Source: an optimization exercise on an open RTL-to-GDS flow (aim: small area, a short achievable clock period and few clock cycles). Production flows keep margins and buffers that such runs may drop. Function was checked by simulation only, so behaviour that the tests miss may differ from the original. The series may have gaps, and a smaller design here may also do less where the tests do not look. With no activity given, the tool overestimates toggling in this design, so its power and IR-drop figures are unreliable.

## design.v

```verilog
module IF(clk,reset,intterupt,stall,flush,exception,
    PCSrcID,branchaddrID,jumpaddrID,instructionIF,
    PCIF,PCplus4IF,instructionID,imem_data,PC);
    input clk,reset,intterupt,stall,flush,exception;
    input [2:0] PCSrcID;
    input [31:0] branchaddrID,jumpaddrID;
    input [31:0] instructionID; 
    output [31:0] instructionIF;
    output [31:0] PCplus4IF,PCIF;
    input [31:0] imem_data; 
    output reg [31:0] PC;
    wire [31:0] PCnext;
    assign PCIF=flush? PC-32'd4:PC;
    assign PCplus4IF=(stall)?PC:PC+32'd4;
    assign PCnext=
        (PCSrcID==3)? 32'h80000004:
        (PCSrcID==4)? 32'h80000008:
        (stall)? PC:
        (PCSrcID==1)? branchaddrID:
        (PCSrcID==2)? jumpaddrID:
        (PCSrcID==0)? PCplus4IF:32'd0;
    always @(posedge clk or posedge reset) 
    begin
        if (reset) begin
            PC<=0;
        end
        else begin
            PC<=PCnext;
        end
    end
    wire [31:0] instructionPC;
    assign instructionPC=imem_data;
    assign instructionIF=flush? 32'b0: stall? instructionID: instructionPC;
endmodule
module IF_ID(clk,reset,intterupt,PCIF,PCplus4IF,instructionIF,PCID,PCplus4ID,instructionID);
    input clk,reset,intterupt;
    input [31:0] PCplus4IF,PCIF;
    input [31:0] instructionIF;
    output reg [31:0] PCplus4ID,PCID;
    output reg [31:0] instructionID;
    always @(posedge clk or posedge reset)
    begin
        if (reset)
        begin
            PCplus4ID<=0;
            PCID<=0;
            instructionID<=0;
        end
        else begin
            PCplus4ID<=PCplus4IF;
            PCID<=PCIF;
            instructionID<=instructionIF;
        end
    end
endmodule
module Control(OpCode,Funct,stall,intterupt,exception,
	BranchID,JumpID,JRID,RegWriteID,RegDstID,MemReadID,MemWriteID,MemtoRegID,ALUSrcID,ExtOpID,ALUOpID);
	input [5:0] OpCode;
	input [5:0] Funct;
	input stall,intterupt,exception;
	output BranchID,JumpID,RegWriteID,MemReadID,MemWriteID,ALUSrcID,ExtOpID,JRID;
	output [1:0] RegDstID,MemtoRegID;
	output [3:0] ALUOpID;
	assign ALUOpID[2:0] = 
		(OpCode == 6'h00)? 3'b010: 
		(OpCode == 6'h04)? 3'b001: 
		(OpCode == 6'h0c)? 3'b100: 
		(OpCode == 6'h0d)? 3'b011: 
		(OpCode == 6'h0f)? 3'b110: 
		(OpCode == 6'h0a || OpCode == 6'h0b)? 3'b101:3'b000; 
	assign ALUOpID[3] = OpCode[0];
	assign BranchID=
		(OpCode == 6'h04 || OpCode==6'h05 || OpCode==6'h06 || OpCode==6'h07)? 1:0;
	assign JumpID=
		(OpCode==6'h02 || OpCode==6'h03 || (OpCode==6'h00 & Funct==6'h08) || (OpCode==6'h00 & Funct==6'h09))?1:0; 
	assign JRID=
		(OpCode==6'h00 & (Funct==6'h08 | Funct==6'h09));
	assign RegWriteID=
		(intterupt | exception)? 1:
		(stall)? 0:
		(OpCode == 6'h2b || OpCode == 6'h04 || OpCode == 6'h05 || OpCode==6'h06 || OpCode==6'h07 ||
		 OpCode == 6'h02 || (OpCode == 6'h00 & Funct == 6'h08))? 0:1; 
	assign RegDstID=
		(intterupt | exception)? 2'b11:
		(OpCode == 6'h23 || OpCode == 6'h0f || OpCode == 6'h08 || OpCode == 6'h09 || OpCode == 6'h0c || OpCode == 6'h0b || OpCode == 6'h0a || OpCode==6'h0d)? 2'b00:
		(OpCode == 6'h03 || (OpCode==6'h00 & Funct==6'h09))? 2'b10:2'b01;
	assign MemReadID=
		(stall)? 0:
		(OpCode == 6'h23)? 1:0;
	assign MemWriteID=
		(stall | intterupt)? 0:
		(OpCode == 6'h2b)? 1:0;
	assign MemtoRegID=
		intterupt? 2'b11:
		(OpCode == 6'h23)? 2'b01:
		(exception || OpCode == 6'h03 || (OpCode == 6'h00 & Funct == 6'h09))? 2'b10:2'b00;
	assign ALUSrcID=
		(OpCode == 6'h23 || OpCode == 6'h2b || OpCode == 6'h0f || OpCode == 6'h08 || OpCode == 6'h09 || OpCode == 6'h0c || OpCode == 6'h0a || OpCode == 6'h0b || OpCode==6'h0d)? 1:0;
	assign ExtOpID=
		(OpCode == 6'h0c || OpCode==6'h0d)? 0:1;
endmodule
module Compare(forwardout1ID,forwardout2ID,OpCode,compare);
    input [31:0] forwardout1ID,forwardout2ID;
    input [5:0] OpCode;
    output compare;
    wire [31:0] diff;
    assign diff=forwardout1ID-forwardout2ID;
    assign compare=
        (OpCode==6'h4 & diff==0) | (OpCode==6'h5 & diff!=0) | (OpCode==6'h6 & $signed(forwardout1ID)<=0) | (OpCode==6'h7 & $signed(forwardout1ID)>0);
endmodule
module RegisterFile(reset,clk,RegWriteWB,readaddr1,readaddr2,regwriteaddrWB,regwritedataWB,
	readdata1,readdata2);
	input reset,clk;
	input RegWriteWB;
	input [4:0] readaddr1,readaddr2,regwriteaddrWB;
	input [31:0] regwritedataWB;
	output [31:0] readdata1,readdata2;
	reg [31:0] RF_data[31:1];
	assign readdata1 = (readaddr1 == 5'b00000)? 32'h00000000: RF_data[readaddr1];
	assign readdata2 = (readaddr2 == 5'b00000)? 32'h00000000: RF_data[readaddr2];
	integer i;
	always @(posedge reset or posedge clk)
		if (reset)
			for (i = 1; i < 32; i = i + 1)
				RF_data[i] <= 32'h00000000;
		else if (RegWriteWB && (regwriteaddrWB != 5'b00000))
			RF_data[regwriteaddrWB] <= regwritedataWB;
endmodule
module DataForward(clk,reset,intterupt,
    readdata1,readdata2,
    regwritedataWB,ALUoutMEM,
    regwriteaddrWB,regwriteaddrMEM,rsaddr,rtaddr,
    RegWriteWB,RegWriteMEM,
    forwardout1,forwardout2);
    input clk,reset,intterupt;
    input [31:0] readdata1,readdata2,regwritedataWB,ALUoutMEM;
    input [4:0] regwriteaddrWB,regwriteaddrMEM,rsaddr,rtaddr;
    input RegWriteWB,RegWriteMEM;
    output [31:0] forwardout1,forwardout2;
    wire [1:0] Forward1,Forward2; 
    assign Forward1=(RegWriteMEM & (regwriteaddrMEM!=0) & (regwriteaddrMEM==rsaddr))? 2'b01:
        (RegWriteWB & (regwriteaddrWB!=0) & (regwriteaddrWB==rsaddr))? 2'b10:2'b00;
    assign Forward2=(RegWriteMEM & (regwriteaddrMEM!=0) & (regwriteaddrMEM==rtaddr))? 2'b01:
        (RegWriteWB & (regwriteaddrWB!=0) & (regwriteaddrWB==rtaddr))? 2'b10:2'b00;
    assign forwardout1=(Forward1==2'b01)? ALUoutMEM:(Forward1==2'b10)? regwritedataWB:readdata1;
    assign forwardout2=(Forward2==2'b01)? ALUoutMEM:(Forward2==2'b10)? regwritedataWB:readdata2;
endmodule
module ID(clk,reset,intterupt,stall,exception,instructionID,PCplus4ID,PCID,regwriteaddrWB,regwritedataWB,RegWriteWB,RegWriteMEM,
    ALUoutMEM,regwriteaddrMEM,readdata1ID,readdata2ID,extenddataID,rdaddrID,rtaddrID,rsaddrID,branchaddrID,jumpaddrID,
    JumpID,JRID,PCSrcID,RegWriteID,ExtOpID,MemReadID,MemWriteID,ALUSrcID,MemtoRegID,BranchID,RegDstID,ALUOpID,FunctID,shamtID);
    input clk,reset,intterupt,stall;
    input [31:0] instructionID,PCplus4ID,PCID;
    input [4:0] regwriteaddrWB,regwriteaddrMEM;
    input [31:0] regwritedataWB,ALUoutMEM;
    input RegWriteWB,RegWriteMEM;
    output exception;
    output [31:0] readdata1ID;
    output [31:0] readdata2ID;
    output [31:0] extenddataID;
    output [31:0] branchaddrID,jumpaddrID;
    output [4:0] rdaddrID,rtaddrID,rsaddrID,shamtID;
    output RegWriteID,ExtOpID,MemReadID,MemWriteID,ALUSrcID,BranchID,JumpID,JRID;
    output [1:0] RegDstID,MemtoRegID;
    output [3:0] ALUOpID;
    output [5:0] FunctID;
    output [2:0] PCSrcID;
    assign exception=(instructionID[31:26]==6'h3f);
    Control Control(.OpCode(instructionID[31:26]),.Funct(instructionID[5:0]),.stall(stall),.intterupt(intterupt),.exception(exception),
		.BranchID(BranchID),.RegWriteID(RegWriteID),.RegDstID(RegDstID),.JumpID(JumpID),.JRID(JRID), 
		.MemReadID(MemReadID),.MemWriteID(MemWriteID),.MemtoRegID(MemtoRegID),
		.ALUSrcID(ALUSrcID),.ExtOpID(ExtOpID),.ALUOpID(ALUOpID));
    wire [31:0] regreaddata1,regreaddata2;
    RegisterFile RegisterFile(.reset(reset),.clk(clk),.RegWriteWB(RegWriteWB),
        .readaddr1(instructionID[25:21]),.readaddr2(instructionID[20:16]),.regwriteaddrWB(regwriteaddrWB),.regwritedataWB(regwritedataWB),
	    .readdata1(regreaddata1),.readdata2(regreaddata2));
    assign extenddataID={ExtOpID? {16{instructionID[15]}}:16'h0000, instructionID[15:0]};
    assign rdaddrID=instructionID[15:11];
    assign rtaddrID=instructionID[20:16];
    assign rsaddrID=instructionID[25:21];
    assign shamtID=instructionID[10:6];
    assign FunctID=instructionID[5:0];
    wire forwardWB_ID1,forwardWB_ID2;
    assign forwardWB_ID1=RegWriteWB & (regwriteaddrWB!=0) & (regwriteaddrWB==instructionID[25:21]);
    assign forwardWB_ID2=RegWriteWB & (regwriteaddrWB!=0) & (regwriteaddrWB==instructionID[20:16]);
    assign readdata1ID=forwardWB_ID1? regwritedataWB:regreaddata1;
    assign readdata2ID=forwardWB_ID2? regwritedataWB:regreaddata2; 
    wire compare;
    wire [31:0] forwardout1ID,forwardout2ID;
    Compare Compare(.forwardout1ID(forwardout1ID),.forwardout2ID(forwardout2ID),.OpCode(instructionID[31:26]),.compare(compare));
    assign PCSrcID=(intterupt)? 3'd3: (exception & PCID[31]==0)? 3'd4: (BranchID & compare)? 3'd1:(JumpID)?3'd2:3'd0;
    assign branchaddrID=PCplus4ID+{extenddataID[29:0],2'b00};
    DataForward DataForwardID(.clk(clk),.reset(reset),.intterupt(intterupt),
      .readdata1(readdata1ID),.readdata2(readdata2ID),.regwritedataWB(regwritedataWB),.ALUoutMEM(ALUoutMEM), 
      .regwriteaddrWB(regwriteaddrWB),.regwriteaddrMEM(regwriteaddrMEM),.rsaddr(rsaddrID),.rtaddr(rtaddrID),
      .RegWriteWB(RegWriteWB),.RegWriteMEM(RegWriteMEM), 
      .forwardout1(forwardout1ID),.forwardout2(forwardout2ID)); 
    assign jumpaddrID=JRID?forwardout1ID:{PCplus4ID[31:28],instructionID[25:0],2'b00};
endmodule
module StallFlush(clk,reset,intterupt,
    MemReadEX,rtaddrEX,rtaddrID,rsaddrID,PCSrcID,BranchID,JRID,regwriteaddrEX,
    MemReadMEM,regwriteaddrMEM,MemtoRegMEM,RegWriteEX,
    stall,flush);
    input clk,reset,intterupt;
    input MemReadEX,BranchID,JRID,MemReadMEM,RegWriteEX;
    input [4:0] regwriteaddrEX,rtaddrEX,rsaddrID,rtaddrID,regwriteaddrMEM;
    input [2:0] PCSrcID;
    input [1:0] MemtoRegMEM;
    output stall,flush;
    assign stall=(MemReadEX & (rtaddrEX!=0) & ((rtaddrEX==rsaddrID) | (rtaddrEX==rtaddrID))) 
    | (BranchID & RegWriteEX & (regwriteaddrEX!=0) & (regwriteaddrEX==rsaddrID | regwriteaddrEX==rtaddrID)) 
    | (BranchID & MemReadMEM & (regwriteaddrMEM!=0) & ((regwriteaddrMEM==rsaddrID) | (regwriteaddrMEM==rtaddrID))) 
    | (BranchID & (MemtoRegMEM==2'b10) & (rsaddrID==5'b11111 | rtaddrID==5'b11111)) 
    | (BranchID & (MemtoRegMEM==2'b11) & (rsaddrID==5'b11010 | rtaddrID==5'b11010)) 
    | (JRID & RegWriteEX & (regwriteaddrEX!=0) & (regwriteaddrEX==rsaddrID)) 
    | (JRID & MemReadMEM & (regwriteaddrMEM!=0) & (regwriteaddrMEM==rsaddrID)) 
    | (JRID & (MemtoRegMEM==2'b10) & rsaddrID==5'b11111) 
    | (JRID & (MemtoRegMEM==2'b11) & rsaddrID==5'b11010); 
    assign flush=(stall!=1) & (PCSrcID!=0);
endmodule
module ID_EX(clk,reset,intterupt,
    PCplus4ID,readdata1ID,readdata2ID,extenddataID,rdaddrID,rtaddrID,rsaddrID,
    RegWriteID,ExtOpID,MemReadID,MemWriteID,FunctID,shamtID,PCID,
    ALUSrcID,MemtoRegID,RegDstID,ALUOpID,
    PCplus4EX,readdata1EX,readdata2EX,extenddataEX,rdaddrEX,rtaddrEX,rsaddrEX,
    RegWriteEX,ExtOpEX,MemReadEX,MemWriteEX,FunctEX,shamtEX,PCEX,
    ALUSrcEX,MemtoRegEX,RegDstEX,ALUOpEX);
    input clk,reset,intterupt;
    input [31:0] PCplus4ID,readdata1ID,readdata2ID,extenddataID,PCID;
    input [4:0] rdaddrID,rtaddrID,rsaddrID,shamtID;
    input RegWriteID,ExtOpID,MemReadID,MemWriteID,ALUSrcID;
    input [1:0] RegDstID,MemtoRegID;
    input [3:0] ALUOpID;
    input [5:0] FunctID;
    output reg [31:0] PCplus4EX,readdata1EX,readdata2EX,extenddataEX,PCEX;
    output reg [4:0] rdaddrEX,rtaddrEX,rsaddrEX,shamtEX;
    output reg RegWriteEX,ExtOpEX,MemReadEX,MemWriteEX,ALUSrcEX;
    output reg [1:0] RegDstEX,MemtoRegEX;
    output reg [3:0] ALUOpEX;
    output reg [5:0] FunctEX;
    always @(posedge clk or posedge reset)
    begin
        if(reset) begin
            PCplus4EX<=0;
            PCEX<=0;
            readdata1EX<=0;
            readdata2EX<=0;
            extenddataEX<=0;
            rdaddrEX<=0;
            rtaddrEX<=0;
            rsaddrEX<=0;
            shamtEX<=0;
            RegWriteEX<=0;
            ExtOpEX<=0;
            MemReadEX<=0;
            MemWriteEX<=0;
            ALUSrcEX<=0;
            MemtoRegEX<=0;
            RegDstEX<=0;
            ALUOpEX<=0;
            FunctEX<=0;
        end
        else begin
            PCplus4EX<=PCplus4ID;
            PCEX<=PCID;
            readdata1EX<=readdata1ID;
            readdata2EX<=readdata2ID;
            extenddataEX<=extenddataID;
            rdaddrEX<=rdaddrID;
            rtaddrEX<=rtaddrID;
            rsaddrEX<=rsaddrID;
            shamtEX<=shamtID;
            RegWriteEX<=RegWriteID;
            ExtOpEX<=ExtOpID;
            MemReadEX<=MemReadID;
            MemWriteEX<=MemWriteID;
            ALUSrcEX<=ALUSrcID;
            MemtoRegEX<=MemtoRegID;
            RegDstEX<=RegDstID;
            ALUOpEX<=ALUOpID;
            FunctEX<=FunctID;
        end
    end
endmodule
module ALUControl(ALUOp, Funct, ALUCt, Sign);
	input [3:0] ALUOp;
	input [5:0] Funct;
	output reg [4:0] ALUCt;
	output Sign;
	parameter aluAND = 5'b00000;
	parameter aluOR  = 5'b00001;
	parameter aluADD = 5'b00010;
	parameter aluSUB = 5'b00110;
	parameter aluSLT = 5'b00111;
	parameter aluNOR = 5'b01100;
	parameter aluXOR = 5'b01101;
	parameter aluSLL = 5'b10000;
	parameter aluSRL = 5'b11000;
	parameter aluSRA = 5'b11001;
	parameter aluLU  = 5'b11010;
	assign Sign = (ALUOp[2:0] == 3'b010)? ~Funct[0]: ~ALUOp[3];
	reg [4:0] aluFunct;
	always @(*)
		case (Funct)
			6'b00_0000: aluFunct <= aluSLL;
			6'b00_0010: aluFunct <= aluSRL;
			6'b00_0011: aluFunct <= aluSRA;
			6'b10_0000: aluFunct <= aluADD;
			6'b10_0001: aluFunct <= aluADD;
			6'b10_0010: aluFunct <= aluSUB;
			6'b10_0011: aluFunct <= aluSUB;
			6'b10_0100: aluFunct <= aluAND;
			6'b10_0101: aluFunct <= aluOR;
			6'b10_0110: aluFunct <= aluXOR;
			6'b10_0111: aluFunct <= aluNOR;
			6'b10_1010: aluFunct <= aluSLT;
			6'b10_1011: aluFunct <= aluSLT;
			default: aluFunct <= aluADD;
		endcase
	always @(*)
		case (ALUOp[2:0])
			3'b000: ALUCt <= aluADD;
			3'b001: ALUCt <= aluSUB;
			3'b100: ALUCt <= aluAND;
			3'b011: ALUCt <= aluOR;
			3'b101: ALUCt <= aluSLT;
			3'b110: ALUCt <= aluLU;
			3'b010: ALUCt <= aluFunct;
			default: ALUCt <= aluADD;
		endcase
endmodule
module ALU(in1, in2, ALUCt, Sign, out, zero,shamt);
	input [31:0] in1, in2;
	input [4:0] ALUCt,shamt;
	input Sign;
	output reg [31:0] out;
	output zero;
	assign zero = (out == 0);
	wire ss;
	assign ss = {in1[31], in2[31]};
	wire lt_31;
	assign lt_31 = (in1[30:0] < in2[30:0]);
	wire lt_signed;
	assign lt_signed = (in1[31] ^ in2[31])? 
		((ss == 2'b01)? 0: 1): lt_31;
	always @(*)
		case (ALUCt)
			5'b00000: out <= in1 & in2;
			5'b00001: out <= in1 | in2;
			5'b00010: out <= in1 + in2;
			5'b00110: out <= in1 - in2;
			5'b00111: out <= {31'h00000000, Sign? lt_signed: (in1 < in2)};
			5'b01100: out <= ~(in1 | in2);
			5'b01101: out <= in1 ^ in2;
			5'b10000: out <= (in2 << shamt);
			5'b11000: out <= (in2 >> shamt);
			5'b11001: out <= ({{32{in2[31]}}, in2} >> shamt);
			5'b11010: out <= {in2[15:0],16'b0};
			default: out <= 32'h00000000;
		endcase
endmodule
module EX(clk,reset,intterupt,
    readdata1EX,readdata2EX,extenddataEX,rdaddrEX,rtaddrEX,rsaddrEX,shamtEX,
    regwritedataWB,ALUoutMEM,regwriteaddrWB,regwriteaddrMEM,RegWriteWB,RegWriteMEM,
    ALUSrcEX,ALUOpEX,RegDstEX,FunctEX,
    ALUequalEX,ALUoutEX,memwritedataEX,regwriteaddrEX);
    input clk,reset,intterupt;
    input [31:0] readdata1EX,readdata2EX,extenddataEX;
    input [31:0] regwritedataWB,ALUoutMEM;
    input [4:0] rdaddrEX,rtaddrEX,rsaddrEX;
    input [4:0] regwriteaddrMEM,regwriteaddrWB;
    input [4:0] shamtEX;
    input ALUSrcEX;
    input RegWriteMEM,RegWriteWB;
    input [1:0] RegDstEX;
    input [3:0] ALUOpEX;
    input [5:0] FunctEX;
    output ALUequalEX;
    output [31:0] ALUoutEX,memwritedataEX;
    output [4:0] regwriteaddrEX;
    wire [4:0] ALUCt;
    wire Sign;
    ALUControl ALUControl(.ALUOp(ALUOpEX),.Funct(FunctEX),.ALUCt(ALUCt),.Sign(Sign));
    wire [31:0] forwardout1EX,forwardout2EX;
    DataForward DataForwardEX(.clk(clk),.reset(reset),.intterupt(intterupt),
        .readdata1(readdata1EX),.readdata2(readdata2EX),.regwritedataWB(regwritedataWB),.ALUoutMEM(ALUoutMEM), 
        .regwriteaddrWB(regwriteaddrWB),.regwriteaddrMEM(regwriteaddrMEM),.rsaddr(rsaddrEX),.rtaddr(rtaddrEX),
        .RegWriteWB(RegWriteWB),.RegWriteMEM(RegWriteMEM), 
        .forwardout1(forwardout1EX),.forwardout2(forwardout2EX)); 
    wire [31:0] ALUin2;
    assign ALUin2=ALUSrcEX?extenddataEX:forwardout2EX;
    ALU ALU(.in1(forwardout1EX),.in2(ALUin2),.ALUCt(ALUCt),.Sign(Sign),.shamt(shamtEX),
        .out(ALUoutEX),.zero(ALUequalEX));
    assign memwritedataEX=forwardout2EX;
    assign regwriteaddrEX=(RegDstEX==2'b00)? rtaddrEX:(RegDstEX==2'b01)? rdaddrEX:(RegDstEX==2'b10)? 5'b11111:5'b11010;
endmodule
module EX_MEM(clk,reset,intterupt,
    ALUequalEX,MemWriteEX,MemReadEX,MemtoRegEX,RegWriteEX,
    ALUoutEX,memwritedataEX,regwriteaddrEX,PCplus4EX,PCEX,
    ALUequalMEM,MemWriteMEM,MemReadMEM,MemtoRegMEM,RegWriteMEM,
    ALUoutMEM,memwritedataMEM,regwriteaddrMEM,PCplus4MEM,PCMEM);
    input clk,reset,intterupt;
    input ALUequalEX,MemWriteEX,MemReadEX,RegWriteEX;
    input [1:0] MemtoRegEX; 
    input [31:0] ALUoutEX,memwritedataEX,PCplus4EX,PCEX;
    input [4:0] regwriteaddrEX;
    output reg ALUequalMEM,MemWriteMEM,MemReadMEM,RegWriteMEM;
    output reg [1:0] MemtoRegMEM;
    output reg [31:0] ALUoutMEM,memwritedataMEM,PCplus4MEM,PCMEM;
    output reg [4:0] regwriteaddrMEM;
    always @(posedge clk or posedge reset)
    begin
        if(reset) begin
            ALUequalMEM<=0;
            MemWriteMEM<=0;
            MemReadMEM<=0;
            MemtoRegMEM<=0;
            RegWriteMEM<=0;
            ALUoutMEM<=0;
            memwritedataMEM<=0;
            regwriteaddrMEM<=0;
            PCplus4MEM<=0;
            PCMEM<=0;
        end
        else begin
            ALUequalMEM<=ALUequalEX;
            MemWriteMEM<=MemWriteEX;
            MemReadMEM<=MemReadEX;
            MemtoRegMEM<=MemtoRegEX;
            RegWriteMEM<=RegWriteEX;
            ALUoutMEM<=ALUoutEX;
            memwritedataMEM<=memwritedataEX;
            regwriteaddrMEM<=regwriteaddrEX;
            PCplus4MEM<=PCplus4EX;
            PCMEM<=PCEX;
        end
    end
endmodule
module MEM(clk,reset,
    memaddrMEM,memwritedataMEM,
    ALUequalMEM,MemWriteMEM,MemReadMEM,
    memreaddataMEM,
    dmem_addr,dmem_wdata,dmem_we,dmem_re,dmem_rdata);
    input clk,reset;
    input [31:0] memaddrMEM,memwritedataMEM;
    input ALUequalMEM,MemWriteMEM,MemReadMEM;
    output [31:0] memreaddataMEM;
    output [31:0] dmem_addr,dmem_wdata;
    output dmem_we,dmem_re;
    input [31:0] dmem_rdata;
    assign dmem_addr=memaddrMEM;
    assign dmem_wdata=memwritedataMEM;
    assign dmem_we=MemWriteMEM;
    assign dmem_re=MemReadMEM;
    assign memreaddataMEM=MemReadMEM? dmem_rdata:32'h00000000;
endmodule
module MEM_WB(clk,reset,intterupt,
    ALUoutMEM,memreaddataMEM,regwriteaddrMEM,MemtoRegMEM,RegWriteMEM,PCplus4MEM,PCMEM,
    ALUoutWB,memreaddataWB,regwriteaddrWB,MemtoRegWB,RegWriteWB,PCplus4WB,PCWB);
    input clk,reset,intterupt;
    input [31:0] ALUoutMEM,memreaddataMEM,PCplus4MEM,PCMEM;
    input [4:0] regwriteaddrMEM;
    input [1:0] MemtoRegMEM;
    input RegWriteMEM;
    output reg [31:0] ALUoutWB,memreaddataWB,PCplus4WB,PCWB;
    output reg [4:0] regwriteaddrWB;
    output reg [1:0] MemtoRegWB;
    output reg RegWriteWB;
    always @(posedge clk or posedge reset)
    begin
        if(reset) begin
            ALUoutWB<=0;
            memreaddataWB<=0;
            regwriteaddrWB<=0;
            MemtoRegWB<=0;
            RegWriteWB<=0;
            PCplus4WB<=0;
            PCWB<=0;
        end
        else begin
            ALUoutWB<=ALUoutMEM;
            memreaddataWB<=memreaddataMEM;
            regwriteaddrWB<=regwriteaddrMEM;
            MemtoRegWB<=MemtoRegMEM;
            RegWriteWB<=RegWriteMEM;
            PCplus4WB<=PCplus4MEM;
            PCWB<=PCMEM;
        end
    end
endmodule
module WB(clk,reset,intterupt,
    memreaddataWB,ALUoutWB,PCplus4WB,PCWB,MemtoRegWB,regwritedataWB);
    input clk,reset,intterupt;
    input [31:0] memreaddataWB,ALUoutWB,PCplus4WB,PCWB;
    input [1:0] MemtoRegWB;
    output [31:0] regwritedataWB;
    assign regwritedataWB=(MemtoRegWB==2'b01)? memreaddataWB:(MemtoRegWB==2'b00)? ALUoutWB:(MemtoRegWB==2'b10)?PCplus4WB:PCWB;
endmodule
module CPU(reset, clk, imem_addr, imem_data, dmem_addr, dmem_wdata, dmem_we, dmem_re, dmem_rdata);
	input reset, clk; 
    output [31:0] imem_addr; 
    input [31:0] imem_data; 
    output [31:0] dmem_addr,dmem_wdata; 
    output dmem_we,dmem_re; 
    input [31:0] dmem_rdata; 
    wire stall,flush; 
    wire intterupt,exception;
    assign intterupt=1'b0; 
    wire [2:0] PCSrcID; 
    wire [31:0] jumpaddrID; 
    wire [31:0] branchaddrID; 
    wire [31:0] instructionIF,instructionID; 
    wire [31:0] PCplus4IF,PCIF; 
    IF IF(.clk(clk),.reset(reset),.intterupt(intterupt),.stall(stall),.flush(flush),.exception(exception),
        .PCSrcID(PCSrcID), 
        .branchaddrID(branchaddrID),.instructionID(instructionID),.jumpaddrID(jumpaddrID), 
        .imem_data(imem_data),.PC(imem_addr),
        .instructionIF(instructionIF),.PCplus4IF(PCplus4IF),.PCIF(PCIF)); 
    wire [31:0] PCplus4ID,PCID;
    IF_ID IF_ID(.clk(clk),.reset(reset),.intterupt(intterupt),
        .PCIF(PCIF),.PCplus4IF(PCplus4IF),.instructionIF(instructionIF), 
        .PCID(PCID),.PCplus4ID(PCplus4ID),.instructionID(instructionID)); 
    wire [4:0] regwriteaddrWB,regwriteaddrMEM; 
    wire [31:0] regwritedataWB,ALUoutMEM; 
    wire RegWriteWB,RegWriteMEM; 
    wire [31:0] readdata1ID;
    wire [31:0] readdata2ID; 
    wire [31:0] extenddataID; 
    wire [4:0] rdaddrID,rsaddrID,rtaddrID; 
    wire [4:0] shamtID;
    wire RegWriteID,ExtOpID,MemReadID,MemWriteID,ALUSrcID,BranchID,JumpID,JRID;
    wire [1:0] RegDstID,MemtoRegID;
    wire [3:0] ALUOpID;
    wire [5:0] FunctID; 
    ID ID(.clk(clk),.reset(reset),.intterupt(intterupt),.stall(stall),.exception(exception),
        .instructionID(instructionID),.PCplus4ID(PCplus4ID),.PCID(PCID),
        .regwriteaddrWB(regwriteaddrWB),.regwritedataWB(regwritedataWB),.RegWriteWB(RegWriteWB),
        .regwriteaddrMEM(regwriteaddrMEM),.ALUoutMEM(ALUoutMEM),.RegWriteMEM(RegWriteMEM), 
        .readdata1ID(readdata1ID),.readdata2ID(readdata2ID),.extenddataID(extenddataID),
        .rdaddrID(rdaddrID),.rtaddrID(rtaddrID),.rsaddrID(rsaddrID),.branchaddrID(branchaddrID),.jumpaddrID(jumpaddrID), 
        .RegWriteID(RegWriteID),.ExtOpID(ExtOpID),.MemReadID(MemReadID),.PCSrcID(PCSrcID),.shamtID(shamtID),
        .MemWriteID(MemWriteID),.ALUSrcID(ALUSrcID),.MemtoRegID(MemtoRegID),.JumpID(JumpID),.JRID(JRID),
        .BranchID(BranchID),.RegDstID(RegDstID),.ALUOpID(ALUOpID),.FunctID(FunctID)); 
    wire [31:0] PCplus4EX,PCEX;
    wire [31:0] readdata1EX;
    wire [31:0] readdata2EX; 
    wire [31:0] extenddataEX; 
    wire [4:0] rdaddrEX,rtaddrEX,rsaddrEX; 
    wire [4:0] shamtEX;
    wire RegWriteEX,ExtOpEX,MemReadEX,MemWriteEX,ALUSrcEX;
    wire [1:0] RegDstEX,MemtoRegEX;
    wire [3:0] ALUOpEX;
    wire [5:0] FunctEX; 
    wire [4:0] regwriteaddrEX;
    wire MemReadMEM;
    wire [1:0] MemtoRegMEM;
    StallFlush StallFlush(.clk(clk),.reset(reset),.intterupt(intterupt),
        .regwriteaddrEX(regwriteaddrEX),.BranchID(BranchID),.RegWriteEX(RegWriteEX),.JRID(JRID),
        .MemReadEX(MemReadEX),.rtaddrEX(rtaddrEX),.rtaddrID(rtaddrID),.rsaddrID(rsaddrID),.PCSrcID(PCSrcID),
        .MemReadMEM(MemReadMEM),.MemtoRegMEM(MemtoRegMEM),.regwriteaddrMEM(regwriteaddrMEM), 
        .stall(stall),.flush(flush)); 
    ID_EX ID_EX(.clk(clk),.reset(reset),.intterupt(intterupt),
        .readdata1ID(readdata1ID),.readdata2ID(readdata2ID),.extenddataID(extenddataID),.PCplus4ID(PCplus4ID),
        .rdaddrID(rdaddrID),.rtaddrID(rtaddrID),.rsaddrID(rsaddrID),.shamtID(shamtID),.PCID(PCID),
        .RegWriteID(RegWriteID),.ExtOpID(ExtOpID),.MemReadID(MemReadID),
        .MemWriteID(MemWriteID),.ALUSrcID(ALUSrcID),.MemtoRegID(MemtoRegID),
        .RegDstID(RegDstID),.ALUOpID(ALUOpID),.FunctID(FunctID),
        .readdata1EX(readdata1EX),.readdata2EX(readdata2EX),.extenddataEX(extenddataEX),.PCplus4EX(PCplus4EX),
        .rdaddrEX(rdaddrEX),.rtaddrEX(rtaddrEX),.rsaddrEX(rsaddrEX),.shamtEX(shamtEX),.PCEX(PCEX),
        .RegWriteEX(RegWriteEX),.ExtOpEX(ExtOpEX),.MemReadEX(MemReadEX),
        .MemWriteEX(MemWriteEX),.ALUSrcEX(ALUSrcEX),.MemtoRegEX(MemtoRegEX),
        .RegDstEX(RegDstEX),.ALUOpEX(ALUOpEX),.FunctEX(FunctEX));
    wire [31:0] ALUoutEX;
    wire [31:0] memwritedataEX;
    wire ALUequalEX;
    EX EX(.clk(clk),.reset(reset),.intterupt(intterupt),
        .readdata1EX(readdata1EX),.readdata2EX(readdata2EX),.extenddataEX(extenddataEX),
        .rdaddrEX(rdaddrEX),.rtaddrEX(rtaddrEX),.rsaddrEX(rsaddrEX),.shamtEX(shamtEX),
        .regwritedataWB(regwritedataWB),.ALUoutMEM(ALUoutMEM),.regwriteaddrWB(regwriteaddrWB),.regwriteaddrMEM(regwriteaddrMEM), 
        .RegWriteWB(RegWriteWB),.RegWriteMEM(RegWriteMEM),
        .ALUSrcEX(ALUSrcEX),.ALUOpEX(ALUOpEX),.RegDstEX(RegDstEX),.FunctEX(FunctEX), 
        .ALUequalEX(ALUequalEX), 
        .ALUoutEX(ALUoutEX),.memwritedataEX(memwritedataEX),.regwriteaddrEX(regwriteaddrEX)); 
    wire [31:0] memwritedataMEM;
    wire [31:0] PCplus4MEM,PCMEM;
    wire ALUequalMEM,MemWriteMEM; 
    EX_MEM EX_MEM(.clk(clk),.reset(reset),.intterupt(intterupt),
        .ALUequalEX(ALUequalEX),.MemWriteEX(MemWriteEX),.MemReadEX(MemReadEX),.MemtoRegEX(MemtoRegEX),.RegWriteEX(RegWriteEX),
        .ALUoutEX(ALUoutEX),.memwritedataEX(memwritedataEX),.regwriteaddrEX(regwriteaddrEX),.PCplus4EX(PCplus4EX),.PCEX(PCEX),
        .ALUequalMEM(ALUequalMEM),.MemWriteMEM(MemWriteMEM),.MemReadMEM(MemReadMEM),.MemtoRegMEM(MemtoRegMEM),.RegWriteMEM(RegWriteMEM),
        .ALUoutMEM(ALUoutMEM),.memwritedataMEM(memwritedataMEM),.regwriteaddrMEM(regwriteaddrMEM),.PCplus4MEM(PCplus4MEM),.PCMEM(PCMEM));
    wire [31:0] memreaddataMEM;
    MEM MEM(.clk(clk),.reset(reset),
        .memaddrMEM(ALUoutMEM),.memwritedataMEM(memwritedataMEM), 
        .ALUequalMEM(ALUequalMEM),.MemWriteMEM(MemWriteMEM),.MemReadMEM(MemReadMEM), 
        .memreaddataMEM(memreaddataMEM), 
        .dmem_addr(dmem_addr),.dmem_wdata(dmem_wdata),.dmem_we(dmem_we),.dmem_re(dmem_re),.dmem_rdata(dmem_rdata)); 
    wire [31:0] ALUoutWB;
    wire [31:0] memreaddataWB;
    wire [31:0] PCplus4WB,PCWB;
    wire [1:0] MemtoRegWB;
    MEM_WB MEM_WB(.clk(clk),.reset(reset),.intterupt(intterupt),
        .ALUoutMEM(ALUoutMEM),.memreaddataMEM(memreaddataMEM),.regwriteaddrMEM(regwriteaddrMEM),
        .MemtoRegMEM(MemtoRegMEM),.RegWriteMEM(RegWriteMEM),.PCplus4MEM(PCplus4MEM),.PCMEM(PCMEM),
        .ALUoutWB(ALUoutWB),.memreaddataWB(memreaddataWB),.regwriteaddrWB(regwriteaddrWB),
        .MemtoRegWB(MemtoRegWB),.RegWriteWB(RegWriteWB),.PCplus4WB(PCplus4WB),.PCWB(PCWB));
    WB WB(.clk(clk),.reset(reset),.intterupt(intterupt),
        .PCWB(PCWB),.PCplus4WB(PCplus4WB),.memreaddataWB(memreaddataWB),.ALUoutWB(ALUoutWB),.MemtoRegWB(MemtoRegWB), 
        .regwritedataWB(regwritedataWB)); 
endmodule
```

## config.mk

```make
export PLATFORM = sky130hd
export DESIGN_NAME = CPU
export DESIGN_NICKNAME = CPU
export VERILOG_FILES = /design/flow/design.v
export SDC_FILE = /design/flow/constraint.sdc
export NUM_CORES = 4
export LEC_CHECK = 0
export CAP_MARGIN = 20
export CORE_MARGIN = 2
export CORE_UTILIZATION = 30
export SLEW_MARGIN = 20
```

## constraint.sdc

```tcl
create_clock -name core_clock -period 11.0 [get_ports {clk}]
set_input_delay 2.2000 -clock core_clock [delete_from_list [all_inputs] [get_ports {clk}]]
set_output_delay 2.2000 -clock core_clock [all_outputs]
set_load 0.01 [all_outputs]
```

## run.sh

```bash
#!/bin/bash
# synth_recipe.tcl (not shown) runs the flow's synth.tcl, then flattens the netlist and writes it again
# the make line also repeats each setting of config.mk as NAME=value (left out here)
make -C /OpenROAD-flow-scripts/flow DESIGN_CONFIG=/design/flow/config.mk WORK_HOME=/design/flow/orfs CLKGATE_MAP_FILE= SYNTH_SCRIPT=/design/flow/synth_recipe.tcl finish
```

### Finished layout with every layer on, run 1

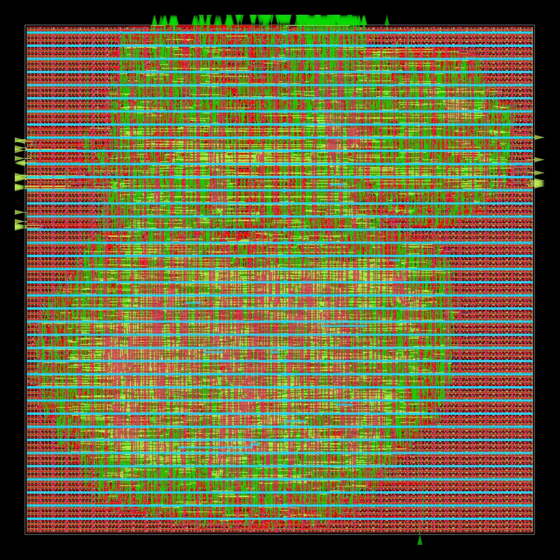
wirelength, routed: 482000 um
Final Util: 0.351
# rows: 192

### Wires at chosen ports, followed through buffers, run 1

Scale bar: 200 um.
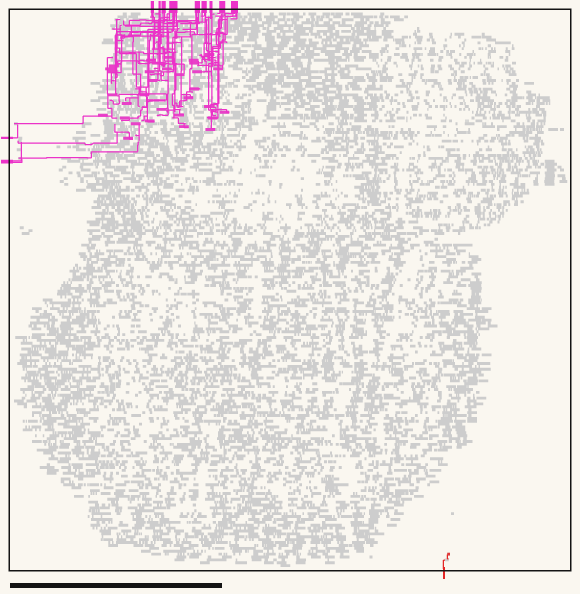
| port | colour | bits | direction | end cells | buffers | wire |
|---|---|---|---|---|---|---|
| `reset` | red | 1 | input | 1 | 1 | 15.8 um |
| `imem_addr` | magenta | 32 | output | 32 | 32 | 4390 um |

==> run summary, run 1 <==
clk_skew between 0.08 and 0.09 ns; status no timing/DRC/antenna violations; r2r startpoint IF_ID.instructionID[23]; r2r endpoint IF_ID.instructionID[22]; post-synthesis mux area share 0.0442; Die Ht approximately 530 um; DRT iter0 DRCs 13595; vias in the first global route about 77000; Total Routing Usage GR 0.337; Initial Util 0.301; Worst Setup EP IF_ID.instructionID[22]; clock latency on the worst-skew pair between 0.9 and 1 ns; layout cells sized above 1 0.110; top achievable clock speed 104 MHz; WP data arrival around 10 ns; largest net degree at the start of global routing 163; critical path depth 24; Synth Cell Area slightly above 0.08 mm^2; r2r setup slk approximately 1.3 ns; Setup CP Type reg -> reg; WL/cell roughly 38 um; launching element type of the critical path flop; Slew @ Worst Pin 1.35 ns; Slew HR 0.103; Gate Count Post-Synth between 9000 and 10000; port buffer count between 150 and 200; DRT Pass-1 Iters 11; DP Cell Count 12419; CTS clk-pin slew, worst paths ~0.060 ns; Setup-failing EPs final 0; synthesized flop and latch total roughly 1600; top_reg_cell synth dfrtp_1; Avg Vias per Cell approximately 6.4; fin nets roughly 9000; unique cell type count in the Yosys netlist 93; nature of the critical path endpoint flop; Hold Startpoint EX_MEM.PCMEM[9]; WP buf/inv 5; sequential area share after synthesis 0.473; Non-Filler Instances roughly 13000
Testbench counts for the RTL of run 1, summed over its fixed seeds: cycles 103,966.
### Wiring heat map, run 1

Scale bar: 200 um. The die is cut into 26 by 26 equal tiles; white is low, dark blue is high, scaled to the fullest tile. Values are wire area over tile area, all layers added.
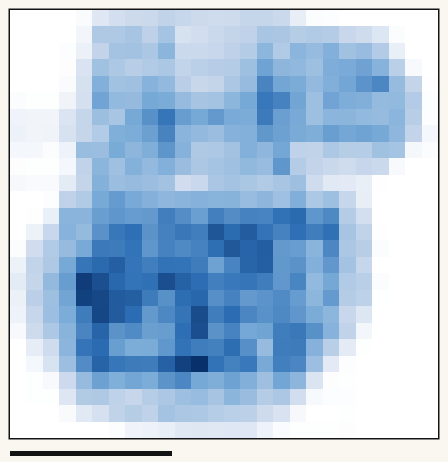
emptiest ninth of the die: bottom right
densest ninth of the die: middle
tiles over half the peak: 28%
mean over tiles: 0.31
fullest tile: 0.91

[run 1: per-stage QoR]
step	setup WS, ns	hold WS, ns	util	area [um^2]
floorplan	-12.71	0.331	-	82200
global placement	1.63	0.331	0.327	89200
detailed placement	1.84	0.335	0.327	89300
CTS	1.76	0.338	0.350	95600
global route	1.13	0.353	0.350	95700
finish	1.34	0.332	0.351	95800
[run 1: state kept, by name (all words and copies together), names as in the netlist, 12 cells and up]
register,flops
EX_MEM.ALUoutMEM,32
EX_MEM.PCMEM,32
EX_MEM.PCplus4MEM,30
ID_EX.extenddataEX,12
IF_ID.PCID,30
MEM_WB.PCWB,32
ID_EX.PCEX,30
ID.RegisterFile.RF_data,992
MEM_WB.memreaddataWB,32
ID_EX.readdata2EX,32
IF_ID.PCplus4ID,32
ID_EX.readdata1EX,32
ID_EX.PCplus4EX,32
EX_MEM.memwritedataMEM,32
IF.PC,32
MEM_WB.PCplus4WB,30
MEM_WB.ALUoutWB,32
IF_ID.instructionID,32
[run 1: per-layer routing]
metal | share of wire | track usage
met3 | 0.12 | 0.109
met1 | 0.40 | 0.448
met4 | 0.075 | 0.204
met5 | 0.00046 | 0.00208
met2 | 0.40 | 0.470
[run 1: cell usage after synthesis, drive strengths merged (28+ instances only)]
cell / count / area (um^2)
nor2: 350 / 1320
xor2: 79 / 692
a222oi: 33 / 330
a21oi: 352 / 1760
a22o: 123 / 1080
nand2: 1446 / 5430
a2111oi: 78 / 722
a221oi: 113 / 990
inv: 166 / 623
clkbuf: 693 / 2600
nand3: 304 / 1520
nand4: 174 / 1090
a22oi: 491 / 3690
dfrtp: 1553 / 38900
and2: 51 / 319
ha: 160 / 2000
buf: 105 / 467
o21ai: 1345 / 6740
mux2: 68 / 766
xnor2: 104 / 911
nand2b: 51 / 319
a211oi: 41 / 308
nor4: 61 / 382
mux2i: 257 / 2570
o21a: 40 / 300
or3: 28 / 200
a31oi: 47 / 294
or4: 28 / 225
o211ai: 53 / 398
o31ai: 32 / 240
and3: 196 / 1230
nor3: 98 / 500
nor2b: 32 / 200
[run 1: cell type report]
type / count / area [um^2]
fillers: 27544 / 177000
multi-input cells: 6580 / 40700
flip-flops and latches: 1553 / 38900
clock buffers: 244 / 5240
repair buffers: 535 / 4740
well taps: 3589 / 4490
clock inverters: 87 / 1050
inverters: 168 / 634
diodes: 20 / 50.0
==> run 2: a larger rewrite; changed files in full <==
==> design.v <==
module CPU(reset, clk, imem_addr, imem_data, dmem_addr, dmem_wdata, dmem_we, dmem_re, dmem_rdata);
  input reset, clk;
  output [31:0] imem_addr;
  input [31:0] imem_data;
  output [31:0] dmem_addr, dmem_wdata;
  output dmem_we, dmem_re;
  input [31:0] dmem_rdata;
  localparam ALU_ADD = 4'd0, ALU_SUB = 4'd1, ALU_AND = 4'd2, ALU_OR = 4'd3,
             ALU_XOR = 4'd4, ALU_NOR = 4'd5, ALU_SLT = 4'd6, ALU_SLTU = 4'd7,
             ALU_SLL = 4'd8, ALU_SRL = 4'd9, ALU_SRA = 4'd10, ALU_LUI = 4'd11,
             ALU_LINK = 4'd12;
  reg [31:0] pc;
  reg [31:0] e_a, e_b, e_x;
  reg [15:0] e_imm;
  reg        e_fa, e_fb;
  reg [4:0]  e_dst;
  reg        e_ld, e_st, e_br, e_jr, e_pred;
  reg [1:0]  e_bop;
  reg [3:0]  e_alu;
  reg        e_isimm, e_sext;
  reg [31:0] m_res, m_sd;
  reg [4:0]  m_dst;
  reg        m_ld, m_st;
  reg [31:0] rf [0:31];
  reg [31:1] rv;
  wire [31:0] rvz = {rv, 1'b0};
  wire [31:0] ins = imem_data;
  wire [5:0] op = ins[31:26];
  wire [5:0] fn = ins[5:0];
  wire [4:0] rs = ins[25:21], rt = ins[20:16], rd = ins[15:11];
  wire rtype = (op == 6'h00);
  wire r_sh  = rtype & (fn == 6'h00 | fn == 6'h02 | fn == 6'h03);
  wire r_alu = rtype & (fn[5:4] == 2'b10);
  wire r_jr  = rtype & (fn == 6'h08);
  wire r_jalr = rtype & (fn == 6'h09);
  wire i_alu = (op[5:3] == 3'b001);
  wire i_lui = (op == 6'h0f);
  wire f_ld  = (op == 6'h23);
  wire f_st  = (op == 6'h2b);
  wire f_br  = (op[5:2] == 4'b0001);
  wire f_j   = (op[5:1] == 5'b00001);
  wire f_jal = (op == 6'h03);
  wire f_trap = (op == 6'h3f);
  wire uses_rs = ~(f_j | f_trap | i_lui | r_sh);
  wire uses_rt = rtype | f_st | (op[5:1] == 5'b00010);
  reg [4:0] f_dst;
  always @* begin
    if (r_sh | r_alu) f_dst = rd;
    else if (i_alu | f_ld) f_dst = rt;
    else if (f_jal | r_jalr) f_dst = 5'd31;
    else if (f_trap) f_dst = 5'd26;
    else f_dst = 5'd0;
  end
  reg [3:0] f_alu;
  always @* begin
    f_alu = ALU_ADD;
    if (rtype) begin
      case (fn)
        6'h00: f_alu = ALU_SLL;
        6'h02: f_alu = ALU_SRL;
        6'h03: f_alu = ALU_SRA;
        6'h22, 6'h23: f_alu = ALU_SUB;
        6'h24: f_alu = ALU_AND;
        6'h25: f_alu = ALU_OR;
        6'h26: f_alu = ALU_XOR;
        6'h27: f_alu = ALU_NOR;
        6'h2a: f_alu = ALU_SLT;
        6'h2b: f_alu = ALU_SLTU;
        6'h09: f_alu = ALU_LINK;
        default: f_alu = ALU_ADD;
      endcase
    end else begin
      case (op)
        6'h0a: f_alu = ALU_SLT;
        6'h0b: f_alu = ALU_SLTU;
        6'h0c: f_alu = ALU_AND;
        6'h0d: f_alu = ALU_OR;
        6'h0e: f_alu = ALU_XOR;
        6'h0f: f_alu = ALU_LUI;
        6'h03, 6'h3f: f_alu = ALU_LINK;
        default: f_alu = ALU_ADD;
      endcase
    end
  end
  wire [31:0] m_wdata = m_ld ? dmem_rdata : m_res;
  wire [31:0] rf_a = rvz[rs] ? rf[rs] : 32'd0;
  wire [31:0] rf_b = rvz[rt] ? rf[rt] : 32'd0;
  wire [31:0] f_a = (m_dst != 5'd0 && m_dst == rs) ? m_wdata : rf_a;
  wire [31:0] f_b = (m_dst != 5'd0 && m_dst == rt) ? m_wdata : rf_b;
  wire [31:0] pc4 = pc + 32'd4;
  wire [31:0] btarget = pc4 + {{14{ins[15]}}, ins[15:0], 2'b00};
  wire f_pred = f_br & ins[15];
  wire [31:0] a = e_fa ? m_res : e_a;
  wire [31:0] b = e_fb ? m_res : e_b;
  wire [31:0] immx = {e_sext ? {16{e_imm[15]}} : 16'd0, e_imm};
  wire [31:0] bi = e_isimm ? immx : b;
  wire [31:0] sum = a + bi;
  wire [31:0] dif = a - bi;
  wire lt_s = (a[31] ^ bi[31]) ? a[31] : dif[31];
  wire lt_u = (a < bi);
  reg [31:0] res;
  always @* begin
    case (e_alu)
      ALU_ADD:  res = sum;
      ALU_SUB:  res = dif;
      ALU_AND:  res = a & bi;
      ALU_OR:   res = a | bi;
      ALU_XOR:  res = a ^ bi;
      ALU_NOR:  res = ~(a | bi);
      ALU_SLT:  res = {31'd0, lt_s};
      ALU_SLTU: res = {31'd0, lt_u};
      ALU_SLL:  res = bi << e_imm[10:6];
      ALU_SRL:  res = bi >> e_imm[10:6];
      ALU_SRA:  res = $signed(bi) >>> e_imm[10:6];
      ALU_LUI:  res = {e_imm, 16'd0};
      default:  res = e_x;
    endcase
  end
  wire a_zero = (a == 32'd0);
  reg cond;
  always @* begin
    case (e_bop)
      2'd0: cond = (a == b);
      2'd1: cond = (a != b);
      2'd2: cond = a[31] | a_zero;
      default: cond = ~a[31] & ~a_zero;
    endcase
  end
  wire e_redirect = e_jr | (e_br & (cond != e_pred));
  wire [31:0] e_target = e_jr ? a : e_x;
  wire stall = e_ld & (e_dst != 5'd0) &
               ((uses_rs & (rs == e_dst)) | (uses_rt & (rt == e_dst)));
  wire kill = e_redirect | stall;
  reg [31:0] npc;
  always @* begin
    if (e_redirect) npc = e_target;
    else if (stall) npc = pc;
    else if (f_j) npc = {pc4[31:28], ins[25:0], 2'b00};
    else if (f_trap & ~pc[31]) npc = 32'h80000008;
    else if (f_pred) npc = btarget;
    else npc = pc4;
  end
  always @(posedge clk or posedge reset)
    if (reset) pc <= 32'd0;
    else pc <= npc;
  always @(posedge clk or posedge reset)
    if (reset) begin
      e_dst <= 5'd0; e_ld <= 1'b0; e_st <= 1'b0; e_br <= 1'b0; e_jr <= 1'b0;
    end else if (kill) begin
      e_dst <= 5'd0; e_ld <= 1'b0; e_st <= 1'b0; e_br <= 1'b0; e_jr <= 1'b0;
    end else begin
      e_dst <= f_dst; e_ld <= f_ld; e_st <= f_st; e_br <= f_br; e_jr <= r_jr | r_jalr;
    end
  always @(posedge clk) begin
    e_a <= f_a;
    e_b <= f_b;
    e_fa <= (e_dst != 5'd0) && (e_dst == rs);
    e_fb <= (e_dst != 5'd0) && (e_dst == rt);
    e_imm <= ins[15:0];
    e_x <= (f_br & ~ins[15]) ? btarget : pc4;
    e_pred <= f_pred;
    e_bop <= op[1:0];
    e_alu <= f_alu;
    e_isimm <= i_alu | f_ld | f_st;
    e_sext <= ~(op == 6'h0c | op == 6'h0d | op == 6'h0e);
  end
  always @(posedge clk or posedge reset)
    if (reset) begin
      m_dst <= 5'd0; m_ld <= 1'b0; m_st <= 1'b0;
    end else begin
      m_dst <= e_dst; m_ld <= e_ld; m_st <= e_st;
    end
  always @(posedge clk) begin
    m_res <= res;
    m_sd <= b;
  end
  assign dmem_addr = m_res;
  assign dmem_wdata = m_sd;
  assign dmem_we = m_st;
  assign dmem_re = m_ld;
  always @(posedge clk or posedge reset)
    if (reset) rv <= 31'd0;
    else if (m_dst != 5'd0) rv[m_dst] <= 1'b1;
  always @(posedge clk)
    if (m_dst != 5'd0) rf[m_dst] <= m_wdata;
  assign imem_addr = pc;
endmodule
### Routed clock nets over the placement, run 2

Scale bar: 100 um.
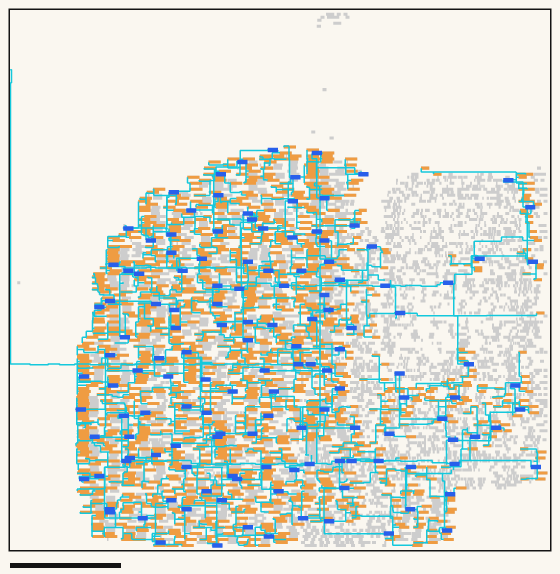
[cells driving clock nets] blue | count: 138
[flip-flops] orange | count: 1290
[clock wires] cyan | length: 16700 um
routed clock nets: 139

### Wires at chosen ports, followed through buffers, run 2

Scale bar: 100 um.
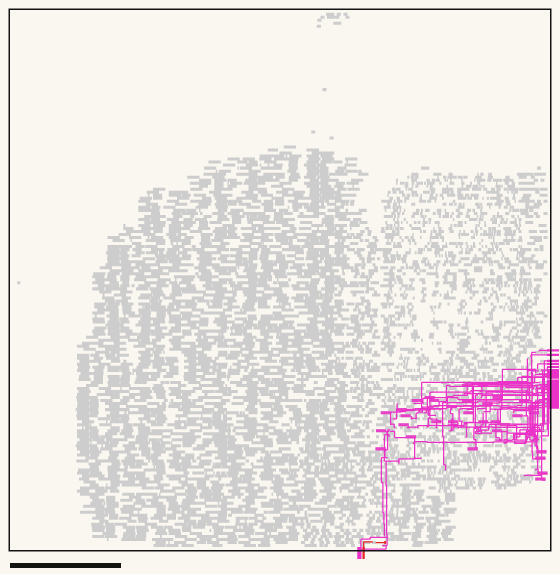
| port | colour | bits | direction | end cells | buffers | wire |
|---|---|---|---|---|---|---|
| `reset` | red | 1 | input | 1 | 1 | 23.3 um |
| `imem_addr` | magenta | 32 | output | 32 | 32 | 4290 um |

### Static IR drop, run 2

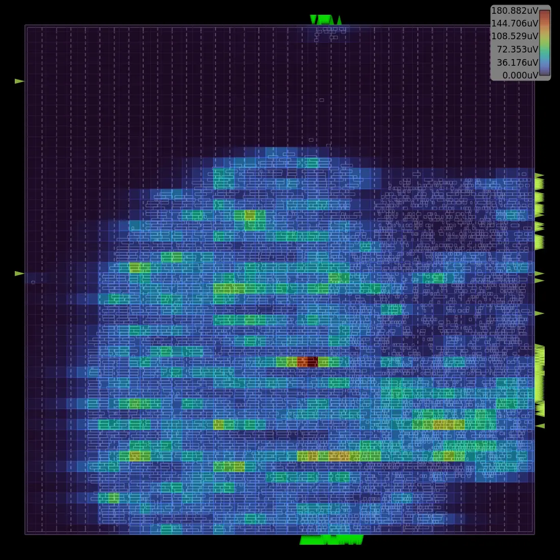

==> run 2 against run 1 <==
  * Non-clock buffer count shrank 234
  * Critical path depth is 2 lower
  * Fmax up 59%
  * Via count is 40% lower
  * Still clean
  * Flip-flop and latch count decreased by 263
  * Clock skew decreased by 0.037 ns
==> run summary, run 2 <==
Slew @ Worst Pin 1.16 ns (was 1.35 ns); GR Util met1 0.273 (was 0.448); unique cell type count in the Yosys netlist 103 (was 93); largest net degree at the start of global routing 120 (was 163); layout cells sized above 1 0.231 (was 0.110); cell taking the most area after synthesis edfxtp_1 (was dfrtp_1); top post-synthesis cells by area edfxtp_1 44%, mux4_2 22%, dfxtp_1 5.4%, mux2i_1 2.9%, dfrtp_1 2.8% (was dfrtp_1 47%, o21ai_0 8.1%, nand2_1 6.6%, a22oi_1 4.5%, clkbuf_1 3.2%); status no timing/DRC/antenna violations (unchanged); nature of the critical path endpoint flop (unchanged); Most flops, register rf (was ID.RegisterFile.RF_data); Die Ht 487 um (was 527 um); # rows 177 (was 192); commonest cells in the synthesized netlist 1024 x edfxtp_1, 672 x mux4_2, 272 x nor2_1 (was 1553 x dfrtp_1, 1446 x nand2_1, 1332 x o21ai_0); DRT iter0 DRCs 6884 (was 13595); Worst Setup EP m_res[31] (was IF_ID.instructionID[22]); top_reg_cell synth edfxtp_1 (was dfrtp_1); vias in the first global route 47425 (was 76553); Yosys top cell area share 0.440 (was 0.473); Slew HR 0.222 (was 0.103); launching element type of the critical path flop (unchanged); Synth Cell Area 0.0699 mm^2 (was 0.0822 mm^2); clock latency on the worst-skew pair 0.80 ns (was 0.93 ns); Setup-failing EPs final 0 (unchanged); Post-DP Area 0.0754 mm^2 (was 0.0893 mm^2); grt met2 use 0.333 (was 0.470); WL/cell 31.8 um (was 37.8 um); wirelength, routed 260000 um (was 482000 um); top achievable clock speed 165 MHz (was 104 MHz); clk_skew 0.0453 ns (was 0.0826 ns); fin nets 5206 (was 9253); WP data arrival 6.79 ns (was 10.44 ns); synthesized flop and latch total 1290 (was 1553)
Testbench counts for the RTL of run 2, summed over its fixed seeds: cycles 94,728.
## run 2: changes by cell type in the layout (fill, tap and decap cells not counted), moves of 76 or more
cell      previous run  this run
buf_4              345       137
nand3_1            293        57
edfxtp_1             0      1024
a221oi_1           113        37
a22o_1             123         6
nand2_1           1422       262
a22oi_1            491        27
and3_1             195        26
dfrtp_1           1542        77
mux4_2              13       672
a21oi_1            350       206
dfxtp_1              0       181
o21ai_0           1307       216
nand4_1            174        31
## run 2: cell families after synthesis
group	count (synthesis)	synth area share
mux	935	0.257
xor+xnor	149	0.0187
other cells	1	0.0000537
fa+ha+maj	144	0.0262
flops	1290	0.522
buf+inv	521	0.0296
compound gates	962	0.0887
simple gates	871	0.0578
## run 2: critical path, delay by kind of cell (launching register included)
| kind | cells | cell delay, ns |
|---|---|---|
| buffers and inverters | 4 | 1.15 |
| AO/OA/AOI/OAI | 11 | 2.52 |
| multiplexers | 1 | 0.67 |
| adder cells (fa/ha/maj) | 2 | 0.97 |
| AND/OR/NAND/NOR | 4 | 0.39 |
| flip-flops | 1 | 0.29 |
## run 2: layout make-up
cell class	count	area [um^2]	area share
flip-flops and latches	1290	36500	0.456
multi-input cells	3093	31700	0.397
clock buffers	192	3810	0.0476
well taps	3043	3810	0.0476
repair buffers	301	2740	0.0343
clock inverters	61	752	0.00940
inverters	172	647	0.00809
diodes	3	7.51	0.0000939
## run 2: per-stage QoR
stage,cells,utilization,worst slack [ns]
after floorplan,4904,-,6.20
after global placement,7898,0.325,4.79
after detailed placement,7898,0.325,4.82
after CTS,8151,0.344,5.10
after global routing,8154,0.345,4.74
final,8155,0.345,4.92
## run 2: worst min path at each step
| stage | from | to | slack, ns | cells past startpoint |
|---|---|---|---|---|
| 6_report | e_st | m_st | 0.39 | 0 |
| 5_1_grt | e_st | m_st | 0.39 | 0 |
| 2_1_floorplan | e_st | m_st | 0.33 | 0 |
| 3_3_place_gp | e_st | m_st | 0.38 | 0 |
| 3_5_place_dp | e_st | m_st | 0.35 | 0 |
| 4_1_cts | e_st | m_st | 0.39 | 0 |
## run 2: metal layers
metal,wire length [um],vias up
li1,-,19781
met1,97100,25267
met2,119000,3105
met3,27300,603
met4,16500,6
met5,133,-
==> run 3: a larger rewrite; changed files in full <==
removed: run.sh
==> design.v <==
module CPU(reset, clk, imem_addr, imem_data, dmem_addr, dmem_wdata, dmem_we, dmem_re, dmem_rdata);
  input reset, clk;
  output [31:0] imem_addr;
  input [31:0] imem_data;
  output [31:0] dmem_addr, dmem_wdata;
  output dmem_we, dmem_re;
  input [31:0] dmem_rdata;
  reg [31:0] pc;
  reg [31:0] e_a, e_b, e_x, e_i;
  reg        e_fa, e_fb;
  reg [4:0]  e_dst;
  reg        e_ld, e_st, e_br, e_jr, e_pred;
  reg [1:0]  e_bop;
  reg        e_bi;
  reg        e_sub, e_uns;
  reg [1:0]  e_lop;
  reg        e_left, e_arith;
  reg        e_rsum, e_rlog, e_rslt, e_rsh, e_rb;
  reg [31:0] m_res, m_sd;
  reg [4:0]  m_dst;
  reg        m_ld, m_st;
  reg [31:0] rf [1:31];
  reg [31:1] rv;
  wire [31:0] ins = imem_data;
  wire [5:0] op = ins[31:26];
  wire [5:0] fn = ins[5:0];
  wire [4:0] rs = ins[25:21], rt = ins[20:16], rd = ins[15:11];
  wire rtype  = (op == 6'h00);
  wire r_sh   = rtype & (fn == 6'h00 | fn == 6'h02 | fn == 6'h03);
  wire r_alu  = rtype & (fn[5:4] == 2'b10);
  wire r_jr   = rtype & (fn == 6'h08);
  wire r_jalr = rtype & (fn == 6'h09);
  wire i_alu  = (op[5:3] == 3'b001);
  wire i_lui  = (op == 6'h0f);
  wire i_zx   = (op == 6'h0c) | (op == 6'h0d) | (op == 6'h0e);
  wire f_ld   = (op == 6'h23);
  wire f_st   = (op == 6'h2b);
  wire f_br   = (op[5:2] == 4'b0001);
  wire f_j    = (op[5:1] == 5'b00001);
  wire f_jal  = (op == 6'h03);
  wire f_trap = (op == 6'h3f);
  wire f_jr   = r_jr | r_jalr;
  wire f_link = f_jal | r_jalr | f_trap;
  wire f_imm  = i_alu | f_ld | f_st;
  wire uses_rs = ~(f_j | f_trap | i_lui | r_sh);
  wire uses_rt = rtype | f_st | (op[5:1] == 5'b00010);
  reg [4:0] f_dst;
  always @* begin
    if (r_sh | r_alu) f_dst = rd;
    else if (i_alu | f_ld) f_dst = rt;
    else if (f_jal | r_jalr) f_dst = 5'd31;
    else if (f_trap) f_dst = 5'd26;
    else f_dst = 5'd0;
  end
  wire f_slt  = (rtype & (fn == 6'h2a | fn == 6'h2b)) | (op == 6'h0a) | (op == 6'h0b);
  wire f_uns  = rtype ? fn[0] : op[0];
  wire f_sub  = (rtype & (fn == 6'h22 | fn == 6'h23)) | f_slt;
  wire f_log  = (rtype & (fn[5:2] == 4'b1001)) | i_zx;
  wire [1:0] f_lop = rtype ? fn[1:0] : op[1:0];
  wire f_rb   = i_lui | f_link;
  wire f_rsum = ~(f_slt | f_log | r_sh | f_rb);
  wire [31:0] m_wdata = m_ld ? dmem_rdata : m_res;
  wire [31:0] rvz = {rv, 1'b0};
  wire [31:0] rf_a = rvz[rs] ? rf[rs] : 32'd0;
  wire [31:0] rf_b = rvz[rt] ? rf[rt] : 32'd0;
  wire mw_rs = (m_dst != 5'd0) && (m_dst == rs);
  wire mw_rt = (m_dst != 5'd0) && (m_dst == rt);
  wire ew_rs = (e_dst != 5'd0) && (e_dst == rs);
  wire ew_rt = (e_dst != 5'd0) && (e_dst == rt);
  wire [31:0] f_a = mw_rs ? m_wdata : rf_a;
  wire [31:0] f_b = mw_rt ? m_wdata : rf_b;
  wire [31:0] pc4 = pc + 32'd4;
  wire [6:0] lo = {1'b0, pc4[7:2]} + {1'b0, ins[5:0]};
  wire [31:0] btarget = {pc4[31:8], lo[5:0], pc4[1:0]};
  wire f_pred = f_br & (ins[15:6] == 10'h3ff) & lo[6];
  wire [31:0] immx = i_lui ? {ins[15:0], 16'd0} : {i_zx ? 16'd0 : {16{ins[15]}}, ins[15:0]};
  wire [31:0] f_i = (f_link ? pc4 : immx) ^ {32{f_sub}};
  wire [31:0] a  = e_fa ? m_res : e_a;
  wire [31:0] b  = e_fb ? m_res : e_b;
  wire [31:0] subm = {32{e_sub}};
  wire [31:0] bx = e_bi ? e_i : e_fb ? (m_res ^ subm) : (e_b ^ subm);
  wire [31:0] bi = bx;
  wire [32:0] sum = {1'b0, a} + {1'b0, bx} + {32'd0, e_sub};
  wire lt = e_uns ? ~sum[32] : ((a[31] == bx[31]) ? a[31] : sum[31]);
  reg [31:0] lres;
  always @* begin
    case (e_lop)
      2'd0: lres = a & bi;
      2'd1: lres = a | bi;
      2'd2: lres = a ^ bi;
      default: lres = ~(a | bi);
    endcase
  end
  reg [31:0] sin, shres;
  wire [31:0] srout;
  integer j;
  always @* for (j = 0; j < 32; j = j + 1) sin[j] = e_left ? b[31-j] : b[j];
  wire [63:0] sext = {{32{e_arith & b[31]}}, sin};
  assign srout = sext >> e_i[10:6];
  always @* for (j = 0; j < 32; j = j + 1) shres[j] = e_left ? srout[31-j] : srout[j];
  wire [31:0] res = ({32{e_rsum}} & sum[31:0]) | ({32{e_rlog}} & lres) |
                    ({32{e_rsh}} & shres) | ({32{e_rb}} & bi) | {31'd0, e_rslt & lt};
  wire a_zero = (a == 32'd0);
  reg cond;
  always @* begin
    case (e_bop)
      2'd0: cond = (a == b);
      2'd1: cond = (a != b);
      2'd2: cond = a[31] | a_zero;
      default: cond = ~a[31] & ~a_zero;
    endcase
  end
  wire e_redirect = e_jr | (e_br & (cond != e_pred));
  wire [31:0] e_btarget = e_x + {e_i[29:0], 2'b00};
  wire [31:0] e_target = e_jr ? a : e_pred ? e_x : e_btarget;
  wire stall = e_ld & (e_dst != 5'd0) &
               ((uses_rs & (rs == e_dst)) | (uses_rt & (rt == e_dst)));
  wire kill = e_redirect | stall;
  wire f_jrnow = f_jr & mw_rs & ~ew_rs;
  wire [31:0] jtarget = m_wdata;
  reg [31:0] fpc;
  always @* begin
    if (f_jrnow) fpc = jtarget;
    else if (f_j) fpc = {pc4[31:28], ins[25:0], 2'b00};
    else if (f_trap & ~pc[31]) fpc = 32'h80000008;
    else if (f_pred) fpc = btarget;
    else fpc = pc4;
  end
  wire [31:0] npc = e_redirect ? e_target : stall ? pc : fpc;
  always @(posedge clk or posedge reset)
    if (reset) pc <= 32'd0;
    else pc <= npc;
  always @(posedge clk or posedge reset)
    if (reset) begin
      e_dst <= 5'd0; e_ld <= 1'b0; e_st <= 1'b0; e_br <= 1'b0; e_jr <= 1'b0;
    end else if (kill) begin
      e_dst <= 5'd0; e_ld <= 1'b0; e_st <= 1'b0; e_br <= 1'b0; e_jr <= 1'b0;
    end else begin
      e_dst <= f_dst; e_ld <= f_ld; e_st <= f_st; e_br <= f_br; e_jr <= f_jr & ~f_jrnow;
    end
  always @(posedge clk) begin
    e_a <= f_a;
    e_b <= f_b;
    e_x <= pc4;
    e_fa <= ew_rs;
    e_fb <= ew_rt;
    e_pred <= f_pred;
    e_bop <= op[1:0];
    e_bi <= f_imm | f_link;
    e_i <= f_i;
    e_sub <= f_sub;
    e_uns <= f_uns;
    e_lop <= f_lop;
    e_left <= ~fn[1];
    e_arith <= fn[0];
    e_rsum <= f_rsum;
    e_rlog <= f_log;
    e_rslt <= f_slt;
    e_rsh <= r_sh;
    e_rb <= f_rb;
  end
  always @(posedge clk or posedge reset)
    if (reset) begin
      m_dst <= 5'd0; m_ld <= 1'b0; m_st <= 1'b0;
    end else begin
      m_dst <= e_dst; m_ld <= e_ld; m_st <= e_st;
    end
  always @(posedge clk) begin
    m_res <= res;
    m_sd <= b;
  end
  assign dmem_addr = m_res;
  assign dmem_wdata = m_sd;
  assign dmem_we = m_st;
  assign dmem_re = m_ld;
  assign imem_addr = pc;
  always @(posedge clk or posedge reset)
    if (reset) rv <= 31'd0;
    else if (m_dst != 5'd0) rv[m_dst] <= 1'b1;
  always @(posedge clk)
    if (m_dst != 5'd0) rf[m_dst] <= m_wdata;
endmodule
==> flow/run.sh <==
#!/bin/bash
# The standard layout, with plain buffers (not delay cells) on the ports,
# timing repair aimed below the clock period (worst paths only), and larger
# clock-tree sink clusters. make's output goes to make.log; each ORFS step
# writes its own log under orfs/logs.
set -euo pipefail
bash standard.sh \
  "BUFFER_PORTS_ARGS=-buffer_cell sky130_fd_sc_hd__buf_2" \
  SETUP_SLACK_MARGIN=7.3 \
  TNS_END_PERCENT=5 \
  finish > make.log 2>&1
==> standard.sh <==
#!/bin/bash
# synth_recipe.tcl (not shown) runs the flow's synth.tcl, then flattens the netlist and writes it again
# the make line also repeats each setting of config.mk as NAME=value (left out here)
make -C /OpenROAD-flow-scripts/flow DESIGN_CONFIG=/design/flow/config.mk WORK_HOME=/design/flow/orfs CLKGATE_MAP_FILE= SYNTH_SCRIPT=/design/flow/synth_recipe.tcl "${@:-finish}"
==> config.mk <==
export PLATFORM = sky130hd
export DESIGN_NAME = CPU
export DESIGN_NICKNAME = CPU
export VERILOG_FILES = /design/flow/design.v
export SDC_FILE = /design/flow/constraint.sdc
export NUM_CORES = 4
export LEC_CHECK = 0
export CAP_MARGIN = 20
export CORE_MARGIN = 2
export CORE_UTILIZATION = 40
export CTS_CLUSTER_DIAMETER = 60
export CTS_CLUSTER_SIZE = 20
export SLEW_MARGIN = 20
### Static IR drop, run 3

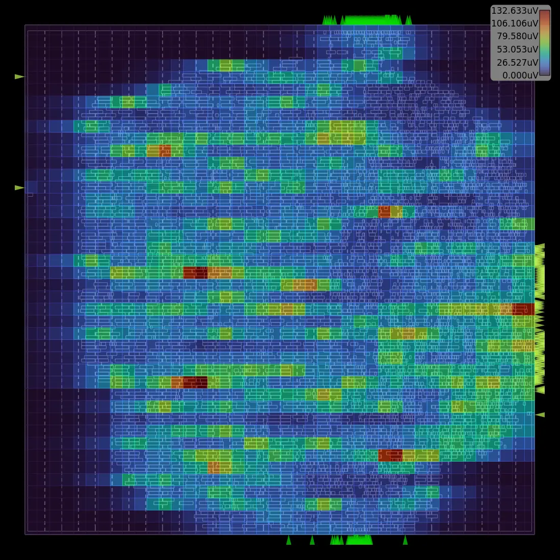

### Gate families picked out, run 3

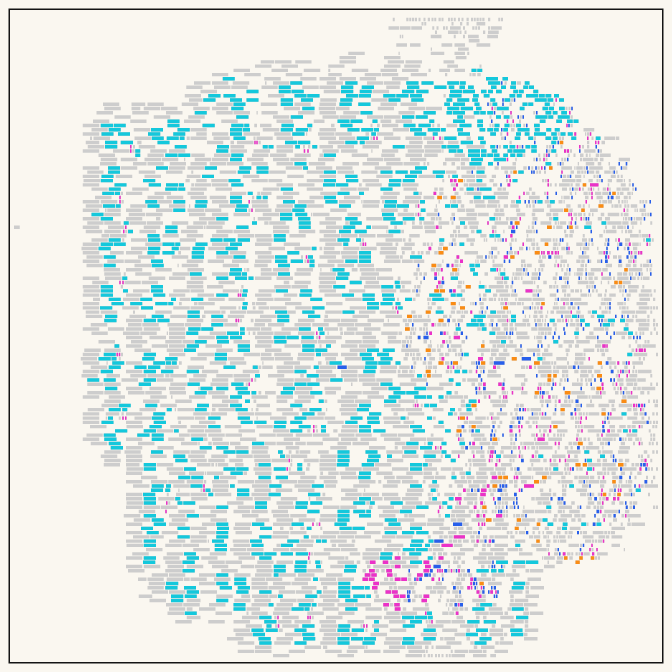
| family | colour | cells |
|---|---|---|
| NAND gates | blue | 377 |
| AND-OR and OR-AND gates | orange | 84 |
| multiplexers | cyan | 982 |
| NOR gates | magenta | 358 |

### Finished layout with every layer on, run 3

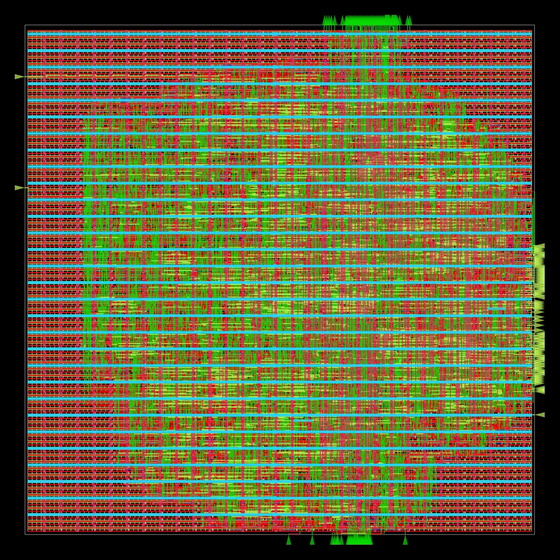
die width: 418 um
Final Util: 0.461
Die Ht: 418 um

==> run 3 against run 2 <==
  * Design area down 2.1%
  * Highest routed layer unchanged
  * Worst setup slack better by 1.8 ns
  * Count of clock-buffer cells in the layout down 73
  * Routed wire length down 1.5%
  * Critical path depth down 11
  * Die area down 26%
  * Global-route usage up 7.2 points
  * Critical endpoint is now pc[25]
==> run summary, run 3 <==
status no timing/DRC/antenna violations (unchanged); clock latency on the worst-skew pair 0.81 ns (was 0.80 ns); sequential area share after synthesis 0.524 (was 0.522); vias in the first global route 46396 (was 47425); cell area after layout 0.0783 mm^2 (was 0.0800 mm^2); nature of the critical path endpoint flop (unchanged); synthesized flop and latch total 1279 (was 1290); wirelength, routed 256000 um (was 260000 um); Setup CP Type in -> reg (was reg -> reg); register area 0.0360 mm^2 (was 0.0365 mm^2); port buffer count 163 (unchanged); Total Routing Usage GR 0.286 (was 0.215); top post-synthesis cells by area edfxtp_1 43%, mux4_2 21%, dfxtp_1 6.1%, mux2i_1 4.0%, dfrtp_1 2.9% (was edfxtp_1 44%, mux4_2 22%, dfxtp_1 5.4%, mux2i_1 2.9%, dfrtp_1 2.8%); CTS clk-pin slew, worst paths 0.08 ns (was 0.06 ns); Yosys top cell area share 0.434 (was 0.440); layout cells sized above 1 0.295 (was 0.231); clk_skew 0.0700 ns (was 0.0453 ns); Multi-input gate area 0.0315 mm^2 (was 0.0317 mm^2); largest net degree at the start of global routing 85 (was 120); unique cell type count in the Yosys netlist 91 (was 103); top_reg_cell synth edfxtp_1 (unchanged); cell taking the most area after synthesis edfxtp_1 (unchanged); count leader, synth edfxtp_1 (unchanged); simple-gate share of the synthesized area 0.0524 (was 0.0578); WL/cell 35.1 um (was 31.8 um); launching element type of the critical path primary input (was flop); DP Cell Count 6997 (was 7898); adder-cell area share of the yosys netlist 0.0216 (was 0.0262); Gate Count Post-Synth 4847 (was 4873); DRT Pass-1 Iters 7 (was 9)
Testbench counts for the RTL of run 3, summed over its fixed seeds: cycles 94,493.
run 3: cell types whose count changed after synthesis, sizes merged, moves of 23 or more:
cell | previous run | this run
ha | 140 | 112
mux4 | 672 | 630
a31oi | 39 | 16
xnor2 | 98 | 135
mux2 | 44 | 80
o211ai | 45 | 21
inv | 170 | 195
edfxtp | 1024 | 992
a21o | 45 | 19
mux2i | 219 | 272
run 3: cell families (layout without fill, tap and decap cells):
| kind of cell | Yosys count | count (layout) |
|---|---|---|
| buffers and inverters | 558 | 785 |
| and+or+nand+nor | 796 | 798 |
| xor gates and xnor gates | 180 | 180 |
| muxes | 982 | 982 |
| DFF | 1279 | 1279 |
| adders and majority gates | 116 | 116 |
| AOI/OAI and AO/OA | 936 | 936 |
run 3: stage by stage:
stage               setup slack [ns]  hold slack [ns]
floorplan                       6.20            0.331
global placement                4.12            0.339
detailed placement              4.15            0.354
CTS                             6.85            0.354
global route                    6.68            0.382
finish                          6.75            0.341
run 3: path summary, 6_finish.rpt:
check                         startpoint        end  slack [ns]  cells after the start
min                                 e_st       m_st        0.34                      0
max                        imem_data[31]     pc[25]        6.75                     11
max reg2reg                         e_fb  m_res[25]        6.77                     14
min reg2reg                         e_st       m_st        0.34                      0
min in group asynchronous          reset     pc[12]        1.37                      2
max in group asynchronous          reset       e_jr        8.30                      3
run 3: layout make-up:
cell class,instances,share of cell area
timing repair buffer,390,0.0452
sequential,1279,0.459
tap,2218,0.0354
clock buffer,119,0.0344
clock inverter,80,0.0135
multi-input combinational,3012,0.403
inverter,196,0.00943
run 3: metal layers:
metal	up-vias	global-route usage	share of wire
li1	19616	-	-
met2	3170	0.456	0.46
met1	25004	0.362	0.36
met5	-	0	0.00010
met3	734	0.0519	0.099
met4	4	0.182	0.077
run 3: repair_timing:
action / 4_1_cts / 5_1_grt
resized for setup: 231 / 70
pin swaps: 35 / 14
endpoints found under the setup margin: 249 / 244
hold buffers: 0 / 0
buffers inserted: 55 / 21
gates cloned: 17 / 4
==> run 4, diff against run 3 <==
--- a/design.v
+++ b/design.v
@@ -11,12 +11,12 @@
   reg [4:0]  e_dst;
   reg        e_ld, e_st, e_br, e_jr, e_pred;
   reg [1:0]  e_bop;
-  reg        e_bi;
+  reg        e_bi, e_const;
   reg        e_sub, e_uns;
   reg [1:0]  e_lop;
   reg        e_left, e_arith;
   reg        e_rsum, e_rlog, e_rslt, e_rsh, e_rb;
-  reg [31:0] m_res, m_sd;
+  reg [31:0] m_res, m_sd, m_addr;
   reg [4:0]  m_dst;
   reg        m_ld, m_st;
   reg [31:0] rf [1:31];
@@ -74,7 +74,7 @@
   wire [31:0] btarget = {pc4[31:8], lo[5:0], pc4[1:0]};
   wire f_pred = f_br & (ins[15:6] == 10'h3ff) & lo[6];
   wire [31:0] immx = i_lui ? {ins[15:0], 16'd0} : {i_zx ? 16'd0 : {16{ins[15]}}, ins[15:0]};
-  wire [31:0] f_i = (f_link ? pc4 : immx) ^ {32{f_sub}};
+  wire [31:0] f_i = f_link ? pc4 : (immx ^ {32{op[5:1] == 5'b00101}});
   wire [31:0] a  = e_fa ? m_res : e_a;
   wire [31:0] b  = e_fb ? m_res : e_b;
   wire [31:0] subm = {32{e_sub}};
@@ -116,17 +116,20 @@
   wire stall = e_ld & (e_dst != 5'd0) &
                ((uses_rs & (rs == e_dst)) | (uses_rt & (rt == e_dst)));
   wire kill = e_redirect | stall;
-  wire f_jrnow = f_jr & mw_rs & ~ew_rs;
-  wire [31:0] jtarget = m_wdata;
-  reg [31:0] fpc;
-  always @* begin
-    if (f_jrnow) fpc = jtarget;
-    else if (f_j) fpc = {pc4[31:28], ins[25:0], 2'b00};
-    else if (f_trap & ~pc[31]) fpc = 32'h80000008;
-    else if (f_pred) fpc = btarget;
-    else fpc = pc4;
-  end
-  wire [31:0] npc = e_redirect ? e_target : stall ? pc : fpc;
+  wire f_jrnow = f_jr & (ew_rs ? e_const : mw_rs);
+  wire [31:0] jtarget = ew_rs ? e_i : m_wdata;
+  wire f_go   = ~e_redirect & ~stall;
+  wire f_tv   = f_trap & ~pc[31];
+  wire s_stay = ~e_redirect & stall;
+  wire s_jr   = f_go & f_jrnow;
+  wire s_j    = f_go & f_j;
+  wire s_trap = f_go & f_tv;
+  wire s_pred = f_go & f_pred;
+  wire s_seq  = f_go & ~(f_jrnow | f_j | f_tv | f_pred);
+  wire [31:0] npc = ({32{e_redirect}} & e_target) | ({32{s_stay}} & pc) |
+                    ({32{s_jr}} & jtarget) | ({32{s_j}} & {pc4[31:28], ins[25:0], 2'b00}) |
+                    ({32{s_trap}} & 32'h80000008) | ({32{s_pred}} & btarget) |
+                    ({32{s_seq}} & pc4);
   always @(posedge clk or posedge reset)
     if (reset) pc <= 32'd0;
     else pc <= npc;
@@ -147,6 +150,7 @@
     e_pred <= f_pred;
     e_bop <= op[1:0];
     e_bi <= f_imm | f_link;
+    e_const <= (rs == 5'd0) & ((op == 6'h0d) | (op == 6'h09) | (op == 6'h08)) | i_lui;
     e_i <= f_i;
     e_sub <= f_sub;
     e_uns <= f_uns;
@@ -169,7 +173,9 @@
     m_res <= res;
     m_sd <= b;
   end
-  assign dmem_addr = m_res;
+  always @(posedge clk)
+    if (e_ld | e_st) m_addr <= res;
+  assign dmem_addr = m_addr;
   assign dmem_wdata = m_sd;
   assign dmem_we = m_st;
   assign dmem_re = m_ld;
### Finished layout with every layer on, run 4

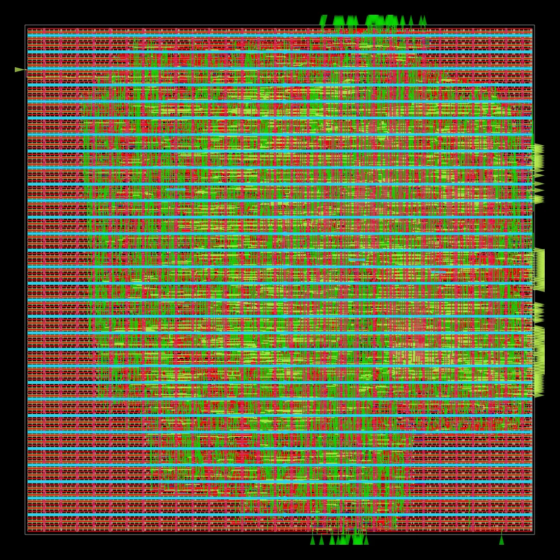
die width: 419 um
Non-Filler Instances: 7443
cell area after layout: 0.0793 mm^2

### Static IR drop, run 4

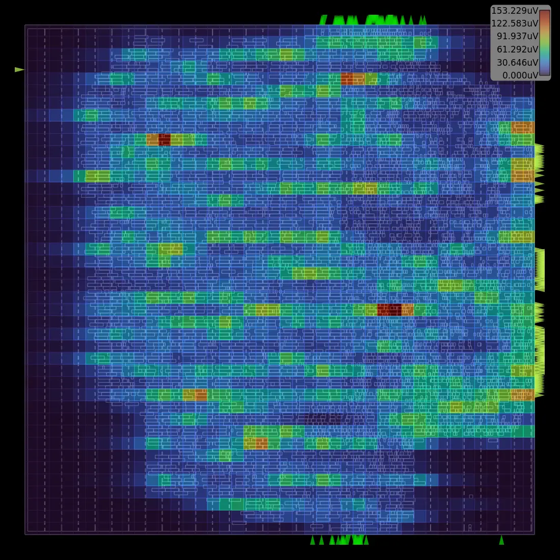

### Wiring heat map, run 4

Scale bar: 100 um. The die is cut into 21 by 21 equal tiles; white is low, dark blue is high, scaled to the fullest tile. Values are wire area over tile area, all layers added.
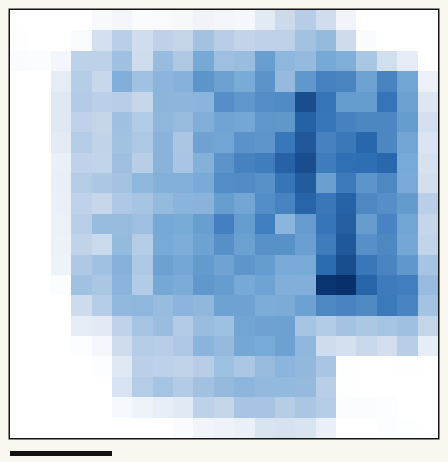
tiles over half the peak: 29%
densest ninth of the die: right middle
mean over tiles: 0.25
nearly empty tiles: 21%

==> run 4 against run 3 <==
  * Worst hold slack improved by 0.13 ns
  * Fmax down 2.4%
  * Global-route usage grew 0.27 points
  * Utilization increased by 0.11 points
  * Sequential share of layout area rose by 0.67 points
  * Still clean
  * Highest routed layer unchanged
  * Worst setup slack got worse by 0.10 ns
==> run summary, run 4 <==
status no timing/DRC/antenna violations (unchanged); Compound-Gate Fraction of Synth Area 0.0792 (was 0.0872); DRT Pass-1 Iters 7 (unchanged); launching element type of the critical path flop (was primary input); r2r endpoint m_addr[28] (was m_res[25]); wirelength, routed 256000 um (about the same); critical path depth 15 (was 11); commonest cells in the synthesized netlist 1024 x edfxtp_1, 620 x mux4_2, 339 x nand2_1 (was 992 x edfxtp_1, 630 x mux4_2, 274 x nand2_1); Post-Synth XOR/XNOR Area 0.0251 (was 0.0230); Gate Count Post-Synth 4871 (was 4847); count leader, synth edfxtp_1 (unchanged); Most flops, register rf (unchanged); max reg flops 992 (unchanged); layout cells sized above 1 0.282 (was 0.295); WP data arrival 4.88 ns (was 4.92 ns); Yosys top cell area share 0.446 (was 0.434); pre-CTS WS 4.57 ns (was 4.15 ns); clock latency on the worst-skew pair 0.78 ns (was 0.81 ns); adder-cell area share of the yosys netlist 0.0215 (was 0.0216); WP buf/inv 4 (was 1); Slew HR 0.201 (was 0.114); vias in the first global route 46403 (was 46396); r2r setup slk 6.64 ns (was 6.77 ns)
Testbench counts for the RTL of run 4, summed over its fixed seeds: cycles 92,959.
[run 4: cell types whose count changed after synthesis, moves of 10 or more]
| cell | before | now |
|---|---|---|
| nor2_1 | 261 | 271 |
| xnor2_1 | 135 | 121 |
| nand2b_1 | 21 | 34 |
| mux2_2 | 80 | 44 |
| o221ai_1 | 22 | 5 |
| inv_1 | 190 | 202 |
| xor2_1 | 45 | 77 |
| a221o_1 | 29 | 14 |
| mux4_2 | 630 | 620 |
| o21ai_1 | 17 | 5 |
| a221oi_1 | 39 | 18 |
| edfxtp_1 | 992 | 1024 |
| nand2_1 | 274 | 339 |
[run 4: layer usage]
metal  global-route usage  up-vias  wire [um]  share of wire
li1                     -    19549          -              -
met3               0.0684      713      26400           0.10
met2                0.450     3118     118000           0.46
met5                    0        -         35        0.00014
met1                0.364    24714      93600           0.37
met4                0.179        6      18100          0.071
[run 4: cell families after synthesis]
group,Yosys count
adder cells (fa/ha/maj),116
flip-flops,1312
buffers and inverters,553
AND/OR/NAND/NOR,875
multiplexers,945
XOR/XNOR,198
AO/OA/AOI/OAI,872
[run 4: per-stage QoR]
stage | hold WS (ns) | instance area (um^2) | util | cells
after floorplan | 0.346 | 69500 | - | 4871
after global placement | 0.455 | 72600 | 0.423 | 7117
after detailed placement | 0.444 | 72600 | 0.423 | 7117
after CTS | 0.471 | 79000 | 0.460 | 7421
after global routing | 0.484 | 79200 | 0.462 | 7435
final | 0.469 | 79300 | 0.462 | 7443
[run 4: final cells by class]
type / count / area, um^2 / area share
Sequential cell: 1312 / 36900 / 0.466
Multi-Input combinational cell: 3012 / 31100 / 0.392
Timing Repair Buffer: 382 / 3580 / 0.0451
Clock buffer: 131 / 2960 / 0.0373
Tap cell: 2310 / 2890 / 0.0365
Clock inverter: 78 / 1030 / 0.0130
Inverter: 206 / 779 / 0.00983
Antenna cell: 12 / 30.0 / 0.000379
[run 4: what timing repair did]
| action | in CTS | in global routing |
|---|---|---|
| pin swaps | 37 | 13 |
| cloned | 31 | 0 |
| buffers inserted | 64 | 9 |
| setup endpoints to repair | 213 | 226 |
| resized for setup | 245 | 28 |
==> run 5, diff against run 4 <==
--- a/design.v
+++ b/design.v
@@ -16,7 +16,7 @@
   reg [1:0]  e_lop;
   reg        e_left, e_arith;
   reg        e_rsum, e_rlog, e_rslt, e_rsh, e_rb;
-  reg [31:0] m_res, m_sd, m_addr;
+  reg [31:0] m_res, m_sd;
   reg [4:0]  m_dst;
   reg        m_ld, m_st;
   reg [31:0] rf [1:31];
@@ -173,9 +173,7 @@
     m_res <= res;
     m_sd <= b;
   end
-  always @(posedge clk)
-    if (e_ld | e_st) m_addr <= res;
-  assign dmem_addr = m_addr;
+  assign dmem_addr = m_res;
   assign dmem_wdata = m_sd;
   assign dmem_we = m_st;
   assign dmem_re = m_ld;
### Routed clock nets over the placement, run 5

Scale bar: 100 um.
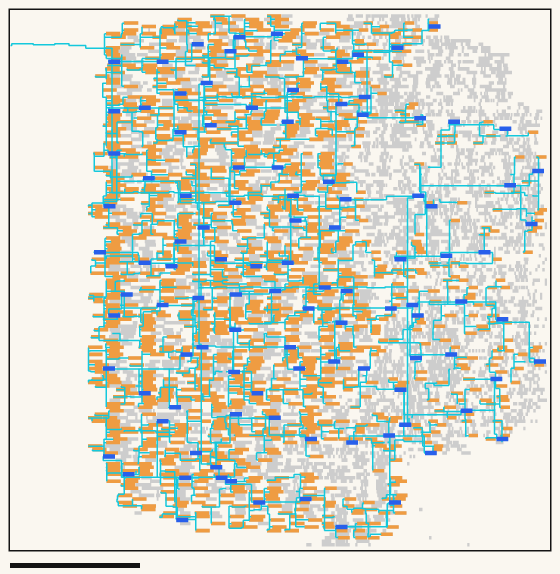
[flip-flops] orange | count: 1280
[clock wires] cyan | length: 15400 um
[cells driving clock nets] blue | count: 108
routed clock nets: 109

### Wiring heat map, run 5

Scale bar: 100 um. The die is cut into 21 by 21 equal tiles; white is low, dark blue is high, scaled to the fullest tile. Values are wire area over tile area, all layers added.
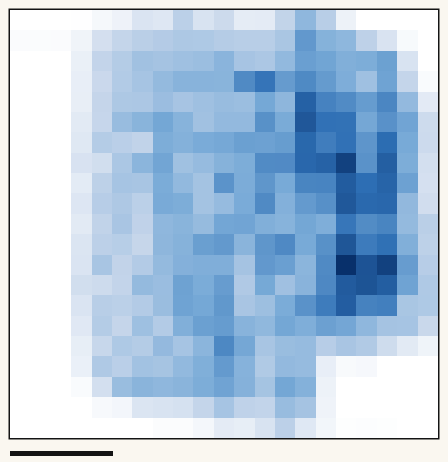
nearly empty tiles: 21%
mean over tiles: 0.26
emptiest ninth of the die: bottom left
densest ninth of the die: right middle
fullest tile: 0.79
tiles over half the peak: 23%

### Finished layout with every layer on, run 5

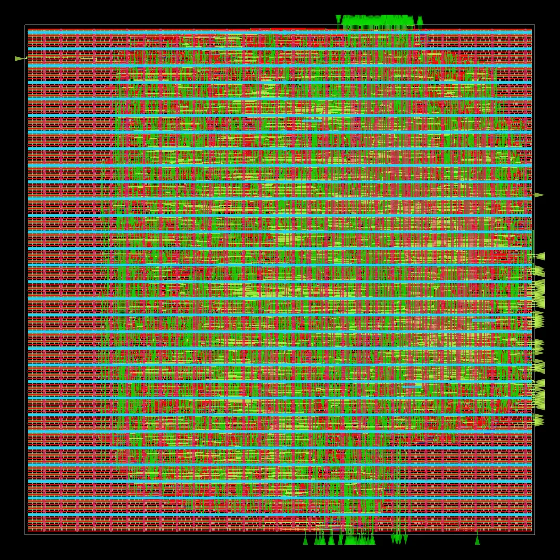
cell area after layout: 0.0783 mm^2
Non-Filler Instances: 7276
Final Util: 0.462
# rows: 151
wirelength, routed: 257000 um

==> run 5 against run 4 <==
  * Critical path type is now in -> reg
  * Count of clock-buffer cells in the layout is 16 lower
  * Non-clock buffer count increased by 8
  * Via count fell by 0.24%
  * Largest cell class unchanged
  * Utilization about the same
  * Still clean on timing, DRC and antenna
==> run summary, run 5 <==
port buffer count 163 (unchanged); top achievable clock speed 243 MHz (was 229 MHz); cell taking the most area after synthesis edfxtp_1 (unchanged); commonest non-fill, non-tap cells in the layout 992 x edfxtp_1, 624 x mux4_2, 281 x nand2_1, 257 x mux2i_1, 217 x nor2_1 (was 1024 x edfxtp_1, 620 x mux4_2, 338 x nand2_1, 251 x mux2i_1, 240 x nor2_1); CTS tree done (unchanged); clk_skew 0.0595 ns (was 0.0552 ns); sequential area share after synthesis 0.528 (was 0.535); Yosys top cell area share 0.437 (was 0.446); Synth Cell Area 0.0681 mm^2 (was 0.0690 mm^2); Setup-failing EPs final 0 (unchanged); Slew @ Worst Pin 1.22 ns (was 1.17 ns); unique cell type count in the Yosys netlist 85 (was 83); Multi-input gate area 0.0312 mm^2 (was 0.0311 mm^2); Fillers 14688 (was 15002); synthesized flop and latch total 1280 (was 1312); DRC violations left 0 (unchanged); CTS clk-pin slew, worst paths 0.07 ns (about the same); vias in the first global route 46529 (was 46403); max-cap viol count 0 (unchanged); r2r startpoint e_fb (was e_fa); largest net degree at the start of global routing 140 (was 133); Setup CP Type in -> reg (was reg -> reg); Worst Slack Setup Final 6.88 ns (was 6.64 ns); Initial Util 0.402 (about the same); R2R cell count 14 (was 15); pre-CTS WS 4.81 ns (was 4.57 ns); r2r endpoint m_res[19] (was m_addr[28]); WP data arrival 4.70 ns (was 4.88 ns); vias 47983 (was 48100); status no timing/DRC/antenna violations (unchanged); Gate Count Post-Synth 4797 (was 4871); Slew HR 0.171 (was 0.201); r2r setup slk 6.99 ns (was 6.64 ns); WP data required 11.59 ns (was 11.52 ns); worst hold margin 0.363 ns (was 0.469 ns); launching element type of the critical path primary input (was flop); nature of the critical path endpoint flop (unchanged); Most flops, register rf (unchanged); fin nets 5139 (was 5207); hold path depth 0 (unchanged); Die Ht 417 um (was 419 um); commonest cells in the synthesized netlist 992 x edfxtp_1, 624 x mux4_2, 288 x nand2_1 (was 1024 x edfxtp_1, 620 x mux4_2, 339 x nand2_1); top_reg_cell synth edfxtp_1 (unchanged); Hold Startpoint e_st (was e_dst[3]); die width 417 um (was 419 um); DRT iter0 DRCs 6772 (was 7817); Avg Vias per Cell 6.59 (was 6.46); Hold EP m_st (was m_dst[3]); count leader, synth edfxtp_1 (unchanged); DRT Pass-1 Iters 9 (was 7); Total Routing Usage GR 0.292 (was 0.289); clock latency on the worst-skew pair 0.79 ns (was 0.78 ns); register area 0.0360 mm^2 (was 0.0369 mm^2)
Testbench counts for the RTL of run 5, summed over its fixed seeds: cycles 92,959.
==> run 5: worst max path at each step <==
stage	depth (start not counted)	end
after CTS	18	m_res[26]
after detailed placement	7	e_a[7]
after global routing	16	pc[4]
after floorplan	13	pc[4]
after global placement	11	pc[24]
final	6	e_b[22]
==> run 5: layout make-up <==
cell class,count,share of cell area
antenna,7,0.000224
multi-input combinational,2967,0.399
inverter,210,0.0104
timing repair buffer,390,0.0446
clock buffer,115,0.0357
sequential,1280,0.460
tap,2218,0.0355
clock inverter,89,0.0146
==> run 5: per-stage QoR <==
step	area, um^2
after floorplan	68500
after global placement	71700
after detailed placement	71800
after CTS	77800
after global routing	78300
final	78300
==> run 5: logic make-up (layout without fill, tap and decap cells) <==
kind of cell,Yosys count,after routing,share of synthesized area
other,0,7,0
xor gates and xnor gates,199,199,0.0257
and+or+nand+nor,812,812,0.0537
DFF,1280,1280,0.528
adders and majority gates,116,116,0.0217
buffers and inverters,550,804,0.0310
muxes,970,970,0.259
AOI/OAI and AO/OA,870,870,0.0814
==> run 5: critical path: cells and delay by family <==
family | cells | cell delay (ns)
AO/OA/AOI/OAI | 1 | 0.12
multiplexers | 3 | 1.29
buffers and inverters | 2 | 0.97
==> run 5: timing repair <==
action                                 CTS  global route
cloned                                  19             1
buffers inserted                        72            19
gates resized for setup                241            64
endpoints found under the hold margin    0             0
pin swaps                               47            40
hold buffers                             0             0
setup endpoints to repair              246           242
==> run 5: metal layers <==
metal	global-route usage	wire length (um)	part of all wire	vias up
li1	-	-	-	19365
met1	0.376	95200	0.37	24738
met2	0.459	118000	0.46	3159
met3	0.0592	25300	0.099	715
met4	0.173	18000	0.070	6
met5	0	45	0.00018	-
==> run 6, diff against run 5 <==
--- a/config.mk
+++ b/config.mk
@@ -7,7 +7,7 @@
 export LEC_CHECK = 0
 export CAP_MARGIN = 20
 export CORE_MARGIN = 2
-export CORE_UTILIZATION = 40
+export CORE_UTILIZATION = 50
 export CTS_CLUSTER_DIAMETER = 60
 export CTS_CLUSTER_SIZE = 20
 export SLEW_MARGIN = 20
### Wiring heat map, run 6

Scale bar: 100 um. The die is cut into 37 by 37 equal tiles; white is low, dark blue is high, scaled to the fullest tile. Values are wire area over tile area, all layers added.
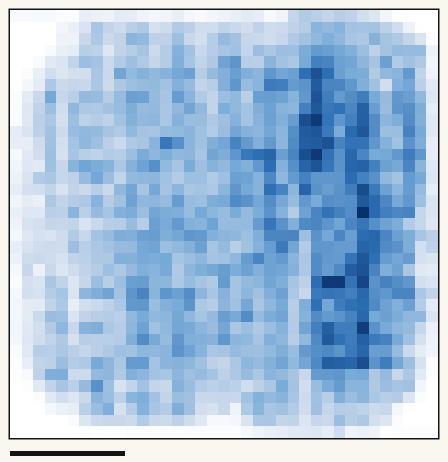
tiles over half the peak: 27%
densest ninth of the die: right middle
fullest tile: 0.85
mean over tiles: 0.32
nearly empty tiles: 5.3%

### Gate families picked out, run 6

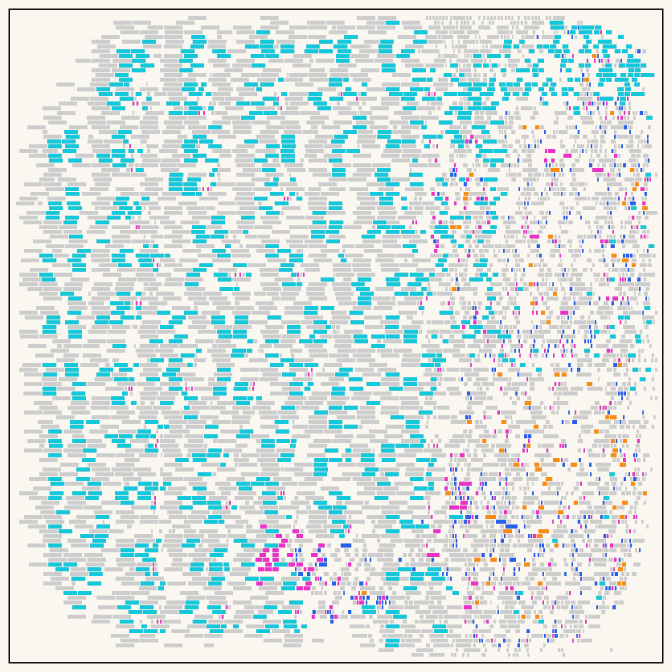
| family | colour | cells |
|---|---|---|
| NOR gates | magenta | 338 |
| NAND gates | blue | 397 |
| AND-OR and OR-AND gates | orange | 82 |
| multiplexers | cyan | 970 |

### Wires at chosen ports, followed through buffers, run 6

Scale bar: 100 um.
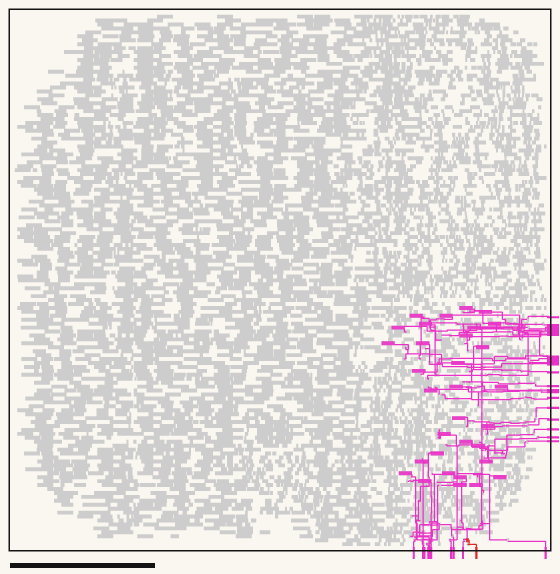
| port | colour | bits | direction | end cells | buffers | wire |
|---|---|---|---|---|---|---|
| `imem_addr` | magenta | 32 | output | 32 | 32 | 3220 um |
| `reset` | red | 1 | input | 1 | 1 | 12.9 um |

==> run 6 against run 5 <==
  * Design area is 0.47% higher
  * Synthesized cell count unchanged
  * Via count up 0.52%
  * Worst setup slack barely moved
  * Die area decreased by 20%
  * Routed wire length grew 0.64%
  * Final cell count down 5.3%
  * Non-clock buffer count grew 47
  * Still clean on timing, DRC and antenna
==> run summary, run 6 <==
DRC violations left 0 (unchanged); Die Ht 373 um (was 417 um); nature of the critical path endpoint flop (unchanged); clock latency on the worst-skew pair 0.78 ns (was 0.79 ns); Slew HR 0.189 (was 0.171); Total Routing Usage GR 0.368 (was 0.292); WP data arrival 4.76 ns (was 4.70 ns); Gate Count Post-Synth 4797 (unchanged); worst hold margin 0.380 ns (was 0.363 ns); max-cap viol count 0 (unchanged); top achievable clock speed 243 MHz (about the same); max reg flops 992 (unchanged); vias in the first global route 46464 (was 46529); DRT Pass-1 Iters 9 (unchanged); Slew @ Worst Pin 1.19 ns (was 1.22 ns); layout cells sized above 1 0.302 (was 0.294); status no timing/DRC/antenna violations (unchanged); fin nets 5189 (was 5139); Setup CP Type in -> reg (unchanged); Setup-failing EPs final 0 (unchanged); CTS clk-pin slew, worst paths 0.07 ns (about the same); count leader, synth edfxtp_1 (unchanged); Final Util 0.581 (was 0.462); Initial Util 0.504 (was 0.402); # rows 135 (was 151); Avg Vias per Cell 7.00 (was 6.59); die width 373 um (was 417 um); wirelength, routed 259000 um (was 257000 um); launching element type of the critical path primary input (unchanged); unique cell type count in the Yosys netlist 85 (unchanged); commonest cells in the synthesized netlist 992 x edfxtp_1, 624 x mux4_2, 288 x nand2_1 (unchanged); synthesized flop and latch total 1280 (unchanged)
-- run 6: cell count changes in the layout (fill, tap and decap cells not counted), moves of 5 or more --
cell,before,now
buf_16,12,24
buf_6,17,22
o21ai_1,24,18
bufbuf_16,13,24
mux2i_1,257,248
inv_8,14,9
buf_4,173,195
clkinv_2,6,12
mux2i_2,14,24
-- run 6: final cells by class --
cell class | instances | area, um^2 | area share
Multi-Input combinational cell | 2967 | 31300 | 0.398
Timing Repair Buffer | 437 | 4350 | 0.0554
Sequential cell | 1280 | 36000 | 0.458
Inverter | 210 | 822 | 0.0105
Antenna cell | 4 | 10.0 | 0.000127
Clock inverter | 89 | 1110 | 0.0141
Clock buffer | 121 | 2870 | 0.0365
Tap cell | 1781 | 2230 | 0.0283
-- run 6: stage by stage --
stage,instances,worst slack [ns],cell area [um^2]
after floorplan,4797,6.47,68500
after global placement,6523,4.09,71200
after detailed placement,6524,4.06,71200
after CTS,6834,6.98,77900
after global routing,6885,6.87,78600
final,6889,6.88,78600
-- run 6: repair_timing --
item / in CTS / in global routing
endpoints found under the setup margin: 231 / 234
pin swaps: 40 / 37
gates cloned: 32 / 1
setup buffers: 68 / 50
endpoints found under the hold margin: 0 / 0
gates resized for setup: 261 / 81
-- run 6: layer usage --
layer | wire [um] | GRT usage | vias to the layer above | share of wire
met5 | 211 | 0 | - | 0.00082
met4 | 19700 | 0.236 | 30 | 0.076
met3 | 26000 | 0.0824 | 773 | 0.10
met2 | 118000 | 0.567 | 3057 | 0.46
met1 | 94800 | 0.475 | 24901 | 0.37
li1 | - | - | 19473 | -
-- run 6: logic make-up after synthesis --
logic type                 count (synthesis)  share of synthesized area
DFF                                     1280                      0.528
muxes                                    970                      0.259
AOI/OAI and AO/OA                        870                     0.0814
and+or+nand+nor                          812                     0.0537
buffers and inverters                    550                     0.0310
xor gates and xnor gates                 199                     0.0257
adders and majority gates                116                     0.0217
-- run 6: worst paths after layout --
path                            endpoint  cells after the start           from  slack, ns
min in group asynchronous           m_st                      2          reset       1.56
worst min-delay path                m_ld                      0           e_ld       0.38
worst max register to register     pc[7]                     12       m_res[5]       6.93
worst min register to register      m_ld                      0           e_ld       0.38
max in group asynchronous           m_ld                      3          reset       8.31
worst max-delay path             e_b[27]                      6  imem_data[17]       6.88
==> run 7, diff against run 6 <==
--- a/design.v
+++ b/design.v
@@ -61,8 +61,16 @@
   wire f_rsum = ~(f_slt | f_log | r_sh | f_rb);
   wire [31:0] m_wdata = m_ld ? dmem_rdata : m_res;
   wire [31:0] rvz = {rv, 1'b0};
-  wire [31:0] rf_a = rvz[rs] ? rf[rs] : 32'd0;
-  wire [31:0] rf_b = rvz[rt] ? rf[rt] : 32'd0;
+  reg [31:0] rf_a, rf_b;
+  integer k;
+  always @* begin
+    rf_a = 32'd0;
+    rf_b = 32'd0;
+    for (k = 1; k < 32; k = k + 1) begin
+      rf_a = rf_a | ({32{rvz[k] & (rs == k)}} & rf[k]);
+      rf_b = rf_b | ({32{rvz[k] & (rt == k)}} & rf[k]);
+    end
+  end
   wire mw_rs = (m_dst != 5'd0) && (m_dst == rs);
   wire mw_rt = (m_dst != 5'd0) && (m_dst == rt);
   wire ew_rs = (e_dst != 5'd0) && (e_dst == rs);
--- a/config.mk
+++ b/config.mk
@@ -6,8 +6,10 @@
 export NUM_CORES = 4
 export LEC_CHECK = 0
 export CAP_MARGIN = 20
+export CELL_PAD_IN_SITES_DETAIL_PLACEMENT = 2
+export CELL_PAD_IN_SITES_GLOBAL_PLACEMENT = 2
 export CORE_MARGIN = 2
-export CORE_UTILIZATION = 50
+export CORE_UTILIZATION = 40
 export CTS_CLUSTER_DIAMETER = 60
 export CTS_CLUSTER_SIZE = 20
 export SLEW_MARGIN = 20
### Finished layout with every layer on, run 7

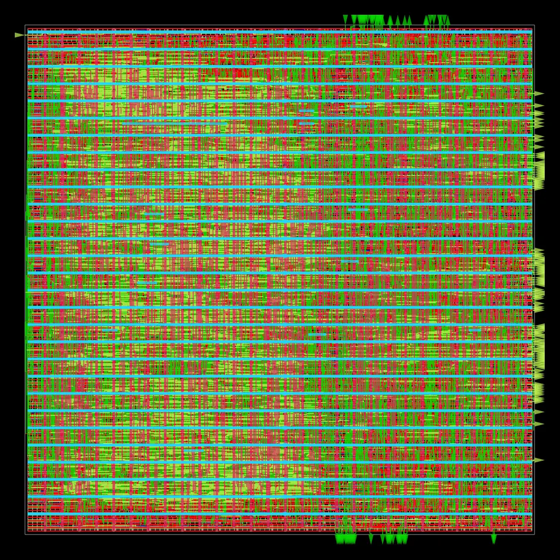
# rows: 146
wirelength, routed: 391000 um

### Static IR drop, run 7

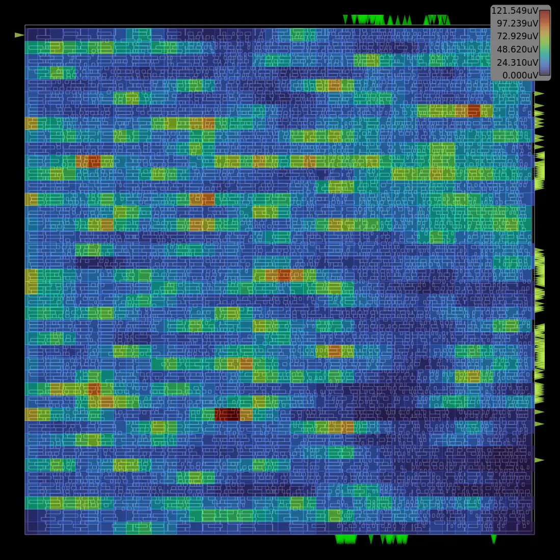

### Wiring heat map, run 7

Scale bar: 100 um. The die is cut into 20 by 20 equal tiles; white is low, dark blue is high, scaled to the fullest tile. Values are wire area over tile area, all layers added.
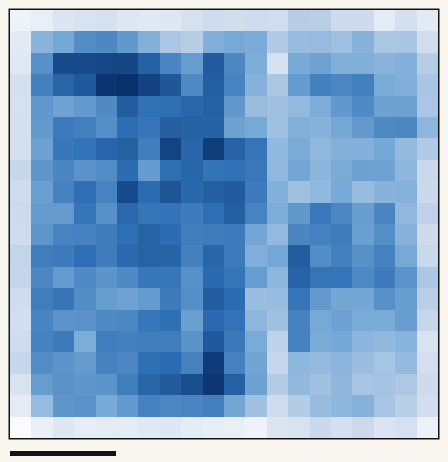
emptiest ninth of the die: bottom right
densest ninth of the die: middle
mean over tiles: 0.44
fullest tile: 0.83

==> run 7 against run 6 <==
  * Highest routed layer unchanged
  * Worst setup slack got worse by 0.012 ns
  * First-iteration DRC count grew 62%
  * Via count rose by 24%
  * Synthesized cell count is 13% higher
  * Register-to-register slack about the same
  * Design area fell by 2.0%
==> run summary, run 7 <==
Yosys top cell area share 0.468 (was 0.437); Slew @ Worst Pin 1.20 ns (was 1.19 ns); DRT iter0 DRCs 10996 (was 6786); largest net degree at the start of global routing 79 (was 85); cell taking the most area after synthesis edfxtp_1 (unchanged); DRT Pass-1 Iters 9 (unchanged); r2r startpoint m_res[15] (was m_res[5]); Total Routing Usage GR 0.458 (was 0.368); CTS tree done (unchanged); Initial Util 0.402 (was 0.504); commonest cells in the synthesized netlist 992 x edfxtp_1, 376 x a22oi_1, 372 x clkbuf_1 (was 992 x edfxtp_1, 624 x mux4_2, 288 x nand2_1); synthesized flop and latch total 1280 (unchanged); r2r setup slk 6.92 ns (was 6.93 ns); top_reg_cell synth edfxtp_1 (unchanged); status no timing/DRC/antenna violations (unchanged); WL/cell 49.7 um (was 37.5 um); Gate Count Post-Synth 5417 (was 4797); clock latency on the worst-skew pair 0.86 ns (was 0.78 ns); Post-DP Area 0.0672 mm^2 (was 0.0712 mm^2); Setup CP Type in -> reg (unchanged); r2r endpoint m_res[0] (was pc[7]); layout cells sized above 1 0.231 (was 0.302); top post-synthesis cells by area edfxtp_1 47%, dfxtp_1 6.6%, a22oi_1 4.4%, a221oi_1 4.0%, a22o_1 3.8% (was edfxtp_1 44%, mux4_2 21%, dfxtp_1 6.1%, mux2i_1 4.2%, dfrtp_1 2.9%); max-cap viol count 0 (unchanged); Die Ht 403 um (was 373 um); R2R cell count 14 (was 12); CP top delay family simple AND/OR/NAND/NOR gates (was multiplexers); commonest non-fill, non-tap cells in the layout 992 x edfxtp_1, 373 x a22oi_1, 322 x nand2_1, 275 x a22o_1, 265 x a221oi_1 (was 992 x edfxtp_1, 624 x mux4_2, 284 x nand2_1, 248 x mux2i_1); launching element type of the critical path primary input (unchanged); register area 0.0360 mm^2 (about the same); CP Launch Point imem_data[16] (was imem_data[17]); Multi-input gate area 0.0278 mm^2 (was 0.0313 mm^2); count leader, synth edfxtp_1 (unchanged); Final Util 0.487 (was 0.581); die width 403 um (was 373 um); DP Cell Count 7404 (was 6524); hold_buf cts 0 (unchanged); clk_skew 0.0787 ns (was 0.0388 ns); vias in the first global route 58273 (was 46464); port buffer count 163 (unchanged); WP buf/inv 4 (was 2); unique cell type count in the Yosys netlist 85 (unchanged); vias 59731 (was 48234); critical path depth 11 (was 6); nature of the critical path endpoint flop (unchanged); WP data required 11.66 ns (was 11.64 ns); WP data arrival 4.79 ns (was 4.76 ns)
Testbench counts for the RTL of run 7, summed over its fixed seeds: cycles 92,959.
[run 7: cell types whose count changed after synthesis, sizes merged, moves of 99 or more]
cell	before	now
mux4	624	36
clkbuf	243	372
a221oi	12	292
nand3	61	160
a22o	7	276
mux2i	294	118
a22oi	37	376
[run 7: final cells by class]
cell class | instances | area share
Antenna cell | 10 | 0.000325
Sequential cell | 1280 | 0.467
Tap cell | 2072 | 0.0336
Multi-Input combinational cell | 3533 | 0.361
Clock inverter | 93 | 0.0147
Inverter | 171 | 0.00857
Clock buffer | 146 | 0.0440
Timing Repair Buffer | 555 | 0.0708
[run 7: through the flow]
step | setup WS [ns] | hold WS [ns]
after floorplan | 6.63 | 0.331
after global placement | 4.80 | 0.334
after detailed placement | 5.14 | 0.351
after CTS | 6.89 | 0.355
after global routing | 6.86 | 0.362
final | 6.87 | 0.349
[run 7: cell families after synthesis]
logic type      Yosys count  synth area share
buf+inv                 609            0.0371
compound gates         1756             0.206
simple gates           1200            0.0913
flops                  1280             0.565
mux                     253            0.0492
fa+ha+maj               116            0.0233
xor+xnor                203            0.0280
[run 7: worst min path at each step]
stage	startpoint	endpoint	slack [ns]	cells past startpoint
final	e_st	m_st	0.35	0
after global routing	e_st	m_st	0.36	0
after CTS	e_st	m_st	0.36	0
after detailed placement	e_st	m_st	0.35	0
after global placement	e_st	m_st	0.33	0
after floorplan	e_st	m_st	0.33	0
[run 7: metal layers]
layer / global-route usage / part of all wire / routed length [um] / up-vias
met1: 0.549 / 0.34 / 134000 / 30265
met4: 0.346 / 0.097 / 38100 / 26
met3: 0.131 / 0.13 / 49400 / 1784
li1: - / - / - / 22070
met2: 0.699 / 0.43 / 170000 / 5586
met5: 0 / 0.00057 / 221 / -
[run 7: repair_timing]
action                                  CTS  global route
endpoints found under the setup margin  256           251
cloned                                   14            13
setup buffers                            56           123
resized for setup                       367           333
pin swaps                                72            92
==> run 8, diff against run 7 <==
--- a/design.v
+++ b/design.v
@@ -16,7 +16,7 @@
   reg [1:0]  e_lop;
   reg        e_left, e_arith;
   reg        e_rsum, e_rlog, e_rslt, e_rsh, e_rb;
-  reg [31:0] m_res, m_sd;
+  reg [31:0] m_res, m_sd, m_addr;
   reg [4:0]  m_dst;
   reg        m_ld, m_st;
   reg [31:0] rf [1:31];
@@ -181,7 +181,9 @@
     m_res <= res;
     m_sd <= b;
   end
-  assign dmem_addr = m_res;
+  always @(posedge clk)
+    if (e_ld | e_st) m_addr <= res;
+  assign dmem_addr = m_addr;
   assign dmem_wdata = m_sd;
   assign dmem_we = m_st;
   assign dmem_re = m_ld;
### Static IR drop, run 8

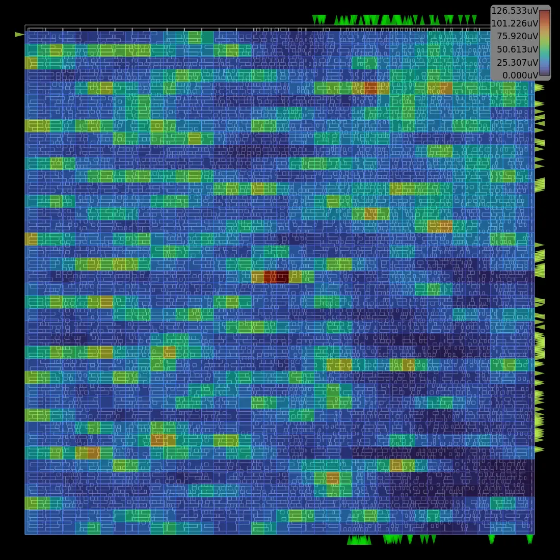

### Gate families picked out, run 8

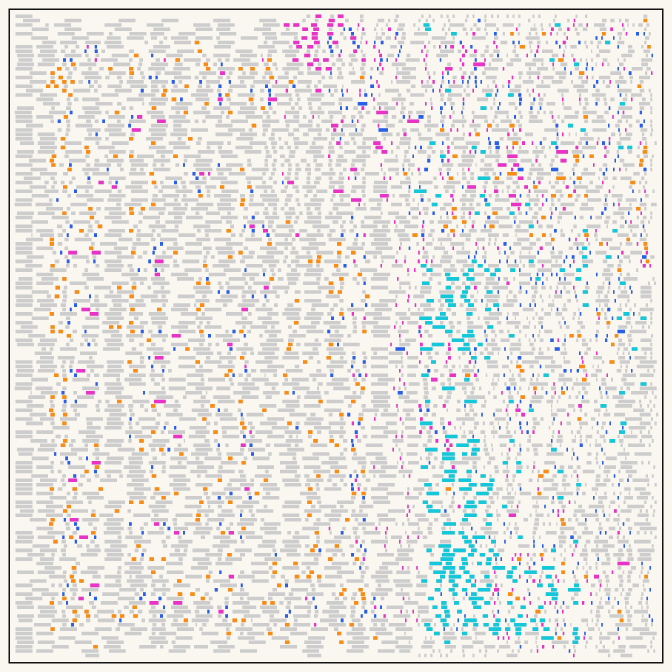
| family | colour | cells |
|---|---|---|
| NAND gates | blue | 570 |
| AND-OR and OR-AND gates | orange | 370 |
| multiplexers | cyan | 268 |
| NOR gates | magenta | 468 |

### Wires at chosen ports, followed through buffers, run 8

Scale bar: 100 um.
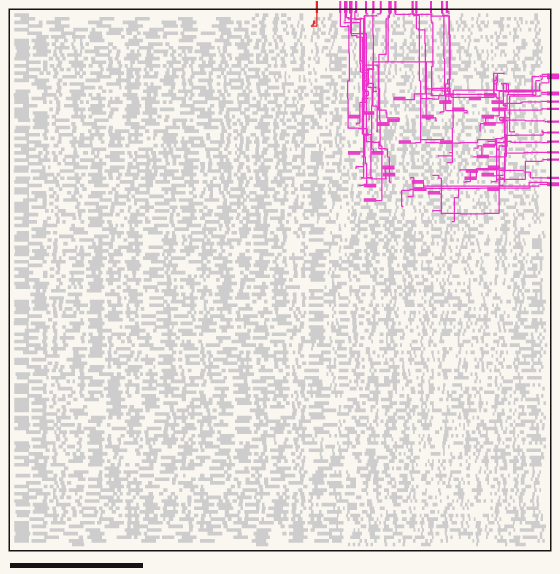
| port | colour | bits | direction | end cells | buffers | wire |
|---|---|---|---|---|---|---|
| `imem_addr` | magenta | 32 | output | 32 | 32 | 4020 um |
| `reset` | red | 1 | input | 1 | 1 | 18.6 um |

==> run 8 against run 7 <==
  * Critical endpoint unchanged
  * Final cell count down 0.36%
  * Largest cell class unchanged
  * Critical path depth down 2
  * Design area shrank 1.6%
  * Register-to-register slack got worse by 0.34 ns
  * Worst hold slack gained 0.044 ns
  * Count of clock-buffer cells in the layout increased by 5
  * Still clean on timing, DRC and antenna
  * Fmax down 9.1%
  * Sequential share of layout area grew 2.0 points
  * Utilization shrank 1.4 points
==> run summary, run 8 <==
CTS tree done (unchanged); WP data required 11.73 ns (was 11.66 ns); status no timing/DRC/antenna violations (unchanged); top sig layer met5 (unchanged); Total Routing Usage GR 0.452 (was 0.458); max reg flops 992 (unchanged); hold path depth 0 (unchanged); nature of the critical path endpoint flop (unchanged); CTS root buf clkbuf_16 (unchanged); R2R cell count 17 (was 14); # rows 147 (was 146); Setup CP Type in -> reg (unchanged); Gate Count Post-Synth 5371 (was 5417); Most flops, register rf (unchanged); DP Cell Count 7431 (was 7404); clock latency on the worst-skew pair 0.84 ns (was 0.86 ns); cell taking the most area after synthesis edfxtp_1 (unchanged); commonest cells in the synthesized netlist 1024 x edfxtp_1, 362 x a22oi_1, 347 x clkbuf_1 (was 992 x edfxtp_1, 376 x a22oi_1, 372 x clkbuf_1); top_reg_cell synth edfxtp_1 (unchanged); fin nets 5732 (was 5853); top achievable clock speed 220 MHz (was 242 MHz); launching element type of the critical path primary input (unchanged); WL/cell 49.0 um (was 49.7 um); Slew @ Worst Pin 1.23 ns (was 1.20 ns); DRT Pass-1 Iters 8 (was 9); Fillers 15607 (was 15392); die width 405 um (was 403 um); routed metal-1 wirelength 134000 um (about the same); wirelength, routed 384000 um (was 391000 um); sequential area share after synthesis 0.574 (was 0.565); CTS clk-pin slew, worst paths 0.07 ns (about the same); cell area after layout 0.0759 mm^2 (was 0.0771 mm^2); port buffer count 163 (unchanged); commonest non-fill, non-tap cells in the layout 1024 x edfxtp_1, 361 x a22oi_1, 288 x a221oi_1, 285 x a22o_1, 275 x nand2_1 (was 992 x edfxtp_1, 373 x a22oi_1, 322 x nand2_1, 275 x a22o_1, 265 x a221oi_1); Setup-failing EPs final 0 (unchanged); Final Util 0.474 (was 0.487); Worst Slack Setup Final 6.46 ns (was 6.87 ns); worst hold margin 0.394 ns (was 0.349 ns); largest net degree at the start of global routing 65 (was 79); vias in the first global route 57524 (was 58273); DRC violations left 0 (unchanged); unique cell type count in the Yosys netlist 92 (was 85); layout cells sized above 1 0.209 (was 0.231); vias 58340 (was 59731); Slew HR 0.183 (was 0.198); WP data arrival 5.27 ns (was 4.79 ns); top post-synthesis cells by area edfxtp_1 48%, dfxtp_1 6.5%, a22oi_1 4.2%, a221oi_1 4.1%, a22o_1 3.9% (was edfxtp_1 47%, dfxtp_1 6.6%, a22oi_1 4.4%, a221oi_1 4.0%, a22o_1 3.8%); met2 WL 168000 um (was 170000 um); Non-Filler Instances 7832 (was 7860)
Testbench counts for the RTL of run 8, summed over its fixed seeds: cycles 92,959.
## run 8: cell count changes after synthesis, sizes merged, moves of 16 or more
cell / previous run / this run
edfxtp: 992 / 1024
nand3: 160 / 143
xnor2: 157 / 141
buf: 66 / 84
nand2: 324 / 279
clkbuf: 372 / 348
## run 8: cell type report
cell class	count	area (um^2)	area share
clock buffer	151	3470	0.0457
timing repair buffer	476	4150	0.0548
tap	2160	2700	0.0356
sequential	1312	37000	0.487
multi-input combinational	3472	27000	0.356
antenna	19	47.5	0.000627
inverter	158	607	0.00800
clock inverter	84	902	0.0119
## run 8: critical path, cell delays in order
cell and delay, ns:
clkbuf_4 0.24, nor3b_1 0.58, and3_2 0.62, buf_4 0.76
a22o_1 0.27, a221oi_1 0.06, nand4_1 0.20, nor3_4 0.11
a21oi_1 0.19
## run 8: timing repair
item / 4_1_cts / 5_1_grt
pin swaps: 28 / 51
hold buffers: 0 / 0
setup endpoints to repair: 259 / 259
setup buffers: 41 / 88
cloned: 9 / 9
resized for setup: 202 / 287
## run 8: path summary, 6_finish.rpt
check	slack (ns)	endpoint	from
setup / recovery	6.46	e_b[24]	imem_data[20]
hold / removal	0.39	m_st	e_st
setup reg to reg	6.58	m_addr[25]	e_fb
hold reg to reg	0.39	m_st	e_st
max in group asynchronous	8.35	e_jr	reset
min in group asynchronous	1.45	rv[25]	reset
## run 8: metal layers
| layer | track usage | vias to the layer above |
|---|---|---|
| met5 | 0.00297 | - |
| met4 | 0.338 | 4 |
| met3 | 0.123 | 1593 |
| met2 | 0.693 | 5106 |
| met1 | 0.543 | 29862 |
| li1 | - | 21775 |
## run 8: logic make-up (layout without fill, tap and decap cells)
group	Yosys count	after routing	synth area share
adders and majority gates	116	116	0.0230
AOI/OAI and AO/OA	1722	1723	0.201
DFF	1312	1312	0.574
and+or+nand+nor	1166	1168	0.0877
muxes	268	268	0.0515
buffers and inverters	590	869	0.0367
other	0	19	0
xor gates and xnor gates	197	197	0.0268
==> run 9, diff against run 8 <==
--- a/design.v
+++ b/design.v
@@ -16,7 +16,7 @@
   reg [1:0]  e_lop;
   reg        e_left, e_arith;
   reg        e_rsum, e_rlog, e_rslt, e_rsh, e_rb;
-  reg [31:0] m_res, m_sd, m_addr;
+  reg [31:0] m_res, m_sd;
   reg [4:0]  m_dst;
   reg        m_ld, m_st;
   reg [31:0] rf [1:31];
@@ -80,7 +80,8 @@
   wire [31:0] pc4 = pc + 32'd4;
   wire [6:0] lo = {1'b0, pc4[7:2]} + {1'b0, ins[5:0]};
   wire [31:0] btarget = {pc4[31:8], lo[5:0], pc4[1:0]};
-  wire f_pred = f_br & (ins[15:6] == 10'h3ff) & lo[6];
+  wire f_pred = f_br & (ins[15:6] == 10'h3ff) & lo[6] |
+                (op == 6'h05) & (ins[15:6] == 10'h000) & ~lo[6];
   wire [31:0] immx = i_lui ? {ins[15:0], 16'd0} : {i_zx ? 16'd0 : {16{ins[15]}}, ins[15:0]};
   wire [31:0] f_i = f_link ? pc4 : (immx ^ {32{op[5:1] == 5'b00101}});
   wire [31:0] a  = e_fa ? m_res : e_a;
@@ -181,9 +182,7 @@
     m_res <= res;
     m_sd <= b;
   end
-  always @(posedge clk)
-    if (e_ld | e_st) m_addr <= res;
-  assign dmem_addr = m_addr;
+  assign dmem_addr = m_res;
   assign dmem_wdata = m_sd;
   assign dmem_we = m_st;
   assign dmem_re = m_ld;
### Wires at chosen ports, followed through buffers, run 9

Scale bar: 100 um.
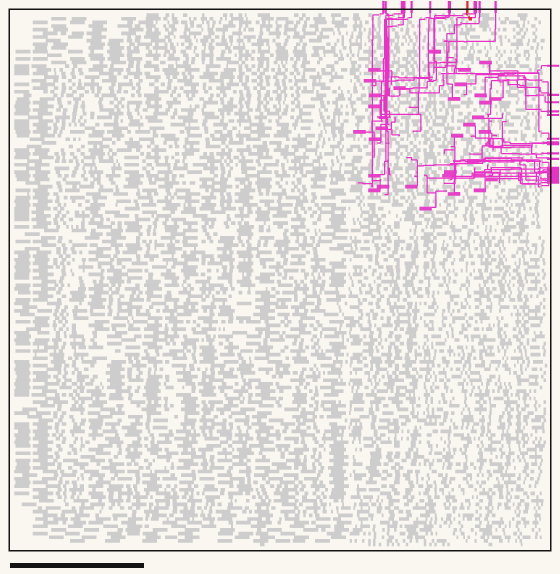
| port | colour | bits | direction | end cells | buffers | wire |
|---|---|---|---|---|---|---|
| `reset` | red | 1 | input | 1 | 1 | 6.80 um |
| `imem_addr` | magenta | 32 | output | 32 | 32 | 3640 um |

### Static IR drop, run 9

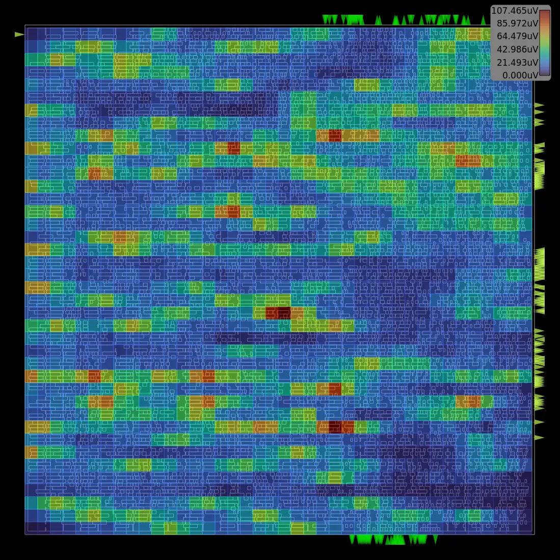

### Routed clock nets over the placement, run 9

Scale bar: 100 um.
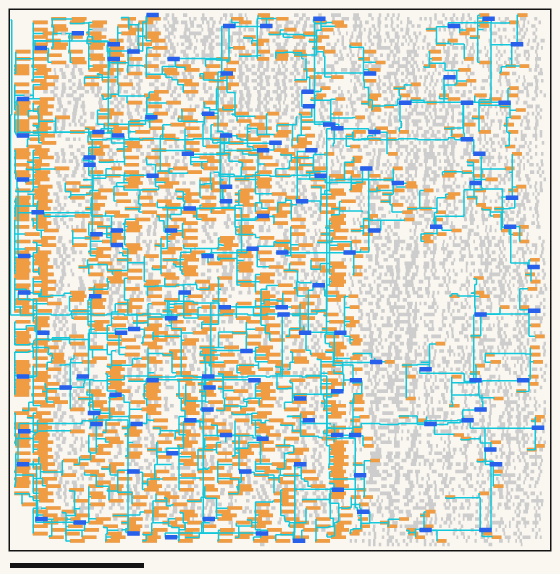
[flip-flops] orange | count: 1280
[clock wires] cyan | length: 17300 um
[cells driving clock nets] blue | count: 130
flops lie: all over the die
routed clock nets: 131

==> run 9 against run 8 <==
  * Global-route usage is 0.54 points higher
  * Die area fell by 1.4%
  * Fmax rose by 4.3%
  * Final cell count shrank 0.98%
  * Critical path depth is the same
  * First-iteration DRC count up 8.2%
  * Design area decreased by 0.67%
  * Flip-flop and latch count shrank 32
  * Largest cell class unchanged
==> run summary, run 9 <==
Most flops, register rf (unchanged); fin nets 5745 (was 5732); Slew @ Worst Pin 1.25 ns (was 1.23 ns); die width 402 um (was 405 um); commonest cells in the synthesized netlist 992 x edfxtp_1, 364 x clkbuf_1, 345 x nand2_1 (was 1024 x edfxtp_1, 362 x a22oi_1, 347 x clkbuf_1); Setup-failing EPs final 0 (unchanged); DRT Pass-1 Iters 13 (was 8); synthesized flop and latch total 1280 (was 1312); r2r startpoint e_fb (unchanged); CP cell instances buf_2 -> and2_1 -> and3_2 -> buf_4 -> a22o_1 -> a221oi_1 -> nand4_1 -> nor3_1 -> a21oi_1 (was clkbuf_4 -> nor3b_1 -> and3_2 -> buf_4 -> a22o_1 -> a221oi_1 -> nand4_1 -> nor3_4 -> a21oi_1); WP data arrival 5.09 ns (was 5.27 ns); worst hold margin 0.361 ns (was 0.394 ns); WP data required 11.73 ns (about the same); WL/cell 49.5 um (was 49.0 um); status no timing/DRC/antenna violations (unchanged); wirelength, routed 384000 um (about the same); count leader, synth edfxtp_1 (unchanged); CTS root buf clkbuf_16 (unchanged); # rows 146 (was 147); cell taking the most area after synthesis edfxtp_1 (unchanged); Final Util 0.477 (was 0.474)
Testbench counts for the RTL of run 9, summed over its fixed seeds: cycles 91,835.
[run 9: changes by cell type after synthesis, sizes merged, moves of 16 or more]
cell | before | now
mux2 | 108 | 124
a22oi | 362 | 288
nand2 | 279 | 345
nand4 | 115 | 150
nand3 | 143 | 115
xor2 | 56 | 74
a222oi | 91 | 116
edfxtp | 1024 | 992
nor2 | 289 | 244
clkbuf | 348 | 364
[run 9: worst max path at each step]
stage	start	slack [ns]	endpoint	depth (start not counted)
6_report	imem_data[17]	6.64	e_b[3]	9
2_1_floorplan	e_fb	6.62	m_res[18]	20
4_1_cts	imem_data[23]	6.82	e_a[6]	12
3_5_place_dp	e_fb	5.18	m_res[28]	17
3_3_place_gp	e_fb	5.18	m_res[28]	17
5_1_grt	imem_data[19]	6.74	e_b[15]	10
[run 9: layout make-up]
| type | count | area, um^2 | area share |
|---|---|---|---|
| clock inverters | 98 | 1250 | 0.0166 |
| clock buffers | 138 | 3320 | 0.0441 |
| multi-input cells | 3476 | 27200 | 0.362 |
| diodes | 16 | 40.0 | 0.000531 |
| repair buffers | 507 | 4230 | 0.0562 |
| inverters | 168 | 669 | 0.00888 |
| flip-flops and latches | 1280 | 36000 | 0.478 |
| well taps | 2072 | 2590 | 0.0344 |
[run 9: through the flow]
stage	setup WS, ns	cell area (um^2)	std cells
2_1_floorplan	6.62	63700	5354
3_3_place_gp	5.18	67000	7330
3_5_place_dp	5.18	67000	7330
4_1_cts	6.82	73800	7651
5_1_grt	6.74	75300	7740
6_report	6.64	75400	7755
[run 9: cells by family after synthesis]
family                   synth area share
AO/OA/AOI/OAI                       0.202
flip-flops                          0.567
AND/OR/NAND/NOR                    0.0901
buffers and inverters              0.0369
multiplexers                       0.0519
XOR/XNOR                           0.0290
adder cells (fa/ha/maj)            0.0234
[run 9: per-layer routing]
metal / vias to the layer above / part of all wire
met4: 22 / 0.098
met5: - / 0.00047
met2: 5541 / 0.43
li1: 21783 / -
met3: 1876 / 0.13
met1: 30015 / 0.34
[run 9: what timing repair did]
| item | in CTS | in global routing |
|---|---|---|
| setup endpoints to repair | 236 | 254 |
| setup buffers | 75 | 78 |
| pin swaps | 53 | 51 |
| gates resized for setup | 298 | 193 |
| gates cloned | 10 | 9 |
==> run 10, diff against run 9 <==
==> config.mk (replaced) <==
export PLATFORM = sky130hd
export DESIGN_NAME = CPU
export DESIGN_NICKNAME = CPU
export VERILOG_FILES = /design/flow/design.v
export SDC_FILE = /design/flow/constraint.sdc
export NUM_CORES = 4
export LEC_CHECK = 0
export CAP_MARGIN = 20
export CELL_PAD_IN_SITES_DETAIL_PLACEMENT = 1
export CELL_PAD_IN_SITES_GLOBAL_PLACEMENT = 1
export CORE_MARGIN = 2
export CORE_UTILIZATION = 45
export CTS_CLUSTER_DIAMETER = 60
export CTS_CLUSTER_SIZE = 20
export SLEW_MARGIN = 20
### Wiring heat map, run 10

Scale bar: 100 um. The die is cut into 38 by 38 equal tiles; white is low, dark blue is high, scaled to the fullest tile. Values are wire area over tile area, all layers added.
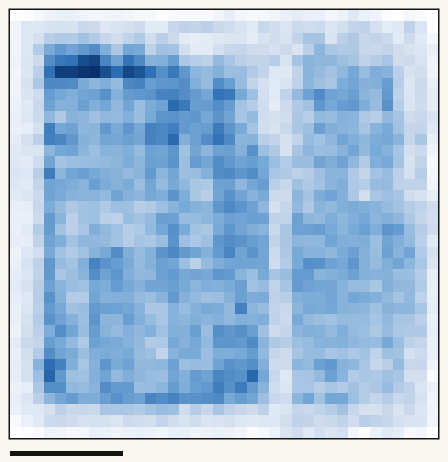
nearly empty tiles: 0.70%
mean over tiles: 0.45
tiles over half the peak: 25%

### Routed clock nets over the placement, run 10

Scale bar: 100 um.
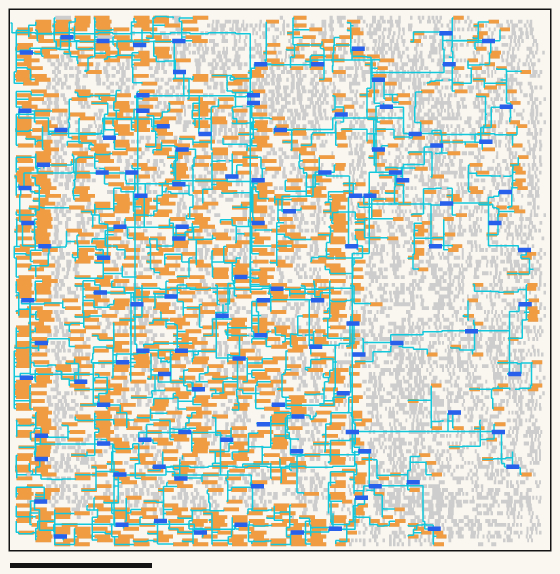
[cells driving clock nets] blue | count: 117
[clock wires] cyan | length: 16200 um
[flip-flops] orange | count: 1280
routed clock nets: 118

### Finished layout with every layer on, run 10

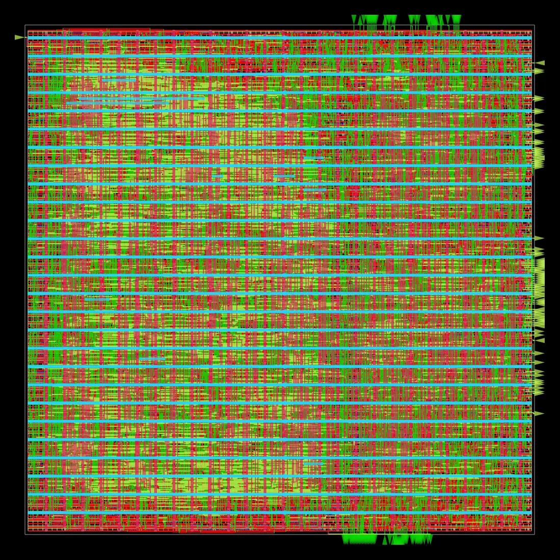
# rows: 137
num ports: 164

==> run 10 against run 9 <==
  * Clock skew shrank 0.012 ns
  * Still clean on timing, DRC and antenna
  * Global-route usage grew 2.1 points
  * Critical endpoint is now e_b[13]
  * Utilization grew 5.4 points
  * Design area decreased by 1.6%
  * Synthesized cell count is the same
  * Via count is 2.9% lower
  * Count of clock-buffer cells in the layout down 13
==> run summary, run 10 <==
unique cell type count in the Yosys netlist 92 (unchanged); CP Launch Point imem_data[17] (unchanged); count leader, synth edfxtp_1 (unchanged); synthesized flop and latch total 1280 (unchanged); CTS tree done (unchanged); cell area after layout 0.0741 mm^2 (was 0.0754 mm^2); vias 57530 (was 59237); Avg Vias per Cell 7.69 (was 7.64); top sig layer met5 (unchanged); r2r startpoint e_fb (unchanged); Max stage delay cell, worst path buf_4 (was and3_2); Synth Cell Area 0.0634 mm^2 (unchanged); port buffer count 163 (unchanged); Yosys top cell area share 0.470 (unchanged); met3 WL 45700 um (was 48200 um); top_reg_cell synth edfxtp_1 (unchanged); routed metal-1 wirelength 120000 um (was 132000 um); CTS root buf clkbuf_16 (unchanged); Gate Count Post-Synth 5354 (unchanged); r2r setup slk 6.90 ns (was 6.88 ns); DRT Pass-1 Iters 8 (was 13); Die Ht 379 um (was 402 um); DRT iter0 DRCs 10342 (was 10782); DP Cell Count 7125 (was 7330); launching element type of the critical path primary input (unchanged); Post-DP Area 0.0666 mm^2 (was 0.0670 mm^2); status no timing/DRC/antenna violations (unchanged); DRC violations left 0 (unchanged); Slew HR 0.225 (was 0.167)
[run 10: cell counts after synthesis]
Identical to the previous run, type by type.
[run 10: cell families (layout without fill, tap and decap cells)]
logic type                 Yosys count  count (layout)  share of synthesized area
AOI/OAI and AO/OA                 1697            1698                      0.202
buffers and inverters              605             850                     0.0369
DFF                               1280            1280                      0.567
muxes                              270             270                     0.0519
other                                0               5                          0
adders and majority gates          116             116                     0.0234
xor gates and xnor gates           210             210                     0.0290
and+or+nand+nor                   1176            1179                     0.0901
[run 10: critical path: cells and delay by family]
kind                   cells  cell delay [ns]
buffers and inverters      2             0.88
AND/OR/NAND/NOR            4             1.29
AO/OA/AOI/OAI              2             0.54
[run 10: through the flow]
step,hold WS [ns],worst slack [ns],utilization
finish,0.362,6.69,0.531
global route,0.376,6.80,0.531
CTS,0.367,6.92,0.526
detailed placement,0.342,4.98,0.477
global placement,0.339,4.76,0.477
floorplan,0.331,6.62,-
[run 10: metal layers]
layer / up-vias / GRT usage
met2: 5403 / 0.710
met1: 28664 / 0.573
met3: 1785 / 0.146
li1: 21656 / -
met4: 22 / 0.386
met5: - / 0.00789
[run 10: final cells by class]
| type | count | area (um^2) |
|---|---|---|
| Fill cell | 14058 | 65600 |
| Sequential cell | 1280 | 36000 |
| Multi-Input combinational cell | 3473 | 27100 |
| Timing Repair Buffer | 462 | 3930 |
| Clock buffer | 125 | 3000 |
| Tap cell | 1876 | 2350 |
| Clock inverter | 95 | 1130 |
| Inverter | 168 | 641 |
| Antenna cell | 5 | 12.5 |
[run 10: timing repair]
item                                    in CTS  in global routing
hold endpoints to repair                     0                  0
cloned                                      15                  0
pin swaps                                   78                 45
resized for setup                          375                106
setup buffers                               92                 27
endpoints found under the setup margin     247                218
==> run 11, diff against run 10 <==
--- a/config.mk
+++ b/config.mk
@@ -5,11 +5,11 @@
 export SDC_FILE = /design/flow/constraint.sdc
 export NUM_CORES = 4
 export LEC_CHECK = 0
-export CAP_MARGIN = 20
+export CAP_MARGIN = 10
 export CELL_PAD_IN_SITES_DETAIL_PLACEMENT = 1
 export CELL_PAD_IN_SITES_GLOBAL_PLACEMENT = 1
 export CORE_MARGIN = 2
 export CORE_UTILIZATION = 45
 export CTS_CLUSTER_DIAMETER = 60
 export CTS_CLUSTER_SIZE = 20
-export SLEW_MARGIN = 20
+export SLEW_MARGIN = 10
### Static IR drop, run 11

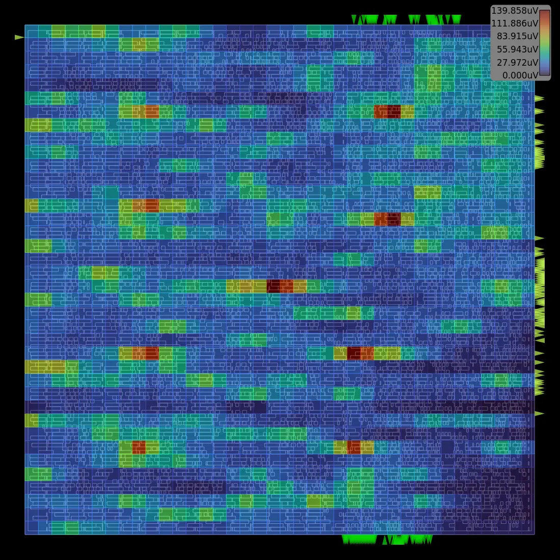

### Wiring heat map, run 11

Scale bar: 100 um. The die is cut into 38 by 38 equal tiles; white is low, dark blue is high, scaled to the fullest tile. Values are wire area over tile area, all layers added.
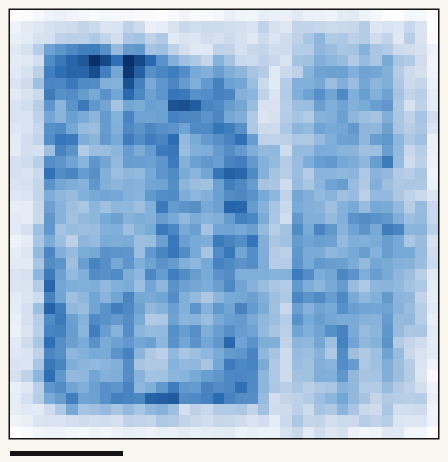
mean over tiles: 0.45
tiles over half the peak: 34%
fullest tile: 1.1

### Finished layout with every layer on, run 11

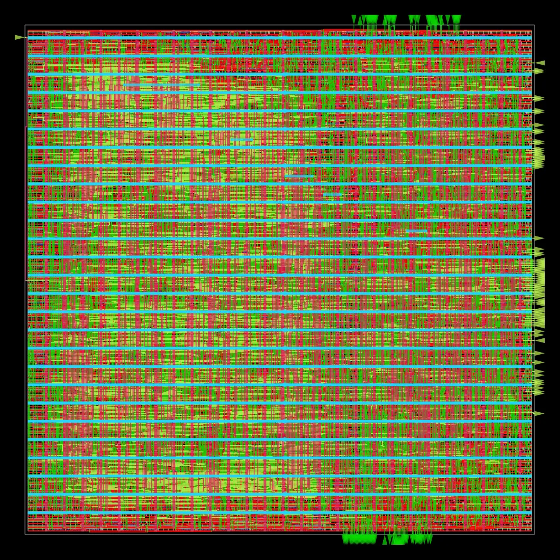
Final Util: 0.532
die width: 379 um
area of the die: 0.144 mm^2
Die Ht: 379 um
cell area after layout: 0.0743 mm^2

==> run 11 against run 10 <==
  * Still clean
  * Die area stayed put
  * Fmax is 1.1% higher
  * First-iteration DRC count is 9.3% higher
==> run summary, run 11 <==
Compound-Gate Fraction of Synth Area 0.202 (unchanged); Slew @ Worst Pin 1.16 ns (about the same); launching element type of the critical path primary input (unchanged); largest net degree at the start of global routing 65 (unchanged); DRT Pass-1 Iters 11 (was 8); Gate Count Post-Synth 5354 (unchanged); max reg flops 992 (unchanged); layout cells sized above 1 0.210 (was 0.211); top_reg_cell synth edfxtp_1 (unchanged); wirelength, routed 352000 um (was 351000 um); Multi-input gate area 0.0270 mm^2 (was 0.0271 mm^2); count leader, synth edfxtp_1 (unchanged); WL/cell 46.9 um (about the same); CTS clk-pin slew, worst paths 0.08 ns (about the same); Avg Vias per Cell 7.68 (was 7.69); port buffer count 163 (unchanged); cell taking the most area after synthesis edfxtp_1 (unchanged); Post CTS Setup Buffer Count 97 (was 92); status no timing/DRC/antenna violations (unchanged); Fillers 14057 (was 14058); Setup-failing EPs final 0 (unchanged); vias in the first global route 54934 (was 54990); unique cell type count in the Yosys netlist 92 (unchanged)
## run 11: changes by cell type in the layout (fill, tap and decap cells not counted), moves of 4 or more
cell | before | now
and3_2 | 33 | 38
and3_4 | 25 | 20
buf_4 | 215 | 222
buf_6 | 57 | 52
clkinv_4 | 12 | 8
diode_2 | 5 | 16
inv_12 | 10 | 4
inv_16 | 2 | 6
inv_8 | 12 | 19
mux2i_4 | 18 | 13
o21ai_0 | 205 | 210
o21ai_1 | 29 | 24
xnor2_2 | 13 | 8
## run 11: worst max-delay path, cell delays in order
cell and delay [ns]:
buf_4 0.17, nor2_1 0.46, and3_2 0.28, buf_4 0.50, buf_4 0.51, a22o_1 0.21, a221oi_1 0.05, nand4_1 0.14
nor3_1 0.06, buf_4 0.18, a21oi_1 0.15
## run 11: final timing paths
kind	slack [ns]	end	depth (start not counted)	startpoint
setup reg to reg	6.78	m_res[30]	13	e_fb
min in group asynchronous	1.47	pc[18]	2	reset
max in group asynchronous	8.26	m_dst[0]	3	reset
setup / recovery	6.73	e_a[22]	11	imem_data[23]
hold / removal	0.35	m_st	0	e_st
hold reg to reg	0.35	m_st	0	e_st
## run 11: layout make-up
type / instances / area share
repair buffers: 469 / 0.0548
multi-input cells: 3472 / 0.364
clock inverters: 97 / 0.0164
inverters: 168 / 0.00863
well taps: 1876 / 0.0316
diodes: 16 / 0.000539
flip-flops and latches: 1280 / 0.485
clock buffers: 123 / 0.0400
## run 11: routing by layer
| layer | vias up | share of wire | track usage |
|---|---|---|---|
| li1 | 21695 | - | - |
| met1 | 28561 | 0.34 | 0.571 |
| met2 | 5496 | 0.42 | 0.713 |
| met3 | 1840 | 0.13 | 0.147 |
| met4 | 10 | 0.10 | 0.396 |
| met5 | - | 0.00033 | 0.00823 |
## run 11: stage by stage
stage | instances | setup WS (ns) | util | hold slack (ns)
floorplan | 5354 | 6.62 | - | 0.331
global placement | 7124 | 4.76 | 0.477 | 0.339
detailed placement | 7124 | 4.97 | 0.477 | 0.340
CTS | 7456 | 6.91 | 0.526 | 0.355
global route | 7486 | 6.71 | 0.531 | 0.373
finish | 7501 | 6.73 | 0.532 | 0.353
==> run 12, diff against run 11 <==
--- a/config.mk
+++ b/config.mk
@@ -11,5 +11,5 @@
 export CORE_MARGIN = 2
 export CORE_UTILIZATION = 45
 export CTS_CLUSTER_DIAMETER = 60
-export CTS_CLUSTER_SIZE = 20
+export CTS_CLUSTER_SIZE = 30
 export SLEW_MARGIN = 10
### Wires at chosen ports, followed through buffers, run 12

Scale bar: 100 um.
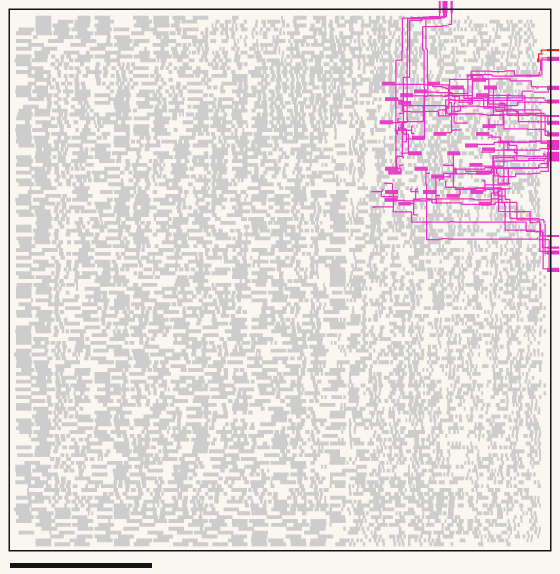
| port | colour | bits | direction | end cells | buffers | wire |
|---|---|---|---|---|---|---|
| `reset` | red | 1 | input | 1 | 1 | 14.5 um |
| `imem_addr` | magenta | 32 | output | 32 | 32 | 3900 um |

### Routed clock nets over the placement, run 12

Scale bar: 100 um.
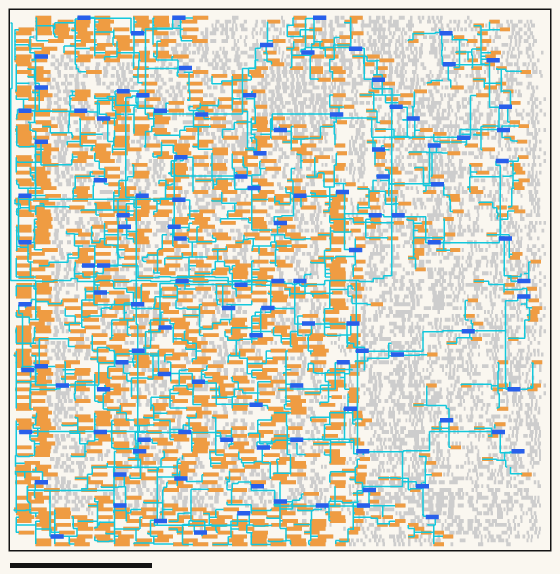
[cells driving clock nets] blue | count: 116
[clock wires] cyan | length: 15800 um
[flip-flops] orange | count: 1280
flops lie: all over the die

### Gate families picked out, run 12

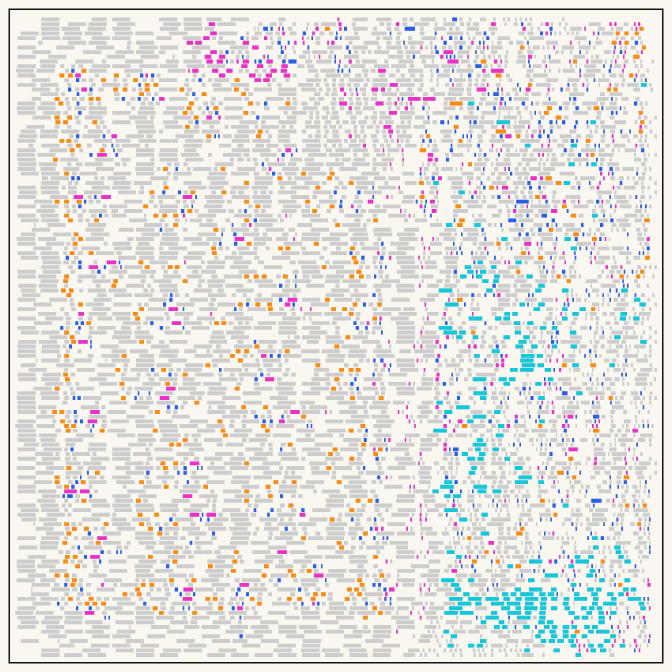
| family | colour | cells |
|---|---|---|
| multiplexers | cyan | 270 |
| NOR gates | magenta | 414 |
| AND-OR and OR-AND gates | orange | 382 |
| NAND gates | blue | 642 |

==> run 12 against run 11 <==
  * Final cell count rose by 0.68%
  * Die area unchanged
  * Critical endpoint is now m_res[30]
  * Utilization is 0.77 points higher
  * Flip-flop and latch count is the same
  * Design area grew 1.4%
==> run summary, run 12 <==
status no timing/DRC/antenna violations (unchanged); CTS tree done (unchanged); post-cts sizing count 356 (was 354); Avg Vias per Cell 7.73 (was 7.68); largest family of logic cells by synthesized area compound AO/OA/AOI/OAI gates (unchanged); Total Routing Usage GR 0.479 (was 0.480); Setup-failing EPs final 0 (unchanged); adder-cell area share of the yosys netlist 0.0234 (unchanged); commonest cells in the synthesized netlist 992 x edfxtp_1, 364 x clkbuf_1, 345 x nand2_1 (unchanged); Setup CP Type reg -> reg (was in -> reg); top achievable clock speed 237 MHz (was 234 MHz); Max stage delay cell, worst path a222oi_1 (was buf_4); Post CTS Setup Buffer Count 97 (unchanged); max reg flops 992 (unchanged); CTS root buf clkbuf_16 (unchanged); Slew @ Worst Pin 1.20 ns (was 1.16 ns); max-cap viol count 0 (unchanged); WP data required 11.61 ns (was 11.71 ns); # rows 137 (unchanged); DRT iter0 DRCs 11153 (was 11308); Post-Synth XOR/XNOR Area 0.0290 (unchanged); synthesized flop and latch total 1280 (unchanged); die width 379 um (unchanged); vias in the first global route 54938 (was 54934); DRC violations left 0 (unchanged); simple-gate share of the synthesized area 0.0901 (unchanged); top_reg_cell synth edfxtp_1 (unchanged); wirelength, routed 358000 um (was 352000 um); WL/cell 47.4 um (was 46.9 um); Compound-Gate Fraction of Synth Area 0.202 (unchanged); WP data arrival 4.83 ns (was 4.97 ns); CTS clk-pin slew, worst paths 0.08 ns (about the same); DRT Pass-1 Iters 14 (was 11); unique cell type count in the Yosys netlist 92 (unchanged); Most flops, register rf (unchanged); nature of the critical path endpoint flop (unchanged); Initial Util 0.454 (unchanged); Worst path max stage delay 0.76 ns (was 0.51 ns); Synth Cell Area 0.0634 mm^2 (unchanged); vias 58374 (was 57602); Die Ht 379 um (unchanged); clk_skew 0.0360 ns (was 0.0366 ns); largest net degree at the start of global routing 65 (unchanged); Yosys top cell area share 0.470 (unchanged); cell taking the most area after synthesis edfxtp_1 (unchanged); top post-synthesis cells by area edfxtp_1 47%, dfxtp_1 6.6%, a221oi_1 4.3%, a22o_1 4.1%, a22oi_1 3.4% (unchanged); hold_buf cts 0 (unchanged); port buffer count 163 (unchanged); num ports 164 (unchanged); Worst Slack Setup Final 6.78 ns (was 6.73 ns)
==> run 12: cell types whose count changed in the layout (fill, tap and decap cells not counted), moves of 3 or more <==
cell	previous run	this run
and2_1	12	9
inv_12	4	11
and3_2	38	29
nor2b_4	0	6
buf_12	20	39
and3_4	20	31
buf_16	4	9
and2_4	1	4
nor2b_2	6	2
clkbuf_16	119	126
buf_4	222	241
inv_6	19	16
==> run 12: final cells by class <==
cell class / instances / area [um^2] / area share
sequential: 1280 / 36000 / 0.478
antenna: 15 / 37.5 / 0.000498
inverter: 168 / 641 / 0.00850
timing repair buffer: 518 / 4900 / 0.0651
multi-input combinational: 3473 / 27200 / 0.360
tap: 1876 / 2350 / 0.0312
clock buffer: 121 / 2960 / 0.0393
clock inverter: 101 / 1310 / 0.0173
==> run 12: path summary, 6_finish.rpt <==
path | from | endpoint | slack (ns) | depth (start not counted)
setup / recovery | e_fb | m_res[30] | 6.78 | 13
hold / removal | e_st | m_st | 0.35 | 0
setup reg to reg | e_fb | m_res[30] | 6.78 | 13
hold reg to reg | e_st | m_st | 0.35 | 0
max in group asynchronous | reset | m_dst[0] | 8.27 | 3
min in group asynchronous | reset | m_ld | 1.47 | 2
==> run 12: kinds of logic after synthesis <==
kind of cell	count (synthesis)
AOI/OAI and AO/OA	1697
DFF	1280
and+or+nand+nor	1176
buffers and inverters	605
muxes	270
xor gates and xnor gates	210
adders and majority gates	116
==> run 12: per-layer routing <==
layer,wire length (um),track usage,vias up
met5,224,0.00789,-
met4,37000,0.392,20
met3,48100,0.150,1899
met2,151000,0.713,5645
met1,121000,0.569,28997
li1,-,-,21813
==> run 12: critical path: cells and delay by family, from the launching register on <==
kind	cells	cell delay [ns]
compound gates	6	2.12
xor+xnor	1	0.10
buf+inv	3	0.36
mux	2	0.64
fa+ha+maj	1	0.42
flops	1	0.41
==> run 12: metrics by stage <==
stage | instance area [um^2] | utilization | hold WS, ns | std cells
final | 75300 | 0.539 | 0.354 | 7552
after floorplan | 63700 | - | 0.331 | 5354
after global placement | 66600 | 0.477 | 0.339 | 7124
after global routing | 75300 | 0.539 | 0.372 | 7537
after CTS | 73600 | 0.527 | 0.355 | 7458
after detailed placement | 66600 | 0.477 | 0.340 | 7124
==> run 13, diff against run 12 <==
--- a/config.mk
+++ b/config.mk
@@ -5,11 +5,11 @@
 export SDC_FILE = /design/flow/constraint.sdc
 export NUM_CORES = 4
 export LEC_CHECK = 0
-export CAP_MARGIN = 10
+export CAP_MARGIN = 20
 export CELL_PAD_IN_SITES_DETAIL_PLACEMENT = 1
 export CELL_PAD_IN_SITES_GLOBAL_PLACEMENT = 1
 export CORE_MARGIN = 2
 export CORE_UTILIZATION = 45
 export CTS_CLUSTER_DIAMETER = 60
 export CTS_CLUSTER_SIZE = 30
-export SLEW_MARGIN = 10
+export SLEW_MARGIN = 20
### Gate families picked out, run 13

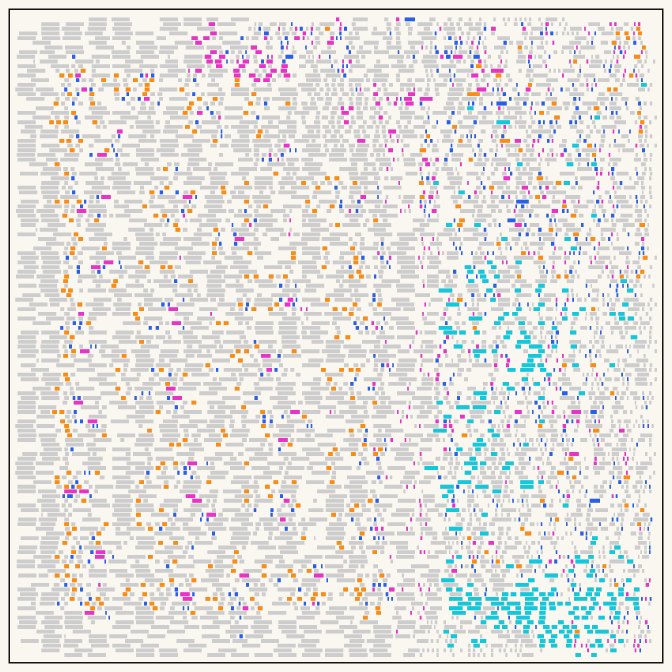
| family | colour | cells |
|---|---|---|
| multiplexers | cyan | 270 |
| NOR gates | magenta | 415 |
| NAND gates | blue | 642 |
| AND-OR and OR-AND gates | orange | 382 |

### Wiring heat map, run 13

Scale bar: 100 um. The die is cut into 38 by 38 equal tiles; white is low, dark blue is high, scaled to the fullest tile. Values are wire area over tile area, all layers added.
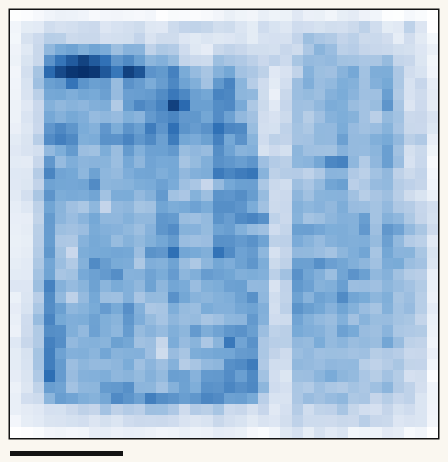
tiles over half the peak: 24%
densest ninth of the die: middle
mean over tiles: 0.46

### Static IR drop, run 13

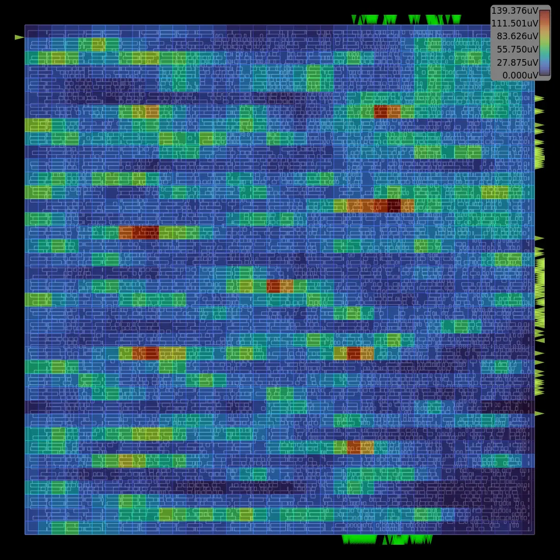

==> run 13 against run 12 <==
  * Worst hold slack improved by 0.0085 ns
  * Register-to-register slack improved by 0.12 ns
  * Worst setup slack got worse by 0.050 ns
  * Die area unchanged
  * Design area decreased by 0.23%
  * Still clean
  * Clock skew about the same
  * Count of clock-buffer cells in the layout increased by 1
  * First-iteration DRC count decreased by 1.9%
==> run summary, run 13 <==
Slew HR 0.202 (was 0.203); Slew @ Worst Pin 1.20 ns (about the same); max-cap viol count 0 (unchanged); Gate Count Post-Synth 5354 (unchanged); wirelength, routed 356000 um (was 358000 um); WL/cell 47.1 um (was 47.4 um); DRC violations left 0 (unchanged); synthesized flop and latch total 1280 (unchanged); nature of the critical path endpoint flop (unchanged); top achievable clock speed 234 MHz (was 237 MHz); fin nets 5733 (was 5739); launching element type of the critical path primary input (was flop); sequential area share after synthesis 0.567 (unchanged); vias 58463 (was 58374); max reg flops 992 (unchanged); Fillers 13986 (was 13998); Yosys top cell area share 0.470 (unchanged); Most flops, register rf (unchanged); top post-synthesis cells by area edfxtp_1 47%, dfxtp_1 6.6%, a221oi_1 4.3%, a22o_1 4.1%, a22oi_1 3.4% (unchanged); Setup CP Type in -> reg (was reg -> reg); status no timing/DRC/antenna violations (unchanged); DRT iter0 DRCs 10944 (was 11153); num ports 164 (unchanged); Total Routing Usage GR 0.478 (was 0.479); largest net degree at the start of global routing 65 (unchanged); Die Ht 379 um (unchanged); Synth Cell Area 0.0634 mm^2 (unchanged); CTS tree done (unchanged); clk_skew 0.0362 ns (was 0.0360 ns); Avg Vias per Cell 7.75 (was 7.73); WP data arrival 4.90 ns (was 4.83 ns); unique cell type count in the Yosys netlist 92 (unchanged); register area 0.0360 mm^2 (about the same)
-- run 13: through the flow --
step	instances	utilization	hold slack (ns)	setup slack, ns
floorplan	5354	-	0.331	6.62
global placement	7124	0.477	0.339	4.76
detailed placement	7125	0.477	0.342	4.98
CTS	7448	0.527	0.367	6.92
global route	7531	0.538	0.376	6.79
finish	7548	0.538	0.363	6.73
-- run 13: final cells by class --
| cell class | count | share of cell area |
|---|---|---|
| clock inverters | 98 | 0.0172 |
| well taps | 1876 | 0.0312 |
| clock buffers | 122 | 0.0392 |
| multi-input cells | 3473 | 0.361 |
| diodes | 19 | 0.000633 |
| inverters | 168 | 0.00852 |
| repair buffers | 512 | 0.0630 |
| flip-flops and latches | 1280 | 0.479 |
-- run 13: logic make-up after synthesis --
logic type / synth area share
DFF: 0.567
AOI/OAI and AO/OA: 0.202
muxes: 0.0519
buffers and inverters: 0.0369
adders and majority gates: 0.0234
and+or+nand+nor: 0.0901
xor gates and xnor gates: 0.0290
-- run 13: worst max-delay path: stages --
cell	delay, ns
buf_2	0.28
nor2b_2	0.44
and4_4	0.53
buf_4	0.59
a221oi_1	0.23
nand4_1	0.19
nor3_4	0.08
a21oi_1	0.31
-- run 13: path summary, 6_finish.rpt --
path	slack, ns	cells after the start	to	startpoint
worst max register to register	6.90	25	m_res[0]	e_fb
worst min-delay path	0.36	0	m_st	e_st
worst min register to register	0.36	0	m_st	e_st
min in group asynchronous	1.48	2	m_ld	reset
max in group asynchronous	8.27	3	m_dst[0]	reset
worst max-delay path	6.73	8	e_b[13]	imem_data[17]
-- run 13: layer usage --
metal	vias up	track usage	wire length, um
li1	21774	-	-
met1	29066	0.574	121000
met2	5777	0.715	151000
met3	1826	0.140	47500
met4	20	0.383	36100
met5	-	0.00926	308
-- run 13: timing repair --
action / in CTS / in global routing
pin swaps: 76 / 68
cloned: 15 / 9
buffers inserted: 88 / 72
hold buffers: 0 / 0
gates resized for setup: 386 / 176
endpoints found under the setup margin: 245 / 222

separate check: timing with driven ports:
No port has a modelled driver above. Below, the same layouts with a new extraction and two added sets of constraints. Step 1, drivers: a clkbuf_16 drives clk and a buf_2 each remaining input, both assumed. Step 2 moves the port delays by t, midway between the first and last clock arrival at a register: inputs arrive t later, outputs are due t later. That takes back most of the time a late clock gives input paths. Slacks: ideal / step 1 / step 2; pairs: ideal / step 1.
run	t (ns)	setup WS [ns]	cell pins on the clock port's net
run 1	0.964	1.343 / 1.343 / 1.343	1
run 2	0.869	4.923 / 4.923 / 4.858	1
run 3	0.856	6.745 / 6.684 / 5.828	1
run 4	0.842	6.642 / 6.640 / 5.798	1
run 5	0.856	6.884 / 6.807 / 5.951	1
run 6	0.842	6.884 / 6.787 / 5.945	1
run 7	0.908	6.871 / 6.829 / 5.993	1
run 8	0.903	6.456 / 6.255 / 5.351	1
run 9	0.895	6.644 / 6.713 / 5.818	1
run 10	0.864	6.689 / 6.751 / 5.887	1
run 11	0.857	6.735 / 6.781 / 5.934	1
run 12	0.857	6.780 / 6.780 / 5.984	1
run 13	0.851	6.730 / 6.792 / 5.941	1
After both steps setup and hold are still met in every run listed. The setup slack of run 8, which loses most, moves by -0.201 ns with the drivers and by -1.105 ns with both steps.
